Context: an optimization exercise on an open-source flow, tuned for small area and a short achievable clock period. The choices shown serve that exercise and are no tape-out recipe.
RTL that was checked went through simulation tests only; none was proved equivalent to the original.
The series may have gaps, and a smaller design here may also do less where the tests do not look.
Only the layout flow was run in runs 2 to 4; the RTL was not checked for function there.

==> design/flow/design.v <==
module DMA_wrapper #(
    parameter integer M_AXIS_TDATA_WIDTH = 8,
    parameter integer S_AXIS_TDATA_WIDTH = 8,
    parameter DATA_RES = 8,
    parameter WEIGHT_RES = 8,
    parameter KERNEL_WIDTH = 3,
    parameter KERNEL_SIZE = 9,
    parameter MAX_DIM = 32
) (
    input   clk_i,
    input   resetn_i,
    input wire [WEIGHT_RES*(KERNEL_SIZE+1)-1:0] kernel_weights,
    input wire [$clog2(MAX_DIM)-1:0] image_dimension,
    output wire  m_axis_tvalid,
    output wire [M_AXIS_TDATA_WIDTH-1 : 0] m_axis_tdata,
    output wire  m_axis_tlast,
    input wire  m_axis_tready,
    output wire  s_axis_tready,
    input wire [S_AXIS_TDATA_WIDTH-1 : 0] s_axis_tdata,
    input wire  s_axis_tlast,
    input wire  s_axis_tvalid
);
  assign s_axis_tready = m_axis_tready;
  reg [4:0] dim_m1;        
  reg [4:0] lb_cfg;        
  reg [7:0] w0, w1, w2, w3, w4, w5, w6, w7, w8;
  wire [4:0] nm4 = image_dimension - 5'd4;
  wire       seg12 = (nm4 >= 5'd12);
  wire [4:0] nrem = seg12 ? nm4 - 5'd12 : nm4;
  always @(posedge clk_i) begin
    dim_m1 <= image_dimension - 5'd1;
    lb_cfg <= {seg12, nrem[3:0]};
    w0 <= kernel_weights[7:0];
    w1 <= kernel_weights[15:8];
    w2 <= kernel_weights[23:16];
    w3 <= kernel_weights[31:24];
    w4 <= kernel_weights[39:32];
    w5 <= kernel_weights[47:40];
    w6 <= kernel_weights[55:48];
    w7 <= kernel_weights[63:56];
    w8 <= kernel_weights[71:64];
  end
  reg [4:0] col, row;
  wire col_last = (col == dim_m1) && (col != 5'd0);
  wire row_last = (row == dim_m1);
  always @(posedge clk_i) begin
    if (!resetn_i) begin
      col <= 5'd0;
      row <= 5'd0;
    end else if (s_axis_tvalid) begin
      if (col_last) begin
        col <= 5'd0;
        row <= row_last ? 5'd0 : row + 5'd1;
      end else begin
        col <= col + 5'd1;
      end
    end
  end
  reg f1_v, f1_l, f2_v, f2_l;
  reg tvalid_r, tlast_r;
  reg [7:0] tdata_r;
  always @(posedge clk_i) begin
    if (!resetn_i) begin
      f1_v <= 1'b0;
      f2_v <= 1'b0;
      tvalid_r <= 1'b0;
    end else begin
      f1_v <= s_axis_tvalid && (row[4:1] != 4'd0) && (col[4:1] != 4'd0);
      f2_v <= f1_v;
      tvalid_r <= f2_v;
    end
    f1_l <= row_last && col_last;
    f2_l <= f1_l;
    tlast_r <= f2_l;
  end
  assign m_axis_tvalid = tvalid_r;
  assign m_axis_tlast  = tlast_r;
  assign m_axis_tdata  = tdata_r;
  reg  [7:0] pc;
  always @(posedge clk_i) pc <= s_axis_tdata;
  wire [7:0] pb, pa;
  linebuf lb1 (.clk_i(clk_i), .cfg(lb_cfg), .d(pc), .q(pb));
  linebuf lb2 (.clk_i(clk_i), .cfg(lb_cfg), .d(pb), .q(pa));
  wire t0_1 = (w2[0] & pa[6]) ^ (w2[1] & pa[5]) ^ (w2[2] & pa[4]);
  wire t0_2 = ((w2[0] & pa[6]) & (w2[1] & pa[5])) | ((w2[0] & pa[6]) & (w2[2] & pa[4])) | ((w2[1] & pa[5]) & (w2[2] & pa[4]));
  wire t0_3 = (w2[0] & pa[7]) ^ (w2[1] & pa[6]) ^ (w2[2] & pa[5]);
  wire t0_4 = ((w2[0] & pa[7]) & (w2[1] & pa[6])) | ((w2[0] & pa[7]) & (w2[2] & pa[5])) | ((w2[1] & pa[6]) & (w2[2] & pa[5]));
  wire t0_5 = (w2[3] & pa[4]) ^ (w2[4] & pa[3]) ^ (w2[5] & pa[2]);
  wire t0_6 = ((w2[3] & pa[4]) & (w2[4] & pa[3])) | ((w2[3] & pa[4]) & (w2[5] & pa[2])) | ((w2[4] & pa[3]) & (w2[5] & pa[2]));
  wire t0_7 = (w2[6] & pa[1]) ^ ~(w2[7] & pa[0]) ^ (w5[0] & pb[7]);
  wire t0_8 = ((w2[6] & pa[1]) & ~(w2[7] & pa[0])) | ((w2[6] & pa[1]) & (w5[0] & pb[7])) | (~(w2[7] & pa[0]) & (w5[0] & pb[7]));
  wire t0_9 = (w2[1] & pa[7]) ^ (w2[2] & pa[6]) ^ (w2[3] & pa[5]);
  wire t0_10 = ((w2[1] & pa[7]) & (w2[2] & pa[6])) | ((w2[1] & pa[7]) & (w2[3] & pa[5])) | ((w2[2] & pa[6]) & (w2[3] & pa[5]));
  wire t0_11 = (w2[4] & pa[4]) ^ (w2[5] & pa[3]) ^ (w2[6] & pa[2]);
  wire t0_12 = ((w2[4] & pa[4]) & (w2[5] & pa[3])) | ((w2[4] & pa[4]) & (w2[6] & pa[2])) | ((w2[5] & pa[3]) & (w2[6] & pa[2]));
  wire t0_13 = ~(w2[7] & pa[1]) ^ (w5[1] & pb[7]);
  wire t0_14 = ~(w2[7] & pa[1]) & (w5[1] & pb[7]);
  wire t0_15 = (w2[2] & pa[7]) ^ (w2[3] & pa[6]) ^ (w2[4] & pa[5]);
  wire t0_16 = ((w2[2] & pa[7]) & (w2[3] & pa[6])) | ((w2[2] & pa[7]) & (w2[4] & pa[5])) | ((w2[3] & pa[6]) & (w2[4] & pa[5]));
  wire t0_17 = (w2[0] & pa[4]) ^ (w2[1] & pa[3]) ^ (w2[2] & pa[2]);
  wire t0_18 = ((w2[0] & pa[4]) & (w2[1] & pa[3])) | ((w2[0] & pa[4]) & (w2[2] & pa[2])) | ((w2[1] & pa[3]) & (w2[2] & pa[2]));
  wire t0_19 = (w2[0] & pa[5]) ^ (w2[1] & pa[4]) ^ (w2[2] & pa[3]);
  wire t0_20 = ((w2[0] & pa[5]) & (w2[1] & pa[4])) | ((w2[0] & pa[5]) & (w2[2] & pa[3])) | ((w2[1] & pa[4]) & (w2[2] & pa[3]));
  wire t0_21 = (w2[3] & pa[2]) ^ (w2[4] & pa[1]) ^ (w2[5] & pa[0]);
  wire t0_22 = ((w2[3] & pa[2]) & (w2[4] & pa[1])) | ((w2[3] & pa[2]) & (w2[5] & pa[0])) | ((w2[4] & pa[1]) & (w2[5] & pa[0]));
  wire t0_23 = (w5[0] & pb[5]) ^ (w5[1] & pb[4]) ^ (w5[2] & pb[3]);
  wire t0_24 = ((w5[0] & pb[5]) & (w5[1] & pb[4])) | ((w5[0] & pb[5]) & (w5[2] & pb[3])) | ((w5[1] & pb[4]) & (w5[2] & pb[3]));
  wire t0_25 = t0_1 ^ (w2[3] & pa[3]) ^ (w2[4] & pa[2]);
  wire t0_26 = (t0_1 & (w2[3] & pa[3])) | (t0_1 & (w2[4] & pa[2])) | ((w2[3] & pa[3]) & (w2[4] & pa[2]));
  wire t0_27 = (w2[5] & pa[1]) ^ (w2[6] & pa[0]) ^ (w5[0] & pb[6]);
  wire t0_28 = ((w2[5] & pa[1]) & (w2[6] & pa[0])) | ((w2[5] & pa[1]) & (w5[0] & pb[6])) | ((w2[6] & pa[0]) & (w5[0] & pb[6]));
  wire t0_29 = (w5[1] & pb[5]) ^ (w5[2] & pb[4]) ^ (w5[3] & pb[3]);
  wire t0_30 = ((w5[1] & pb[5]) & (w5[2] & pb[4])) | ((w5[1] & pb[5]) & (w5[3] & pb[3])) | ((w5[2] & pb[4]) & (w5[3] & pb[3]));
  wire t0_31 = (w5[4] & pb[2]) ^ (w5[5] & pb[1]) ^ (w5[6] & pb[0]);
  wire t0_32 = ((w5[4] & pb[2]) & (w5[5] & pb[1])) | ((w5[4] & pb[2]) & (w5[6] & pb[0])) | ((w5[5] & pb[1]) & (w5[6] & pb[0]));
  wire t0_33 = (w8[0] & pc[6]) ^ (w8[1] & pc[5]);
  wire t0_34 = (w8[0] & pc[6]) & (w8[1] & pc[5]);
  wire t0_35 = t0_2 ^ t0_3 ^ t0_5;
  wire t0_36 = (t0_2 & t0_3) | (t0_2 & t0_5) | (t0_3 & t0_5);
  wire t0_37 = t0_7 ^ (w5[1] & pb[6]) ^ (w5[2] & pb[5]);
  wire t0_38 = (t0_7 & (w5[1] & pb[6])) | (t0_7 & (w5[2] & pb[5])) | ((w5[1] & pb[6]) & (w5[2] & pb[5]));
  wire t0_39 = (w5[3] & pb[4]) ^ (w5[4] & pb[3]) ^ (w5[5] & pb[2]);
  wire t0_40 = ((w5[3] & pb[4]) & (w5[4] & pb[3])) | ((w5[3] & pb[4]) & (w5[5] & pb[2])) | ((w5[4] & pb[3]) & (w5[5] & pb[2]));
  wire t0_41 = (w5[6] & pb[1]) ^ ~(w5[7] & pb[0]) ^ (w8[0] & pc[7]);
  wire t0_42 = ((w5[6] & pb[1]) & ~(w5[7] & pb[0])) | ((w5[6] & pb[1]) & (w8[0] & pc[7])) | (~(w5[7] & pb[0]) & (w8[0] & pc[7]));
  wire t0_43 = (w8[1] & pc[6]) ^ (w8[2] & pc[5]) ^ (w8[3] & pc[4]);
  wire t0_44 = ((w8[1] & pc[6]) & (w8[2] & pc[5])) | ((w8[1] & pc[6]) & (w8[3] & pc[4])) | ((w8[2] & pc[5]) & (w8[3] & pc[4]));
  wire t0_45 = (w8[4] & pc[3]) ^ (w8[5] & pc[2]);
  wire t0_46 = (w8[4] & pc[3]) & (w8[5] & pc[2]);
  wire t0_47 = t0_4 ^ t0_6 ^ t0_8;
  wire t0_48 = (t0_4 & t0_6) | (t0_4 & t0_8) | (t0_6 & t0_8);
  wire t0_49 = t0_9 ^ t0_11 ^ t0_13;
  wire t0_50 = (t0_9 & t0_11) | (t0_9 & t0_13) | (t0_11 & t0_13);
  wire t0_51 = (w5[2] & pb[6]) ^ (w5[3] & pb[5]) ^ (w5[4] & pb[4]);
  wire t0_52 = ((w5[2] & pb[6]) & (w5[3] & pb[5])) | ((w5[2] & pb[6]) & (w5[4] & pb[4])) | ((w5[3] & pb[5]) & (w5[4] & pb[4]));
  wire t0_53 = (w5[5] & pb[3]) ^ (w5[6] & pb[2]) ^ ~(w5[7] & pb[1]);
  wire t0_54 = ((w5[5] & pb[3]) & (w5[6] & pb[2])) | ((w5[5] & pb[3]) & ~(w5[7] & pb[1])) | ((w5[6] & pb[2]) & ~(w5[7] & pb[1]));
  wire t0_55 = (w8[1] & pc[7]) ^ (w8[2] & pc[6]) ^ (w8[3] & pc[5]);
  wire t0_56 = ((w8[1] & pc[7]) & (w8[2] & pc[6])) | ((w8[1] & pc[7]) & (w8[3] & pc[5])) | ((w8[2] & pc[6]) & (w8[3] & pc[5]));
  wire t0_57 = (w8[4] & pc[4]) ^ (w8[5] & pc[3]) ^ (w8[6] & pc[2]);
  wire t0_58 = ((w8[4] & pc[4]) & (w8[5] & pc[3])) | ((w8[4] & pc[4]) & (w8[6] & pc[2])) | ((w8[5] & pc[3]) & (w8[6] & pc[2]));
  wire t0_59 = t0_10 ^ t0_12 ^ t0_14;
  wire t0_60 = (t0_10 & t0_12) | (t0_10 & t0_14) | (t0_12 & t0_14);
  wire t0_61 = t0_15 ^ (w2[5] & pa[4]) ^ (w2[6] & pa[3]);
  wire t0_62 = (t0_15 & (w2[5] & pa[4])) | (t0_15 & (w2[6] & pa[3])) | ((w2[5] & pa[4]) & (w2[6] & pa[3]));
  wire t0_63 = ~(w2[7] & pa[2]) ^ (w5[2] & pb[7]) ^ (w5[3] & pb[6]);
  wire t0_64 = (~(w2[7] & pa[2]) & (w5[2] & pb[7])) | (~(w2[7] & pa[2]) & (w5[3] & pb[6])) | ((w5[2] & pb[7]) & (w5[3] & pb[6]));
  wire t0_65 = (w5[4] & pb[5]) ^ (w5[5] & pb[4]) ^ (w5[6] & pb[3]);
  wire t0_66 = ((w5[4] & pb[5]) & (w5[5] & pb[4])) | ((w5[4] & pb[5]) & (w5[6] & pb[3])) | ((w5[5] & pb[4]) & (w5[6] & pb[3]));
  wire t0_67 = ~(w5[7] & pb[2]) ^ (w8[2] & pc[7]) ^ (w8[3] & pc[6]);
  wire t0_68 = (~(w5[7] & pb[2]) & (w8[2] & pc[7])) | (~(w5[7] & pb[2]) & (w8[3] & pc[6])) | ((w8[2] & pc[7]) & (w8[3] & pc[6]));
  wire t0_69 = (w8[4] & pc[5]) ^ (w8[5] & pc[4]) ^ (w8[6] & pc[3]);
  wire t0_70 = ((w8[4] & pc[5]) & (w8[5] & pc[4])) | ((w8[4] & pc[5]) & (w8[6] & pc[3])) | ((w8[5] & pc[4]) & (w8[6] & pc[3]));
  wire t0_71 = t0_16 ^ (w2[3] & pa[7]) ^ (w2[4] & pa[6]);
  wire t0_72 = (t0_16 & (w2[3] & pa[7])) | (t0_16 & (w2[4] & pa[6])) | ((w2[3] & pa[7]) & (w2[4] & pa[6]));
  wire t0_73 = (w2[5] & pa[5]) ^ (w2[6] & pa[4]) ^ ~(w2[7] & pa[3]);
  wire t0_74 = ((w2[5] & pa[5]) & (w2[6] & pa[4])) | ((w2[5] & pa[5]) & ~(w2[7] & pa[3])) | ((w2[6] & pa[4]) & ~(w2[7] & pa[3]));
  wire t0_75 = (w5[3] & pb[7]) ^ (w5[4] & pb[6]) ^ (w5[5] & pb[5]);
  wire t0_76 = ((w5[3] & pb[7]) & (w5[4] & pb[6])) | ((w5[3] & pb[7]) & (w5[5] & pb[5])) | ((w5[4] & pb[6]) & (w5[5] & pb[5]));
  wire t0_77 = (w5[6] & pb[4]) ^ ~(w5[7] & pb[3]) ^ (w8[3] & pc[7]);
  wire t0_78 = ((w5[6] & pb[4]) & ~(w5[7] & pb[3])) | ((w5[6] & pb[4]) & (w8[3] & pc[7])) | (~(w5[7] & pb[3]) & (w8[3] & pc[7]));
  wire t0_79 = (w8[4] & pc[6]) ^ (w8[5] & pc[5]);
  wire t0_80 = (w8[4] & pc[6]) & (w8[5] & pc[5]);
  wire t0_81 = (w2[4] & pa[7]) ^ (w2[5] & pa[6]) ^ (w2[6] & pa[5]);
  wire t0_82 = ((w2[4] & pa[7]) & (w2[5] & pa[6])) | ((w2[4] & pa[7]) & (w2[6] & pa[5])) | ((w2[5] & pa[6]) & (w2[6] & pa[5]));
  wire t0_83 = ~(w2[7] & pa[4]) ^ (w5[4] & pb[7]) ^ (w5[5] & pb[6]);
  wire t0_84 = (~(w2[7] & pa[4]) & (w5[4] & pb[7])) | (~(w2[7] & pa[4]) & (w5[5] & pb[6])) | ((w5[4] & pb[7]) & (w5[5] & pb[6]));
  wire t0_85 = (w2[0] & pa[3]) ^ (w2[1] & pa[2]) ^ (w2[2] & pa[1]);
  wire t0_86 = ((w2[0] & pa[3]) & (w2[1] & pa[2])) | ((w2[0] & pa[3]) & (w2[2] & pa[1])) | ((w2[1] & pa[2]) & (w2[2] & pa[1]));
  wire t0_87 = (w2[3] & pa[0]) ^ (w5[0] & pb[3]);
  wire t0_88 = (w2[3] & pa[0]) & (w5[0] & pb[3]);
  wire t0_89 = t0_17 ^ (w2[3] & pa[1]) ^ (w2[4] & pa[0]);
  wire t0_90 = (t0_17 & (w2[3] & pa[1])) | (t0_17 & (w2[4] & pa[0])) | ((w2[3] & pa[1]) & (w2[4] & pa[0]));
  wire t0_91 = (w5[0] & pb[4]) ^ (w5[1] & pb[3]) ^ (w5[2] & pb[2]);
  wire t0_92 = ((w5[0] & pb[4]) & (w5[1] & pb[3])) | ((w5[0] & pb[4]) & (w5[2] & pb[2])) | ((w5[1] & pb[3]) & (w5[2] & pb[2]));
  wire t0_93 = (w5[3] & pb[1]) ^ (w5[4] & pb[0]) ^ (w8[0] & pc[4]);
  wire t0_94 = ((w5[3] & pb[1]) & (w5[4] & pb[0])) | ((w5[3] & pb[1]) & (w8[0] & pc[4])) | ((w5[4] & pb[0]) & (w8[0] & pc[4]));
  wire t0_95 = t0_18 ^ t0_19 ^ t0_21;
  wire t0_96 = (t0_18 & t0_19) | (t0_18 & t0_21) | (t0_19 & t0_21);
  wire t0_97 = t0_23 ^ (w5[3] & pb[2]) ^ (w5[4] & pb[1]);
  wire t0_98 = (t0_23 & (w5[3] & pb[2])) | (t0_23 & (w5[4] & pb[1])) | ((w5[3] & pb[2]) & (w5[4] & pb[1]));
  wire t0_99 = (w5[5] & pb[0]) ^ (w8[0] & pc[5]) ^ (w8[1] & pc[4]);
  wire t0_100 = ((w5[5] & pb[0]) & (w8[0] & pc[5])) | ((w5[5] & pb[0]) & (w8[1] & pc[4])) | ((w8[0] & pc[5]) & (w8[1] & pc[4]));
  wire t0_101 = (w8[2] & pc[3]) ^ (w8[3] & pc[2]);
  wire t0_102 = (w8[2] & pc[3]) & (w8[3] & pc[2]);
  wire t0_103 = t0_20 ^ t0_22 ^ t0_24;
  wire t0_104 = (t0_20 & t0_22) | (t0_20 & t0_24) | (t0_22 & t0_24);
  wire t0_105 = t0_25 ^ t0_27 ^ t0_29;
  wire t0_106 = (t0_25 & t0_27) | (t0_25 & t0_29) | (t0_27 & t0_29);
  wire t0_107 = t0_31 ^ t0_33 ^ (w8[2] & pc[4]);
  wire t0_108 = (t0_31 & t0_33) | (t0_31 & (w8[2] & pc[4])) | (t0_33 & (w8[2] & pc[4]));
  wire t0_109 = (w8[3] & pc[3]) ^ (w8[4] & pc[2]) ^ (w8[5] & pc[1]);
  wire t0_110 = ((w8[3] & pc[3]) & (w8[4] & pc[2])) | ((w8[3] & pc[3]) & (w8[5] & pc[1])) | ((w8[4] & pc[2]) & (w8[5] & pc[1]));
  wire t0_111 = t0_26 ^ t0_28 ^ t0_30;
  wire t0_112 = (t0_26 & t0_28) | (t0_26 & t0_30) | (t0_28 & t0_30);
  wire t0_113 = t0_32 ^ t0_34 ^ t0_35;
  wire t0_114 = (t0_32 & t0_34) | (t0_32 & t0_35) | (t0_34 & t0_35);
  wire t0_115 = t0_37 ^ t0_39 ^ t0_41;
  wire t0_116 = (t0_37 & t0_39) | (t0_37 & t0_41) | (t0_39 & t0_41);
  wire t0_117 = t0_43 ^ t0_45 ^ (w8[6] & pc[1]);
  wire t0_118 = (t0_43 & t0_45) | (t0_43 & (w8[6] & pc[1])) | (t0_45 & (w8[6] & pc[1]));
  wire t0_119 = t0_36 ^ t0_38 ^ t0_40;
  wire t0_120 = (t0_36 & t0_38) | (t0_36 & t0_40) | (t0_38 & t0_40);
  wire t0_121 = t0_42 ^ t0_44 ^ t0_46;
  wire t0_122 = (t0_42 & t0_44) | (t0_42 & t0_46) | (t0_44 & t0_46);
  wire t0_123 = t0_47 ^ t0_49 ^ t0_51;
  wire t0_124 = (t0_47 & t0_49) | (t0_47 & t0_51) | (t0_49 & t0_51);
  wire t0_125 = t0_53 ^ t0_55 ^ t0_57;
  wire t0_126 = (t0_53 & t0_55) | (t0_53 & t0_57) | (t0_55 & t0_57);
  wire t0_127 = t0_48 ^ t0_50 ^ t0_52;
  wire t0_128 = (t0_48 & t0_50) | (t0_48 & t0_52) | (t0_50 & t0_52);
  wire t0_129 = t0_54 ^ t0_56 ^ t0_58;
  wire t0_130 = (t0_54 & t0_56) | (t0_54 & t0_58) | (t0_56 & t0_58);
  wire t0_131 = t0_59 ^ t0_61 ^ t0_63;
  wire t0_132 = (t0_59 & t0_61) | (t0_59 & t0_63) | (t0_61 & t0_63);
  wire t0_133 = t0_65 ^ t0_67 ^ t0_69;
  wire t0_134 = (t0_65 & t0_67) | (t0_65 & t0_69) | (t0_67 & t0_69);
  wire t0_135 = t0_60 ^ t0_62 ^ t0_64;
  wire t0_136 = (t0_60 & t0_62) | (t0_60 & t0_64) | (t0_62 & t0_64);
  wire t0_137 = t0_66 ^ t0_68 ^ t0_70;
  wire t0_138 = (t0_66 & t0_68) | (t0_66 & t0_70) | (t0_68 & t0_70);
  wire t0_139 = t0_71 ^ t0_73 ^ t0_75;
  wire t0_140 = (t0_71 & t0_73) | (t0_71 & t0_75) | (t0_73 & t0_75);
  wire t0_141 = t0_77 ^ t0_79 ^ (w8[6] & pc[4]);
  wire t0_142 = (t0_77 & t0_79) | (t0_77 & (w8[6] & pc[4])) | (t0_79 & (w8[6] & pc[4]));
  wire t0_143 = t0_72 ^ t0_74 ^ t0_76;
  wire t0_144 = (t0_72 & t0_74) | (t0_72 & t0_76) | (t0_74 & t0_76);
  wire t0_145 = t0_78 ^ t0_80 ^ t0_81;
  wire t0_146 = (t0_78 & t0_80) | (t0_78 & t0_81) | (t0_80 & t0_81);
  wire t0_147 = t0_83 ^ (w5[6] & pb[5]) ^ ~(w5[7] & pb[4]);
  wire t0_148 = (t0_83 & (w5[6] & pb[5])) | (t0_83 & ~(w5[7] & pb[4])) | ((w5[6] & pb[5]) & ~(w5[7] & pb[4]));
  wire t0_149 = (w8[4] & pc[7]) ^ (w8[5] & pc[6]) ^ (w8[6] & pc[5]);
  wire t0_150 = ((w8[4] & pc[7]) & (w8[5] & pc[6])) | ((w8[4] & pc[7]) & (w8[6] & pc[5])) | ((w8[5] & pc[6]) & (w8[6] & pc[5]));
  wire t0_151 = t0_82 ^ t0_84 ^ (w2[5] & pa[7]);
  wire t0_152 = (t0_82 & t0_84) | (t0_82 & (w2[5] & pa[7])) | (t0_84 & (w2[5] & pa[7]));
  wire t0_153 = (w2[6] & pa[6]) ^ ~(w2[7] & pa[5]) ^ (w5[5] & pb[7]);
  wire t0_154 = ((w2[6] & pa[6]) & ~(w2[7] & pa[5])) | ((w2[6] & pa[6]) & (w5[5] & pb[7])) | (~(w2[7] & pa[5]) & (w5[5] & pb[7]));
  wire t0_155 = (w5[6] & pb[6]) ^ ~(w5[7] & pb[5]) ^ (w8[5] & pc[7]);
  wire t0_156 = ((w5[6] & pb[6]) & ~(w5[7] & pb[5])) | ((w5[6] & pb[6]) & (w8[5] & pc[7])) | (~(w5[7] & pb[5]) & (w8[5] & pc[7]));
  wire t0_157 = (w2[0] & pa[2]) ^ (w2[1] & pa[1]) ^ (w2[2] & pa[0]);
  wire t0_158 = ((w2[0] & pa[2]) & (w2[1] & pa[1])) | ((w2[0] & pa[2]) & (w2[2] & pa[0])) | ((w2[1] & pa[1]) & (w2[2] & pa[0]));
  wire t0_159 = (w5[0] & pb[2]) ^ (w5[1] & pb[1]);
  wire t0_160 = (w5[0] & pb[2]) & (w5[1] & pb[1]);
  wire t0_161 = t0_85 ^ t0_87 ^ (w5[1] & pb[2]);
  wire t0_162 = (t0_85 & t0_87) | (t0_85 & (w5[1] & pb[2])) | (t0_87 & (w5[1] & pb[2]));
  wire t0_163 = (w5[2] & pb[1]) ^ (w5[3] & pb[0]) ^ (w8[0] & pc[3]);
  wire t0_164 = ((w5[2] & pb[1]) & (w5[3] & pb[0])) | ((w5[2] & pb[1]) & (w8[0] & pc[3])) | ((w5[3] & pb[0]) & (w8[0] & pc[3]));
  wire t0_165 = (w8[1] & pc[2]) ^ (w8[2] & pc[1]);
  wire t0_166 = (w8[1] & pc[2]) & (w8[2] & pc[1]);
  wire t0_167 = t0_86 ^ t0_88 ^ t0_89;
  wire t0_168 = (t0_86 & t0_88) | (t0_86 & t0_89) | (t0_88 & t0_89);
  wire t0_169 = t0_91 ^ t0_93 ^ (w8[1] & pc[3]);
  wire t0_170 = (t0_91 & t0_93) | (t0_91 & (w8[1] & pc[3])) | (t0_93 & (w8[1] & pc[3]));
  wire t0_171 = (w8[2] & pc[2]) ^ (w8[3] & pc[1]) ^ (w8[4] & pc[0]);
  wire t0_172 = ((w8[2] & pc[2]) & (w8[3] & pc[1])) | ((w8[2] & pc[2]) & (w8[4] & pc[0])) | ((w8[3] & pc[1]) & (w8[4] & pc[0]));
  wire t0_173 = t0_90 ^ t0_92 ^ t0_94;
  wire t0_174 = (t0_90 & t0_92) | (t0_90 & t0_94) | (t0_92 & t0_94);
  wire t0_175 = t0_95 ^ t0_97 ^ t0_99;
  wire t0_176 = (t0_95 & t0_97) | (t0_95 & t0_99) | (t0_97 & t0_99);
  wire t0_177 = t0_101 ^ (w8[4] & pc[1]) ^ (w8[5] & pc[0]);
  wire t0_178 = (t0_101 & (w8[4] & pc[1])) | (t0_101 & (w8[5] & pc[0])) | ((w8[4] & pc[1]) & (w8[5] & pc[0]));
  wire t0_179 = t0_96 ^ t0_98 ^ t0_100;
  wire t0_180 = (t0_96 & t0_98) | (t0_96 & t0_100) | (t0_98 & t0_100);
  wire t0_181 = t0_102 ^ t0_103 ^ t0_105;
  wire t0_182 = (t0_102 & t0_103) | (t0_102 & t0_105) | (t0_103 & t0_105);
  wire t0_183 = t0_107 ^ t0_109 ^ (w8[6] & pc[0]);
  wire t0_184 = (t0_107 & t0_109) | (t0_107 & (w8[6] & pc[0])) | (t0_109 & (w8[6] & pc[0]));
  wire t0_185 = t0_104 ^ t0_106 ^ t0_108;
  wire t0_186 = (t0_104 & t0_106) | (t0_104 & t0_108) | (t0_106 & t0_108);
  wire t0_187 = t0_110 ^ t0_111 ^ t0_113;
  wire t0_188 = (t0_110 & t0_111) | (t0_110 & t0_113) | (t0_111 & t0_113);
  wire t0_189 = t0_115 ^ t0_117 ^ ~(w8[7] & pc[0]);
  wire t0_190 = (t0_115 & t0_117) | (t0_115 & ~(w8[7] & pc[0])) | (t0_117 & ~(w8[7] & pc[0]));
  wire t0_191 = t0_112 ^ t0_114 ^ t0_116;
  wire t0_192 = (t0_112 & t0_114) | (t0_112 & t0_116) | (t0_114 & t0_116);
  wire t0_193 = t0_118 ^ t0_119 ^ t0_121;
  wire t0_194 = (t0_118 & t0_119) | (t0_118 & t0_121) | (t0_119 & t0_121);
  wire t0_195 = t0_123 ^ t0_125 ^ ~(w8[7] & pc[1]);
  wire t0_196 = (t0_123 & t0_125) | (t0_123 & ~(w8[7] & pc[1])) | (t0_125 & ~(w8[7] & pc[1]));
  wire t0_197 = t0_120 ^ t0_122 ^ t0_124;
  wire t0_198 = (t0_120 & t0_122) | (t0_120 & t0_124) | (t0_122 & t0_124);
  wire t0_199 = t0_126 ^ t0_127 ^ t0_129;
  wire t0_200 = (t0_126 & t0_127) | (t0_126 & t0_129) | (t0_127 & t0_129);
  wire t0_201 = t0_131 ^ t0_133 ^ ~(w8[7] & pc[2]);
  wire t0_202 = (t0_131 & t0_133) | (t0_131 & ~(w8[7] & pc[2])) | (t0_133 & ~(w8[7] & pc[2]));
  wire t0_203 = t0_128 ^ t0_130 ^ t0_132;
  wire t0_204 = (t0_128 & t0_130) | (t0_128 & t0_132) | (t0_130 & t0_132);
  wire t0_205 = t0_134 ^ t0_135 ^ t0_137;
  wire t0_206 = (t0_134 & t0_135) | (t0_134 & t0_137) | (t0_135 & t0_137);
  wire t0_207 = t0_139 ^ t0_141 ^ ~(w8[7] & pc[3]);
  wire t0_208 = (t0_139 & t0_141) | (t0_139 & ~(w8[7] & pc[3])) | (t0_141 & ~(w8[7] & pc[3]));
  wire t0_209 = t0_136 ^ t0_138 ^ t0_140;
  wire t0_210 = (t0_136 & t0_138) | (t0_136 & t0_140) | (t0_138 & t0_140);
  wire t0_211 = t0_142 ^ t0_143 ^ t0_145;
  wire t0_212 = (t0_142 & t0_143) | (t0_142 & t0_145) | (t0_143 & t0_145);
  wire t0_213 = t0_147 ^ t0_149 ^ ~(w8[7] & pc[4]);
  wire t0_214 = (t0_147 & t0_149) | (t0_147 & ~(w8[7] & pc[4])) | (t0_149 & ~(w8[7] & pc[4]));
  wire t0_215 = t0_144 ^ t0_146 ^ t0_148;
  wire t0_216 = (t0_144 & t0_146) | (t0_144 & t0_148) | (t0_146 & t0_148);
  wire t0_217 = t0_150 ^ t0_151 ^ t0_153;
  wire t0_218 = (t0_150 & t0_151) | (t0_150 & t0_153) | (t0_151 & t0_153);
  wire t0_219 = t0_155 ^ (w8[6] & pc[6]) ^ ~(w8[7] & pc[5]);
  wire t0_220 = (t0_155 & (w8[6] & pc[6])) | (t0_155 & ~(w8[7] & pc[5])) | ((w8[6] & pc[6]) & ~(w8[7] & pc[5]));
  wire t0_221 = t0_152 ^ t0_154 ^ t0_156;
  wire t0_222 = (t0_152 & t0_154) | (t0_152 & t0_156) | (t0_154 & t0_156);
  wire t0_223 = (w2[6] & pa[7]) ^ ~(w2[7] & pa[6]) ^ (w5[6] & pb[7]);
  wire t0_224 = ((w2[6] & pa[7]) & ~(w2[7] & pa[6])) | ((w2[6] & pa[7]) & (w5[6] & pb[7])) | (~(w2[7] & pa[6]) & (w5[6] & pb[7]));
  wire t0_225 = ~(w5[7] & pb[6]) ^ (w8[6] & pc[7]) ^ ~(w8[7] & pc[6]);
  wire t0_226 = (~(w5[7] & pb[6]) & (w8[6] & pc[7])) | (~(w5[7] & pb[6]) & ~(w8[7] & pc[6])) | ((w8[6] & pc[7]) & ~(w8[7] & pc[6]));
  wire t0_227 = (w2[0] & pa[1]) ^ (w2[1] & pa[0]) ^ (w5[0] & pb[1]);
  wire t0_228 = ((w2[0] & pa[1]) & (w2[1] & pa[0])) | ((w2[0] & pa[1]) & (w5[0] & pb[1])) | ((w2[1] & pa[0]) & (w5[0] & pb[1]));
  wire t0_229 = t0_157 ^ t0_159 ^ (w5[2] & pb[0]);
  wire t0_230 = (t0_157 & t0_159) | (t0_157 & (w5[2] & pb[0])) | (t0_159 & (w5[2] & pb[0]));
  wire t0_231 = (w8[0] & pc[2]) ^ (w8[1] & pc[1]);
  wire t0_232 = (w8[0] & pc[2]) & (w8[1] & pc[1]);
  wire t0_233 = t0_158 ^ t0_160 ^ t0_161;
  wire t0_234 = (t0_158 & t0_160) | (t0_158 & t0_161) | (t0_160 & t0_161);
  wire t0_235 = t0_163 ^ t0_165 ^ (w8[3] & pc[0]);
  wire t0_236 = (t0_163 & t0_165) | (t0_163 & (w8[3] & pc[0])) | (t0_165 & (w8[3] & pc[0]));
  wire t0_237 = t0_162 ^ t0_164 ^ t0_166;
  wire t0_238 = (t0_162 & t0_164) | (t0_162 & t0_166) | (t0_164 & t0_166);
  wire t0_239 = t0_167 ^ t0_169 ^ t0_171;
  wire t0_240 = (t0_167 & t0_169) | (t0_167 & t0_171) | (t0_169 & t0_171);
  wire t0_241 = t0_168 ^ t0_170 ^ t0_172;
  wire t0_242 = (t0_168 & t0_170) | (t0_168 & t0_172) | (t0_170 & t0_172);
  wire t0_243 = t0_173 ^ t0_175 ^ t0_177;
  wire t0_244 = (t0_173 & t0_175) | (t0_173 & t0_177) | (t0_175 & t0_177);
  wire t0_245 = t0_174 ^ t0_176 ^ t0_178;
  wire t0_246 = (t0_174 & t0_176) | (t0_174 & t0_178) | (t0_176 & t0_178);
  wire t0_247 = t0_179 ^ t0_181 ^ t0_183;
  wire t0_248 = (t0_179 & t0_181) | (t0_179 & t0_183) | (t0_181 & t0_183);
  wire t0_249 = t0_180 ^ t0_182 ^ t0_184;
  wire t0_250 = (t0_180 & t0_182) | (t0_180 & t0_184) | (t0_182 & t0_184);
  wire t0_251 = t0_185 ^ t0_187 ^ t0_189;
  wire t0_252 = (t0_185 & t0_187) | (t0_185 & t0_189) | (t0_187 & t0_189);
  wire t0_253 = t0_186 ^ t0_188 ^ t0_190;
  wire t0_254 = (t0_186 & t0_188) | (t0_186 & t0_190) | (t0_188 & t0_190);
  wire t0_255 = t0_191 ^ t0_193 ^ t0_195;
  wire t0_256 = (t0_191 & t0_193) | (t0_191 & t0_195) | (t0_193 & t0_195);
  wire t0_257 = t0_192 ^ t0_194 ^ t0_196;
  wire t0_258 = (t0_192 & t0_194) | (t0_192 & t0_196) | (t0_194 & t0_196);
  wire t0_259 = t0_197 ^ t0_199 ^ t0_201;
  wire t0_260 = (t0_197 & t0_199) | (t0_197 & t0_201) | (t0_199 & t0_201);
  wire t0_261 = t0_198 ^ t0_200 ^ t0_202;
  wire t0_262 = (t0_198 & t0_200) | (t0_198 & t0_202) | (t0_200 & t0_202);
  wire t0_263 = t0_203 ^ t0_205 ^ t0_207;
  wire t0_264 = (t0_203 & t0_205) | (t0_203 & t0_207) | (t0_205 & t0_207);
  wire t0_265 = t0_204 ^ t0_206 ^ t0_208;
  wire t0_266 = (t0_204 & t0_206) | (t0_204 & t0_208) | (t0_206 & t0_208);
  wire t0_267 = t0_209 ^ t0_211 ^ t0_213;
  wire t0_268 = (t0_209 & t0_211) | (t0_209 & t0_213) | (t0_211 & t0_213);
  wire t0_269 = t0_210 ^ t0_212 ^ t0_214;
  wire t0_270 = (t0_210 & t0_212) | (t0_210 & t0_214) | (t0_212 & t0_214);
  wire t0_271 = t0_215 ^ t0_217 ^ t0_219;
  wire t0_272 = (t0_215 & t0_217) | (t0_215 & t0_219) | (t0_217 & t0_219);
  wire t0_273 = t0_216 ^ t0_218 ^ t0_220;
  wire t0_274 = (t0_216 & t0_218) | (t0_216 & t0_220) | (t0_218 & t0_220);
  wire t0_275 = t0_221 ^ t0_223 ^ t0_225;
  wire t0_276 = (t0_221 & t0_223) | (t0_221 & t0_225) | (t0_223 & t0_225);
  wire t0_277 = t0_222 ^ t0_224 ^ t0_226;
  wire t0_278 = (t0_222 & t0_224) | (t0_222 & t0_226) | (t0_224 & t0_226);
  wire t0_279 = ~(w2[7] & pa[7]) ^ ~(w5[7] & pb[7]) ^ ~(w8[7] & pc[7]);
  wire t0_280 = (~(w2[7] & pa[7]) & ~(w5[7] & pb[7])) | (~(w2[7] & pa[7]) & ~(w8[7] & pc[7])) | (~(w5[7] & pb[7]) & ~(w8[7] & pc[7]));
  wire t0_281 = t0_227 ^ (w5[1] & pb[0]);
  wire t0_282 = t0_227 & (w5[1] & pb[0]);
  wire t0_283 = t0_228 ^ t0_229 ^ t0_231;
  wire t0_284 = (t0_228 & t0_229) | (t0_228 & t0_231) | (t0_229 & t0_231);
  wire t0_285 = t0_230 ^ t0_232 ^ t0_233;
  wire t0_286 = (t0_230 & t0_232) | (t0_230 & t0_233) | (t0_232 & t0_233);
  wire t0_287 = t0_234 ^ t0_236 ^ t0_237;
  wire t0_288 = (t0_234 & t0_236) | (t0_234 & t0_237) | (t0_236 & t0_237);
  wire t0_289 = t0_238 ^ t0_240 ^ t0_241;
  wire t0_290 = (t0_238 & t0_240) | (t0_238 & t0_241) | (t0_240 & t0_241);
  wire t0_291 = t0_242 ^ t0_244 ^ t0_245;
  wire t0_292 = (t0_242 & t0_244) | (t0_242 & t0_245) | (t0_244 & t0_245);
  wire t0_293 = t0_246 ^ t0_248 ^ t0_249;
  wire t0_294 = (t0_246 & t0_248) | (t0_246 & t0_249) | (t0_248 & t0_249);
  wire t0_295 = t0_250 ^ t0_252 ^ t0_253;
  wire t0_296 = (t0_250 & t0_252) | (t0_250 & t0_253) | (t0_252 & t0_253);
  wire t0_297 = t0_254 ^ t0_256 ^ t0_257;
  wire t0_298 = (t0_254 & t0_256) | (t0_254 & t0_257) | (t0_256 & t0_257);
  wire t0_299 = t0_258 ^ t0_260 ^ t0_261;
  wire t0_300 = (t0_258 & t0_260) | (t0_258 & t0_261) | (t0_260 & t0_261);
  wire t0_301 = t0_262 ^ t0_264 ^ t0_265;
  wire t0_302 = (t0_262 & t0_264) | (t0_262 & t0_265) | (t0_264 & t0_265);
  wire t0_303 = t0_266 ^ t0_268 ^ t0_269;
  wire t0_304 = (t0_266 & t0_268) | (t0_266 & t0_269) | (t0_268 & t0_269);
  wire t0_305 = t0_270 ^ t0_272 ^ t0_273;
  wire t0_306 = (t0_270 & t0_272) | (t0_270 & t0_273) | (t0_272 & t0_273);
  wire t0_307 = t0_274 ^ t0_276 ^ t0_277;
  wire t0_308 = (t0_274 & t0_276) | (t0_274 & t0_277) | (t0_276 & t0_277);
  wire t0_309 = (w2[0] & pa[0]) ^ (w5[0] & pb[0]);
  wire t0_310 = (w2[0] & pa[0]) & (w5[0] & pb[0]);
  wire t0_311 = t0_281 ^ (w8[0] & pc[1]) ^ (w8[1] & pc[0]);
  wire t0_312 = (t0_281 & (w8[0] & pc[1])) | (t0_281 & (w8[1] & pc[0])) | ((w8[0] & pc[1]) & (w8[1] & pc[0]));
  wire t0_313 = t0_282 ^ t0_283 ^ (w8[2] & pc[0]);
  wire t0_314 = (t0_282 & t0_283) | (t0_282 & (w8[2] & pc[0])) | (t0_283 & (w8[2] & pc[0]));
  wire t0_315 = t0_284 ^ t0_285 ^ t0_235;
  wire t0_316 = (t0_284 & t0_285) | (t0_284 & t0_235) | (t0_285 & t0_235);
  wire t0_317 = t0_286 ^ t0_287 ^ t0_239;
  wire t0_318 = (t0_286 & t0_287) | (t0_286 & t0_239) | (t0_287 & t0_239);
  wire t0_319 = t0_288 ^ t0_289 ^ t0_243;
  wire t0_320 = (t0_288 & t0_289) | (t0_288 & t0_243) | (t0_289 & t0_243);
  wire t0_321 = t0_290 ^ t0_291 ^ t0_247;
  wire t0_322 = (t0_290 & t0_291) | (t0_290 & t0_247) | (t0_291 & t0_247);
  wire t0_323 = t0_292 ^ t0_293 ^ t0_251;
  wire t0_324 = (t0_292 & t0_293) | (t0_292 & t0_251) | (t0_293 & t0_251);
  wire t0_325 = t0_294 ^ t0_295 ^ t0_255;
  wire t0_326 = (t0_294 & t0_295) | (t0_294 & t0_255) | (t0_295 & t0_255);
  wire t0_327 = t0_296 ^ t0_297 ^ t0_259;
  wire t0_328 = (t0_296 & t0_297) | (t0_296 & t0_259) | (t0_297 & t0_259);
  wire t0_329 = t0_298 ^ t0_299 ^ t0_263;
  wire t0_330 = (t0_298 & t0_299) | (t0_298 & t0_263) | (t0_299 & t0_263);
  wire t0_331 = t0_300 ^ t0_301 ^ t0_267;
  wire t0_332 = (t0_300 & t0_301) | (t0_300 & t0_267) | (t0_301 & t0_267);
  wire t0_333 = t0_302 ^ t0_303 ^ t0_271;
  wire t0_334 = (t0_302 & t0_303) | (t0_302 & t0_271) | (t0_303 & t0_271);
  wire t0_335 = t0_304 ^ t0_305 ^ t0_275;
  wire t0_336 = (t0_304 & t0_305) | (t0_304 & t0_275) | (t0_305 & t0_275);
  wire t0_337 = t0_306 ^ t0_307 ^ t0_279;
  wire t0_338 = (t0_306 & t0_307) | (t0_306 & t0_279) | (t0_307 & t0_279);
  wire t0_339 = t0_308 ^ t0_278 ^ t0_280;
  wire t0_340 = (t0_308 & t0_278) | (t0_308 & t0_280) | (t0_278 & t0_280);
  reg [17:0] cs0_0, cs0_1;
  always @(posedge clk_i) begin
    cs0_0 <= {1'b0, t0_340, t0_338, t0_336, t0_334, t0_332, t0_330, t0_328, t0_326, t0_324, t0_322, t0_320, t0_318, t0_316, t0_314, t0_312, t0_310, t0_309};
    cs0_1 <= {1'b0, 1'b0, t0_339, t0_337, t0_335, t0_333, t0_331, t0_329, t0_327, t0_325, t0_323, t0_321, t0_319, t0_317, t0_315, t0_313, t0_311, (w8[0] & pc[0])};
  end
  wire t1_1 = cs0_0[5] ^ cs0_1[5];
  wire t1_2 = cs0_0[5] & cs0_1[5];
  wire t1_3 = cs0_0[6] ^ cs0_1[6] ^ (w1[0] & pa[6]);
  wire t1_4 = (cs0_0[6] & cs0_1[6]) | (cs0_0[6] & (w1[0] & pa[6])) | (cs0_1[6] & (w1[0] & pa[6]));
  wire t1_5 = (w1[1] & pa[5]) ^ (w1[2] & pa[4]) ^ (w1[3] & pa[3]);
  wire t1_6 = ((w1[1] & pa[5]) & (w1[2] & pa[4])) | ((w1[1] & pa[5]) & (w1[3] & pa[3])) | ((w1[2] & pa[4]) & (w1[3] & pa[3]));
  wire t1_7 = (w1[4] & pa[2]) ^ (w1[5] & pa[1]);
  wire t1_8 = (w1[4] & pa[2]) & (w1[5] & pa[1]);
  wire t1_9 = cs0_0[7] ^ cs0_1[7] ^ (w1[0] & pa[7]);
  wire t1_10 = (cs0_0[7] & cs0_1[7]) | (cs0_0[7] & (w1[0] & pa[7])) | (cs0_1[7] & (w1[0] & pa[7]));
  wire t1_11 = (w1[1] & pa[6]) ^ (w1[2] & pa[5]) ^ (w1[3] & pa[4]);
  wire t1_12 = ((w1[1] & pa[6]) & (w1[2] & pa[5])) | ((w1[1] & pa[6]) & (w1[3] & pa[4])) | ((w1[2] & pa[5]) & (w1[3] & pa[4]));
  wire t1_13 = (w1[4] & pa[3]) ^ (w1[5] & pa[2]) ^ (w1[6] & pa[1]);
  wire t1_14 = ((w1[4] & pa[3]) & (w1[5] & pa[2])) | ((w1[4] & pa[3]) & (w1[6] & pa[1])) | ((w1[5] & pa[2]) & (w1[6] & pa[1]));
  wire t1_15 = ~(w1[7] & pa[0]) ^ (w4[0] & pb[7]) ^ (w4[1] & pb[6]);
  wire t1_16 = (~(w1[7] & pa[0]) & (w4[0] & pb[7])) | (~(w1[7] & pa[0]) & (w4[1] & pb[6])) | ((w4[0] & pb[7]) & (w4[1] & pb[6]));
  wire t1_17 = (w4[2] & pb[5]) ^ (w4[3] & pb[4]) ^ (w4[4] & pb[3]);
  wire t1_18 = ((w4[2] & pb[5]) & (w4[3] & pb[4])) | ((w4[2] & pb[5]) & (w4[4] & pb[3])) | ((w4[3] & pb[4]) & (w4[4] & pb[3]));
  wire t1_19 = cs0_0[8] ^ cs0_1[8] ^ (w1[1] & pa[7]);
  wire t1_20 = (cs0_0[8] & cs0_1[8]) | (cs0_0[8] & (w1[1] & pa[7])) | (cs0_1[8] & (w1[1] & pa[7]));
  wire t1_21 = (w1[2] & pa[6]) ^ (w1[3] & pa[5]) ^ (w1[4] & pa[4]);
  wire t1_22 = ((w1[2] & pa[6]) & (w1[3] & pa[5])) | ((w1[2] & pa[6]) & (w1[4] & pa[4])) | ((w1[3] & pa[5]) & (w1[4] & pa[4]));
  wire t1_23 = (w1[5] & pa[3]) ^ (w1[6] & pa[2]) ^ ~(w1[7] & pa[1]);
  wire t1_24 = ((w1[5] & pa[3]) & (w1[6] & pa[2])) | ((w1[5] & pa[3]) & ~(w1[7] & pa[1])) | ((w1[6] & pa[2]) & ~(w1[7] & pa[1]));
  wire t1_25 = (w4[1] & pb[7]) ^ (w4[2] & pb[6]) ^ (w4[3] & pb[5]);
  wire t1_26 = ((w4[1] & pb[7]) & (w4[2] & pb[6])) | ((w4[1] & pb[7]) & (w4[3] & pb[5])) | ((w4[2] & pb[6]) & (w4[3] & pb[5]));
  wire t1_27 = (w4[4] & pb[4]) ^ (w4[5] & pb[3]);
  wire t1_28 = (w4[4] & pb[4]) & (w4[5] & pb[3]);
  wire t1_29 = cs0_0[9] ^ cs0_1[9] ^ (w1[2] & pa[7]);
  wire t1_30 = (cs0_0[9] & cs0_1[9]) | (cs0_0[9] & (w1[2] & pa[7])) | (cs0_1[9] & (w1[2] & pa[7]));
  wire t1_31 = (w1[3] & pa[6]) ^ (w1[4] & pa[5]) ^ (w1[5] & pa[4]);
  wire t1_32 = ((w1[3] & pa[6]) & (w1[4] & pa[5])) | ((w1[3] & pa[6]) & (w1[5] & pa[4])) | ((w1[4] & pa[5]) & (w1[5] & pa[4]));
  wire t1_33 = (w1[6] & pa[3]) ^ ~(w1[7] & pa[2]) ^ (w4[2] & pb[7]);
  wire t1_34 = ((w1[6] & pa[3]) & ~(w1[7] & pa[2])) | ((w1[6] & pa[3]) & (w4[2] & pb[7])) | (~(w1[7] & pa[2]) & (w4[2] & pb[7]));
  wire t1_35 = cs0_0[10] ^ cs0_1[10];
  wire t1_36 = cs0_0[10] & cs0_1[10];
  wire t1_37 = cs0_0[3] ^ cs0_1[3];
  wire t1_38 = cs0_0[3] & cs0_1[3];
  wire t1_39 = cs0_0[4] ^ cs0_1[4] ^ (w1[0] & pa[4]);
  wire t1_40 = (cs0_0[4] & cs0_1[4]) | (cs0_0[4] & (w1[0] & pa[4])) | (cs0_1[4] & (w1[0] & pa[4]));
  wire t1_41 = (w1[1] & pa[3]) ^ (w1[2] & pa[2]) ^ (w1[3] & pa[1]);
  wire t1_42 = ((w1[1] & pa[3]) & (w1[2] & pa[2])) | ((w1[1] & pa[3]) & (w1[3] & pa[1])) | ((w1[2] & pa[2]) & (w1[3] & pa[1]));
  wire t1_43 = (w1[4] & pa[0]) ^ (w4[0] & pb[4]);
  wire t1_44 = (w1[4] & pa[0]) & (w4[0] & pb[4]);
  wire t1_45 = t1_1 ^ (w1[0] & pa[5]) ^ (w1[1] & pa[4]);
  wire t1_46 = (t1_1 & (w1[0] & pa[5])) | (t1_1 & (w1[1] & pa[4])) | ((w1[0] & pa[5]) & (w1[1] & pa[4]));
  wire t1_47 = (w1[2] & pa[3]) ^ (w1[3] & pa[2]) ^ (w1[4] & pa[1]);
  wire t1_48 = ((w1[2] & pa[3]) & (w1[3] & pa[2])) | ((w1[2] & pa[3]) & (w1[4] & pa[1])) | ((w1[3] & pa[2]) & (w1[4] & pa[1]));
  wire t1_49 = (w1[5] & pa[0]) ^ (w4[0] & pb[5]) ^ (w4[1] & pb[4]);
  wire t1_50 = ((w1[5] & pa[0]) & (w4[0] & pb[5])) | ((w1[5] & pa[0]) & (w4[1] & pb[4])) | ((w4[0] & pb[5]) & (w4[1] & pb[4]));
  wire t1_51 = (w4[2] & pb[3]) ^ (w4[3] & pb[2]) ^ (w4[4] & pb[1]);
  wire t1_52 = ((w4[2] & pb[3]) & (w4[3] & pb[2])) | ((w4[2] & pb[3]) & (w4[4] & pb[1])) | ((w4[3] & pb[2]) & (w4[4] & pb[1]));
  wire t1_53 = (w4[5] & pb[0]) ^ (w7[0] & pc[5]);
  wire t1_54 = (w4[5] & pb[0]) & (w7[0] & pc[5]);
  wire t1_55 = t1_2 ^ t1_3 ^ t1_5;
  wire t1_56 = (t1_2 & t1_3) | (t1_2 & t1_5) | (t1_3 & t1_5);
  wire t1_57 = t1_7 ^ (w1[6] & pa[0]) ^ (w4[0] & pb[6]);
  wire t1_58 = (t1_7 & (w1[6] & pa[0])) | (t1_7 & (w4[0] & pb[6])) | ((w1[6] & pa[0]) & (w4[0] & pb[6]));
  wire t1_59 = (w4[1] & pb[5]) ^ (w4[2] & pb[4]) ^ (w4[3] & pb[3]);
  wire t1_60 = ((w4[1] & pb[5]) & (w4[2] & pb[4])) | ((w4[1] & pb[5]) & (w4[3] & pb[3])) | ((w4[2] & pb[4]) & (w4[3] & pb[3]));
  wire t1_61 = (w4[4] & pb[2]) ^ (w4[5] & pb[1]) ^ (w4[6] & pb[0]);
  wire t1_62 = ((w4[4] & pb[2]) & (w4[5] & pb[1])) | ((w4[4] & pb[2]) & (w4[6] & pb[0])) | ((w4[5] & pb[1]) & (w4[6] & pb[0]));
  wire t1_63 = (w7[0] & pc[6]) ^ (w7[1] & pc[5]) ^ (w7[2] & pc[4]);
  wire t1_64 = ((w7[0] & pc[6]) & (w7[1] & pc[5])) | ((w7[0] & pc[6]) & (w7[2] & pc[4])) | ((w7[1] & pc[5]) & (w7[2] & pc[4]));
  wire t1_65 = (w7[3] & pc[3]) ^ (w7[4] & pc[2]);
  wire t1_66 = (w7[3] & pc[3]) & (w7[4] & pc[2]);
  wire t1_67 = t1_4 ^ t1_6 ^ t1_8;
  wire t1_68 = (t1_4 & t1_6) | (t1_4 & t1_8) | (t1_6 & t1_8);
  wire t1_69 = t1_9 ^ t1_11 ^ t1_13;
  wire t1_70 = (t1_9 & t1_11) | (t1_9 & t1_13) | (t1_11 & t1_13);
  wire t1_71 = t1_15 ^ t1_17 ^ (w4[5] & pb[2]);
  wire t1_72 = (t1_15 & t1_17) | (t1_15 & (w4[5] & pb[2])) | (t1_17 & (w4[5] & pb[2]));
  wire t1_73 = (w4[6] & pb[1]) ^ ~(w4[7] & pb[0]) ^ (w7[0] & pc[7]);
  wire t1_74 = ((w4[6] & pb[1]) & ~(w4[7] & pb[0])) | ((w4[6] & pb[1]) & (w7[0] & pc[7])) | (~(w4[7] & pb[0]) & (w7[0] & pc[7]));
  wire t1_75 = (w7[1] & pc[6]) ^ (w7[2] & pc[5]) ^ (w7[3] & pc[4]);
  wire t1_76 = ((w7[1] & pc[6]) & (w7[2] & pc[5])) | ((w7[1] & pc[6]) & (w7[3] & pc[4])) | ((w7[2] & pc[5]) & (w7[3] & pc[4]));
  wire t1_77 = (w7[4] & pc[3]) ^ (w7[5] & pc[2]) ^ (w7[6] & pc[1]);
  wire t1_78 = ((w7[4] & pc[3]) & (w7[5] & pc[2])) | ((w7[4] & pc[3]) & (w7[6] & pc[1])) | ((w7[5] & pc[2]) & (w7[6] & pc[1]));
  wire t1_79 = t1_10 ^ t1_12 ^ t1_14;
  wire t1_80 = (t1_10 & t1_12) | (t1_10 & t1_14) | (t1_12 & t1_14);
  wire t1_81 = t1_16 ^ t1_18 ^ t1_19;
  wire t1_82 = (t1_16 & t1_18) | (t1_16 & t1_19) | (t1_18 & t1_19);
  wire t1_83 = t1_21 ^ t1_23 ^ t1_25;
  wire t1_84 = (t1_21 & t1_23) | (t1_21 & t1_25) | (t1_23 & t1_25);
  wire t1_85 = t1_27 ^ (w4[6] & pb[2]) ^ ~(w4[7] & pb[1]);
  wire t1_86 = (t1_27 & (w4[6] & pb[2])) | (t1_27 & ~(w4[7] & pb[1])) | ((w4[6] & pb[2]) & ~(w4[7] & pb[1]));
  wire t1_87 = (w7[1] & pc[7]) ^ (w7[2] & pc[6]) ^ (w7[3] & pc[5]);
  wire t1_88 = ((w7[1] & pc[7]) & (w7[2] & pc[6])) | ((w7[1] & pc[7]) & (w7[3] & pc[5])) | ((w7[2] & pc[6]) & (w7[3] & pc[5]));
  wire t1_89 = (w7[4] & pc[4]) ^ (w7[5] & pc[3]) ^ (w7[6] & pc[2]);
  wire t1_90 = ((w7[4] & pc[4]) & (w7[5] & pc[3])) | ((w7[4] & pc[4]) & (w7[6] & pc[2])) | ((w7[5] & pc[3]) & (w7[6] & pc[2]));
  wire t1_91 = t1_20 ^ t1_22 ^ t1_24;
  wire t1_92 = (t1_20 & t1_22) | (t1_20 & t1_24) | (t1_22 & t1_24);
  wire t1_93 = t1_26 ^ t1_28 ^ t1_29;
  wire t1_94 = (t1_26 & t1_28) | (t1_26 & t1_29) | (t1_28 & t1_29);
  wire t1_95 = t1_31 ^ t1_33 ^ (w4[3] & pb[6]);
  wire t1_96 = (t1_31 & t1_33) | (t1_31 & (w4[3] & pb[6])) | (t1_33 & (w4[3] & pb[6]));
  wire t1_97 = (w4[4] & pb[5]) ^ (w4[5] & pb[4]) ^ (w4[6] & pb[3]);
  wire t1_98 = ((w4[4] & pb[5]) & (w4[5] & pb[4])) | ((w4[4] & pb[5]) & (w4[6] & pb[3])) | ((w4[5] & pb[4]) & (w4[6] & pb[3]));
  wire t1_99 = ~(w4[7] & pb[2]) ^ (w7[2] & pc[7]) ^ (w7[3] & pc[6]);
  wire t1_100 = (~(w4[7] & pb[2]) & (w7[2] & pc[7])) | (~(w4[7] & pb[2]) & (w7[3] & pc[6])) | ((w7[2] & pc[7]) & (w7[3] & pc[6]));
  wire t1_101 = (w7[4] & pc[5]) ^ (w7[5] & pc[4]) ^ (w7[6] & pc[3]);
  wire t1_102 = ((w7[4] & pc[5]) & (w7[5] & pc[4])) | ((w7[4] & pc[5]) & (w7[6] & pc[3])) | ((w7[5] & pc[4]) & (w7[6] & pc[3]));
  wire t1_103 = t1_30 ^ t1_32 ^ t1_34;
  wire t1_104 = (t1_30 & t1_32) | (t1_30 & t1_34) | (t1_32 & t1_34);
  wire t1_105 = t1_35 ^ (w1[3] & pa[7]) ^ (w1[4] & pa[6]);
  wire t1_106 = (t1_35 & (w1[3] & pa[7])) | (t1_35 & (w1[4] & pa[6])) | ((w1[3] & pa[7]) & (w1[4] & pa[6]));
  wire t1_107 = (w1[5] & pa[5]) ^ (w1[6] & pa[4]) ^ ~(w1[7] & pa[3]);
  wire t1_108 = ((w1[5] & pa[5]) & (w1[6] & pa[4])) | ((w1[5] & pa[5]) & ~(w1[7] & pa[3])) | ((w1[6] & pa[4]) & ~(w1[7] & pa[3]));
  wire t1_109 = (w4[3] & pb[7]) ^ (w4[4] & pb[6]) ^ (w4[5] & pb[5]);
  wire t1_110 = ((w4[3] & pb[7]) & (w4[4] & pb[6])) | ((w4[3] & pb[7]) & (w4[5] & pb[5])) | ((w4[4] & pb[6]) & (w4[5] & pb[5]));
  wire t1_111 = (w4[6] & pb[4]) ^ ~(w4[7] & pb[3]) ^ (w7[3] & pc[7]);
  wire t1_112 = ((w4[6] & pb[4]) & ~(w4[7] & pb[3])) | ((w4[6] & pb[4]) & (w7[3] & pc[7])) | (~(w4[7] & pb[3]) & (w7[3] & pc[7]));
  wire t1_113 = (w7[4] & pc[6]) ^ (w7[5] & pc[5]) ^ (w7[6] & pc[4]);
  wire t1_114 = ((w7[4] & pc[6]) & (w7[5] & pc[5])) | ((w7[4] & pc[6]) & (w7[6] & pc[4])) | ((w7[5] & pc[5]) & (w7[6] & pc[4]));
  wire t1_115 = t1_36 ^ cs0_0[11] ^ cs0_1[11];
  wire t1_116 = (t1_36 & cs0_0[11]) | (t1_36 & cs0_1[11]) | (cs0_0[11] & cs0_1[11]);
  wire t1_117 = (w1[4] & pa[7]) ^ (w1[5] & pa[6]) ^ (w1[6] & pa[5]);
  wire t1_118 = ((w1[4] & pa[7]) & (w1[5] & pa[6])) | ((w1[4] & pa[7]) & (w1[6] & pa[5])) | ((w1[5] & pa[6]) & (w1[6] & pa[5]));
  wire t1_119 = ~(w1[7] & pa[4]) ^ (w4[4] & pb[7]) ^ (w4[5] & pb[6]);
  wire t1_120 = (~(w1[7] & pa[4]) & (w4[4] & pb[7])) | (~(w1[7] & pa[4]) & (w4[5] & pb[6])) | ((w4[4] & pb[7]) & (w4[5] & pb[6]));
  wire t1_121 = (w4[6] & pb[5]) ^ ~(w4[7] & pb[4]) ^ (w7[4] & pc[7]);
  wire t1_122 = ((w4[6] & pb[5]) & ~(w4[7] & pb[4])) | ((w4[6] & pb[5]) & (w7[4] & pc[7])) | (~(w4[7] & pb[4]) & (w7[4] & pc[7]));
  wire t1_123 = cs0_0[12] ^ cs0_1[12] ^ (w1[5] & pa[7]);
  wire t1_124 = (cs0_0[12] & cs0_1[12]) | (cs0_0[12] & (w1[5] & pa[7])) | (cs0_1[12] & (w1[5] & pa[7]));
  wire t1_125 = cs0_0[2] ^ cs0_1[2] ^ (w1[0] & pa[2]);
  wire t1_126 = (cs0_0[2] & cs0_1[2]) | (cs0_0[2] & (w1[0] & pa[2])) | (cs0_1[2] & (w1[0] & pa[2]));
  wire t1_127 = t1_37 ^ (w1[0] & pa[3]) ^ (w1[1] & pa[2]);
  wire t1_128 = (t1_37 & (w1[0] & pa[3])) | (t1_37 & (w1[1] & pa[2])) | ((w1[0] & pa[3]) & (w1[1] & pa[2]));
  wire t1_129 = (w1[2] & pa[1]) ^ (w1[3] & pa[0]) ^ (w4[0] & pb[3]);
  wire t1_130 = ((w1[2] & pa[1]) & (w1[3] & pa[0])) | ((w1[2] & pa[1]) & (w4[0] & pb[3])) | ((w1[3] & pa[0]) & (w4[0] & pb[3]));
  wire t1_131 = (w4[1] & pb[2]) ^ (w4[2] & pb[1]);
  wire t1_132 = (w4[1] & pb[2]) & (w4[2] & pb[1]);
  wire t1_133 = t1_38 ^ t1_39 ^ t1_41;
  wire t1_134 = (t1_38 & t1_39) | (t1_38 & t1_41) | (t1_39 & t1_41);
  wire t1_135 = t1_43 ^ (w4[1] & pb[3]) ^ (w4[2] & pb[2]);
  wire t1_136 = (t1_43 & (w4[1] & pb[3])) | (t1_43 & (w4[2] & pb[2])) | ((w4[1] & pb[3]) & (w4[2] & pb[2]));
  wire t1_137 = (w4[3] & pb[1]) ^ (w4[4] & pb[0]) ^ (w7[0] & pc[4]);
  wire t1_138 = ((w4[3] & pb[1]) & (w4[4] & pb[0])) | ((w4[3] & pb[1]) & (w7[0] & pc[4])) | ((w4[4] & pb[0]) & (w7[0] & pc[4]));
  wire t1_139 = (w7[1] & pc[3]) ^ (w7[2] & pc[2]);
  wire t1_140 = (w7[1] & pc[3]) & (w7[2] & pc[2]);
  wire t1_141 = t1_40 ^ t1_42 ^ t1_44;
  wire t1_142 = (t1_40 & t1_42) | (t1_40 & t1_44) | (t1_42 & t1_44);
  wire t1_143 = t1_45 ^ t1_47 ^ t1_49;
  wire t1_144 = (t1_45 & t1_47) | (t1_45 & t1_49) | (t1_47 & t1_49);
  wire t1_145 = t1_51 ^ t1_53 ^ (w7[1] & pc[4]);
  wire t1_146 = (t1_51 & t1_53) | (t1_51 & (w7[1] & pc[4])) | (t1_53 & (w7[1] & pc[4]));
  wire t1_147 = (w7[2] & pc[3]) ^ (w7[3] & pc[2]) ^ (w7[4] & pc[1]);
  wire t1_148 = ((w7[2] & pc[3]) & (w7[3] & pc[2])) | ((w7[2] & pc[3]) & (w7[4] & pc[1])) | ((w7[3] & pc[2]) & (w7[4] & pc[1]));
  wire t1_149 = t1_46 ^ t1_48 ^ t1_50;
  wire t1_150 = (t1_46 & t1_48) | (t1_46 & t1_50) | (t1_48 & t1_50);
  wire t1_151 = t1_52 ^ t1_54 ^ t1_55;
  wire t1_152 = (t1_52 & t1_54) | (t1_52 & t1_55) | (t1_54 & t1_55);
  wire t1_153 = t1_57 ^ t1_59 ^ t1_61;
  wire t1_154 = (t1_57 & t1_59) | (t1_57 & t1_61) | (t1_59 & t1_61);
  wire t1_155 = t1_63 ^ t1_65 ^ (w7[5] & pc[1]);
  wire t1_156 = (t1_63 & t1_65) | (t1_63 & (w7[5] & pc[1])) | (t1_65 & (w7[5] & pc[1]));
  wire t1_157 = t1_56 ^ t1_58 ^ t1_60;
  wire t1_158 = (t1_56 & t1_58) | (t1_56 & t1_60) | (t1_58 & t1_60);
  wire t1_159 = t1_62 ^ t1_64 ^ t1_66;
  wire t1_160 = (t1_62 & t1_64) | (t1_62 & t1_66) | (t1_64 & t1_66);
  wire t1_161 = t1_67 ^ t1_69 ^ t1_71;
  wire t1_162 = (t1_67 & t1_69) | (t1_67 & t1_71) | (t1_69 & t1_71);
  wire t1_163 = t1_73 ^ t1_75 ^ t1_77;
  wire t1_164 = (t1_73 & t1_75) | (t1_73 & t1_77) | (t1_75 & t1_77);
  wire t1_165 = t1_68 ^ t1_70 ^ t1_72;
  wire t1_166 = (t1_68 & t1_70) | (t1_68 & t1_72) | (t1_70 & t1_72);
  wire t1_167 = t1_74 ^ t1_76 ^ t1_78;
  wire t1_168 = (t1_74 & t1_76) | (t1_74 & t1_78) | (t1_76 & t1_78);
  wire t1_169 = t1_79 ^ t1_81 ^ t1_83;
  wire t1_170 = (t1_79 & t1_81) | (t1_79 & t1_83) | (t1_81 & t1_83);
  wire t1_171 = t1_85 ^ t1_87 ^ t1_89;
  wire t1_172 = (t1_85 & t1_87) | (t1_85 & t1_89) | (t1_87 & t1_89);
  wire t1_173 = t1_80 ^ t1_82 ^ t1_84;
  wire t1_174 = (t1_80 & t1_82) | (t1_80 & t1_84) | (t1_82 & t1_84);
  wire t1_175 = t1_86 ^ t1_88 ^ t1_90;
  wire t1_176 = (t1_86 & t1_88) | (t1_86 & t1_90) | (t1_88 & t1_90);
  wire t1_177 = t1_91 ^ t1_93 ^ t1_95;
  wire t1_178 = (t1_91 & t1_93) | (t1_91 & t1_95) | (t1_93 & t1_95);
  wire t1_179 = t1_97 ^ t1_99 ^ t1_101;
  wire t1_180 = (t1_97 & t1_99) | (t1_97 & t1_101) | (t1_99 & t1_101);
  wire t1_181 = t1_92 ^ t1_94 ^ t1_96;
  wire t1_182 = (t1_92 & t1_94) | (t1_92 & t1_96) | (t1_94 & t1_96);
  wire t1_183 = t1_98 ^ t1_100 ^ t1_102;
  wire t1_184 = (t1_98 & t1_100) | (t1_98 & t1_102) | (t1_100 & t1_102);
  wire t1_185 = t1_103 ^ t1_105 ^ t1_107;
  wire t1_186 = (t1_103 & t1_105) | (t1_103 & t1_107) | (t1_105 & t1_107);
  wire t1_187 = t1_109 ^ t1_111 ^ t1_113;
  wire t1_188 = (t1_109 & t1_111) | (t1_109 & t1_113) | (t1_111 & t1_113);
  wire t1_189 = t1_104 ^ t1_106 ^ t1_108;
  wire t1_190 = (t1_104 & t1_106) | (t1_104 & t1_108) | (t1_106 & t1_108);
  wire t1_191 = t1_110 ^ t1_112 ^ t1_114;
  wire t1_192 = (t1_110 & t1_112) | (t1_110 & t1_114) | (t1_112 & t1_114);
  wire t1_193 = t1_115 ^ t1_117 ^ t1_119;
  wire t1_194 = (t1_115 & t1_117) | (t1_115 & t1_119) | (t1_117 & t1_119);
  wire t1_195 = t1_121 ^ (w7[5] & pc[6]) ^ (w7[6] & pc[5]);
  wire t1_196 = (t1_121 & (w7[5] & pc[6])) | (t1_121 & (w7[6] & pc[5])) | ((w7[5] & pc[6]) & (w7[6] & pc[5]));
  wire t1_197 = t1_116 ^ t1_118 ^ t1_120;
  wire t1_198 = (t1_116 & t1_118) | (t1_116 & t1_120) | (t1_118 & t1_120);
  wire t1_199 = t1_122 ^ t1_123 ^ (w1[6] & pa[6]);
  wire t1_200 = (t1_122 & t1_123) | (t1_122 & (w1[6] & pa[6])) | (t1_123 & (w1[6] & pa[6]));
  wire t1_201 = ~(w1[7] & pa[5]) ^ (w4[5] & pb[7]) ^ (w4[6] & pb[6]);
  wire t1_202 = (~(w1[7] & pa[5]) & (w4[5] & pb[7])) | (~(w1[7] & pa[5]) & (w4[6] & pb[6])) | ((w4[5] & pb[7]) & (w4[6] & pb[6]));
  wire t1_203 = ~(w4[7] & pb[5]) ^ (w7[5] & pc[7]) ^ (w7[6] & pc[6]);
  wire t1_204 = (~(w4[7] & pb[5]) & (w7[5] & pc[7])) | (~(w4[7] & pb[5]) & (w7[6] & pc[6])) | ((w7[5] & pc[7]) & (w7[6] & pc[6]));
  wire t1_205 = t1_124 ^ cs0_0[13] ^ cs0_1[13];
  wire t1_206 = (t1_124 & cs0_0[13]) | (t1_124 & cs0_1[13]) | (cs0_0[13] & cs0_1[13]);
  wire t1_207 = (w1[6] & pa[7]) ^ ~(w1[7] & pa[6]) ^ (w4[6] & pb[7]);
  wire t1_208 = ((w1[6] & pa[7]) & ~(w1[7] & pa[6])) | ((w1[6] & pa[7]) & (w4[6] & pb[7])) | (~(w1[7] & pa[6]) & (w4[6] & pb[7]));
  wire t1_209 = cs0_0[1] ^ cs0_1[1] ^ (w1[0] & pa[1]);
  wire t1_210 = (cs0_0[1] & cs0_1[1]) | (cs0_0[1] & (w1[0] & pa[1])) | (cs0_1[1] & (w1[0] & pa[1]));
  wire t1_211 = t1_125 ^ (w1[1] & pa[1]) ^ (w1[2] & pa[0]);
  wire t1_212 = (t1_125 & (w1[1] & pa[1])) | (t1_125 & (w1[2] & pa[0])) | ((w1[1] & pa[1]) & (w1[2] & pa[0]));
  wire t1_213 = (w4[0] & pb[2]) ^ (w4[1] & pb[1]) ^ (w4[2] & pb[0]);
  wire t1_214 = ((w4[0] & pb[2]) & (w4[1] & pb[1])) | ((w4[0] & pb[2]) & (w4[2] & pb[0])) | ((w4[1] & pb[1]) & (w4[2] & pb[0]));
  wire t1_215 = t1_126 ^ t1_127 ^ t1_129;
  wire t1_216 = (t1_126 & t1_127) | (t1_126 & t1_129) | (t1_127 & t1_129);
  wire t1_217 = t1_131 ^ (w4[3] & pb[0]) ^ (w7[0] & pc[3]);
  wire t1_218 = (t1_131 & (w4[3] & pb[0])) | (t1_131 & (w7[0] & pc[3])) | ((w4[3] & pb[0]) & (w7[0] & pc[3]));
  wire t1_219 = (w7[1] & pc[2]) ^ (w7[2] & pc[1]);
  wire t1_220 = (w7[1] & pc[2]) & (w7[2] & pc[1]);
  wire t1_221 = t1_128 ^ t1_130 ^ t1_132;
  wire t1_222 = (t1_128 & t1_130) | (t1_128 & t1_132) | (t1_130 & t1_132);
  wire t1_223 = t1_133 ^ t1_135 ^ t1_137;
  wire t1_224 = (t1_133 & t1_135) | (t1_133 & t1_137) | (t1_135 & t1_137);
  wire t1_225 = t1_139 ^ (w7[3] & pc[1]) ^ (w7[4] & pc[0]);
  wire t1_226 = (t1_139 & (w7[3] & pc[1])) | (t1_139 & (w7[4] & pc[0])) | ((w7[3] & pc[1]) & (w7[4] & pc[0]));
  wire t1_227 = t1_134 ^ t1_136 ^ t1_138;
  wire t1_228 = (t1_134 & t1_136) | (t1_134 & t1_138) | (t1_136 & t1_138);
  wire t1_229 = t1_140 ^ t1_141 ^ t1_143;
  wire t1_230 = (t1_140 & t1_141) | (t1_140 & t1_143) | (t1_141 & t1_143);
  wire t1_231 = t1_145 ^ t1_147 ^ (w7[5] & pc[0]);
  wire t1_232 = (t1_145 & t1_147) | (t1_145 & (w7[5] & pc[0])) | (t1_147 & (w7[5] & pc[0]));
  wire t1_233 = t1_142 ^ t1_144 ^ t1_146;
  wire t1_234 = (t1_142 & t1_144) | (t1_142 & t1_146) | (t1_144 & t1_146);
  wire t1_235 = t1_148 ^ t1_149 ^ t1_151;
  wire t1_236 = (t1_148 & t1_149) | (t1_148 & t1_151) | (t1_149 & t1_151);
  wire t1_237 = t1_153 ^ t1_155 ^ (w7[6] & pc[0]);
  wire t1_238 = (t1_153 & t1_155) | (t1_153 & (w7[6] & pc[0])) | (t1_155 & (w7[6] & pc[0]));
  wire t1_239 = t1_150 ^ t1_152 ^ t1_154;
  wire t1_240 = (t1_150 & t1_152) | (t1_150 & t1_154) | (t1_152 & t1_154);
  wire t1_241 = t1_156 ^ t1_157 ^ t1_159;
  wire t1_242 = (t1_156 & t1_157) | (t1_156 & t1_159) | (t1_157 & t1_159);
  wire t1_243 = t1_161 ^ t1_163 ^ ~(w7[7] & pc[0]);
  wire t1_244 = (t1_161 & t1_163) | (t1_161 & ~(w7[7] & pc[0])) | (t1_163 & ~(w7[7] & pc[0]));
  wire t1_245 = t1_158 ^ t1_160 ^ t1_162;
  wire t1_246 = (t1_158 & t1_160) | (t1_158 & t1_162) | (t1_160 & t1_162);
  wire t1_247 = t1_164 ^ t1_165 ^ t1_167;
  wire t1_248 = (t1_164 & t1_165) | (t1_164 & t1_167) | (t1_165 & t1_167);
  wire t1_249 = t1_169 ^ t1_171 ^ ~(w7[7] & pc[1]);
  wire t1_250 = (t1_169 & t1_171) | (t1_169 & ~(w7[7] & pc[1])) | (t1_171 & ~(w7[7] & pc[1]));
  wire t1_251 = t1_166 ^ t1_168 ^ t1_170;
  wire t1_252 = (t1_166 & t1_168) | (t1_166 & t1_170) | (t1_168 & t1_170);
  wire t1_253 = t1_172 ^ t1_173 ^ t1_175;
  wire t1_254 = (t1_172 & t1_173) | (t1_172 & t1_175) | (t1_173 & t1_175);
  wire t1_255 = t1_177 ^ t1_179 ^ ~(w7[7] & pc[2]);
  wire t1_256 = (t1_177 & t1_179) | (t1_177 & ~(w7[7] & pc[2])) | (t1_179 & ~(w7[7] & pc[2]));
  wire t1_257 = t1_174 ^ t1_176 ^ t1_178;
  wire t1_258 = (t1_174 & t1_176) | (t1_174 & t1_178) | (t1_176 & t1_178);
  wire t1_259 = t1_180 ^ t1_181 ^ t1_183;
  wire t1_260 = (t1_180 & t1_181) | (t1_180 & t1_183) | (t1_181 & t1_183);
  wire t1_261 = t1_185 ^ t1_187 ^ ~(w7[7] & pc[3]);
  wire t1_262 = (t1_185 & t1_187) | (t1_185 & ~(w7[7] & pc[3])) | (t1_187 & ~(w7[7] & pc[3]));
  wire t1_263 = t1_182 ^ t1_184 ^ t1_186;
  wire t1_264 = (t1_182 & t1_184) | (t1_182 & t1_186) | (t1_184 & t1_186);
  wire t1_265 = t1_188 ^ t1_189 ^ t1_191;
  wire t1_266 = (t1_188 & t1_189) | (t1_188 & t1_191) | (t1_189 & t1_191);
  wire t1_267 = t1_193 ^ t1_195 ^ ~(w7[7] & pc[4]);
  wire t1_268 = (t1_193 & t1_195) | (t1_193 & ~(w7[7] & pc[4])) | (t1_195 & ~(w7[7] & pc[4]));
  wire t1_269 = t1_190 ^ t1_192 ^ t1_194;
  wire t1_270 = (t1_190 & t1_192) | (t1_190 & t1_194) | (t1_192 & t1_194);
  wire t1_271 = t1_196 ^ t1_197 ^ t1_199;
  wire t1_272 = (t1_196 & t1_197) | (t1_196 & t1_199) | (t1_197 & t1_199);
  wire t1_273 = t1_201 ^ t1_203 ^ ~(w7[7] & pc[5]);
  wire t1_274 = (t1_201 & t1_203) | (t1_201 & ~(w7[7] & pc[5])) | (t1_203 & ~(w7[7] & pc[5]));
  wire t1_275 = t1_198 ^ t1_200 ^ t1_202;
  wire t1_276 = (t1_198 & t1_200) | (t1_198 & t1_202) | (t1_200 & t1_202);
  wire t1_277 = t1_204 ^ t1_205 ^ t1_207;
  wire t1_278 = (t1_204 & t1_205) | (t1_204 & t1_207) | (t1_205 & t1_207);
  wire t1_279 = ~(w4[7] & pb[6]) ^ (w7[6] & pc[7]) ^ ~(w7[7] & pc[6]);
  wire t1_280 = (~(w4[7] & pb[6]) & (w7[6] & pc[7])) | (~(w4[7] & pb[6]) & ~(w7[7] & pc[6])) | ((w7[6] & pc[7]) & ~(w7[7] & pc[6]));
  wire t1_281 = t1_206 ^ t1_208 ^ cs0_0[14];
  wire t1_282 = (t1_206 & t1_208) | (t1_206 & cs0_0[14]) | (t1_208 & cs0_0[14]);
  wire t1_283 = cs0_1[14] ^ ~(w1[7] & pa[7]) ^ ~(w4[7] & pb[7]);
  wire t1_284 = (cs0_1[14] & ~(w1[7] & pa[7])) | (cs0_1[14] & ~(w4[7] & pb[7])) | (~(w1[7] & pa[7]) & ~(w4[7] & pb[7]));
  wire t1_285 = cs0_0[0] ^ cs0_1[0];
  wire t1_286 = cs0_0[0] & cs0_1[0];
  wire t1_287 = t1_209 ^ (w1[1] & pa[0]) ^ (w4[0] & pb[1]);
  wire t1_288 = (t1_209 & (w1[1] & pa[0])) | (t1_209 & (w4[0] & pb[1])) | ((w1[1] & pa[0]) & (w4[0] & pb[1]));
  wire t1_289 = (w4[1] & pb[0]) ^ (w7[0] & pc[1]);
  wire t1_290 = (w4[1] & pb[0]) & (w7[0] & pc[1]);
  wire t1_291 = t1_210 ^ t1_211 ^ t1_213;
  wire t1_292 = (t1_210 & t1_211) | (t1_210 & t1_213) | (t1_211 & t1_213);
  wire t1_293 = (w7[0] & pc[2]) ^ (w7[1] & pc[1]) ^ (w7[2] & pc[0]);
  wire t1_294 = ((w7[0] & pc[2]) & (w7[1] & pc[1])) | ((w7[0] & pc[2]) & (w7[2] & pc[0])) | ((w7[1] & pc[1]) & (w7[2] & pc[0]));
  wire t1_295 = t1_212 ^ t1_214 ^ t1_215;
  wire t1_296 = (t1_212 & t1_214) | (t1_212 & t1_215) | (t1_214 & t1_215);
  wire t1_297 = t1_217 ^ t1_219 ^ (w7[3] & pc[0]);
  wire t1_298 = (t1_217 & t1_219) | (t1_217 & (w7[3] & pc[0])) | (t1_219 & (w7[3] & pc[0]));
  wire t1_299 = t1_216 ^ t1_218 ^ t1_220;
  wire t1_300 = (t1_216 & t1_218) | (t1_216 & t1_220) | (t1_218 & t1_220);
  wire t1_301 = t1_221 ^ t1_223 ^ t1_225;
  wire t1_302 = (t1_221 & t1_223) | (t1_221 & t1_225) | (t1_223 & t1_225);
  wire t1_303 = t1_222 ^ t1_224 ^ t1_226;
  wire t1_304 = (t1_222 & t1_224) | (t1_222 & t1_226) | (t1_224 & t1_226);
  wire t1_305 = t1_227 ^ t1_229 ^ t1_231;
  wire t1_306 = (t1_227 & t1_229) | (t1_227 & t1_231) | (t1_229 & t1_231);
  wire t1_307 = t1_228 ^ t1_230 ^ t1_232;
  wire t1_308 = (t1_228 & t1_230) | (t1_228 & t1_232) | (t1_230 & t1_232);
  wire t1_309 = t1_233 ^ t1_235 ^ t1_237;
  wire t1_310 = (t1_233 & t1_235) | (t1_233 & t1_237) | (t1_235 & t1_237);
  wire t1_311 = t1_234 ^ t1_236 ^ t1_238;
  wire t1_312 = (t1_234 & t1_236) | (t1_234 & t1_238) | (t1_236 & t1_238);
  wire t1_313 = t1_239 ^ t1_241 ^ t1_243;
  wire t1_314 = (t1_239 & t1_241) | (t1_239 & t1_243) | (t1_241 & t1_243);
  wire t1_315 = t1_240 ^ t1_242 ^ t1_244;
  wire t1_316 = (t1_240 & t1_242) | (t1_240 & t1_244) | (t1_242 & t1_244);
  wire t1_317 = t1_245 ^ t1_247 ^ t1_249;
  wire t1_318 = (t1_245 & t1_247) | (t1_245 & t1_249) | (t1_247 & t1_249);
  wire t1_319 = t1_246 ^ t1_248 ^ t1_250;
  wire t1_320 = (t1_246 & t1_248) | (t1_246 & t1_250) | (t1_248 & t1_250);
  wire t1_321 = t1_251 ^ t1_253 ^ t1_255;
  wire t1_322 = (t1_251 & t1_253) | (t1_251 & t1_255) | (t1_253 & t1_255);
  wire t1_323 = t1_252 ^ t1_254 ^ t1_256;
  wire t1_324 = (t1_252 & t1_254) | (t1_252 & t1_256) | (t1_254 & t1_256);
  wire t1_325 = t1_257 ^ t1_259 ^ t1_261;
  wire t1_326 = (t1_257 & t1_259) | (t1_257 & t1_261) | (t1_259 & t1_261);
  wire t1_327 = t1_258 ^ t1_260 ^ t1_262;
  wire t1_328 = (t1_258 & t1_260) | (t1_258 & t1_262) | (t1_260 & t1_262);
  wire t1_329 = t1_263 ^ t1_265 ^ t1_267;
  wire t1_330 = (t1_263 & t1_265) | (t1_263 & t1_267) | (t1_265 & t1_267);
  wire t1_331 = t1_264 ^ t1_266 ^ t1_268;
  wire t1_332 = (t1_264 & t1_266) | (t1_264 & t1_268) | (t1_266 & t1_268);
  wire t1_333 = t1_269 ^ t1_271 ^ t1_273;
  wire t1_334 = (t1_269 & t1_271) | (t1_269 & t1_273) | (t1_271 & t1_273);
  wire t1_335 = t1_270 ^ t1_272 ^ t1_274;
  wire t1_336 = (t1_270 & t1_272) | (t1_270 & t1_274) | (t1_272 & t1_274);
  wire t1_337 = t1_275 ^ t1_277 ^ t1_279;
  wire t1_338 = (t1_275 & t1_277) | (t1_275 & t1_279) | (t1_277 & t1_279);
  wire t1_339 = t1_276 ^ t1_278 ^ t1_280;
  wire t1_340 = (t1_276 & t1_278) | (t1_276 & t1_280) | (t1_278 & t1_280);
  wire t1_341 = t1_281 ^ t1_283 ^ ~(w7[7] & pc[7]);
  wire t1_342 = (t1_281 & t1_283) | (t1_281 & ~(w7[7] & pc[7])) | (t1_283 & ~(w7[7] & pc[7]));
  wire t1_343 = t1_282 ^ t1_284 ^ cs0_0[15];
  wire t1_344 = (t1_282 & t1_284) | (t1_282 & cs0_0[15]) | (t1_284 & cs0_0[15]);
  wire t1_345 = t1_285 ^ (w1[0] & pa[0]);
  wire t1_346 = t1_285 & (w1[0] & pa[0]);
  wire t1_347 = t1_286 ^ t1_287 ^ t1_289;
  wire t1_348 = (t1_286 & t1_287) | (t1_286 & t1_289) | (t1_287 & t1_289);
  wire t1_349 = t1_288 ^ t1_290 ^ t1_291;
  wire t1_350 = (t1_288 & t1_290) | (t1_288 & t1_291) | (t1_290 & t1_291);
  wire t1_351 = t1_292 ^ t1_294 ^ t1_295;
  wire t1_352 = (t1_292 & t1_294) | (t1_292 & t1_295) | (t1_294 & t1_295);
  wire t1_353 = t1_296 ^ t1_298 ^ t1_299;
  wire t1_354 = (t1_296 & t1_298) | (t1_296 & t1_299) | (t1_298 & t1_299);
  wire t1_355 = t1_300 ^ t1_302 ^ t1_303;
  wire t1_356 = (t1_300 & t1_302) | (t1_300 & t1_303) | (t1_302 & t1_303);
  wire t1_357 = t1_304 ^ t1_306 ^ t1_307;
  wire t1_358 = (t1_304 & t1_306) | (t1_304 & t1_307) | (t1_306 & t1_307);
  wire t1_359 = t1_308 ^ t1_310 ^ t1_311;
  wire t1_360 = (t1_308 & t1_310) | (t1_308 & t1_311) | (t1_310 & t1_311);
  wire t1_361 = t1_312 ^ t1_314 ^ t1_315;
  wire t1_362 = (t1_312 & t1_314) | (t1_312 & t1_315) | (t1_314 & t1_315);
  wire t1_363 = t1_316 ^ t1_318 ^ t1_319;
  wire t1_364 = (t1_316 & t1_318) | (t1_316 & t1_319) | (t1_318 & t1_319);
  wire t1_365 = t1_320 ^ t1_322 ^ t1_323;
  wire t1_366 = (t1_320 & t1_322) | (t1_320 & t1_323) | (t1_322 & t1_323);
  wire t1_367 = t1_324 ^ t1_326 ^ t1_327;
  wire t1_368 = (t1_324 & t1_326) | (t1_324 & t1_327) | (t1_326 & t1_327);
  wire t1_369 = t1_328 ^ t1_330 ^ t1_331;
  wire t1_370 = (t1_328 & t1_330) | (t1_328 & t1_331) | (t1_330 & t1_331);
  wire t1_371 = t1_332 ^ t1_334 ^ t1_335;
  wire t1_372 = (t1_332 & t1_334) | (t1_332 & t1_335) | (t1_334 & t1_335);
  wire t1_373 = t1_336 ^ t1_338 ^ t1_339;
  wire t1_374 = (t1_336 & t1_338) | (t1_336 & t1_339) | (t1_338 & t1_339);
  wire t1_375 = t1_340 ^ t1_342 ^ t1_343;
  wire t1_376 = (t1_340 & t1_342) | (t1_340 & t1_343) | (t1_342 & t1_343);
  wire t1_377 = t1_344 ^ cs0_0[16];
  wire t1_378 = t1_344 & cs0_0[16];
  wire t1_379 = t1_345 ^ (w4[0] & pb[0]);
  wire t1_380 = t1_345 & (w4[0] & pb[0]);
  wire t1_381 = t1_346 ^ t1_347 ^ (w7[1] & pc[0]);
  wire t1_382 = (t1_346 & t1_347) | (t1_346 & (w7[1] & pc[0])) | (t1_347 & (w7[1] & pc[0]));
  wire t1_383 = t1_348 ^ t1_349 ^ t1_293;
  wire t1_384 = (t1_348 & t1_349) | (t1_348 & t1_293) | (t1_349 & t1_293);
  wire t1_385 = t1_350 ^ t1_351 ^ t1_297;
  wire t1_386 = (t1_350 & t1_351) | (t1_350 & t1_297) | (t1_351 & t1_297);
  wire t1_387 = t1_352 ^ t1_353 ^ t1_301;
  wire t1_388 = (t1_352 & t1_353) | (t1_352 & t1_301) | (t1_353 & t1_301);
  wire t1_389 = t1_354 ^ t1_355 ^ t1_305;
  wire t1_390 = (t1_354 & t1_355) | (t1_354 & t1_305) | (t1_355 & t1_305);
  wire t1_391 = t1_356 ^ t1_357 ^ t1_309;
  wire t1_392 = (t1_356 & t1_357) | (t1_356 & t1_309) | (t1_357 & t1_309);
  wire t1_393 = t1_358 ^ t1_359 ^ t1_313;
  wire t1_394 = (t1_358 & t1_359) | (t1_358 & t1_313) | (t1_359 & t1_313);
  wire t1_395 = t1_360 ^ t1_361 ^ t1_317;
  wire t1_396 = (t1_360 & t1_361) | (t1_360 & t1_317) | (t1_361 & t1_317);
  wire t1_397 = t1_362 ^ t1_363 ^ t1_321;
  wire t1_398 = (t1_362 & t1_363) | (t1_362 & t1_321) | (t1_363 & t1_321);
  wire t1_399 = t1_364 ^ t1_365 ^ t1_325;
  wire t1_400 = (t1_364 & t1_365) | (t1_364 & t1_325) | (t1_365 & t1_325);
  wire t1_401 = t1_366 ^ t1_367 ^ t1_329;
  wire t1_402 = (t1_366 & t1_367) | (t1_366 & t1_329) | (t1_367 & t1_329);
  wire t1_403 = t1_368 ^ t1_369 ^ t1_333;
  wire t1_404 = (t1_368 & t1_369) | (t1_368 & t1_333) | (t1_369 & t1_333);
  wire t1_405 = t1_370 ^ t1_371 ^ t1_337;
  wire t1_406 = (t1_370 & t1_371) | (t1_370 & t1_337) | (t1_371 & t1_337);
  wire t1_407 = t1_372 ^ t1_373 ^ t1_341;
  wire t1_408 = (t1_372 & t1_373) | (t1_372 & t1_341) | (t1_373 & t1_341);
  wire t1_409 = t1_374 ^ t1_375 ^ cs0_1[15];
  wire t1_410 = (t1_374 & t1_375) | (t1_374 & cs0_1[15]) | (t1_375 & cs0_1[15]);
  wire t1_411 = t1_376 ^ t1_377 ^ cs0_1[16];
  wire t1_412 = (t1_376 & t1_377) | (t1_376 & cs0_1[16]) | (t1_377 & cs0_1[16]);
  wire t1_413 = t1_378 ^ cs0_0[17] ^ cs0_1[17];
  wire t1_414 = (t1_378 & cs0_0[17]) | (t1_378 & cs0_1[17]) | (cs0_0[17] & cs0_1[17]);
  reg [18:0] cs1_0, cs1_1;
  always @(posedge clk_i) begin
    cs1_0 <= {t1_414, t1_412, t1_410, t1_408, t1_406, t1_404, t1_402, t1_400, t1_398, t1_396, t1_394, t1_392, t1_390, t1_388, t1_386, t1_384, t1_382, t1_380, t1_379};
    cs1_1 <= {1'b0, t1_413, t1_411, t1_409, t1_407, t1_405, t1_403, t1_401, t1_399, t1_397, t1_395, t1_393, t1_391, t1_389, t1_387, t1_385, t1_383, t1_381, (w7[0] & pc[0])};
  end
  wire t2_1 = cs1_0[5] ^ cs1_1[5];
  wire t2_2 = cs1_0[5] & cs1_1[5];
  wire t2_3 = cs1_0[6] ^ cs1_1[6] ^ (w0[0] & pa[6]);
  wire t2_4 = (cs1_0[6] & cs1_1[6]) | (cs1_0[6] & (w0[0] & pa[6])) | (cs1_1[6] & (w0[0] & pa[6]));
  wire t2_5 = (w0[1] & pa[5]) ^ (w0[2] & pa[4]) ^ (w0[3] & pa[3]);
  wire t2_6 = ((w0[1] & pa[5]) & (w0[2] & pa[4])) | ((w0[1] & pa[5]) & (w0[3] & pa[3])) | ((w0[2] & pa[4]) & (w0[3] & pa[3]));
  wire t2_7 = (w0[4] & pa[2]) ^ (w0[5] & pa[1]);
  wire t2_8 = (w0[4] & pa[2]) & (w0[5] & pa[1]);
  wire t2_9 = 1'b1 ^ cs1_0[7] ^ cs1_1[7];
  wire t2_10 = (1'b1 & cs1_0[7]) | (1'b1 & cs1_1[7]) | (cs1_0[7] & cs1_1[7]);
  wire t2_11 = (w0[0] & pa[7]) ^ (w0[1] & pa[6]) ^ (w0[2] & pa[5]);
  wire t2_12 = ((w0[0] & pa[7]) & (w0[1] & pa[6])) | ((w0[0] & pa[7]) & (w0[2] & pa[5])) | ((w0[1] & pa[6]) & (w0[2] & pa[5]));
  wire t2_13 = (w0[3] & pa[4]) ^ (w0[4] & pa[3]) ^ (w0[5] & pa[2]);
  wire t2_14 = ((w0[3] & pa[4]) & (w0[4] & pa[3])) | ((w0[3] & pa[4]) & (w0[5] & pa[2])) | ((w0[4] & pa[3]) & (w0[5] & pa[2]));
  wire t2_15 = (w0[6] & pa[1]) ^ ~(w0[7] & pa[0]) ^ (w3[0] & pb[7]);
  wire t2_16 = ((w0[6] & pa[1]) & ~(w0[7] & pa[0])) | ((w0[6] & pa[1]) & (w3[0] & pb[7])) | (~(w0[7] & pa[0]) & (w3[0] & pb[7]));
  wire t2_17 = (w3[1] & pb[6]) ^ (w3[2] & pb[5]) ^ (w3[3] & pb[4]);
  wire t2_18 = ((w3[1] & pb[6]) & (w3[2] & pb[5])) | ((w3[1] & pb[6]) & (w3[3] & pb[4])) | ((w3[2] & pb[5]) & (w3[3] & pb[4]));
  wire t2_19 = (w3[4] & pb[3]) ^ (w3[5] & pb[2]);
  wire t2_20 = (w3[4] & pb[3]) & (w3[5] & pb[2]);
  wire t2_21 = cs1_0[8] ^ cs1_1[8] ^ (w0[1] & pa[7]);
  wire t2_22 = (cs1_0[8] & cs1_1[8]) | (cs1_0[8] & (w0[1] & pa[7])) | (cs1_1[8] & (w0[1] & pa[7]));
  wire t2_23 = (w0[2] & pa[6]) ^ (w0[3] & pa[5]) ^ (w0[4] & pa[4]);
  wire t2_24 = ((w0[2] & pa[6]) & (w0[3] & pa[5])) | ((w0[2] & pa[6]) & (w0[4] & pa[4])) | ((w0[3] & pa[5]) & (w0[4] & pa[4]));
  wire t2_25 = (w0[5] & pa[3]) ^ (w0[6] & pa[2]) ^ ~(w0[7] & pa[1]);
  wire t2_26 = ((w0[5] & pa[3]) & (w0[6] & pa[2])) | ((w0[5] & pa[3]) & ~(w0[7] & pa[1])) | ((w0[6] & pa[2]) & ~(w0[7] & pa[1]));
  wire t2_27 = (w3[1] & pb[7]) ^ (w3[2] & pb[6]) ^ (w3[3] & pb[5]);
  wire t2_28 = ((w3[1] & pb[7]) & (w3[2] & pb[6])) | ((w3[1] & pb[7]) & (w3[3] & pb[5])) | ((w3[2] & pb[6]) & (w3[3] & pb[5]));
  wire t2_29 = (w3[4] & pb[4]) ^ (w3[5] & pb[3]) ^ (w3[6] & pb[2]);
  wire t2_30 = ((w3[4] & pb[4]) & (w3[5] & pb[3])) | ((w3[4] & pb[4]) & (w3[6] & pb[2])) | ((w3[5] & pb[3]) & (w3[6] & pb[2]));
  wire t2_31 = cs1_0[9] ^ cs1_1[9] ^ (w0[2] & pa[7]);
  wire t2_32 = (cs1_0[9] & cs1_1[9]) | (cs1_0[9] & (w0[2] & pa[7])) | (cs1_1[9] & (w0[2] & pa[7]));
  wire t2_33 = (w0[3] & pa[6]) ^ (w0[4] & pa[5]) ^ (w0[5] & pa[4]);
  wire t2_34 = ((w0[3] & pa[6]) & (w0[4] & pa[5])) | ((w0[3] & pa[6]) & (w0[5] & pa[4])) | ((w0[4] & pa[5]) & (w0[5] & pa[4]));
  wire t2_35 = (w0[6] & pa[3]) ^ ~(w0[7] & pa[2]) ^ (w3[2] & pb[7]);
  wire t2_36 = ((w0[6] & pa[3]) & ~(w0[7] & pa[2])) | ((w0[6] & pa[3]) & (w3[2] & pb[7])) | (~(w0[7] & pa[2]) & (w3[2] & pb[7]));
  wire t2_37 = 1'b1 ^ cs1_0[10] ^ cs1_1[10];
  wire t2_38 = (1'b1 & cs1_0[10]) | (1'b1 & cs1_1[10]) | (cs1_0[10] & cs1_1[10]);
  wire t2_39 = cs1_0[3] ^ cs1_1[3];
  wire t2_40 = cs1_0[3] & cs1_1[3];
  wire t2_41 = cs1_0[4] ^ cs1_1[4] ^ (w0[0] & pa[4]);
  wire t2_42 = (cs1_0[4] & cs1_1[4]) | (cs1_0[4] & (w0[0] & pa[4])) | (cs1_1[4] & (w0[0] & pa[4]));
  wire t2_43 = (w0[1] & pa[3]) ^ (w0[2] & pa[2]) ^ (w0[3] & pa[1]);
  wire t2_44 = ((w0[1] & pa[3]) & (w0[2] & pa[2])) | ((w0[1] & pa[3]) & (w0[3] & pa[1])) | ((w0[2] & pa[2]) & (w0[3] & pa[1]));
  wire t2_45 = (w0[4] & pa[0]) ^ (w3[0] & pb[4]);
  wire t2_46 = (w0[4] & pa[0]) & (w3[0] & pb[4]);
  wire t2_47 = t2_1 ^ (w0[0] & pa[5]) ^ (w0[1] & pa[4]);
  wire t2_48 = (t2_1 & (w0[0] & pa[5])) | (t2_1 & (w0[1] & pa[4])) | ((w0[0] & pa[5]) & (w0[1] & pa[4]));
  wire t2_49 = (w0[2] & pa[3]) ^ (w0[3] & pa[2]) ^ (w0[4] & pa[1]);
  wire t2_50 = ((w0[2] & pa[3]) & (w0[3] & pa[2])) | ((w0[2] & pa[3]) & (w0[4] & pa[1])) | ((w0[3] & pa[2]) & (w0[4] & pa[1]));
  wire t2_51 = (w0[5] & pa[0]) ^ (w3[0] & pb[5]) ^ (w3[1] & pb[4]);
  wire t2_52 = ((w0[5] & pa[0]) & (w3[0] & pb[5])) | ((w0[5] & pa[0]) & (w3[1] & pb[4])) | ((w3[0] & pb[5]) & (w3[1] & pb[4]));
  wire t2_53 = (w3[2] & pb[3]) ^ (w3[3] & pb[2]) ^ (w3[4] & pb[1]);
  wire t2_54 = ((w3[2] & pb[3]) & (w3[3] & pb[2])) | ((w3[2] & pb[3]) & (w3[4] & pb[1])) | ((w3[3] & pb[2]) & (w3[4] & pb[1]));
  wire t2_55 = (w3[5] & pb[0]) ^ (w6[0] & pc[5]);
  wire t2_56 = (w3[5] & pb[0]) & (w6[0] & pc[5]);
  wire t2_57 = t2_2 ^ t2_3 ^ t2_5;
  wire t2_58 = (t2_2 & t2_3) | (t2_2 & t2_5) | (t2_3 & t2_5);
  wire t2_59 = t2_7 ^ (w0[6] & pa[0]) ^ (w3[0] & pb[6]);
  wire t2_60 = (t2_7 & (w0[6] & pa[0])) | (t2_7 & (w3[0] & pb[6])) | ((w0[6] & pa[0]) & (w3[0] & pb[6]));
  wire t2_61 = (w3[1] & pb[5]) ^ (w3[2] & pb[4]) ^ (w3[3] & pb[3]);
  wire t2_62 = ((w3[1] & pb[5]) & (w3[2] & pb[4])) | ((w3[1] & pb[5]) & (w3[3] & pb[3])) | ((w3[2] & pb[4]) & (w3[3] & pb[3]));
  wire t2_63 = (w3[4] & pb[2]) ^ (w3[5] & pb[1]) ^ (w3[6] & pb[0]);
  wire t2_64 = ((w3[4] & pb[2]) & (w3[5] & pb[1])) | ((w3[4] & pb[2]) & (w3[6] & pb[0])) | ((w3[5] & pb[1]) & (w3[6] & pb[0]));
  wire t2_65 = (w6[0] & pc[6]) ^ (w6[1] & pc[5]) ^ (w6[2] & pc[4]);
  wire t2_66 = ((w6[0] & pc[6]) & (w6[1] & pc[5])) | ((w6[0] & pc[6]) & (w6[2] & pc[4])) | ((w6[1] & pc[5]) & (w6[2] & pc[4]));
  wire t2_67 = (w6[3] & pc[3]) ^ (w6[4] & pc[2]);
  wire t2_68 = (w6[3] & pc[3]) & (w6[4] & pc[2]);
  wire t2_69 = t2_4 ^ t2_6 ^ t2_8;
  wire t2_70 = (t2_4 & t2_6) | (t2_4 & t2_8) | (t2_6 & t2_8);
  wire t2_71 = t2_9 ^ t2_11 ^ t2_13;
  wire t2_72 = (t2_9 & t2_11) | (t2_9 & t2_13) | (t2_11 & t2_13);
  wire t2_73 = t2_15 ^ t2_17 ^ t2_19;
  wire t2_74 = (t2_15 & t2_17) | (t2_15 & t2_19) | (t2_17 & t2_19);
  wire t2_75 = (w3[6] & pb[1]) ^ ~(w3[7] & pb[0]) ^ (w6[0] & pc[7]);
  wire t2_76 = ((w3[6] & pb[1]) & ~(w3[7] & pb[0])) | ((w3[6] & pb[1]) & (w6[0] & pc[7])) | (~(w3[7] & pb[0]) & (w6[0] & pc[7]));
  wire t2_77 = (w6[1] & pc[6]) ^ (w6[2] & pc[5]) ^ (w6[3] & pc[4]);
  wire t2_78 = ((w6[1] & pc[6]) & (w6[2] & pc[5])) | ((w6[1] & pc[6]) & (w6[3] & pc[4])) | ((w6[2] & pc[5]) & (w6[3] & pc[4]));
  wire t2_79 = (w6[4] & pc[3]) ^ (w6[5] & pc[2]) ^ (w6[6] & pc[1]);
  wire t2_80 = ((w6[4] & pc[3]) & (w6[5] & pc[2])) | ((w6[4] & pc[3]) & (w6[6] & pc[1])) | ((w6[5] & pc[2]) & (w6[6] & pc[1]));
  wire t2_81 = t2_10 ^ t2_12 ^ t2_14;
  wire t2_82 = (t2_10 & t2_12) | (t2_10 & t2_14) | (t2_12 & t2_14);
  wire t2_83 = t2_16 ^ t2_18 ^ t2_20;
  wire t2_84 = (t2_16 & t2_18) | (t2_16 & t2_20) | (t2_18 & t2_20);
  wire t2_85 = t2_21 ^ t2_23 ^ t2_25;
  wire t2_86 = (t2_21 & t2_23) | (t2_21 & t2_25) | (t2_23 & t2_25);
  wire t2_87 = t2_27 ^ t2_29 ^ ~(w3[7] & pb[1]);
  wire t2_88 = (t2_27 & t2_29) | (t2_27 & ~(w3[7] & pb[1])) | (t2_29 & ~(w3[7] & pb[1]));
  wire t2_89 = (w6[1] & pc[7]) ^ (w6[2] & pc[6]) ^ (w6[3] & pc[5]);
  wire t2_90 = ((w6[1] & pc[7]) & (w6[2] & pc[6])) | ((w6[1] & pc[7]) & (w6[3] & pc[5])) | ((w6[2] & pc[6]) & (w6[3] & pc[5]));
  wire t2_91 = (w6[4] & pc[4]) ^ (w6[5] & pc[3]) ^ (w6[6] & pc[2]);
  wire t2_92 = ((w6[4] & pc[4]) & (w6[5] & pc[3])) | ((w6[4] & pc[4]) & (w6[6] & pc[2])) | ((w6[5] & pc[3]) & (w6[6] & pc[2]));
  wire t2_93 = t2_22 ^ t2_24 ^ t2_26;
  wire t2_94 = (t2_22 & t2_24) | (t2_22 & t2_26) | (t2_24 & t2_26);
  wire t2_95 = t2_28 ^ t2_30 ^ t2_31;
  wire t2_96 = (t2_28 & t2_30) | (t2_28 & t2_31) | (t2_30 & t2_31);
  wire t2_97 = t2_33 ^ t2_35 ^ (w3[3] & pb[6]);
  wire t2_98 = (t2_33 & t2_35) | (t2_33 & (w3[3] & pb[6])) | (t2_35 & (w3[3] & pb[6]));
  wire t2_99 = (w3[4] & pb[5]) ^ (w3[5] & pb[4]) ^ (w3[6] & pb[3]);
  wire t2_100 = ((w3[4] & pb[5]) & (w3[5] & pb[4])) | ((w3[4] & pb[5]) & (w3[6] & pb[3])) | ((w3[5] & pb[4]) & (w3[6] & pb[3]));
  wire t2_101 = ~(w3[7] & pb[2]) ^ (w6[2] & pc[7]) ^ (w6[3] & pc[6]);
  wire t2_102 = (~(w3[7] & pb[2]) & (w6[2] & pc[7])) | (~(w3[7] & pb[2]) & (w6[3] & pc[6])) | ((w6[2] & pc[7]) & (w6[3] & pc[6]));
  wire t2_103 = (w6[4] & pc[5]) ^ (w6[5] & pc[4]) ^ (w6[6] & pc[3]);
  wire t2_104 = ((w6[4] & pc[5]) & (w6[5] & pc[4])) | ((w6[4] & pc[5]) & (w6[6] & pc[3])) | ((w6[5] & pc[4]) & (w6[6] & pc[3]));
  wire t2_105 = t2_32 ^ t2_34 ^ t2_36;
  wire t2_106 = (t2_32 & t2_34) | (t2_32 & t2_36) | (t2_34 & t2_36);
  wire t2_107 = t2_37 ^ (w0[3] & pa[7]) ^ (w0[4] & pa[6]);
  wire t2_108 = (t2_37 & (w0[3] & pa[7])) | (t2_37 & (w0[4] & pa[6])) | ((w0[3] & pa[7]) & (w0[4] & pa[6]));
  wire t2_109 = (w0[5] & pa[5]) ^ (w0[6] & pa[4]) ^ ~(w0[7] & pa[3]);
  wire t2_110 = ((w0[5] & pa[5]) & (w0[6] & pa[4])) | ((w0[5] & pa[5]) & ~(w0[7] & pa[3])) | ((w0[6] & pa[4]) & ~(w0[7] & pa[3]));
  wire t2_111 = (w3[3] & pb[7]) ^ (w3[4] & pb[6]) ^ (w3[5] & pb[5]);
  wire t2_112 = ((w3[3] & pb[7]) & (w3[4] & pb[6])) | ((w3[3] & pb[7]) & (w3[5] & pb[5])) | ((w3[4] & pb[6]) & (w3[5] & pb[5]));
  wire t2_113 = (w3[6] & pb[4]) ^ ~(w3[7] & pb[3]) ^ (w6[3] & pc[7]);
  wire t2_114 = ((w3[6] & pb[4]) & ~(w3[7] & pb[3])) | ((w3[6] & pb[4]) & (w6[3] & pc[7])) | (~(w3[7] & pb[3]) & (w6[3] & pc[7]));
  wire t2_115 = (w6[4] & pc[6]) ^ (w6[5] & pc[5]) ^ (w6[6] & pc[4]);
  wire t2_116 = ((w6[4] & pc[6]) & (w6[5] & pc[5])) | ((w6[4] & pc[6]) & (w6[6] & pc[4])) | ((w6[5] & pc[5]) & (w6[6] & pc[4]));
  wire t2_117 = t2_38 ^ cs1_0[11] ^ cs1_1[11];
  wire t2_118 = (t2_38 & cs1_0[11]) | (t2_38 & cs1_1[11]) | (cs1_0[11] & cs1_1[11]);
  wire t2_119 = (w0[4] & pa[7]) ^ (w0[5] & pa[6]) ^ (w0[6] & pa[5]);
  wire t2_120 = ((w0[4] & pa[7]) & (w0[5] & pa[6])) | ((w0[4] & pa[7]) & (w0[6] & pa[5])) | ((w0[5] & pa[6]) & (w0[6] & pa[5]));
  wire t2_121 = ~(w0[7] & pa[4]) ^ (w3[4] & pb[7]) ^ (w3[5] & pb[6]);
  wire t2_122 = (~(w0[7] & pa[4]) & (w3[4] & pb[7])) | (~(w0[7] & pa[4]) & (w3[5] & pb[6])) | ((w3[4] & pb[7]) & (w3[5] & pb[6]));
  wire t2_123 = (w3[6] & pb[5]) ^ ~(w3[7] & pb[4]) ^ (w6[4] & pc[7]);
  wire t2_124 = ((w3[6] & pb[5]) & ~(w3[7] & pb[4])) | ((w3[6] & pb[5]) & (w6[4] & pc[7])) | (~(w3[7] & pb[4]) & (w6[4] & pc[7]));
  wire t2_125 = cs1_0[12] ^ cs1_1[12] ^ (w0[5] & pa[7]);
  wire t2_126 = (cs1_0[12] & cs1_1[12]) | (cs1_0[12] & (w0[5] & pa[7])) | (cs1_1[12] & (w0[5] & pa[7]));
  wire t2_127 = cs1_0[2] ^ cs1_1[2] ^ (w0[0] & pa[2]);
  wire t2_128 = (cs1_0[2] & cs1_1[2]) | (cs1_0[2] & (w0[0] & pa[2])) | (cs1_1[2] & (w0[0] & pa[2]));
  wire t2_129 = t2_39 ^ (w0[0] & pa[3]) ^ (w0[1] & pa[2]);
  wire t2_130 = (t2_39 & (w0[0] & pa[3])) | (t2_39 & (w0[1] & pa[2])) | ((w0[0] & pa[3]) & (w0[1] & pa[2]));
  wire t2_131 = (w0[2] & pa[1]) ^ (w0[3] & pa[0]) ^ (w3[0] & pb[3]);
  wire t2_132 = ((w0[2] & pa[1]) & (w0[3] & pa[0])) | ((w0[2] & pa[1]) & (w3[0] & pb[3])) | ((w0[3] & pa[0]) & (w3[0] & pb[3]));
  wire t2_133 = (w3[1] & pb[2]) ^ (w3[2] & pb[1]);
  wire t2_134 = (w3[1] & pb[2]) & (w3[2] & pb[1]);
  wire t2_135 = t2_40 ^ t2_41 ^ t2_43;
  wire t2_136 = (t2_40 & t2_41) | (t2_40 & t2_43) | (t2_41 & t2_43);
  wire t2_137 = t2_45 ^ (w3[1] & pb[3]) ^ (w3[2] & pb[2]);
  wire t2_138 = (t2_45 & (w3[1] & pb[3])) | (t2_45 & (w3[2] & pb[2])) | ((w3[1] & pb[3]) & (w3[2] & pb[2]));
  wire t2_139 = (w3[3] & pb[1]) ^ (w3[4] & pb[0]) ^ (w6[0] & pc[4]);
  wire t2_140 = ((w3[3] & pb[1]) & (w3[4] & pb[0])) | ((w3[3] & pb[1]) & (w6[0] & pc[4])) | ((w3[4] & pb[0]) & (w6[0] & pc[4]));
  wire t2_141 = (w6[1] & pc[3]) ^ (w6[2] & pc[2]);
  wire t2_142 = (w6[1] & pc[3]) & (w6[2] & pc[2]);
  wire t2_143 = t2_42 ^ t2_44 ^ t2_46;
  wire t2_144 = (t2_42 & t2_44) | (t2_42 & t2_46) | (t2_44 & t2_46);
  wire t2_145 = t2_47 ^ t2_49 ^ t2_51;
  wire t2_146 = (t2_47 & t2_49) | (t2_47 & t2_51) | (t2_49 & t2_51);
  wire t2_147 = t2_53 ^ t2_55 ^ (w6[1] & pc[4]);
  wire t2_148 = (t2_53 & t2_55) | (t2_53 & (w6[1] & pc[4])) | (t2_55 & (w6[1] & pc[4]));
  wire t2_149 = (w6[2] & pc[3]) ^ (w6[3] & pc[2]) ^ (w6[4] & pc[1]);
  wire t2_150 = ((w6[2] & pc[3]) & (w6[3] & pc[2])) | ((w6[2] & pc[3]) & (w6[4] & pc[1])) | ((w6[3] & pc[2]) & (w6[4] & pc[1]));
  wire t2_151 = t2_48 ^ t2_50 ^ t2_52;
  wire t2_152 = (t2_48 & t2_50) | (t2_48 & t2_52) | (t2_50 & t2_52);
  wire t2_153 = t2_54 ^ t2_56 ^ t2_57;
  wire t2_154 = (t2_54 & t2_56) | (t2_54 & t2_57) | (t2_56 & t2_57);
  wire t2_155 = t2_59 ^ t2_61 ^ t2_63;
  wire t2_156 = (t2_59 & t2_61) | (t2_59 & t2_63) | (t2_61 & t2_63);
  wire t2_157 = t2_65 ^ t2_67 ^ (w6[5] & pc[1]);
  wire t2_158 = (t2_65 & t2_67) | (t2_65 & (w6[5] & pc[1])) | (t2_67 & (w6[5] & pc[1]));
  wire t2_159 = t2_58 ^ t2_60 ^ t2_62;
  wire t2_160 = (t2_58 & t2_60) | (t2_58 & t2_62) | (t2_60 & t2_62);
  wire t2_161 = t2_64 ^ t2_66 ^ t2_68;
  wire t2_162 = (t2_64 & t2_66) | (t2_64 & t2_68) | (t2_66 & t2_68);
  wire t2_163 = t2_69 ^ t2_71 ^ t2_73;
  wire t2_164 = (t2_69 & t2_71) | (t2_69 & t2_73) | (t2_71 & t2_73);
  wire t2_165 = t2_75 ^ t2_77 ^ t2_79;
  wire t2_166 = (t2_75 & t2_77) | (t2_75 & t2_79) | (t2_77 & t2_79);
  wire t2_167 = t2_70 ^ t2_72 ^ t2_74;
  wire t2_168 = (t2_70 & t2_72) | (t2_70 & t2_74) | (t2_72 & t2_74);
  wire t2_169 = t2_76 ^ t2_78 ^ t2_80;
  wire t2_170 = (t2_76 & t2_78) | (t2_76 & t2_80) | (t2_78 & t2_80);
  wire t2_171 = t2_81 ^ t2_83 ^ t2_85;
  wire t2_172 = (t2_81 & t2_83) | (t2_81 & t2_85) | (t2_83 & t2_85);
  wire t2_173 = t2_87 ^ t2_89 ^ t2_91;
  wire t2_174 = (t2_87 & t2_89) | (t2_87 & t2_91) | (t2_89 & t2_91);
  wire t2_175 = t2_82 ^ t2_84 ^ t2_86;
  wire t2_176 = (t2_82 & t2_84) | (t2_82 & t2_86) | (t2_84 & t2_86);
  wire t2_177 = t2_88 ^ t2_90 ^ t2_92;
  wire t2_178 = (t2_88 & t2_90) | (t2_88 & t2_92) | (t2_90 & t2_92);
  wire t2_179 = t2_93 ^ t2_95 ^ t2_97;
  wire t2_180 = (t2_93 & t2_95) | (t2_93 & t2_97) | (t2_95 & t2_97);
  wire t2_181 = t2_99 ^ t2_101 ^ t2_103;
  wire t2_182 = (t2_99 & t2_101) | (t2_99 & t2_103) | (t2_101 & t2_103);
  wire t2_183 = t2_94 ^ t2_96 ^ t2_98;
  wire t2_184 = (t2_94 & t2_96) | (t2_94 & t2_98) | (t2_96 & t2_98);
  wire t2_185 = t2_100 ^ t2_102 ^ t2_104;
  wire t2_186 = (t2_100 & t2_102) | (t2_100 & t2_104) | (t2_102 & t2_104);
  wire t2_187 = t2_105 ^ t2_107 ^ t2_109;
  wire t2_188 = (t2_105 & t2_107) | (t2_105 & t2_109) | (t2_107 & t2_109);
  wire t2_189 = t2_111 ^ t2_113 ^ t2_115;
  wire t2_190 = (t2_111 & t2_113) | (t2_111 & t2_115) | (t2_113 & t2_115);
  wire t2_191 = t2_106 ^ t2_108 ^ t2_110;
  wire t2_192 = (t2_106 & t2_108) | (t2_106 & t2_110) | (t2_108 & t2_110);
  wire t2_193 = t2_112 ^ t2_114 ^ t2_116;
  wire t2_194 = (t2_112 & t2_114) | (t2_112 & t2_116) | (t2_114 & t2_116);
  wire t2_195 = t2_117 ^ t2_119 ^ t2_121;
  wire t2_196 = (t2_117 & t2_119) | (t2_117 & t2_121) | (t2_119 & t2_121);
  wire t2_197 = t2_123 ^ (w6[5] & pc[6]) ^ (w6[6] & pc[5]);
  wire t2_198 = (t2_123 & (w6[5] & pc[6])) | (t2_123 & (w6[6] & pc[5])) | ((w6[5] & pc[6]) & (w6[6] & pc[5]));
  wire t2_199 = t2_118 ^ t2_120 ^ t2_122;
  wire t2_200 = (t2_118 & t2_120) | (t2_118 & t2_122) | (t2_120 & t2_122);
  wire t2_201 = t2_124 ^ t2_125 ^ (w0[6] & pa[6]);
  wire t2_202 = (t2_124 & t2_125) | (t2_124 & (w0[6] & pa[6])) | (t2_125 & (w0[6] & pa[6]));
  wire t2_203 = ~(w0[7] & pa[5]) ^ (w3[5] & pb[7]) ^ (w3[6] & pb[6]);
  wire t2_204 = (~(w0[7] & pa[5]) & (w3[5] & pb[7])) | (~(w0[7] & pa[5]) & (w3[6] & pb[6])) | ((w3[5] & pb[7]) & (w3[6] & pb[6]));
  wire t2_205 = ~(w3[7] & pb[5]) ^ (w6[5] & pc[7]) ^ (w6[6] & pc[6]);
  wire t2_206 = (~(w3[7] & pb[5]) & (w6[5] & pc[7])) | (~(w3[7] & pb[5]) & (w6[6] & pc[6])) | ((w6[5] & pc[7]) & (w6[6] & pc[6]));
  wire t2_207 = t2_126 ^ cs1_0[13] ^ cs1_1[13];
  wire t2_208 = (t2_126 & cs1_0[13]) | (t2_126 & cs1_1[13]) | (cs1_0[13] & cs1_1[13]);
  wire t2_209 = (w0[6] & pa[7]) ^ ~(w0[7] & pa[6]) ^ (w3[6] & pb[7]);
  wire t2_210 = ((w0[6] & pa[7]) & ~(w0[7] & pa[6])) | ((w0[6] & pa[7]) & (w3[6] & pb[7])) | (~(w0[7] & pa[6]) & (w3[6] & pb[7]));
  wire t2_211 = cs1_0[1] ^ cs1_1[1] ^ (w0[0] & pa[1]);
  wire t2_212 = (cs1_0[1] & cs1_1[1]) | (cs1_0[1] & (w0[0] & pa[1])) | (cs1_1[1] & (w0[0] & pa[1]));
  wire t2_213 = t2_127 ^ (w0[1] & pa[1]) ^ (w0[2] & pa[0]);
  wire t2_214 = (t2_127 & (w0[1] & pa[1])) | (t2_127 & (w0[2] & pa[0])) | ((w0[1] & pa[1]) & (w0[2] & pa[0]));
  wire t2_215 = (w3[0] & pb[2]) ^ (w3[1] & pb[1]) ^ (w3[2] & pb[0]);
  wire t2_216 = ((w3[0] & pb[2]) & (w3[1] & pb[1])) | ((w3[0] & pb[2]) & (w3[2] & pb[0])) | ((w3[1] & pb[1]) & (w3[2] & pb[0]));
  wire t2_217 = t2_128 ^ t2_129 ^ t2_131;
  wire t2_218 = (t2_128 & t2_129) | (t2_128 & t2_131) | (t2_129 & t2_131);
  wire t2_219 = t2_133 ^ (w3[3] & pb[0]) ^ (w6[0] & pc[3]);
  wire t2_220 = (t2_133 & (w3[3] & pb[0])) | (t2_133 & (w6[0] & pc[3])) | ((w3[3] & pb[0]) & (w6[0] & pc[3]));
  wire t2_221 = (w6[1] & pc[2]) ^ (w6[2] & pc[1]);
  wire t2_222 = (w6[1] & pc[2]) & (w6[2] & pc[1]);
  wire t2_223 = t2_130 ^ t2_132 ^ t2_134;
  wire t2_224 = (t2_130 & t2_132) | (t2_130 & t2_134) | (t2_132 & t2_134);
  wire t2_225 = t2_135 ^ t2_137 ^ t2_139;
  wire t2_226 = (t2_135 & t2_137) | (t2_135 & t2_139) | (t2_137 & t2_139);
  wire t2_227 = t2_141 ^ (w6[3] & pc[1]) ^ (w6[4] & pc[0]);
  wire t2_228 = (t2_141 & (w6[3] & pc[1])) | (t2_141 & (w6[4] & pc[0])) | ((w6[3] & pc[1]) & (w6[4] & pc[0]));
  wire t2_229 = t2_136 ^ t2_138 ^ t2_140;
  wire t2_230 = (t2_136 & t2_138) | (t2_136 & t2_140) | (t2_138 & t2_140);
  wire t2_231 = t2_142 ^ t2_143 ^ t2_145;
  wire t2_232 = (t2_142 & t2_143) | (t2_142 & t2_145) | (t2_143 & t2_145);
  wire t2_233 = t2_147 ^ t2_149 ^ (w6[5] & pc[0]);
  wire t2_234 = (t2_147 & t2_149) | (t2_147 & (w6[5] & pc[0])) | (t2_149 & (w6[5] & pc[0]));
  wire t2_235 = t2_144 ^ t2_146 ^ t2_148;
  wire t2_236 = (t2_144 & t2_146) | (t2_144 & t2_148) | (t2_146 & t2_148);
  wire t2_237 = t2_150 ^ t2_151 ^ t2_153;
  wire t2_238 = (t2_150 & t2_151) | (t2_150 & t2_153) | (t2_151 & t2_153);
  wire t2_239 = t2_155 ^ t2_157 ^ (w6[6] & pc[0]);
  wire t2_240 = (t2_155 & t2_157) | (t2_155 & (w6[6] & pc[0])) | (t2_157 & (w6[6] & pc[0]));
  wire t2_241 = t2_152 ^ t2_154 ^ t2_156;
  wire t2_242 = (t2_152 & t2_154) | (t2_152 & t2_156) | (t2_154 & t2_156);
  wire t2_243 = t2_158 ^ t2_159 ^ t2_161;
  wire t2_244 = (t2_158 & t2_159) | (t2_158 & t2_161) | (t2_159 & t2_161);
  wire t2_245 = t2_163 ^ t2_165 ^ ~(w6[7] & pc[0]);
  wire t2_246 = (t2_163 & t2_165) | (t2_163 & ~(w6[7] & pc[0])) | (t2_165 & ~(w6[7] & pc[0]));
  wire t2_247 = t2_160 ^ t2_162 ^ t2_164;
  wire t2_248 = (t2_160 & t2_162) | (t2_160 & t2_164) | (t2_162 & t2_164);
  wire t2_249 = t2_166 ^ t2_167 ^ t2_169;
  wire t2_250 = (t2_166 & t2_167) | (t2_166 & t2_169) | (t2_167 & t2_169);
  wire t2_251 = t2_171 ^ t2_173 ^ ~(w6[7] & pc[1]);
  wire t2_252 = (t2_171 & t2_173) | (t2_171 & ~(w6[7] & pc[1])) | (t2_173 & ~(w6[7] & pc[1]));
  wire t2_253 = t2_168 ^ t2_170 ^ t2_172;
  wire t2_254 = (t2_168 & t2_170) | (t2_168 & t2_172) | (t2_170 & t2_172);
  wire t2_255 = t2_174 ^ t2_175 ^ t2_177;
  wire t2_256 = (t2_174 & t2_175) | (t2_174 & t2_177) | (t2_175 & t2_177);
  wire t2_257 = t2_179 ^ t2_181 ^ ~(w6[7] & pc[2]);
  wire t2_258 = (t2_179 & t2_181) | (t2_179 & ~(w6[7] & pc[2])) | (t2_181 & ~(w6[7] & pc[2]));
  wire t2_259 = t2_176 ^ t2_178 ^ t2_180;
  wire t2_260 = (t2_176 & t2_178) | (t2_176 & t2_180) | (t2_178 & t2_180);
  wire t2_261 = t2_182 ^ t2_183 ^ t2_185;
  wire t2_262 = (t2_182 & t2_183) | (t2_182 & t2_185) | (t2_183 & t2_185);
  wire t2_263 = t2_187 ^ t2_189 ^ ~(w6[7] & pc[3]);
  wire t2_264 = (t2_187 & t2_189) | (t2_187 & ~(w6[7] & pc[3])) | (t2_189 & ~(w6[7] & pc[3]));
  wire t2_265 = t2_184 ^ t2_186 ^ t2_188;
  wire t2_266 = (t2_184 & t2_186) | (t2_184 & t2_188) | (t2_186 & t2_188);
  wire t2_267 = t2_190 ^ t2_191 ^ t2_193;
  wire t2_268 = (t2_190 & t2_191) | (t2_190 & t2_193) | (t2_191 & t2_193);
  wire t2_269 = t2_195 ^ t2_197 ^ ~(w6[7] & pc[4]);
  wire t2_270 = (t2_195 & t2_197) | (t2_195 & ~(w6[7] & pc[4])) | (t2_197 & ~(w6[7] & pc[4]));
  wire t2_271 = t2_192 ^ t2_194 ^ t2_196;
  wire t2_272 = (t2_192 & t2_194) | (t2_192 & t2_196) | (t2_194 & t2_196);
  wire t2_273 = t2_198 ^ t2_199 ^ t2_201;
  wire t2_274 = (t2_198 & t2_199) | (t2_198 & t2_201) | (t2_199 & t2_201);
  wire t2_275 = t2_203 ^ t2_205 ^ ~(w6[7] & pc[5]);
  wire t2_276 = (t2_203 & t2_205) | (t2_203 & ~(w6[7] & pc[5])) | (t2_205 & ~(w6[7] & pc[5]));
  wire t2_277 = t2_200 ^ t2_202 ^ t2_204;
  wire t2_278 = (t2_200 & t2_202) | (t2_200 & t2_204) | (t2_202 & t2_204);
  wire t2_279 = t2_206 ^ t2_207 ^ t2_209;
  wire t2_280 = (t2_206 & t2_207) | (t2_206 & t2_209) | (t2_207 & t2_209);
  wire t2_281 = ~(w3[7] & pb[6]) ^ (w6[6] & pc[7]) ^ ~(w6[7] & pc[6]);
  wire t2_282 = (~(w3[7] & pb[6]) & (w6[6] & pc[7])) | (~(w3[7] & pb[6]) & ~(w6[7] & pc[6])) | ((w6[6] & pc[7]) & ~(w6[7] & pc[6]));
  wire t2_283 = t2_208 ^ t2_210 ^ cs1_0[14];
  wire t2_284 = (t2_208 & t2_210) | (t2_208 & cs1_0[14]) | (t2_210 & cs1_0[14]);
  wire t2_285 = cs1_1[14] ^ ~(w0[7] & pa[7]) ^ ~(w3[7] & pb[7]);
  wire t2_286 = (cs1_1[14] & ~(w0[7] & pa[7])) | (cs1_1[14] & ~(w3[7] & pb[7])) | (~(w0[7] & pa[7]) & ~(w3[7] & pb[7]));
  wire t2_287 = cs1_0[0] ^ cs1_1[0];
  wire t2_288 = cs1_0[0] & cs1_1[0];
  wire t2_289 = t2_211 ^ (w0[1] & pa[0]) ^ (w3[0] & pb[1]);
  wire t2_290 = (t2_211 & (w0[1] & pa[0])) | (t2_211 & (w3[0] & pb[1])) | ((w0[1] & pa[0]) & (w3[0] & pb[1]));
  wire t2_291 = (w3[1] & pb[0]) ^ (w6[0] & pc[1]);
  wire t2_292 = (w3[1] & pb[0]) & (w6[0] & pc[1]);
  wire t2_293 = t2_212 ^ t2_213 ^ t2_215;
  wire t2_294 = (t2_212 & t2_213) | (t2_212 & t2_215) | (t2_213 & t2_215);
  wire t2_295 = (w6[0] & pc[2]) ^ (w6[1] & pc[1]) ^ (w6[2] & pc[0]);
  wire t2_296 = ((w6[0] & pc[2]) & (w6[1] & pc[1])) | ((w6[0] & pc[2]) & (w6[2] & pc[0])) | ((w6[1] & pc[1]) & (w6[2] & pc[0]));
  wire t2_297 = t2_214 ^ t2_216 ^ t2_217;
  wire t2_298 = (t2_214 & t2_216) | (t2_214 & t2_217) | (t2_216 & t2_217);
  wire t2_299 = t2_219 ^ t2_221 ^ (w6[3] & pc[0]);
  wire t2_300 = (t2_219 & t2_221) | (t2_219 & (w6[3] & pc[0])) | (t2_221 & (w6[3] & pc[0]));
  wire t2_301 = t2_218 ^ t2_220 ^ t2_222;
  wire t2_302 = (t2_218 & t2_220) | (t2_218 & t2_222) | (t2_220 & t2_222);
  wire t2_303 = t2_223 ^ t2_225 ^ t2_227;
  wire t2_304 = (t2_223 & t2_225) | (t2_223 & t2_227) | (t2_225 & t2_227);
  wire t2_305 = t2_224 ^ t2_226 ^ t2_228;
  wire t2_306 = (t2_224 & t2_226) | (t2_224 & t2_228) | (t2_226 & t2_228);
  wire t2_307 = t2_229 ^ t2_231 ^ t2_233;
  wire t2_308 = (t2_229 & t2_231) | (t2_229 & t2_233) | (t2_231 & t2_233);
  wire t2_309 = t2_230 ^ t2_232 ^ t2_234;
  wire t2_310 = (t2_230 & t2_232) | (t2_230 & t2_234) | (t2_232 & t2_234);
  wire t2_311 = t2_235 ^ t2_237 ^ t2_239;
  wire t2_312 = (t2_235 & t2_237) | (t2_235 & t2_239) | (t2_237 & t2_239);
  wire t2_313 = t2_236 ^ t2_238 ^ t2_240;
  wire t2_314 = (t2_236 & t2_238) | (t2_236 & t2_240) | (t2_238 & t2_240);
  wire t2_315 = t2_241 ^ t2_243 ^ t2_245;
  wire t2_316 = (t2_241 & t2_243) | (t2_241 & t2_245) | (t2_243 & t2_245);
  wire t2_317 = t2_242 ^ t2_244 ^ t2_246;
  wire t2_318 = (t2_242 & t2_244) | (t2_242 & t2_246) | (t2_244 & t2_246);
  wire t2_319 = t2_247 ^ t2_249 ^ t2_251;
  wire t2_320 = (t2_247 & t2_249) | (t2_247 & t2_251) | (t2_249 & t2_251);
  wire t2_321 = t2_248 ^ t2_250 ^ t2_252;
  wire t2_322 = (t2_248 & t2_250) | (t2_248 & t2_252) | (t2_250 & t2_252);
  wire t2_323 = t2_253 ^ t2_255 ^ t2_257;
  wire t2_324 = (t2_253 & t2_255) | (t2_253 & t2_257) | (t2_255 & t2_257);
  wire t2_325 = t2_254 ^ t2_256 ^ t2_258;
  wire t2_326 = (t2_254 & t2_256) | (t2_254 & t2_258) | (t2_256 & t2_258);
  wire t2_327 = t2_259 ^ t2_261 ^ t2_263;
  wire t2_328 = (t2_259 & t2_261) | (t2_259 & t2_263) | (t2_261 & t2_263);
  wire t2_329 = t2_260 ^ t2_262 ^ t2_264;
  wire t2_330 = (t2_260 & t2_262) | (t2_260 & t2_264) | (t2_262 & t2_264);
  wire t2_331 = t2_265 ^ t2_267 ^ t2_269;
  wire t2_332 = (t2_265 & t2_267) | (t2_265 & t2_269) | (t2_267 & t2_269);
  wire t2_333 = t2_266 ^ t2_268 ^ t2_270;
  wire t2_334 = (t2_266 & t2_268) | (t2_266 & t2_270) | (t2_268 & t2_270);
  wire t2_335 = t2_271 ^ t2_273 ^ t2_275;
  wire t2_336 = (t2_271 & t2_273) | (t2_271 & t2_275) | (t2_273 & t2_275);
  wire t2_337 = t2_272 ^ t2_274 ^ t2_276;
  wire t2_338 = (t2_272 & t2_274) | (t2_272 & t2_276) | (t2_274 & t2_276);
  wire t2_339 = t2_277 ^ t2_279 ^ t2_281;
  wire t2_340 = (t2_277 & t2_279) | (t2_277 & t2_281) | (t2_279 & t2_281);
  wire t2_341 = t2_278 ^ t2_280 ^ t2_282;
  wire t2_342 = (t2_278 & t2_280) | (t2_278 & t2_282) | (t2_280 & t2_282);
  wire t2_343 = t2_283 ^ t2_285 ^ ~(w6[7] & pc[7]);
  wire t2_344 = (t2_283 & t2_285) | (t2_283 & ~(w6[7] & pc[7])) | (t2_285 & ~(w6[7] & pc[7]));
  wire t2_345 = t2_284 ^ t2_286 ^ 1'b1;
  wire t2_346 = (t2_284 & t2_286) | (t2_284 & 1'b1) | (t2_286 & 1'b1);
  wire t2_347 = cs1_0[15] ^ cs1_1[15];
  wire t2_348 = cs1_0[15] & cs1_1[15];
  wire t2_349 = 1'b1 ^ cs1_0[16];
  wire t2_350 = 1'b1 & cs1_0[16];
  wire t2_351 = t2_287 ^ (w0[0] & pa[0]);
  wire t2_352 = t2_287 & (w0[0] & pa[0]);
  wire t2_353 = t2_288 ^ t2_289 ^ t2_291;
  wire t2_354 = (t2_288 & t2_289) | (t2_288 & t2_291) | (t2_289 & t2_291);
  wire t2_355 = t2_290 ^ t2_292 ^ t2_293;
  wire t2_356 = (t2_290 & t2_292) | (t2_290 & t2_293) | (t2_292 & t2_293);
  wire t2_357 = t2_294 ^ t2_296 ^ t2_297;
  wire t2_358 = (t2_294 & t2_296) | (t2_294 & t2_297) | (t2_296 & t2_297);
  wire t2_359 = t2_298 ^ t2_300 ^ t2_301;
  wire t2_360 = (t2_298 & t2_300) | (t2_298 & t2_301) | (t2_300 & t2_301);
  wire t2_361 = t2_302 ^ t2_304 ^ t2_305;
  wire t2_362 = (t2_302 & t2_304) | (t2_302 & t2_305) | (t2_304 & t2_305);
  wire t2_363 = t2_306 ^ t2_308 ^ t2_309;
  wire t2_364 = (t2_306 & t2_308) | (t2_306 & t2_309) | (t2_308 & t2_309);
  wire t2_365 = t2_310 ^ t2_312 ^ t2_313;
  wire t2_366 = (t2_310 & t2_312) | (t2_310 & t2_313) | (t2_312 & t2_313);
  wire t2_367 = t2_314 ^ t2_316 ^ t2_317;
  wire t2_368 = (t2_314 & t2_316) | (t2_314 & t2_317) | (t2_316 & t2_317);
  wire t2_369 = t2_318 ^ t2_320 ^ t2_321;
  wire t2_370 = (t2_318 & t2_320) | (t2_318 & t2_321) | (t2_320 & t2_321);
  wire t2_371 = t2_322 ^ t2_324 ^ t2_325;
  wire t2_372 = (t2_322 & t2_324) | (t2_322 & t2_325) | (t2_324 & t2_325);
  wire t2_373 = t2_326 ^ t2_328 ^ t2_329;
  wire t2_374 = (t2_326 & t2_328) | (t2_326 & t2_329) | (t2_328 & t2_329);
  wire t2_375 = t2_330 ^ t2_332 ^ t2_333;
  wire t2_376 = (t2_330 & t2_332) | (t2_330 & t2_333) | (t2_332 & t2_333);
  wire t2_377 = t2_334 ^ t2_336 ^ t2_337;
  wire t2_378 = (t2_334 & t2_336) | (t2_334 & t2_337) | (t2_336 & t2_337);
  wire t2_379 = t2_338 ^ t2_340 ^ t2_341;
  wire t2_380 = (t2_338 & t2_340) | (t2_338 & t2_341) | (t2_340 & t2_341);
  wire t2_381 = t2_342 ^ t2_344 ^ t2_345;
  wire t2_382 = (t2_342 & t2_344) | (t2_342 & t2_345) | (t2_344 & t2_345);
  wire t2_383 = t2_346 ^ t2_348 ^ t2_349;
  wire t2_384 = (t2_346 & t2_348) | (t2_346 & t2_349) | (t2_348 & t2_349);
  wire t2_385 = t2_350 ^ 1'b1 ^ cs1_0[17];
  wire t2_386 = (t2_350 & 1'b1) | (t2_350 & cs1_0[17]) | (1'b1 & cs1_0[17]);
  wire t2_387 = t2_351 ^ (w3[0] & pb[0]);
  wire t2_388 = t2_351 & (w3[0] & pb[0]);
  wire t2_389 = t2_352 ^ t2_353 ^ (w6[1] & pc[0]);
  wire t2_390 = (t2_352 & t2_353) | (t2_352 & (w6[1] & pc[0])) | (t2_353 & (w6[1] & pc[0]));
  wire t2_391 = t2_354 ^ t2_355 ^ t2_295;
  wire t2_392 = (t2_354 & t2_355) | (t2_354 & t2_295) | (t2_355 & t2_295);
  wire t2_393 = t2_356 ^ t2_357 ^ t2_299;
  wire t2_394 = (t2_356 & t2_357) | (t2_356 & t2_299) | (t2_357 & t2_299);
  wire t2_395 = t2_358 ^ t2_359 ^ t2_303;
  wire t2_396 = (t2_358 & t2_359) | (t2_358 & t2_303) | (t2_359 & t2_303);
  wire t2_397 = t2_360 ^ t2_361 ^ t2_307;
  wire t2_398 = (t2_360 & t2_361) | (t2_360 & t2_307) | (t2_361 & t2_307);
  wire t2_399 = t2_362 ^ t2_363 ^ t2_311;
  wire t2_400 = (t2_362 & t2_363) | (t2_362 & t2_311) | (t2_363 & t2_311);
  wire t2_401 = t2_364 ^ t2_365 ^ t2_315;
  wire t2_402 = (t2_364 & t2_365) | (t2_364 & t2_315) | (t2_365 & t2_315);
  wire t2_403 = t2_366 ^ t2_367 ^ t2_319;
  wire t2_404 = (t2_366 & t2_367) | (t2_366 & t2_319) | (t2_367 & t2_319);
  wire t2_405 = t2_368 ^ t2_369 ^ t2_323;
  wire t2_406 = (t2_368 & t2_369) | (t2_368 & t2_323) | (t2_369 & t2_323);
  wire t2_407 = t2_370 ^ t2_371 ^ t2_327;
  wire t2_408 = (t2_370 & t2_371) | (t2_370 & t2_327) | (t2_371 & t2_327);
  wire t2_409 = t2_372 ^ t2_373 ^ t2_331;
  wire t2_410 = (t2_372 & t2_373) | (t2_372 & t2_331) | (t2_373 & t2_331);
  wire t2_411 = t2_374 ^ t2_375 ^ t2_335;
  wire t2_412 = (t2_374 & t2_375) | (t2_374 & t2_335) | (t2_375 & t2_335);
  wire t2_413 = t2_376 ^ t2_377 ^ t2_339;
  wire t2_414 = (t2_376 & t2_377) | (t2_376 & t2_339) | (t2_377 & t2_339);
  wire t2_415 = t2_378 ^ t2_379 ^ t2_343;
  wire t2_416 = (t2_378 & t2_379) | (t2_378 & t2_343) | (t2_379 & t2_343);
  wire t2_417 = t2_380 ^ t2_381 ^ t2_347;
  wire t2_418 = (t2_380 & t2_381) | (t2_380 & t2_347) | (t2_381 & t2_347);
  wire t2_419 = t2_382 ^ t2_383 ^ cs1_1[16];
  wire t2_420 = (t2_382 & t2_383) | (t2_382 & cs1_1[16]) | (t2_383 & cs1_1[16]);
  wire t2_421 = t2_384 ^ t2_385 ^ cs1_1[17];
  wire t2_422 = (t2_384 & t2_385) | (t2_384 & cs1_1[17]) | (t2_385 & cs1_1[17]);
  wire t2_423 = t2_386 ^ cs1_0[18] ^ cs1_1[18];
  wire t2_424 = (t2_386 & cs1_0[18]) | (t2_386 & cs1_1[18]) | (cs1_0[18] & cs1_1[18]);
  reg [19:0] cs2_0, cs2_1;
  always @(posedge clk_i) begin
    cs2_0 <= {t2_424, t2_422, t2_420, t2_418, t2_416, t2_414, t2_412, t2_410, t2_408, t2_406, t2_404, t2_402, t2_400, t2_398, t2_396, t2_394, t2_392, t2_390, t2_388, t2_387};
    cs2_1 <= {1'b1, t2_423, t2_421, t2_419, t2_417, t2_415, t2_413, t2_411, t2_409, t2_407, t2_405, t2_403, t2_401, t2_399, t2_397, t2_395, t2_393, t2_391, t2_389, (w6[0] & pc[0])};
  end
  wire [19:0] S = cs2_0 + cs2_1;
  always @(posedge clk_i)
    tdata_r <= S[19] ? 8'd0 : ((S[18:12] != 7'd0) ? 8'd255 : S[11:4]);
endmodule
module linebuf (
  input clk_i,
  input [4:0] cfg,
  input [7:0] d,
  output [7:0] q
);
  reg [7:0]  s1;
  reg [15:0] s2;
  reg [31:0] s4;
  reg [63:0] s8;
  reg [95:0] s12;
  reg [31:0] sf;
  wire [7:0] o1  = cfg[0] ? s1         : d;
  wire [7:0] o2  = cfg[1] ? s2[15:8]   : o1;
  wire [7:0] o4  = cfg[2] ? s4[31:24]  : o2;
  wire [7:0] o8  = cfg[3] ? s8[63:56]  : o4;
  wire [7:0] o12 = cfg[4] ? s12[95:88] : o8;
  always @(posedge clk_i) begin
    s1  <= d;
    s2  <= {s2[7:0], o1};
    s4  <= {s4[23:0], o2};
    s8  <= {s8[55:0], o4};
    s12 <= {s12[87:0], o8};
    sf  <= {sf[23:0], o12};
  end
  assign q = sf[31:24];
endmodule
==> design/flow/run.sh <==
#!/bin/bash
# synth_recipe.tcl (not shown) runs the flow's synth.tcl, then flattens the netlist and writes it again
# the make line also repeats each setting of config.mk as NAME=value (left out here)
make -C /OpenROAD-flow-scripts/flow DESIGN_CONFIG=/design/flow/config.mk WORK_HOME=/design/flow/orfs CLKGATE_MAP_FILE= SYNTH_SCRIPT=/design/flow/synth_recipe.tcl finish
==> design/flow/config.mk <==
export PLATFORM = sky130hd
export DESIGN_NAME = DMA_wrapper
export DESIGN_NICKNAME = DMA_wrapper
export VERILOG_FILES = /design/flow/design.v
export SDC_FILE = /design/flow/constraint.sdc
export NUM_CORES = 4
export LEC_CHECK = 0
export CAP_MARGIN = 20
export CORE_MARGIN = 2
export CORE_UTILIZATION = 40
export SLEW_MARGIN = 20
==> design/flow/constraint.sdc <==
create_clock -name core_clock -period 8.5 [get_ports {clk_i}]
set_input_delay 1.7000 -clock core_clock [delete_from_list [all_inputs] [get_ports {clk_i}]]
set_output_delay 1.7000 -clock core_clock [all_outputs]
set_load 0.01 [all_outputs]
==> run_1/gates.png <==
Bar = 100 um.
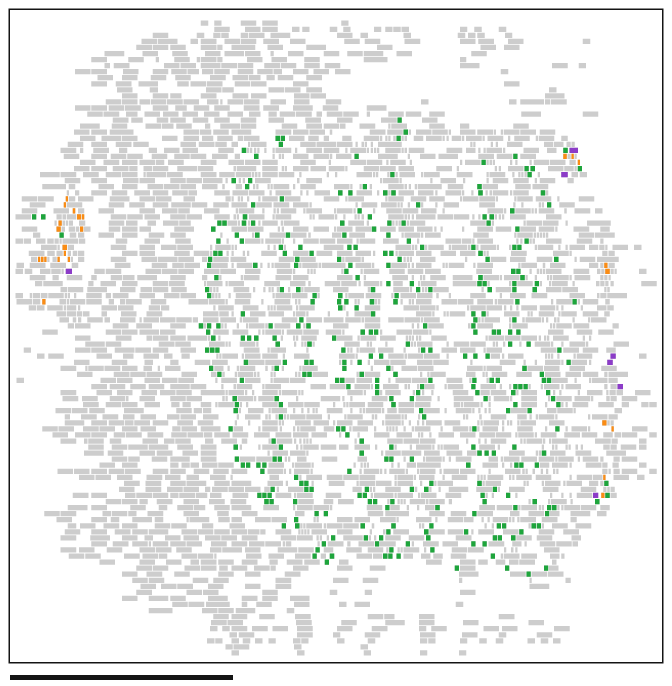
Key: non-inverting ao/oa cells = purple [cells 7]; and/or cells = green [cells 339]; nor cells = orange [cells 25]
multi-input gate share of total cell area: 43.45%
commonest non-fill, non-tap cell in the layout: dfxtp_1
final std cells w/o fill: 4018

==> run_1/layers.png <==
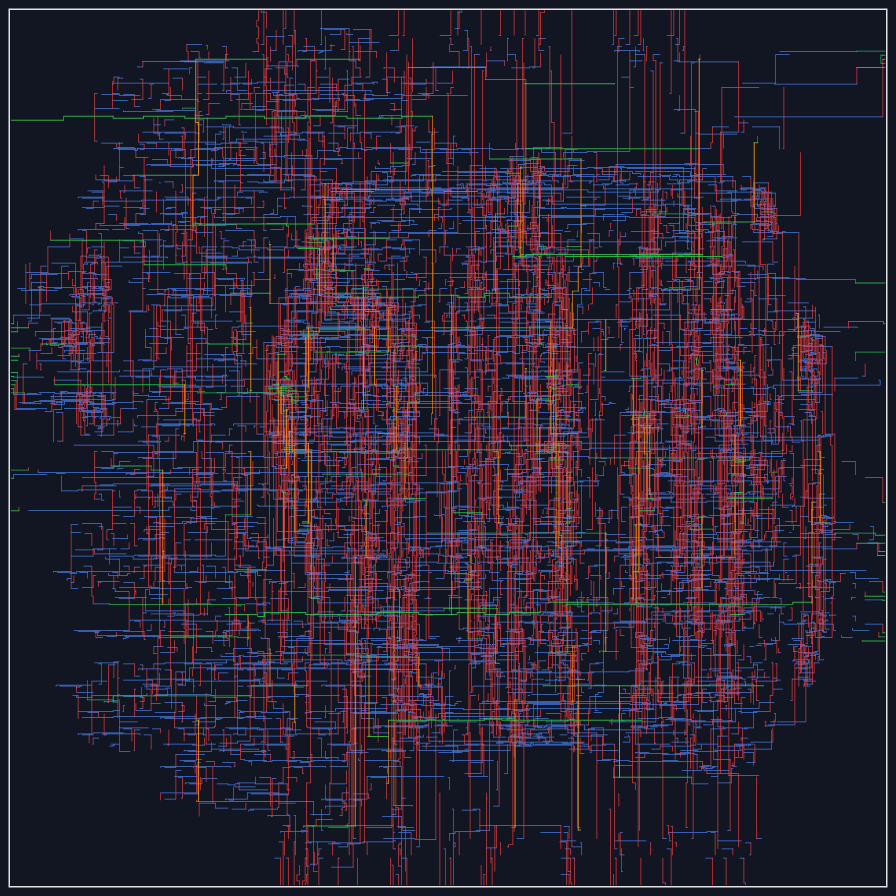
Key: M2 = red [wire length 37.2 mm]; M1 = blue [wire length 26.1 mm]; M3 = green [wire length 3020 um]; M4 = orange [wire length 2580 um]
gr usage total: 16.89%
Vias: 18320
DR WL/cell: 17.16 um
drt total wl: 68.96 mm

==> flow_metrics.py, run 1 <==
metrics = {
    "sta": {
        "setup_viol": 0,
        "final.setup.tns_ns": 0,
        "tightest_slew_ns": 0.8471,
        "whs_ns": 0.3067,
        "drv_slew": 0,
        "fin_skew_ns": 0.05044,
        "max-slew-margin-rel_pct": 43.45,
        "fin_ws_ns": 3.803,
        "min_period_ns": 4.697,
        "rsz0062_at_grt": "false",
        "timing.final.crit_share_pct": 55.26,
        "timing.fmax_mhz": 212.9,
        "hold_viol": 0,
    },
    "final_layout": {
        "seqCellArea_mm2": 0.01435,
        "diodes": 1,
        "multi_input_area_mm2": 0.01669,
        "nFlopsAndLatches": 717,
        "buf_share_pct": 3.094,
        "final_cell_mix": "dfxtp_1 (717), inv_1 (552), fa_1 (539)",
        "clkbuf_count": 100,
        "drive_above_1_share_pct": 8.144,
        "biggestCellCategory": "multi-input combinational cells",
        "inverters": 552,
        "nNetsFinal": 3596,
        "syn2layout_area_growth_pct": 15.08,
        "multi_input_cells": 1413,
        "fill_cells": 7270,
        "final-clk-cell-share_pct": 7.210,
        "nonClockBufferCount": 126,
    },
    "cts": {
        "cts_buffers": 77,
        "postCtsSetupBuffers": 0,
        "path_clk_slew_ns": 0.06,
        "clkLatencyLatePin_ns": 0.64,
        "clock-sinks": 717,
        "cts_hold_buf": 0,
        "clockRootBuffer": "clkbuf_16",
        "cts_tree": "yes",
        "cts_resized": 0,
        "ctsLongestPathBuffers": 3,
        "h-tree-depth": 3,
    },
    "logic_synthesis": {
        "synthFlopType": "dfxtp_1",
        "synthCells": 2745,
        "yosys_warnings": 2,
        "seq_area_frac_synth_pct": 42.99,
        "synth_top_area_share_pct": 42.99,
        "synthTopCellsByArea": "dfxtp_1 (43%), fa_1 (32%), and2_1 (6.3%)",
        "post-synth-top-count-cell": "dfxtp_1",
        "synth_enable_flop_cells": 0,
        "async_flop_share_pct": 0,
        "synth-seq-cells": 717,
        "syn_area_mm2": 0.03339,
        "ys_top_cells_by_count": "dfxtp_1 (717), inv_1 (552), fa_1 (539)",
        "syn_avg_cell_area_um2": 12.16,
        "synth_area_leader_cell": "dfxtp_1",
        "synth_fp_nets": 3454,
        "ys_types": 48,
    },
    "setup_path": {
        "worstPathMaxFanout": 24,
        "rr_worst_depth": 14,
        "cp_top_family": "adder cells",
        "crit_type": "flop to flop",
        "critPathSlowestCell": "fa_1",
        "slowest_delay_ns": 0.55,
        "timing.rr.end": "cs2_1[7]",
        "path_cells": "buf_4, nand2_1, fa_1, inv_1, fa_1, inv_1, fa_1, inv_1, fa_1, inv_1, fa_1, fa_1, inv_1, fa_1",
        "critPathLaunchType": "flop",
        "path_buf_inv": 6,
        "cp_common_cell": "fa_1",
        "setup.worst_path.end": "cs2_1[7]",
        "reg2reg_slack_ns": 3.80,
        "end_kind": "flop",
        "worst-path-stages": 14,
        "r2r-start": "lb2.sf[27]",
        "startpoint": "lb2.sf[27]",
        "worstPathRequired_ns": 8.97,
        "worst_ep_arrival_time_ns": 5.17,
    },
    "worst_hold_path": {
        "min_to": "lb2.s12[56]",
        "hold_path.class": "flop to flop",
        "hold_start": "lb2.s12[48]",
        "hold_depth": 0,
    },
    "routing": {
        "postRouteAntennaNets": 0,
        "first_pass_iters": 5,
        "drc": 0,
        "via_per_inst": 4.558,
        "drtIter0Drc": 611,
    },
    "placed_design": {
        "dp_slack_ns": 3.816,
        "portBuffers": 97,
        "post-place-cells": 3878,
        "place_area_mm2": 0.03565,
        "place_congestion": 0.8417,
        "place_hpwl_mm": 50.92,
    },
    "floorplan": {
        "ioPinCount": 109,
        "initial_core_util_pct": 40.53,
        "dieArea_mm2": 0.08579,
        "die_h_um": 292.9,
        "tap-cell-count": 1070,
    },
    "grt": {
        "grt_first_pass_wirelength_mm": 112.8,
        "grt-ovfl-total": 0,
        "grt_antenna_before_repair": 1,
        "grt_pass1_vias": 21540,
        "grt_max_degree": 27,
    },
    "flow_run": {
        "max_cap_violations": 0,
    },
    "status": {
        "status": "finished clean",
    },
}
==> run_1/class_map.png <==
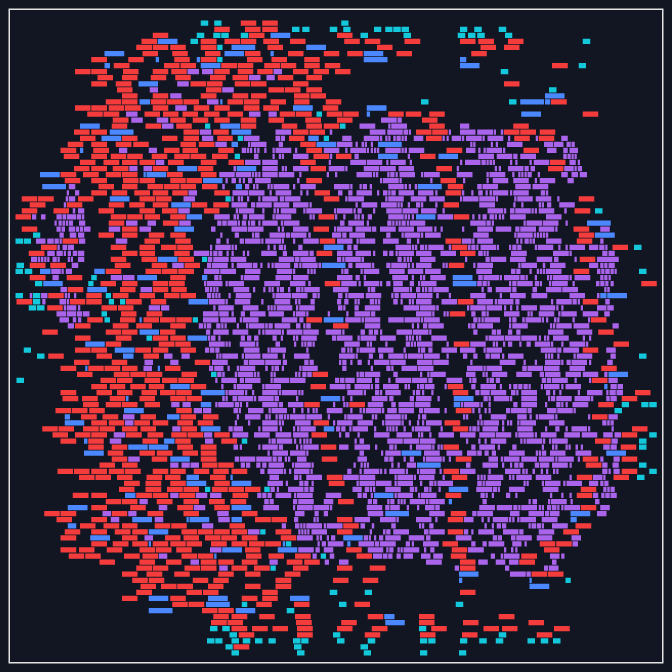
Key: clock drivers and dummy loads = blue [cells 139]; registers = red [cells 717]; remaining logic cells = purple [cells 1965]; remaining buffers and delay cells = cyan [cells 126]
fin area: 0.03842 mm^2
Core Area: 0.08237 mm^2
Seq area share: 37.36%
Core Rows: 105
fin util: 46.64%

-- run 1: flip-flops by register name (all words and copies together) (netlist names), 16 cells and up --
name     cells
lb1.s8      64
lb2.sf      32
cs1_0       18
cs2_1       19
cs0_0       17
lb2.s8      64
cs1_1       18
lb2.s2      16
cs0_1       16
lb2.s4      32
lb1.s12     96
lb2.s12     96
lb1.s4      32
lb1.s2      16
cs2_0       19
lb1.sf      32
-- run 1: routing by layer --
layer,vias up,global-route usage (%),part of all wire [%]
met2,434,32.06,54
met5,-,0,0
li1,8258,-,-
met3,217,2.943,4.4
met4,0,6.917,3.7
met1,9406,18.45,38
-- run 1: logic make-up (layout without fill, tap and decap cells) --
logic type,count (synthesis),in the layout,synth area share (%)
compound gates,51,51,1.109
xor+xnor,31,31,0.8132
fa+ha+maj,611,611,35.02
buf+inv,615,817,7.004
flops,717,717,42.99
mux,82,82,3.208
other cells,0,1,0
simple gates,638,638,9.856
==> run_1/port_trees.png <==
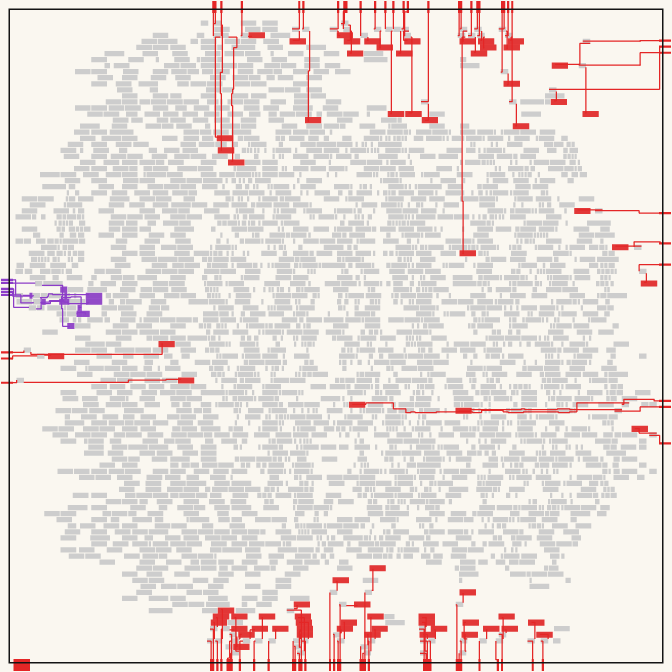

==> run 2: a larger rewrite; changed files in full <==
==> design/flow/design.v <==
module PixelBuffer # (
	parameter DATA_RES = 8,
	parameter KERNEL_WIDTH = 3,
	parameter MAX_LINE_WIDTH = 32  
) (
	input  clk_i, 
	input  resetn_i, 
	input wire [DATA_RES-1:0] pixel_i, 
	input wire data_valid_i,
	input wire [4:0] read_address,
	output wire [KERNEL_WIDTH*DATA_RES-1:0] pixels_o,
	input wire [$clog2(MAX_LINE_WIDTH)-1:0] image_dimension
); 
	integer i;
	reg [DATA_RES-1:0] buffer [MAX_LINE_WIDTH-1:0]; 
	reg [$clog2(MAX_LINE_WIDTH)-1:0] write_address;  
	always @(posedge clk_i) begin 
		if (!resetn_i ) begin 
		    for(i=0;i<MAX_LINE_WIDTH;i=i+1) begin 
				buffer[i] <= 0; 
			end 
			write_address <= 'd0; 
		end else if (data_valid_i) begin 
			buffer[write_address] <= pixel_i; 
			write_address <= (write_address == image_dimension-1) ? 'd0 : write_address + 1;
		end
	end 
	assign pixels_o = {buffer[read_address], buffer[read_address+1], buffer[read_address+2]}; 	
endmodule 
module MAC # (
	parameter DATA_RES = 8, 
	parameter WEIGHT_RES = 8, 
	parameter KERNEL_SIZE = 9,
	parameter MAX_LINE_WIDTH = 32
) ( 
	input  clk_i, 
	input  resetn_i,
	input DMA_not_ready,  
	input wire [DATA_RES*KERNEL_SIZE-1:0] pixel_grid_i, 
	input wire data_valid_i, 
	input wire [WEIGHT_RES*(KERNEL_SIZE+1)-1:0] kernel_i, 
	output reg [DATA_RES-1:0] pixel_o, 
	output reg pixel_valid_o ,
	output wire [19:0] acc_o,
	output wire [19:0] acc_comb_o
); 
	localparam FxP_RES = 4;  
	integer i;
	reg signed [WEIGHT_RES-1:0] kernel [KERNEL_SIZE-1:0];
	reg signed [2*WEIGHT_RES-1:0] mul [KERNEL_SIZE-1:0];
	reg signed [19:0] acc_comb; 
	reg signed [19:0] acc; 
	reg mul_valid; 
	reg acc_valid; 
	assign acc_o = acc;
	assign acc_comb_o = acc_comb;
	always @(posedge clk_i) begin 
		if (!resetn_i) begin 
			for (i=0;i<9;i=i+1) begin 
				kernel[i] <= 'd0; 
			end 
		end else begin 
			for (i=0;i<9;i=i+1) begin 
				kernel[i] <= $signed(kernel_i[i*WEIGHT_RES+:WEIGHT_RES]); 
			end 
		end 
	end 
	always @(posedge clk_i) begin 
		if (!resetn_i ) begin 
			for (i=0;i<9;i=i+1) begin  
				mul[i] <= 'd0;  
			end 
			mul_valid <= 1'b0;
		end else if (!DMA_not_ready) begin 
			for (i=0;i<9;i=i+1) begin  
				mul[i] <= $signed(kernel[i])*$signed({1'b0, pixel_grid_i[i*DATA_RES+:DATA_RES]}); 
			end 
			mul_valid <= data_valid_i; 
		end 
	end 	
	always @(*) begin 
		acc_comb = 0; 
		for (i=0;i<9;i=i+1) begin 
			acc_comb = acc_comb + mul[i];
		end 
	end 
	always @(posedge clk_i) begin 
		if (!resetn_i ) begin 
			acc <= 'd0; 
			acc_valid <= 1'b0; 
		end else if (!DMA_not_ready) begin
			acc <= acc_comb >>> FxP_RES;  
			acc_valid <= mul_valid;
		end 
	end 
	always @(posedge clk_i) begin 
		if (!resetn_i) begin 
			pixel_o <= 'd0; 
			pixel_valid_o <= 1'b0; 
		end else if (!DMA_not_ready) begin 
			pixel_o <= ((acc > $signed('d255)) ? 'd255 : ((acc < $signed(0)) ? 0 : acc[DATA_RES-1:0]));  
			pixel_valid_o <= acc_valid; 
		end 
	end 
endmodule 
module CNN_control # (
	parameter DATA_RES = 8, 
	parameter WEIGHT_RES = 8, 
	parameter MAX_DIM = 32, 
	parameter KERNEL_WIDTH = 3,
	parameter KERNEL_SIZE = 9
) ( 
	input  clk_i, 
	input  resetn_i, 
	input wire [$clog2(MAX_DIM)-1:0] image_dimension,
	input DMA_not_ready,
	input wire [DATA_RES-1:0] pixel_i, 
	input wire data_valid_i, 
	input wire [WEIGHT_RES*(KERNEL_SIZE+1)-1:0] kernel_i,
	output wire [DATA_RES-1:0] pixel_o,
	output wire data_valid_o,
	output wire [1:0] control_state,
	output wire [19:0] acc,
	output wire [19:0] acc_comb
); 
	reg [$clog2(MAX_DIM*MAX_DIM)-1:0] total_pix_counter;  
	reg [$clog2(MAX_DIM)-1:0] row_pix_counter;   
	reg [1:0] write_state;		 
	reg [3:0] buffer_wr_en;   
	wire [KERNEL_WIDTH*DATA_RES-1:0] p_buffers [3:0];  
	reg [$clog2(MAX_DIM)-1:0] read_row_pix_counter;  
	reg [$clog2(MAX_DIM-KERNEL_WIDTH)-1:0] read_row_counter;  
	reg buffer_data_valid;                
	reg [1:0] read_state;			 
	reg [KERNEL_SIZE*DATA_RES-1:0] pixel_grid;
	reg flush_buffers;
	reg [1:0] State;
	localparam awaitBuffers = 2'b00;
	localparam doConv = 2'b01;
	localparam stallConv = 2'b10; 
	localparam imageDone = 2'b11;
	assign control_state = State;
	always @(posedge clk_i) begin  
		if (!resetn_i | flush_buffers) begin 
			total_pix_counter <= 'd0;
			row_pix_counter <= 'd0; 
		end else begin 
			if (data_valid_i) begin 
				total_pix_counter <= (total_pix_counter == image_dimension*image_dimension-1) ? 'd0 : total_pix_counter + 1;
				row_pix_counter <= (row_pix_counter == image_dimension-1) ? 'd0 : row_pix_counter + 1; 
			end 
		end 
	end 
	always @(posedge clk_i) begin  
		if (!resetn_i | flush_buffers) begin 
			read_row_pix_counter <= 'd0; 
			read_row_counter <= 'd0; 
		end else if (buffer_data_valid) begin 
			if (read_row_pix_counter == image_dimension-KERNEL_WIDTH) begin 
				read_row_pix_counter <= 'd0; 
				read_row_counter <= read_row_counter + 1; 
			end else begin 
				read_row_pix_counter <= read_row_pix_counter + 1; 
				read_row_counter <= read_row_counter;
			end 
		end 
	end 
	always @(posedge clk_i) begin 
		if (!resetn_i) begin 
			State <= awaitBuffers; 
			buffer_data_valid <= 1'b0;
			flush_buffers <= 1'b0; 
		end else begin  
			case (State) 
				awaitBuffers: begin 
					flush_buffers <= 1'b0; 
					buffer_data_valid <= 1'b0; 
					if (total_pix_counter == KERNEL_WIDTH*image_dimension-1) begin 	
						State <= doConv; 
					end else begin 
						State <= awaitBuffers;
					end 
				end 
				doConv: begin 
					flush_buffers <= 1'b0; 
					buffer_data_valid <= 1'b1;
					if (read_row_counter == (image_dimension-KERNEL_WIDTH) && read_row_pix_counter == (image_dimension-KERNEL_WIDTH-1)) begin 
						State <= imageDone; 
					end else if (read_row_pix_counter == image_dimension-KERNEL_WIDTH-1 && data_valid_i) begin 
						State <= stallConv; 
					end else begin 
						State <= doConv; 
					end  
				end 
				stallConv: begin 
					flush_buffers <= 1'b0; 
					buffer_data_valid <= 1'b0; 
					if (row_pix_counter == image_dimension-1 && data_valid_i) begin 
						State <= doConv; 
					end else begin 
						State <= stallConv;
					end 
				end 
				imageDone: begin 
					flush_buffers <= 1'b1; 
					buffer_data_valid <= 1'b0; 
					State <= awaitBuffers; 
				end 
			endcase 
		end 
	end 
	always @(posedge clk_i) begin 
		if (!resetn_i | flush_buffers) begin 
			write_state <= 'd0; 
		end else begin 
			if (row_pix_counter == image_dimension-1 && data_valid_i) begin 
				write_state <= write_state + 1;
			end 
		end 
	end 
	always @(*) begin 
		case (write_state)  
			2'd0: buffer_wr_en = 4'b0001; 
			2'd1: buffer_wr_en = 4'b0010; 
			2'd2: buffer_wr_en = 4'b0100; 
			2'd3: buffer_wr_en = 4'b1000; 
		endcase
	end 	
	always @(posedge clk_i) begin 
		if (!resetn_i | flush_buffers) begin 
			read_state <= 'd0; 
		end else if (read_row_pix_counter == image_dimension-KERNEL_WIDTH && buffer_data_valid) begin 
			read_state <= read_state + 1;
		end 
	end 
	always @(*) begin  
        case (read_state) 
            2'd0: begin 
				pixel_grid = {p_buffers[2], p_buffers[1], p_buffers[0]}; 
			end 
            2'd1: begin 
				pixel_grid = {p_buffers[3], p_buffers[2], p_buffers[1]}; 
			end 
			2'd2: begin 
				pixel_grid = {p_buffers[0], p_buffers[3], p_buffers[2]}; 
			end 
			2'd3: begin 
				pixel_grid = {p_buffers[1], p_buffers[0], p_buffers[3]}; 
			end 
		endcase
  end
	MAC # (
		.DATA_RES(DATA_RES), 
		.WEIGHT_RES(WEIGHT_RES), 
		.KERNEL_SIZE(KERNEL_SIZE), 
		.MAX_LINE_WIDTH(MAX_DIM)
	) MAC (
		.clk_i(clk_i), 
		.resetn_i(resetn_i), 
		.DMA_not_ready(DMA_not_ready),
		.pixel_grid_i(pixel_grid),
		.data_valid_i(buffer_data_valid), 
		.kernel_i(kernel_i),
		.pixel_o(pixel_o), 
		.pixel_valid_o(data_valid_o),
		.acc_o(acc),
		.acc_comb_o(acc_comb)
	); 
	generate 
		genvar i; 
		for (i = 0; i < 4; i = i + 1) begin : p
			PixelBuffer # (
				.DATA_RES(DATA_RES),
				.KERNEL_WIDTH(KERNEL_WIDTH),
				.MAX_LINE_WIDTH(MAX_DIM)
			) PixelBuffer (
				.clk_i(clk_i),
				.resetn_i(resetn_i), 
				.pixel_i(pixel_i), 
				.data_valid_i(buffer_wr_en[i] & data_valid_i), 
				.read_address(read_row_pix_counter),
				.pixels_o(p_buffers[i]),
				.image_dimension(image_dimension)
			);
		end 
	endgenerate 
endmodule 
module DMA_wrapper #
(
    parameter integer M_AXIS_TDATA_WIDTH	= 8,
    parameter integer S_AXIS_TDATA_WIDTH	= 8,
    parameter DATA_RES = 8,  
    parameter WEIGHT_RES = 8, 
    parameter KERNEL_WIDTH = 3, 
    parameter KERNEL_SIZE = 9,
    parameter MAX_DIM = 32
)
(
    input   clk_i,
    input   resetn_i,
    input wire [WEIGHT_RES*(KERNEL_SIZE+1)-1:0] kernel_weights,
    input wire [$clog2(MAX_DIM)-1:0] image_dimension,
    output wire  m_axis_tvalid,
    output wire [M_AXIS_TDATA_WIDTH-1 : 0] m_axis_tdata,
    output wire  m_axis_tlast,
    input wire  m_axis_tready,
    output wire  s_axis_tready,
    input wire [S_AXIS_TDATA_WIDTH-1 : 0] s_axis_tdata,
    input wire  s_axis_tlast,
    input wire  s_axis_tvalid
);
  wire [1:0] axi_state;
  wire [1:0] control_state;
  wire out_val;
  wire [19:0] acc;
  wire [19:0] acc_comb;
  wire [M_AXIS_TDATA_WIDTH-1:0] CNN_out;  
    CNN_control # (
        .DATA_RES(DATA_RES),
        .WEIGHT_RES(WEIGHT_RES),
        .MAX_DIM(MAX_DIM),
        .KERNEL_WIDTH(KERNEL_WIDTH),
        .KERNEL_SIZE(KERNEL_SIZE)
    ) CNN (
        .clk_i(clk_i), 
        .resetn_i(resetn_i),
        .image_dimension(image_dimension), 
        .DMA_not_ready(!m_axis_tready),
        .pixel_i(s_axis_tdata),
        .data_valid_i(s_axis_tvalid & m_axis_tready), 
        .kernel_i(kernel_weights), 
        .pixel_o(CNN_out),  
        .data_valid_o(out_val),  
        .control_state(control_state),
        .acc(acc),
        .acc_comb(acc_comb)
    );
    reg [M_AXIS_TDATA_WIDTH-1:0]    tdata_reg;
    reg                             tvalid_reg;
    reg                             tlast_reg;
    reg [1:0] State;
    localparam Init = 2'b00; 
    localparam Reading = 2'b01; 
    localparam Streaming = 2'b10;
    assign axi_state = State;
    reg [9:0] nr_of_writes;
    assign s_axis_tready = m_axis_tready;   
    assign m_axis_tvalid = tvalid_reg;      
    assign m_axis_tdata  = tdata_reg;       
    assign m_axis_tlast  = tlast_reg;       
    always @(posedge clk_i) begin 
        if (!resetn_i) begin 
            State <= Init; 
            tlast_reg <= 1'b0; 
            tvalid_reg <= 1'b0;
            tdata_reg <= 'd0;
            nr_of_writes <= 'b0;
        end else begin
            case(State) 
            Init: begin 
                tlast_reg <= 1'b0; 
                nr_of_writes <= (image_dimension - KERNEL_WIDTH + 1)*(image_dimension - KERNEL_WIDTH + 1);  
                tdata_reg <= 'd0;	
                tvalid_reg <= 1'b0;
                if (s_axis_tvalid & m_axis_tready) begin 
                    State <= Reading;			
                end else begin 
                    State <= Init; 
                end 
            end 
            Reading: begin 
                tlast_reg <= 1'b0; 
                if (out_val) begin  
                    tvalid_reg <= 1'b1;
                    nr_of_writes <= nr_of_writes - 1;
                    tdata_reg <= CNN_out;
                    State <= Streaming; 
                end else begin 
                    tvalid_reg <= 1'b0;
                    nr_of_writes <= nr_of_writes;
                    tdata_reg <= 'd0;
                    State <= Reading; 
                end 
            end  
            Streaming: begin 
                if (out_val) begin
                    tvalid_reg <= 1'b1;
                    nr_of_writes <= nr_of_writes - 1; 
                    tdata_reg <= CNN_out;
                end else begin 
                    tvalid_reg <= 1'b0;
                    nr_of_writes <= nr_of_writes;
                    tdata_reg <= tdata_reg;
                end 
                if (nr_of_writes == 'd1) begin 
                    tlast_reg <= 1'b1; 
                    State <= Streaming; 
                end else if (nr_of_writes == 'd0) begin 
                    tlast_reg <= 1'b0; 
                    State <= Init;
                end else begin
                    tlast_reg <= 1'b0; 
                    State <= Streaming;
                end 
        end 
        endcase 
    end 
 end 
endmodule
==> run_2/port_trees.png <==
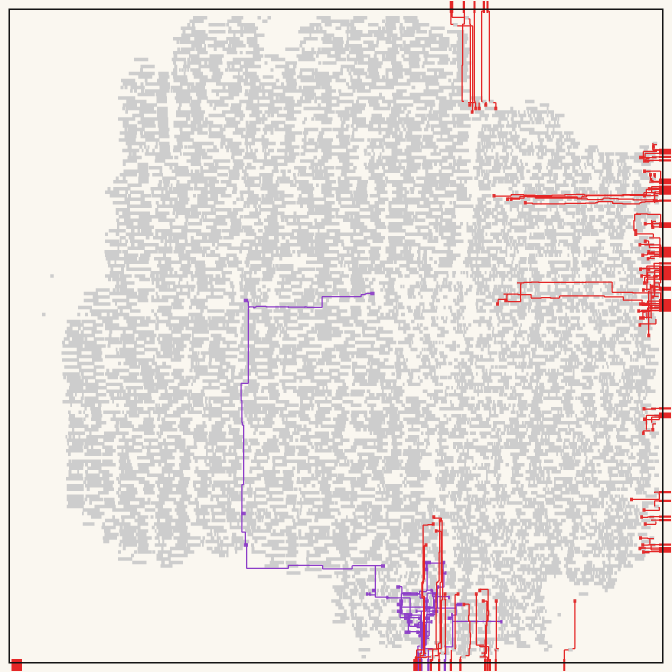
Key: `image_dimension` = purple [direction input, end cells 51, buffers 8, wire 1250 um]; `kernel_weights` = red [direction input, end cells 72, buffers 72, wire 3470 um]
I/O pin count: 109
I/O Buffers: 99

==> run_2/layers.png <==
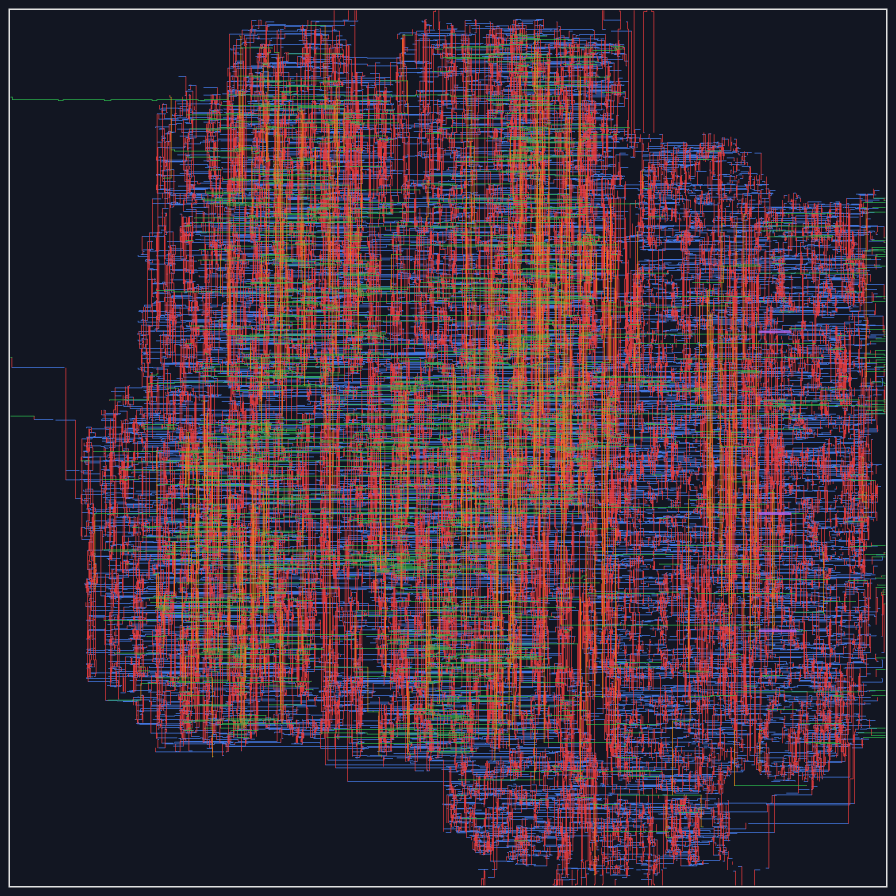
Key: M2 = red [wire length 147 mm]; M3 = green [wire length 29.2 mm]; M4 = orange [wire length 16500 um]; M1 = blue [wire length 122 mm]; M5 = purple [wire length 69.0 um]
gr usage total: 24.33%
Vias: 68970

==> run 2 against run 1 <==
Still clean on timing, DRC and antenna. Critical path depth increased by 11. Die area increased to 3.0 times the previous value. Sequential share of layout area decreased by 4.4 points. Core utilization decreased by 1.8 points. Clock skew decreased by 0.010 ns. Via count increased to 3.8 times the previous value. Register-to-register slack got worse by 3.5 ns.
==> flow_metrics.py, run 2 <==
metrics = {
    "placed_design": {
        "post-place-cells": 11460,
        "dp_slack_ns": 0.1254,
        "place_area_mm2": 0.1077,
    },
    "cts": {
        "path_clk_slew_ns": 0.06,
        "clkLatencyLatePin_ns": 0.84,
        "clock-sinks": 1347,
        "cts_buffers": 157,
        "postCtsSetupBuffers": 0,
    },
    "sta": {
        "timing.final.crit_share_pct": 96.45,
        "hold_viol": 0,
        "whs_ns": 0.4753,
        "rsz0062_at_grt": "false",
        "min_period_ns": 8.198,
        "fin_ws_ns": 0.3020,
        "tightest_slew_ns": 1.228,
        "drv_slew": 0,
    },
    "logic_synthesis": {
        "synth_area_leader_cell": "edfxtp_1",
        "synth_enable_flop_cells": 1024,
        "synth-seq-cells": 1347,
        "synth_top_family_by_area": "multiplexers",
        "synth_xor_area_share_pct": 2.108,
        "synth_compound_area_share_pct": 4.058,
        "yosys_warnings": 6,
        "async_flop_share_pct": 0,
        "synthCells": 8196,
        "yosys.area_share.simple_pct": 14.08,
        "syn_avg_cell_area_um2": 12.39,
    },
    "final_layout": {
        "top_register": "CNN.p.PixelBuffer.buffer",
        "final_area_mm2": 0.1129,
        "fin_cells": 11740,
        "syn2layout_area_growth_pct": 11.18,
        "final_cell_mix": "and2_1 (1477), edfxtp_1 (1024), mux4_2 (956)",
    },
    "setup_path": {
        "worstPathMaxFanout": 25,
        "worst_ep_arrival_time_ns": 8.87,
        "crit_type": "flop to flop",
        "end_kind": "flop",
        "cp_top_family": "adder cells",
        "critPathLaunchType": "flop",
    },
    "routing": {
        "drtIter0Drc": 8226,
        "first_pass_iters": 6,
    },
    "grt": {
        "grt-ovfl-total": 0,
        "grt_first_pass_wirelength_mm": 464.1,
        "grt.busiest_layer": "met2",
        "grtUsageMet3_pct": 4.870,
        "use_met2_pct": 38.74,
        "grt_pass1_vias": 69070,
    },
    "floorplan": {
        "die_h_um": 507.8,
    },
    "status": {
        "status": "finished clean",
    },
}
[run 2: cell count changes after synthesis, sizes merged, moves of 220 or more]
cell / delta
and2: +1142
edfxtp: +1024
mux4: +956
nor2: +536
dfxtp: -394
ha: +393
clkbuf: +303
o21ai: +220
[run 2: repair_timing]
item	4_1_cts	5_1_grt
hold buffers	0	0
setup endpoints to repair	0	7
hold endpoints to repair	0	0
resized for setup	0	9
[run 2: worst paths after layout]
check | end | slack [ns] | startpoint
hold reg to reg | nr_of_writes[4] | 0.48 | nr_of_writes[4]
hold / removal | nr_of_writes[4] | 0.48 | nr_of_writes[4]
setup / recovery | CNN.MAC.mul[4][14] | 0.30 | CNN.read_row_pix_counter[1]
setup reg to reg | CNN.MAC.mul[4][14] | 0.30 | CNN.read_row_pix_counter[1]
[run 2: layout make-up]
cell class	count	area [um^2]
clock buffers	192	4173
inverters	683	2569
diodes	5	12.51
repair buffers	433	3978
fillers	22620	139000
multi-input cells	5645	59780
clock inverters	91	944.7
well taps	3348	4189
flip-flops and latches	1347	37240
==> run_2/critical_path.png <==
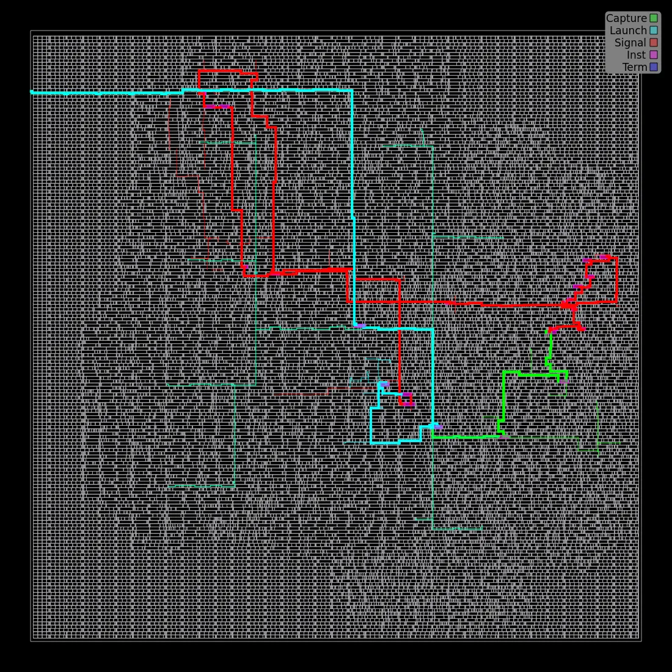

--- run 3: outline of the changes from run 2 ---
design/flow/design.v: 409 -> 1732 lines; modules unchanged: 0
  DMA_wrapper: edited, 122 -> 1724 lines
  cv_fa: new, 4 lines
  cv_ha: new, 4 lines
  removed: PixelBuffer, MAC, CNN_control
==> module cv_ha as of run 3 <==
module cv_ha (input a, input b, output s, output co);
  assign s = a ^ b;
  assign co = a & b;
endmodule
==> module cv_fa as of run 3 <==
module cv_fa (input a, input b, input c, output s, output co);
  assign s = a ^ b ^ c;
  assign co = (a & b) | (a & c) | (b & c);
endmodule
--- a/design/flow/config.mk
+++ b/design/flow/config.mk
@@ -10,2 +10,3 @@
 export CORE_UTILIZATION = 40
 export SLEW_MARGIN = 20
+export SYNTH_HIERARCHICAL = 1
==> run_3/critical_path.png <==
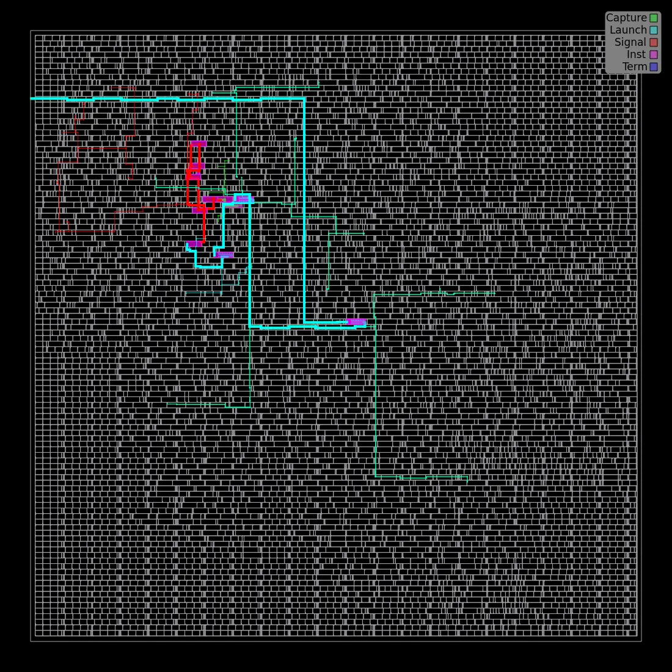
min setup slack post-route: 4.809 ns
post-layout min period: 3.691 ns
fin util: 46.07%
setup TNS: 0 ns
final std cells w/o fill: 3844

==> run_3/placed.png <==
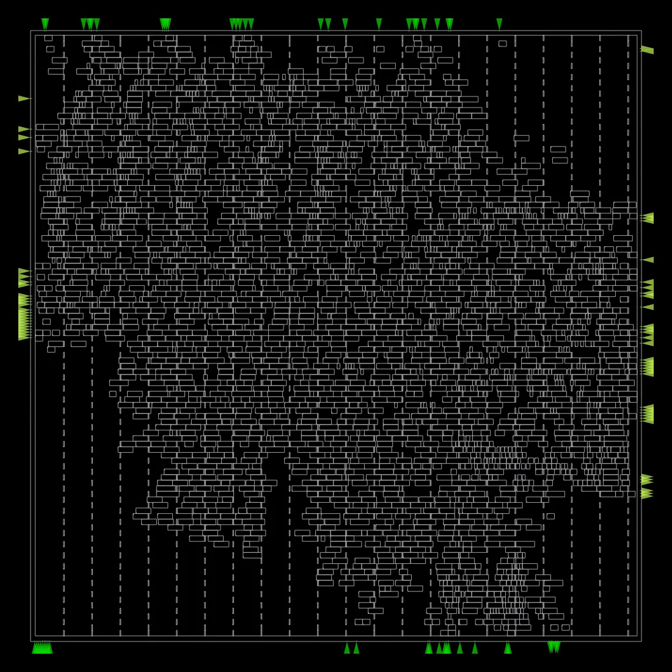
sequential cell count: 875
Core Rows: 108

==> run 3 against run 2 <==
Routed wire length fell by 80%. Clock-buffer cell count fell by 78. Non-clock buffer count fell by 317. Via count fell by 74%. Still clean on timing, DRC and antenna. Final cell count fell by 67%. Synthesized cell count fell by 69%. Highest routed layer is now met4. Cell area fell by 65%.
==> flow_metrics.py, run 3 <==
metrics = {
    "logic_synthesis": {
        "synth_xor_area_share_pct": 0.8314,
        "seq_area_frac_synth_pct": 50.39,
        "synth-adder-area-share_pct": 34.99,
        "syn_avg_cell_area_um2": 13.70,
        "synthTopCellsByArea": "dfxtp_1 (50%), fa_1 (31%), nand2_1 (5.6%)",
        "async_flop_share_pct": 0,
        "synth_area_leader_cell": "dfxtp_1",
        "ys_types": 53,
        "synthCells": 2538,
        "syn_area_mm2": 0.03476,
        "post-synth-top-count-cell": "dfxtp_1",
        "synth_top_family_by_area": "adder cells",
        "yosys_warnings": 7,
    },
    "setup_path": {
        "cp_common_cell": "fa_1",
        "crit_type": "flop to flop",
        "worst_ep_arrival_time_ns": 4.19,
        "path_buf_inv": 0,
        "path_cells": "nand2_1, fa_1, fa_1, fa_1, fa_1, fa_1",
        "timing.rr.end": "cs2_1[9]",
        "slowest_delay_ns": 1.02,
        "critPathLaunchType": "flop",
    },
    "sta": {
        "setup_viol": 0,
        "timing.fmax_mhz": 271.0,
        "drv_slew": 0,
        "whs_ns": 0.3022,
        "max-slew-margin-rel_pct": 28.22,
        "tightest_slew_ns": 1.075,
        "fin_skew_ns": 0.02754,
    },
    "cts": {
        "clkLatencyLatePin_ns": 0.64,
        "cts_hold_buf": 0,
        "cts_tree": "yes",
        "path_clk_slew_ns": 0.06,
        "postCtsSetupBuffers": 0,
        "cts_buffers": 88,
        "clock-sinks": 875,
    },
    "placed_design": {
        "dp_slack_ns": 4.830,
        "post-place-cells": 3683,
        "portBuffers": 97,
        "place_area_mm2": 0.03684,
        "place_congestion": 0.8198,
    },
    "floorplan": {
        "dieArea_mm2": 0.08928,
        "core_region_area_mm2": 0.08648,
        "die_h_um": 298.8,
        "ioPinCount": 109,
        "initial_core_util_pct": 40.20,
    },
    "routing": {
        "via_count": 17810,
        "first_pass_iters": 5,
        "postRouteAntennaNets": 0,
        "finalWirelength_mm": 62.76,
        "drtIter0Drc": 812,
        "drc": 0,
    },
    "grt": {
        "grt_pass1_vias": 20620,
        "grt_antenna_before_repair": 4,
    },
    "final_layout": {
        "top_regs": "lb1_s12: 96 flops, lb2_s12: 96 flops",
        "final_cell_mix": "dfxtp_1 (873), fa_1 (537), nand2_1 (517)",
        "syn2layout_area_growth_pct": 14.62,
        "nNetsFinal": 3366,
        "final_common_cell": "dfxtp_1",
    },
    "status": {
        "status": "finished clean",
    },
}
==> run 3: worst max-delay path by stage <==
stage                     slack [ns]       endpoint  depth (start not counted)           from
after global routing            4.65       cs2_1[9]                          6      lb2_sf[2]
after floorplan                 4.98  s_axis_tready                          1  m_axis_tready
after detailed placement        4.83       cs2_1[9]                          6      lb2_sf[2]
after global placement          4.89       cs2_1[9]                          6      lb2_sf[6]
final                           4.81       cs2_1[9]                          6      lb2_sf[2]
after CTS                       4.82       cs2_1[9]                          6      lb2_sf[2]
==> run 3: routing by layer <==
metal  part of all wire [%]  track usage (%)
met2                     50            25.21
met3                    4.0            2.508
met4                    2.6            5.274
met1                     43            18.34
met5                      0                0
==> run 3: cell type report <==
cell class              instances  area (um^2)
diodes                          1        2.502
multi-input cells            1484        16560
repair buffers                116         1114
well taps                    1155         1445
flip-flops and latches        875        17520
clock inverters                46        583.1
clock buffers                 114         2420
fillers                      7611        46640
inverters                      53        198.9
==> run 3: per-module statistics from Yosys (local to each module, per instance) <==
module	cells	cell area (um^2)
cv_ha	1	12.51
cv_fa	1	20.02
DMA_wrapper	1924	23050
==> run_3/port_trees.png <==
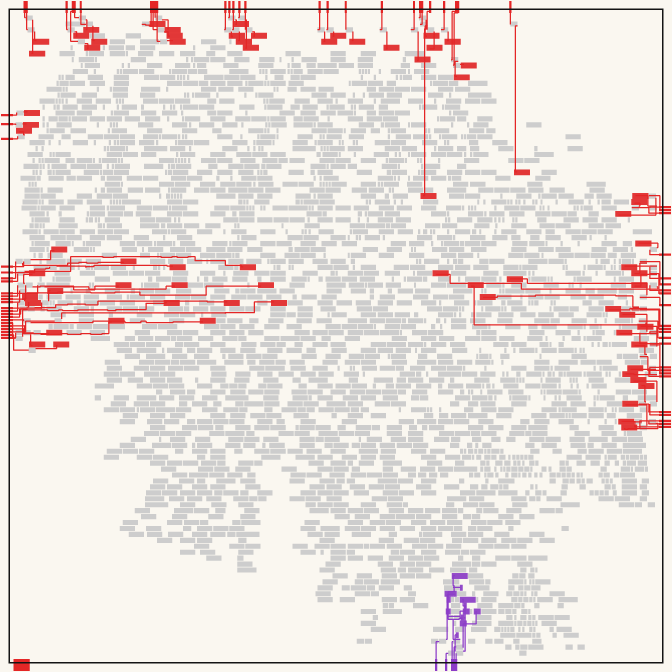

## Run 4: large edit since run 3, in outline
design/flow/design.v: 1732 -> 1813 lines; modules unchanged: 2
  DMA_wrapper: edited, 1724 -> 1805 lines
==> run_4/port_trees.png <==
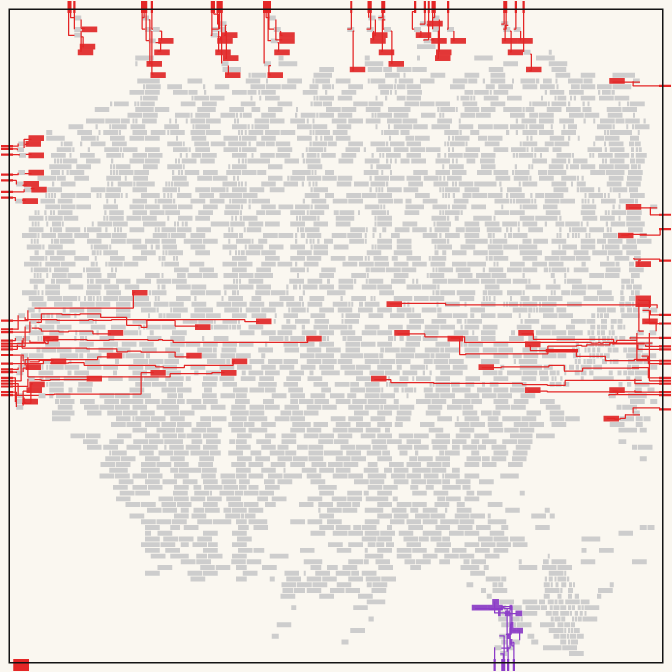
Key: `image_dimension` = purple [direction input, end cells 12, buffers 5, wire 159 um]; `kernel_weights` = red [direction input, end cells 72, buffers 72, wire 2890 um]
I/O Buffers: 97

==> run_4/placed.png <==
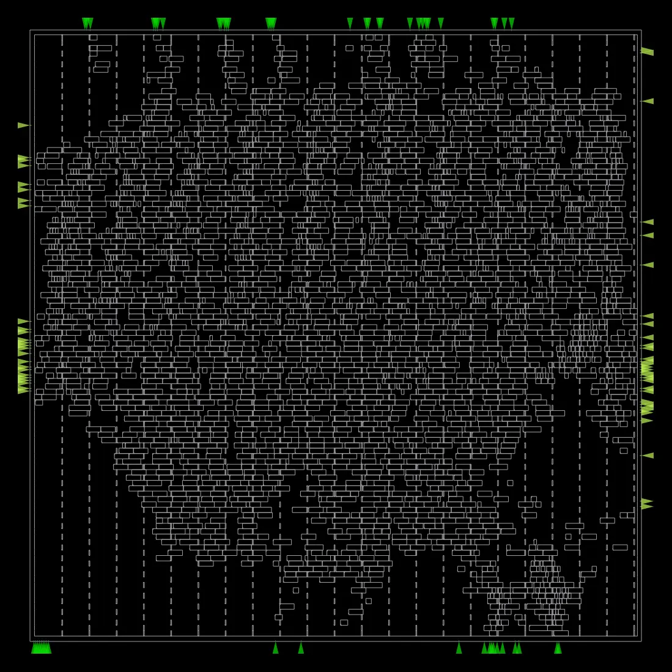
Seq area share: 46.54%
sequential cell count: 1005
# fillers: 8162
Core Area: 0.09305 mm^2

==> run 4 against run 3 <==
Maximum frequency grew 8.5%. Flip-flop and latch count grew 130. Critical path type is now input pin to output pin. Still clean. Sequential share of layout area grew 2.6 points. Register-to-register slack gained 0.37 ns.
==> flow_metrics.py, run 4 <==
metrics = {
    "floorplan": {
        "initial_core_util_pct": 40.20,
        "die_h_um": 309.8,
        "row_count": 112,
        "ioPinCount": 109,
    },
    "sta": {
        "drv_slew": 0,
        "min_period_ns": 3.400,
        "fin_skew_ns": 0.05495,
        "final.setup.tns_ns": 0,
        "whs_ns": 0.3057,
        "timing.final.crit_share_pct": 40.00,
        "rsz0062_at_grt": "false",
        "timing.fmax_mhz": 294.1,
    },
    "routing": {
        "wl_met2_mm": 34.48,
        "wl_met3_mm": 2.718,
        "finalWirelength_mm": 68.76,
        "first_pass_iters": 5,
        "drc": 0,
        "top_layer": "met5",
        "via_count": 18480,
        "wl_per_cell_um": 16.81,
    },
    "placed_design": {
        "dp_slack_ns": 5.092,
        "place_hpwl_mm": 47.74,
        "post-place-cells": 3904,
    },
    "cts": {
        "ctsLongestPathBuffers": 3,
        "h-tree-depth": 3,
        "clkLatencyLatePin_ns": 0.69,
        "clockRootBuffer": "clkbuf_16",
        "cts_hold_buf": 0,
        "clock-sinks": 1005,
        "cts_buffers": 101,
        "postCtsSetupBuffers": 0,
    },
    "grt": {
        "grt.busiest_layer": "met2",
        "grt_first_pass_wirelength_mm": 111.3,
        "grt_pass1_vias": 21630,
        "grt_util_met1_pct": 17.83,
    },
    "setup_path": {
        "startpoint": "m_axis_tready",
        "worstPathMaxFanout": 1,
        "crit_type": "input pin to output pin",
        "reg2reg_slack_ns": 5.18,
        "worst-path-stages": 0,
        "end_kind": "output pin",
        "worst_ep_arrival_time_ns": 1.70,
        "timing.rr.end": "tdata_r[7]",
    },
    "final_layout": {
        "diodes": 0,
        "nNetsFinal": 3489,
        "final_cell_mix": "dfxtp_1 (1003), fa_1 (538), nand2_1 (520)",
        "final_common_cell": "dfxtp_1",
        "top_regs": "lb1_s12: 96 flops, lb2_s12: 96 flops",
    },
    "logic_synthesis": {
        "yosys.area_share.simple_pct": 7.219,
        "syn_area_mm2": 0.03740,
        "synth_compound_area_share_pct": 1.238,
        "yosys_warnings": 7,
        "synthCells": 2659,
        "synthMuxAreaShare_pct": 2.810,
        "synth_enable_flop_cells": 0,
    },
    "status": {
        "status": "finished clean",
    },
}
==> run 4: how the worst min path moves through the flow <==
stage                           start     endpoint  slack, ns  cells after the start
after floorplan              cs0_0[0]     cs1_0[0]       0.31                      0
after global placement    lb2_s12[84]  lb2_s12[92]       0.31                      0
after detailed placement  lb1_s12[73]  lb1_s12[81]       0.31                      0
after CTS                  lb2_s8[15]   lb2_s8[23]       0.31                      0
after global routing      lb2_s12[86]  lb2_s12[94]       0.32                      0
final                      lb1_s8[37]   lb1_s8[45]       0.31                      0
==> run 4: area by class of cell <==
class,count,area (um^2),area share [%]
flip-flops and latches,1005,20120,46.54
multi-input cells,1465,16520,38.22
clock buffers,129,2753,6.367
well taps,1254,1569,3.629
repair buffers,120,1144,2.645
clock inverters,58,898.4,2.078
inverters,60,225.2,0.5209

==> notes/layouts.md <==
Pictures saved along the way, in no particular order.

Cell classes on the final placement.
picture 1
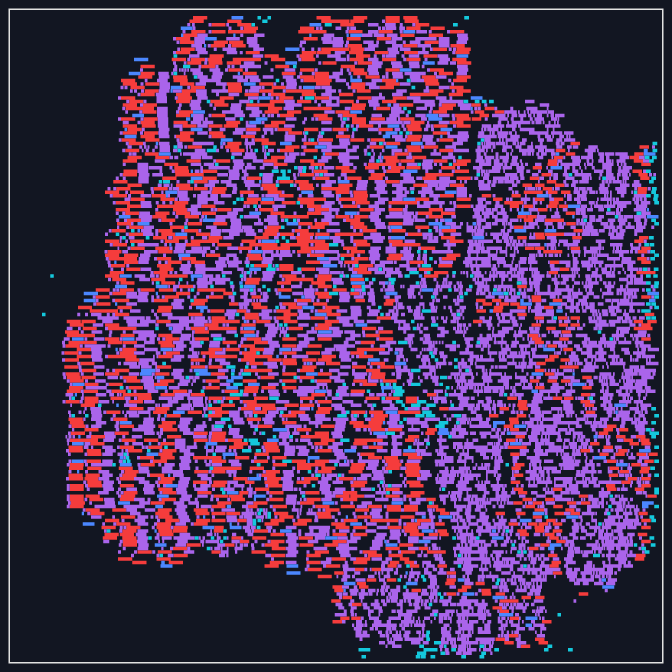
picture 2
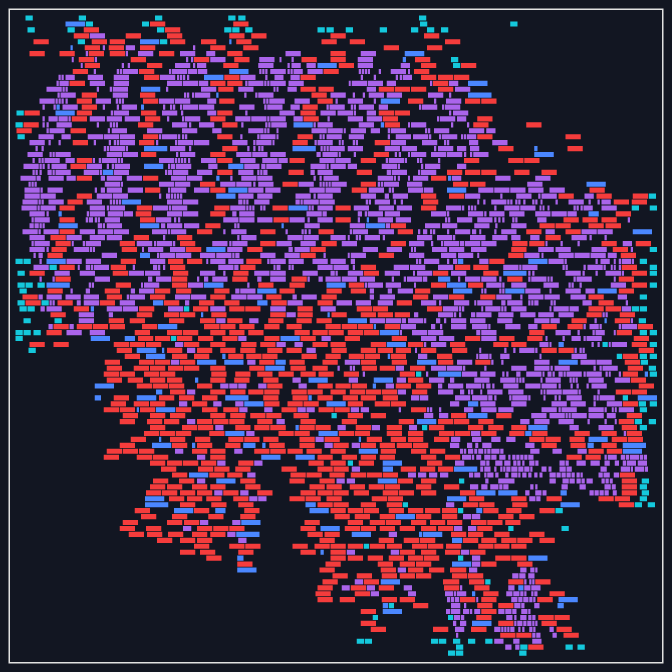
picture 3
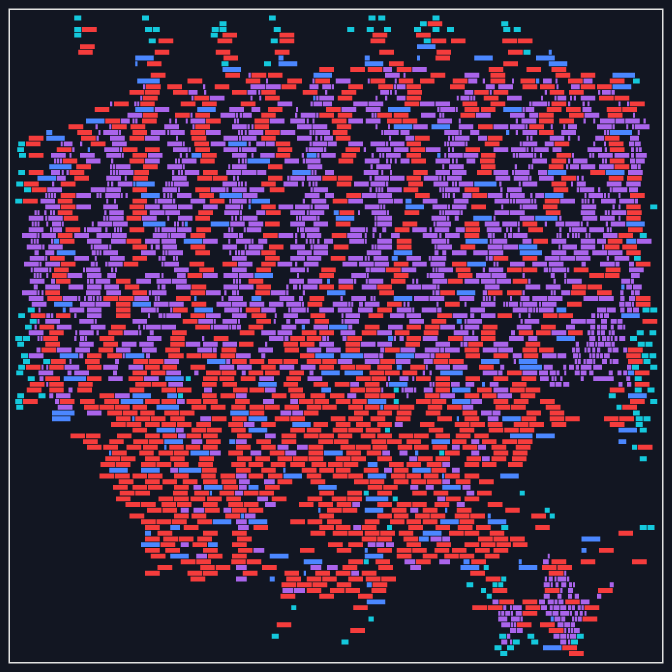
For run 3, see picture 2.
For run 2, see picture 1.
For run 4, see picture 3.
- most cells: picture 1
- most sequential cells: picture 1

## re-timing with driven ports
The results above use ideal ports. As a check the final layouts listed here were re-extracted and re-timed, cells and wires unchanged. Step 1: set_driving_cell puts a clkbuf_16 on clk_i and a buf_2 on each other input, an assumption about the parent block. Step 2, shift: input delay + t, output delay - t, t = (earliest + latest rising clock arrival at the registers) / 2. This alone moves slack from input paths to output paths. Slacks: ideal / step 1 / step 2; pairs: ideal / step 1.
run | t (ns) | setup slack, ns | hold WS [ns]
run 1 | 0.672 | 3.803 / 3.803 / 3.803 | 0.307 / 0.307 / 0.307
run 2 | 0.914 | 0.302 / 0.302 / 0.302 | 0.475 / 0.475 / 0.475
run 3 | 0.694 | 4.809 / 4.809 / 4.809 | 0.302 / 0.302 / 0.302
run 4 | 0.723 | 5.100 / 5.059 / 5.048 | 0.306 / 0.306 / 0.306
After both steps every run listed still meets setup and hold. For run 4, which loses most, drivers alone change the setup slack by -0.041 ns; drivers and shift together by -0.052 ns.
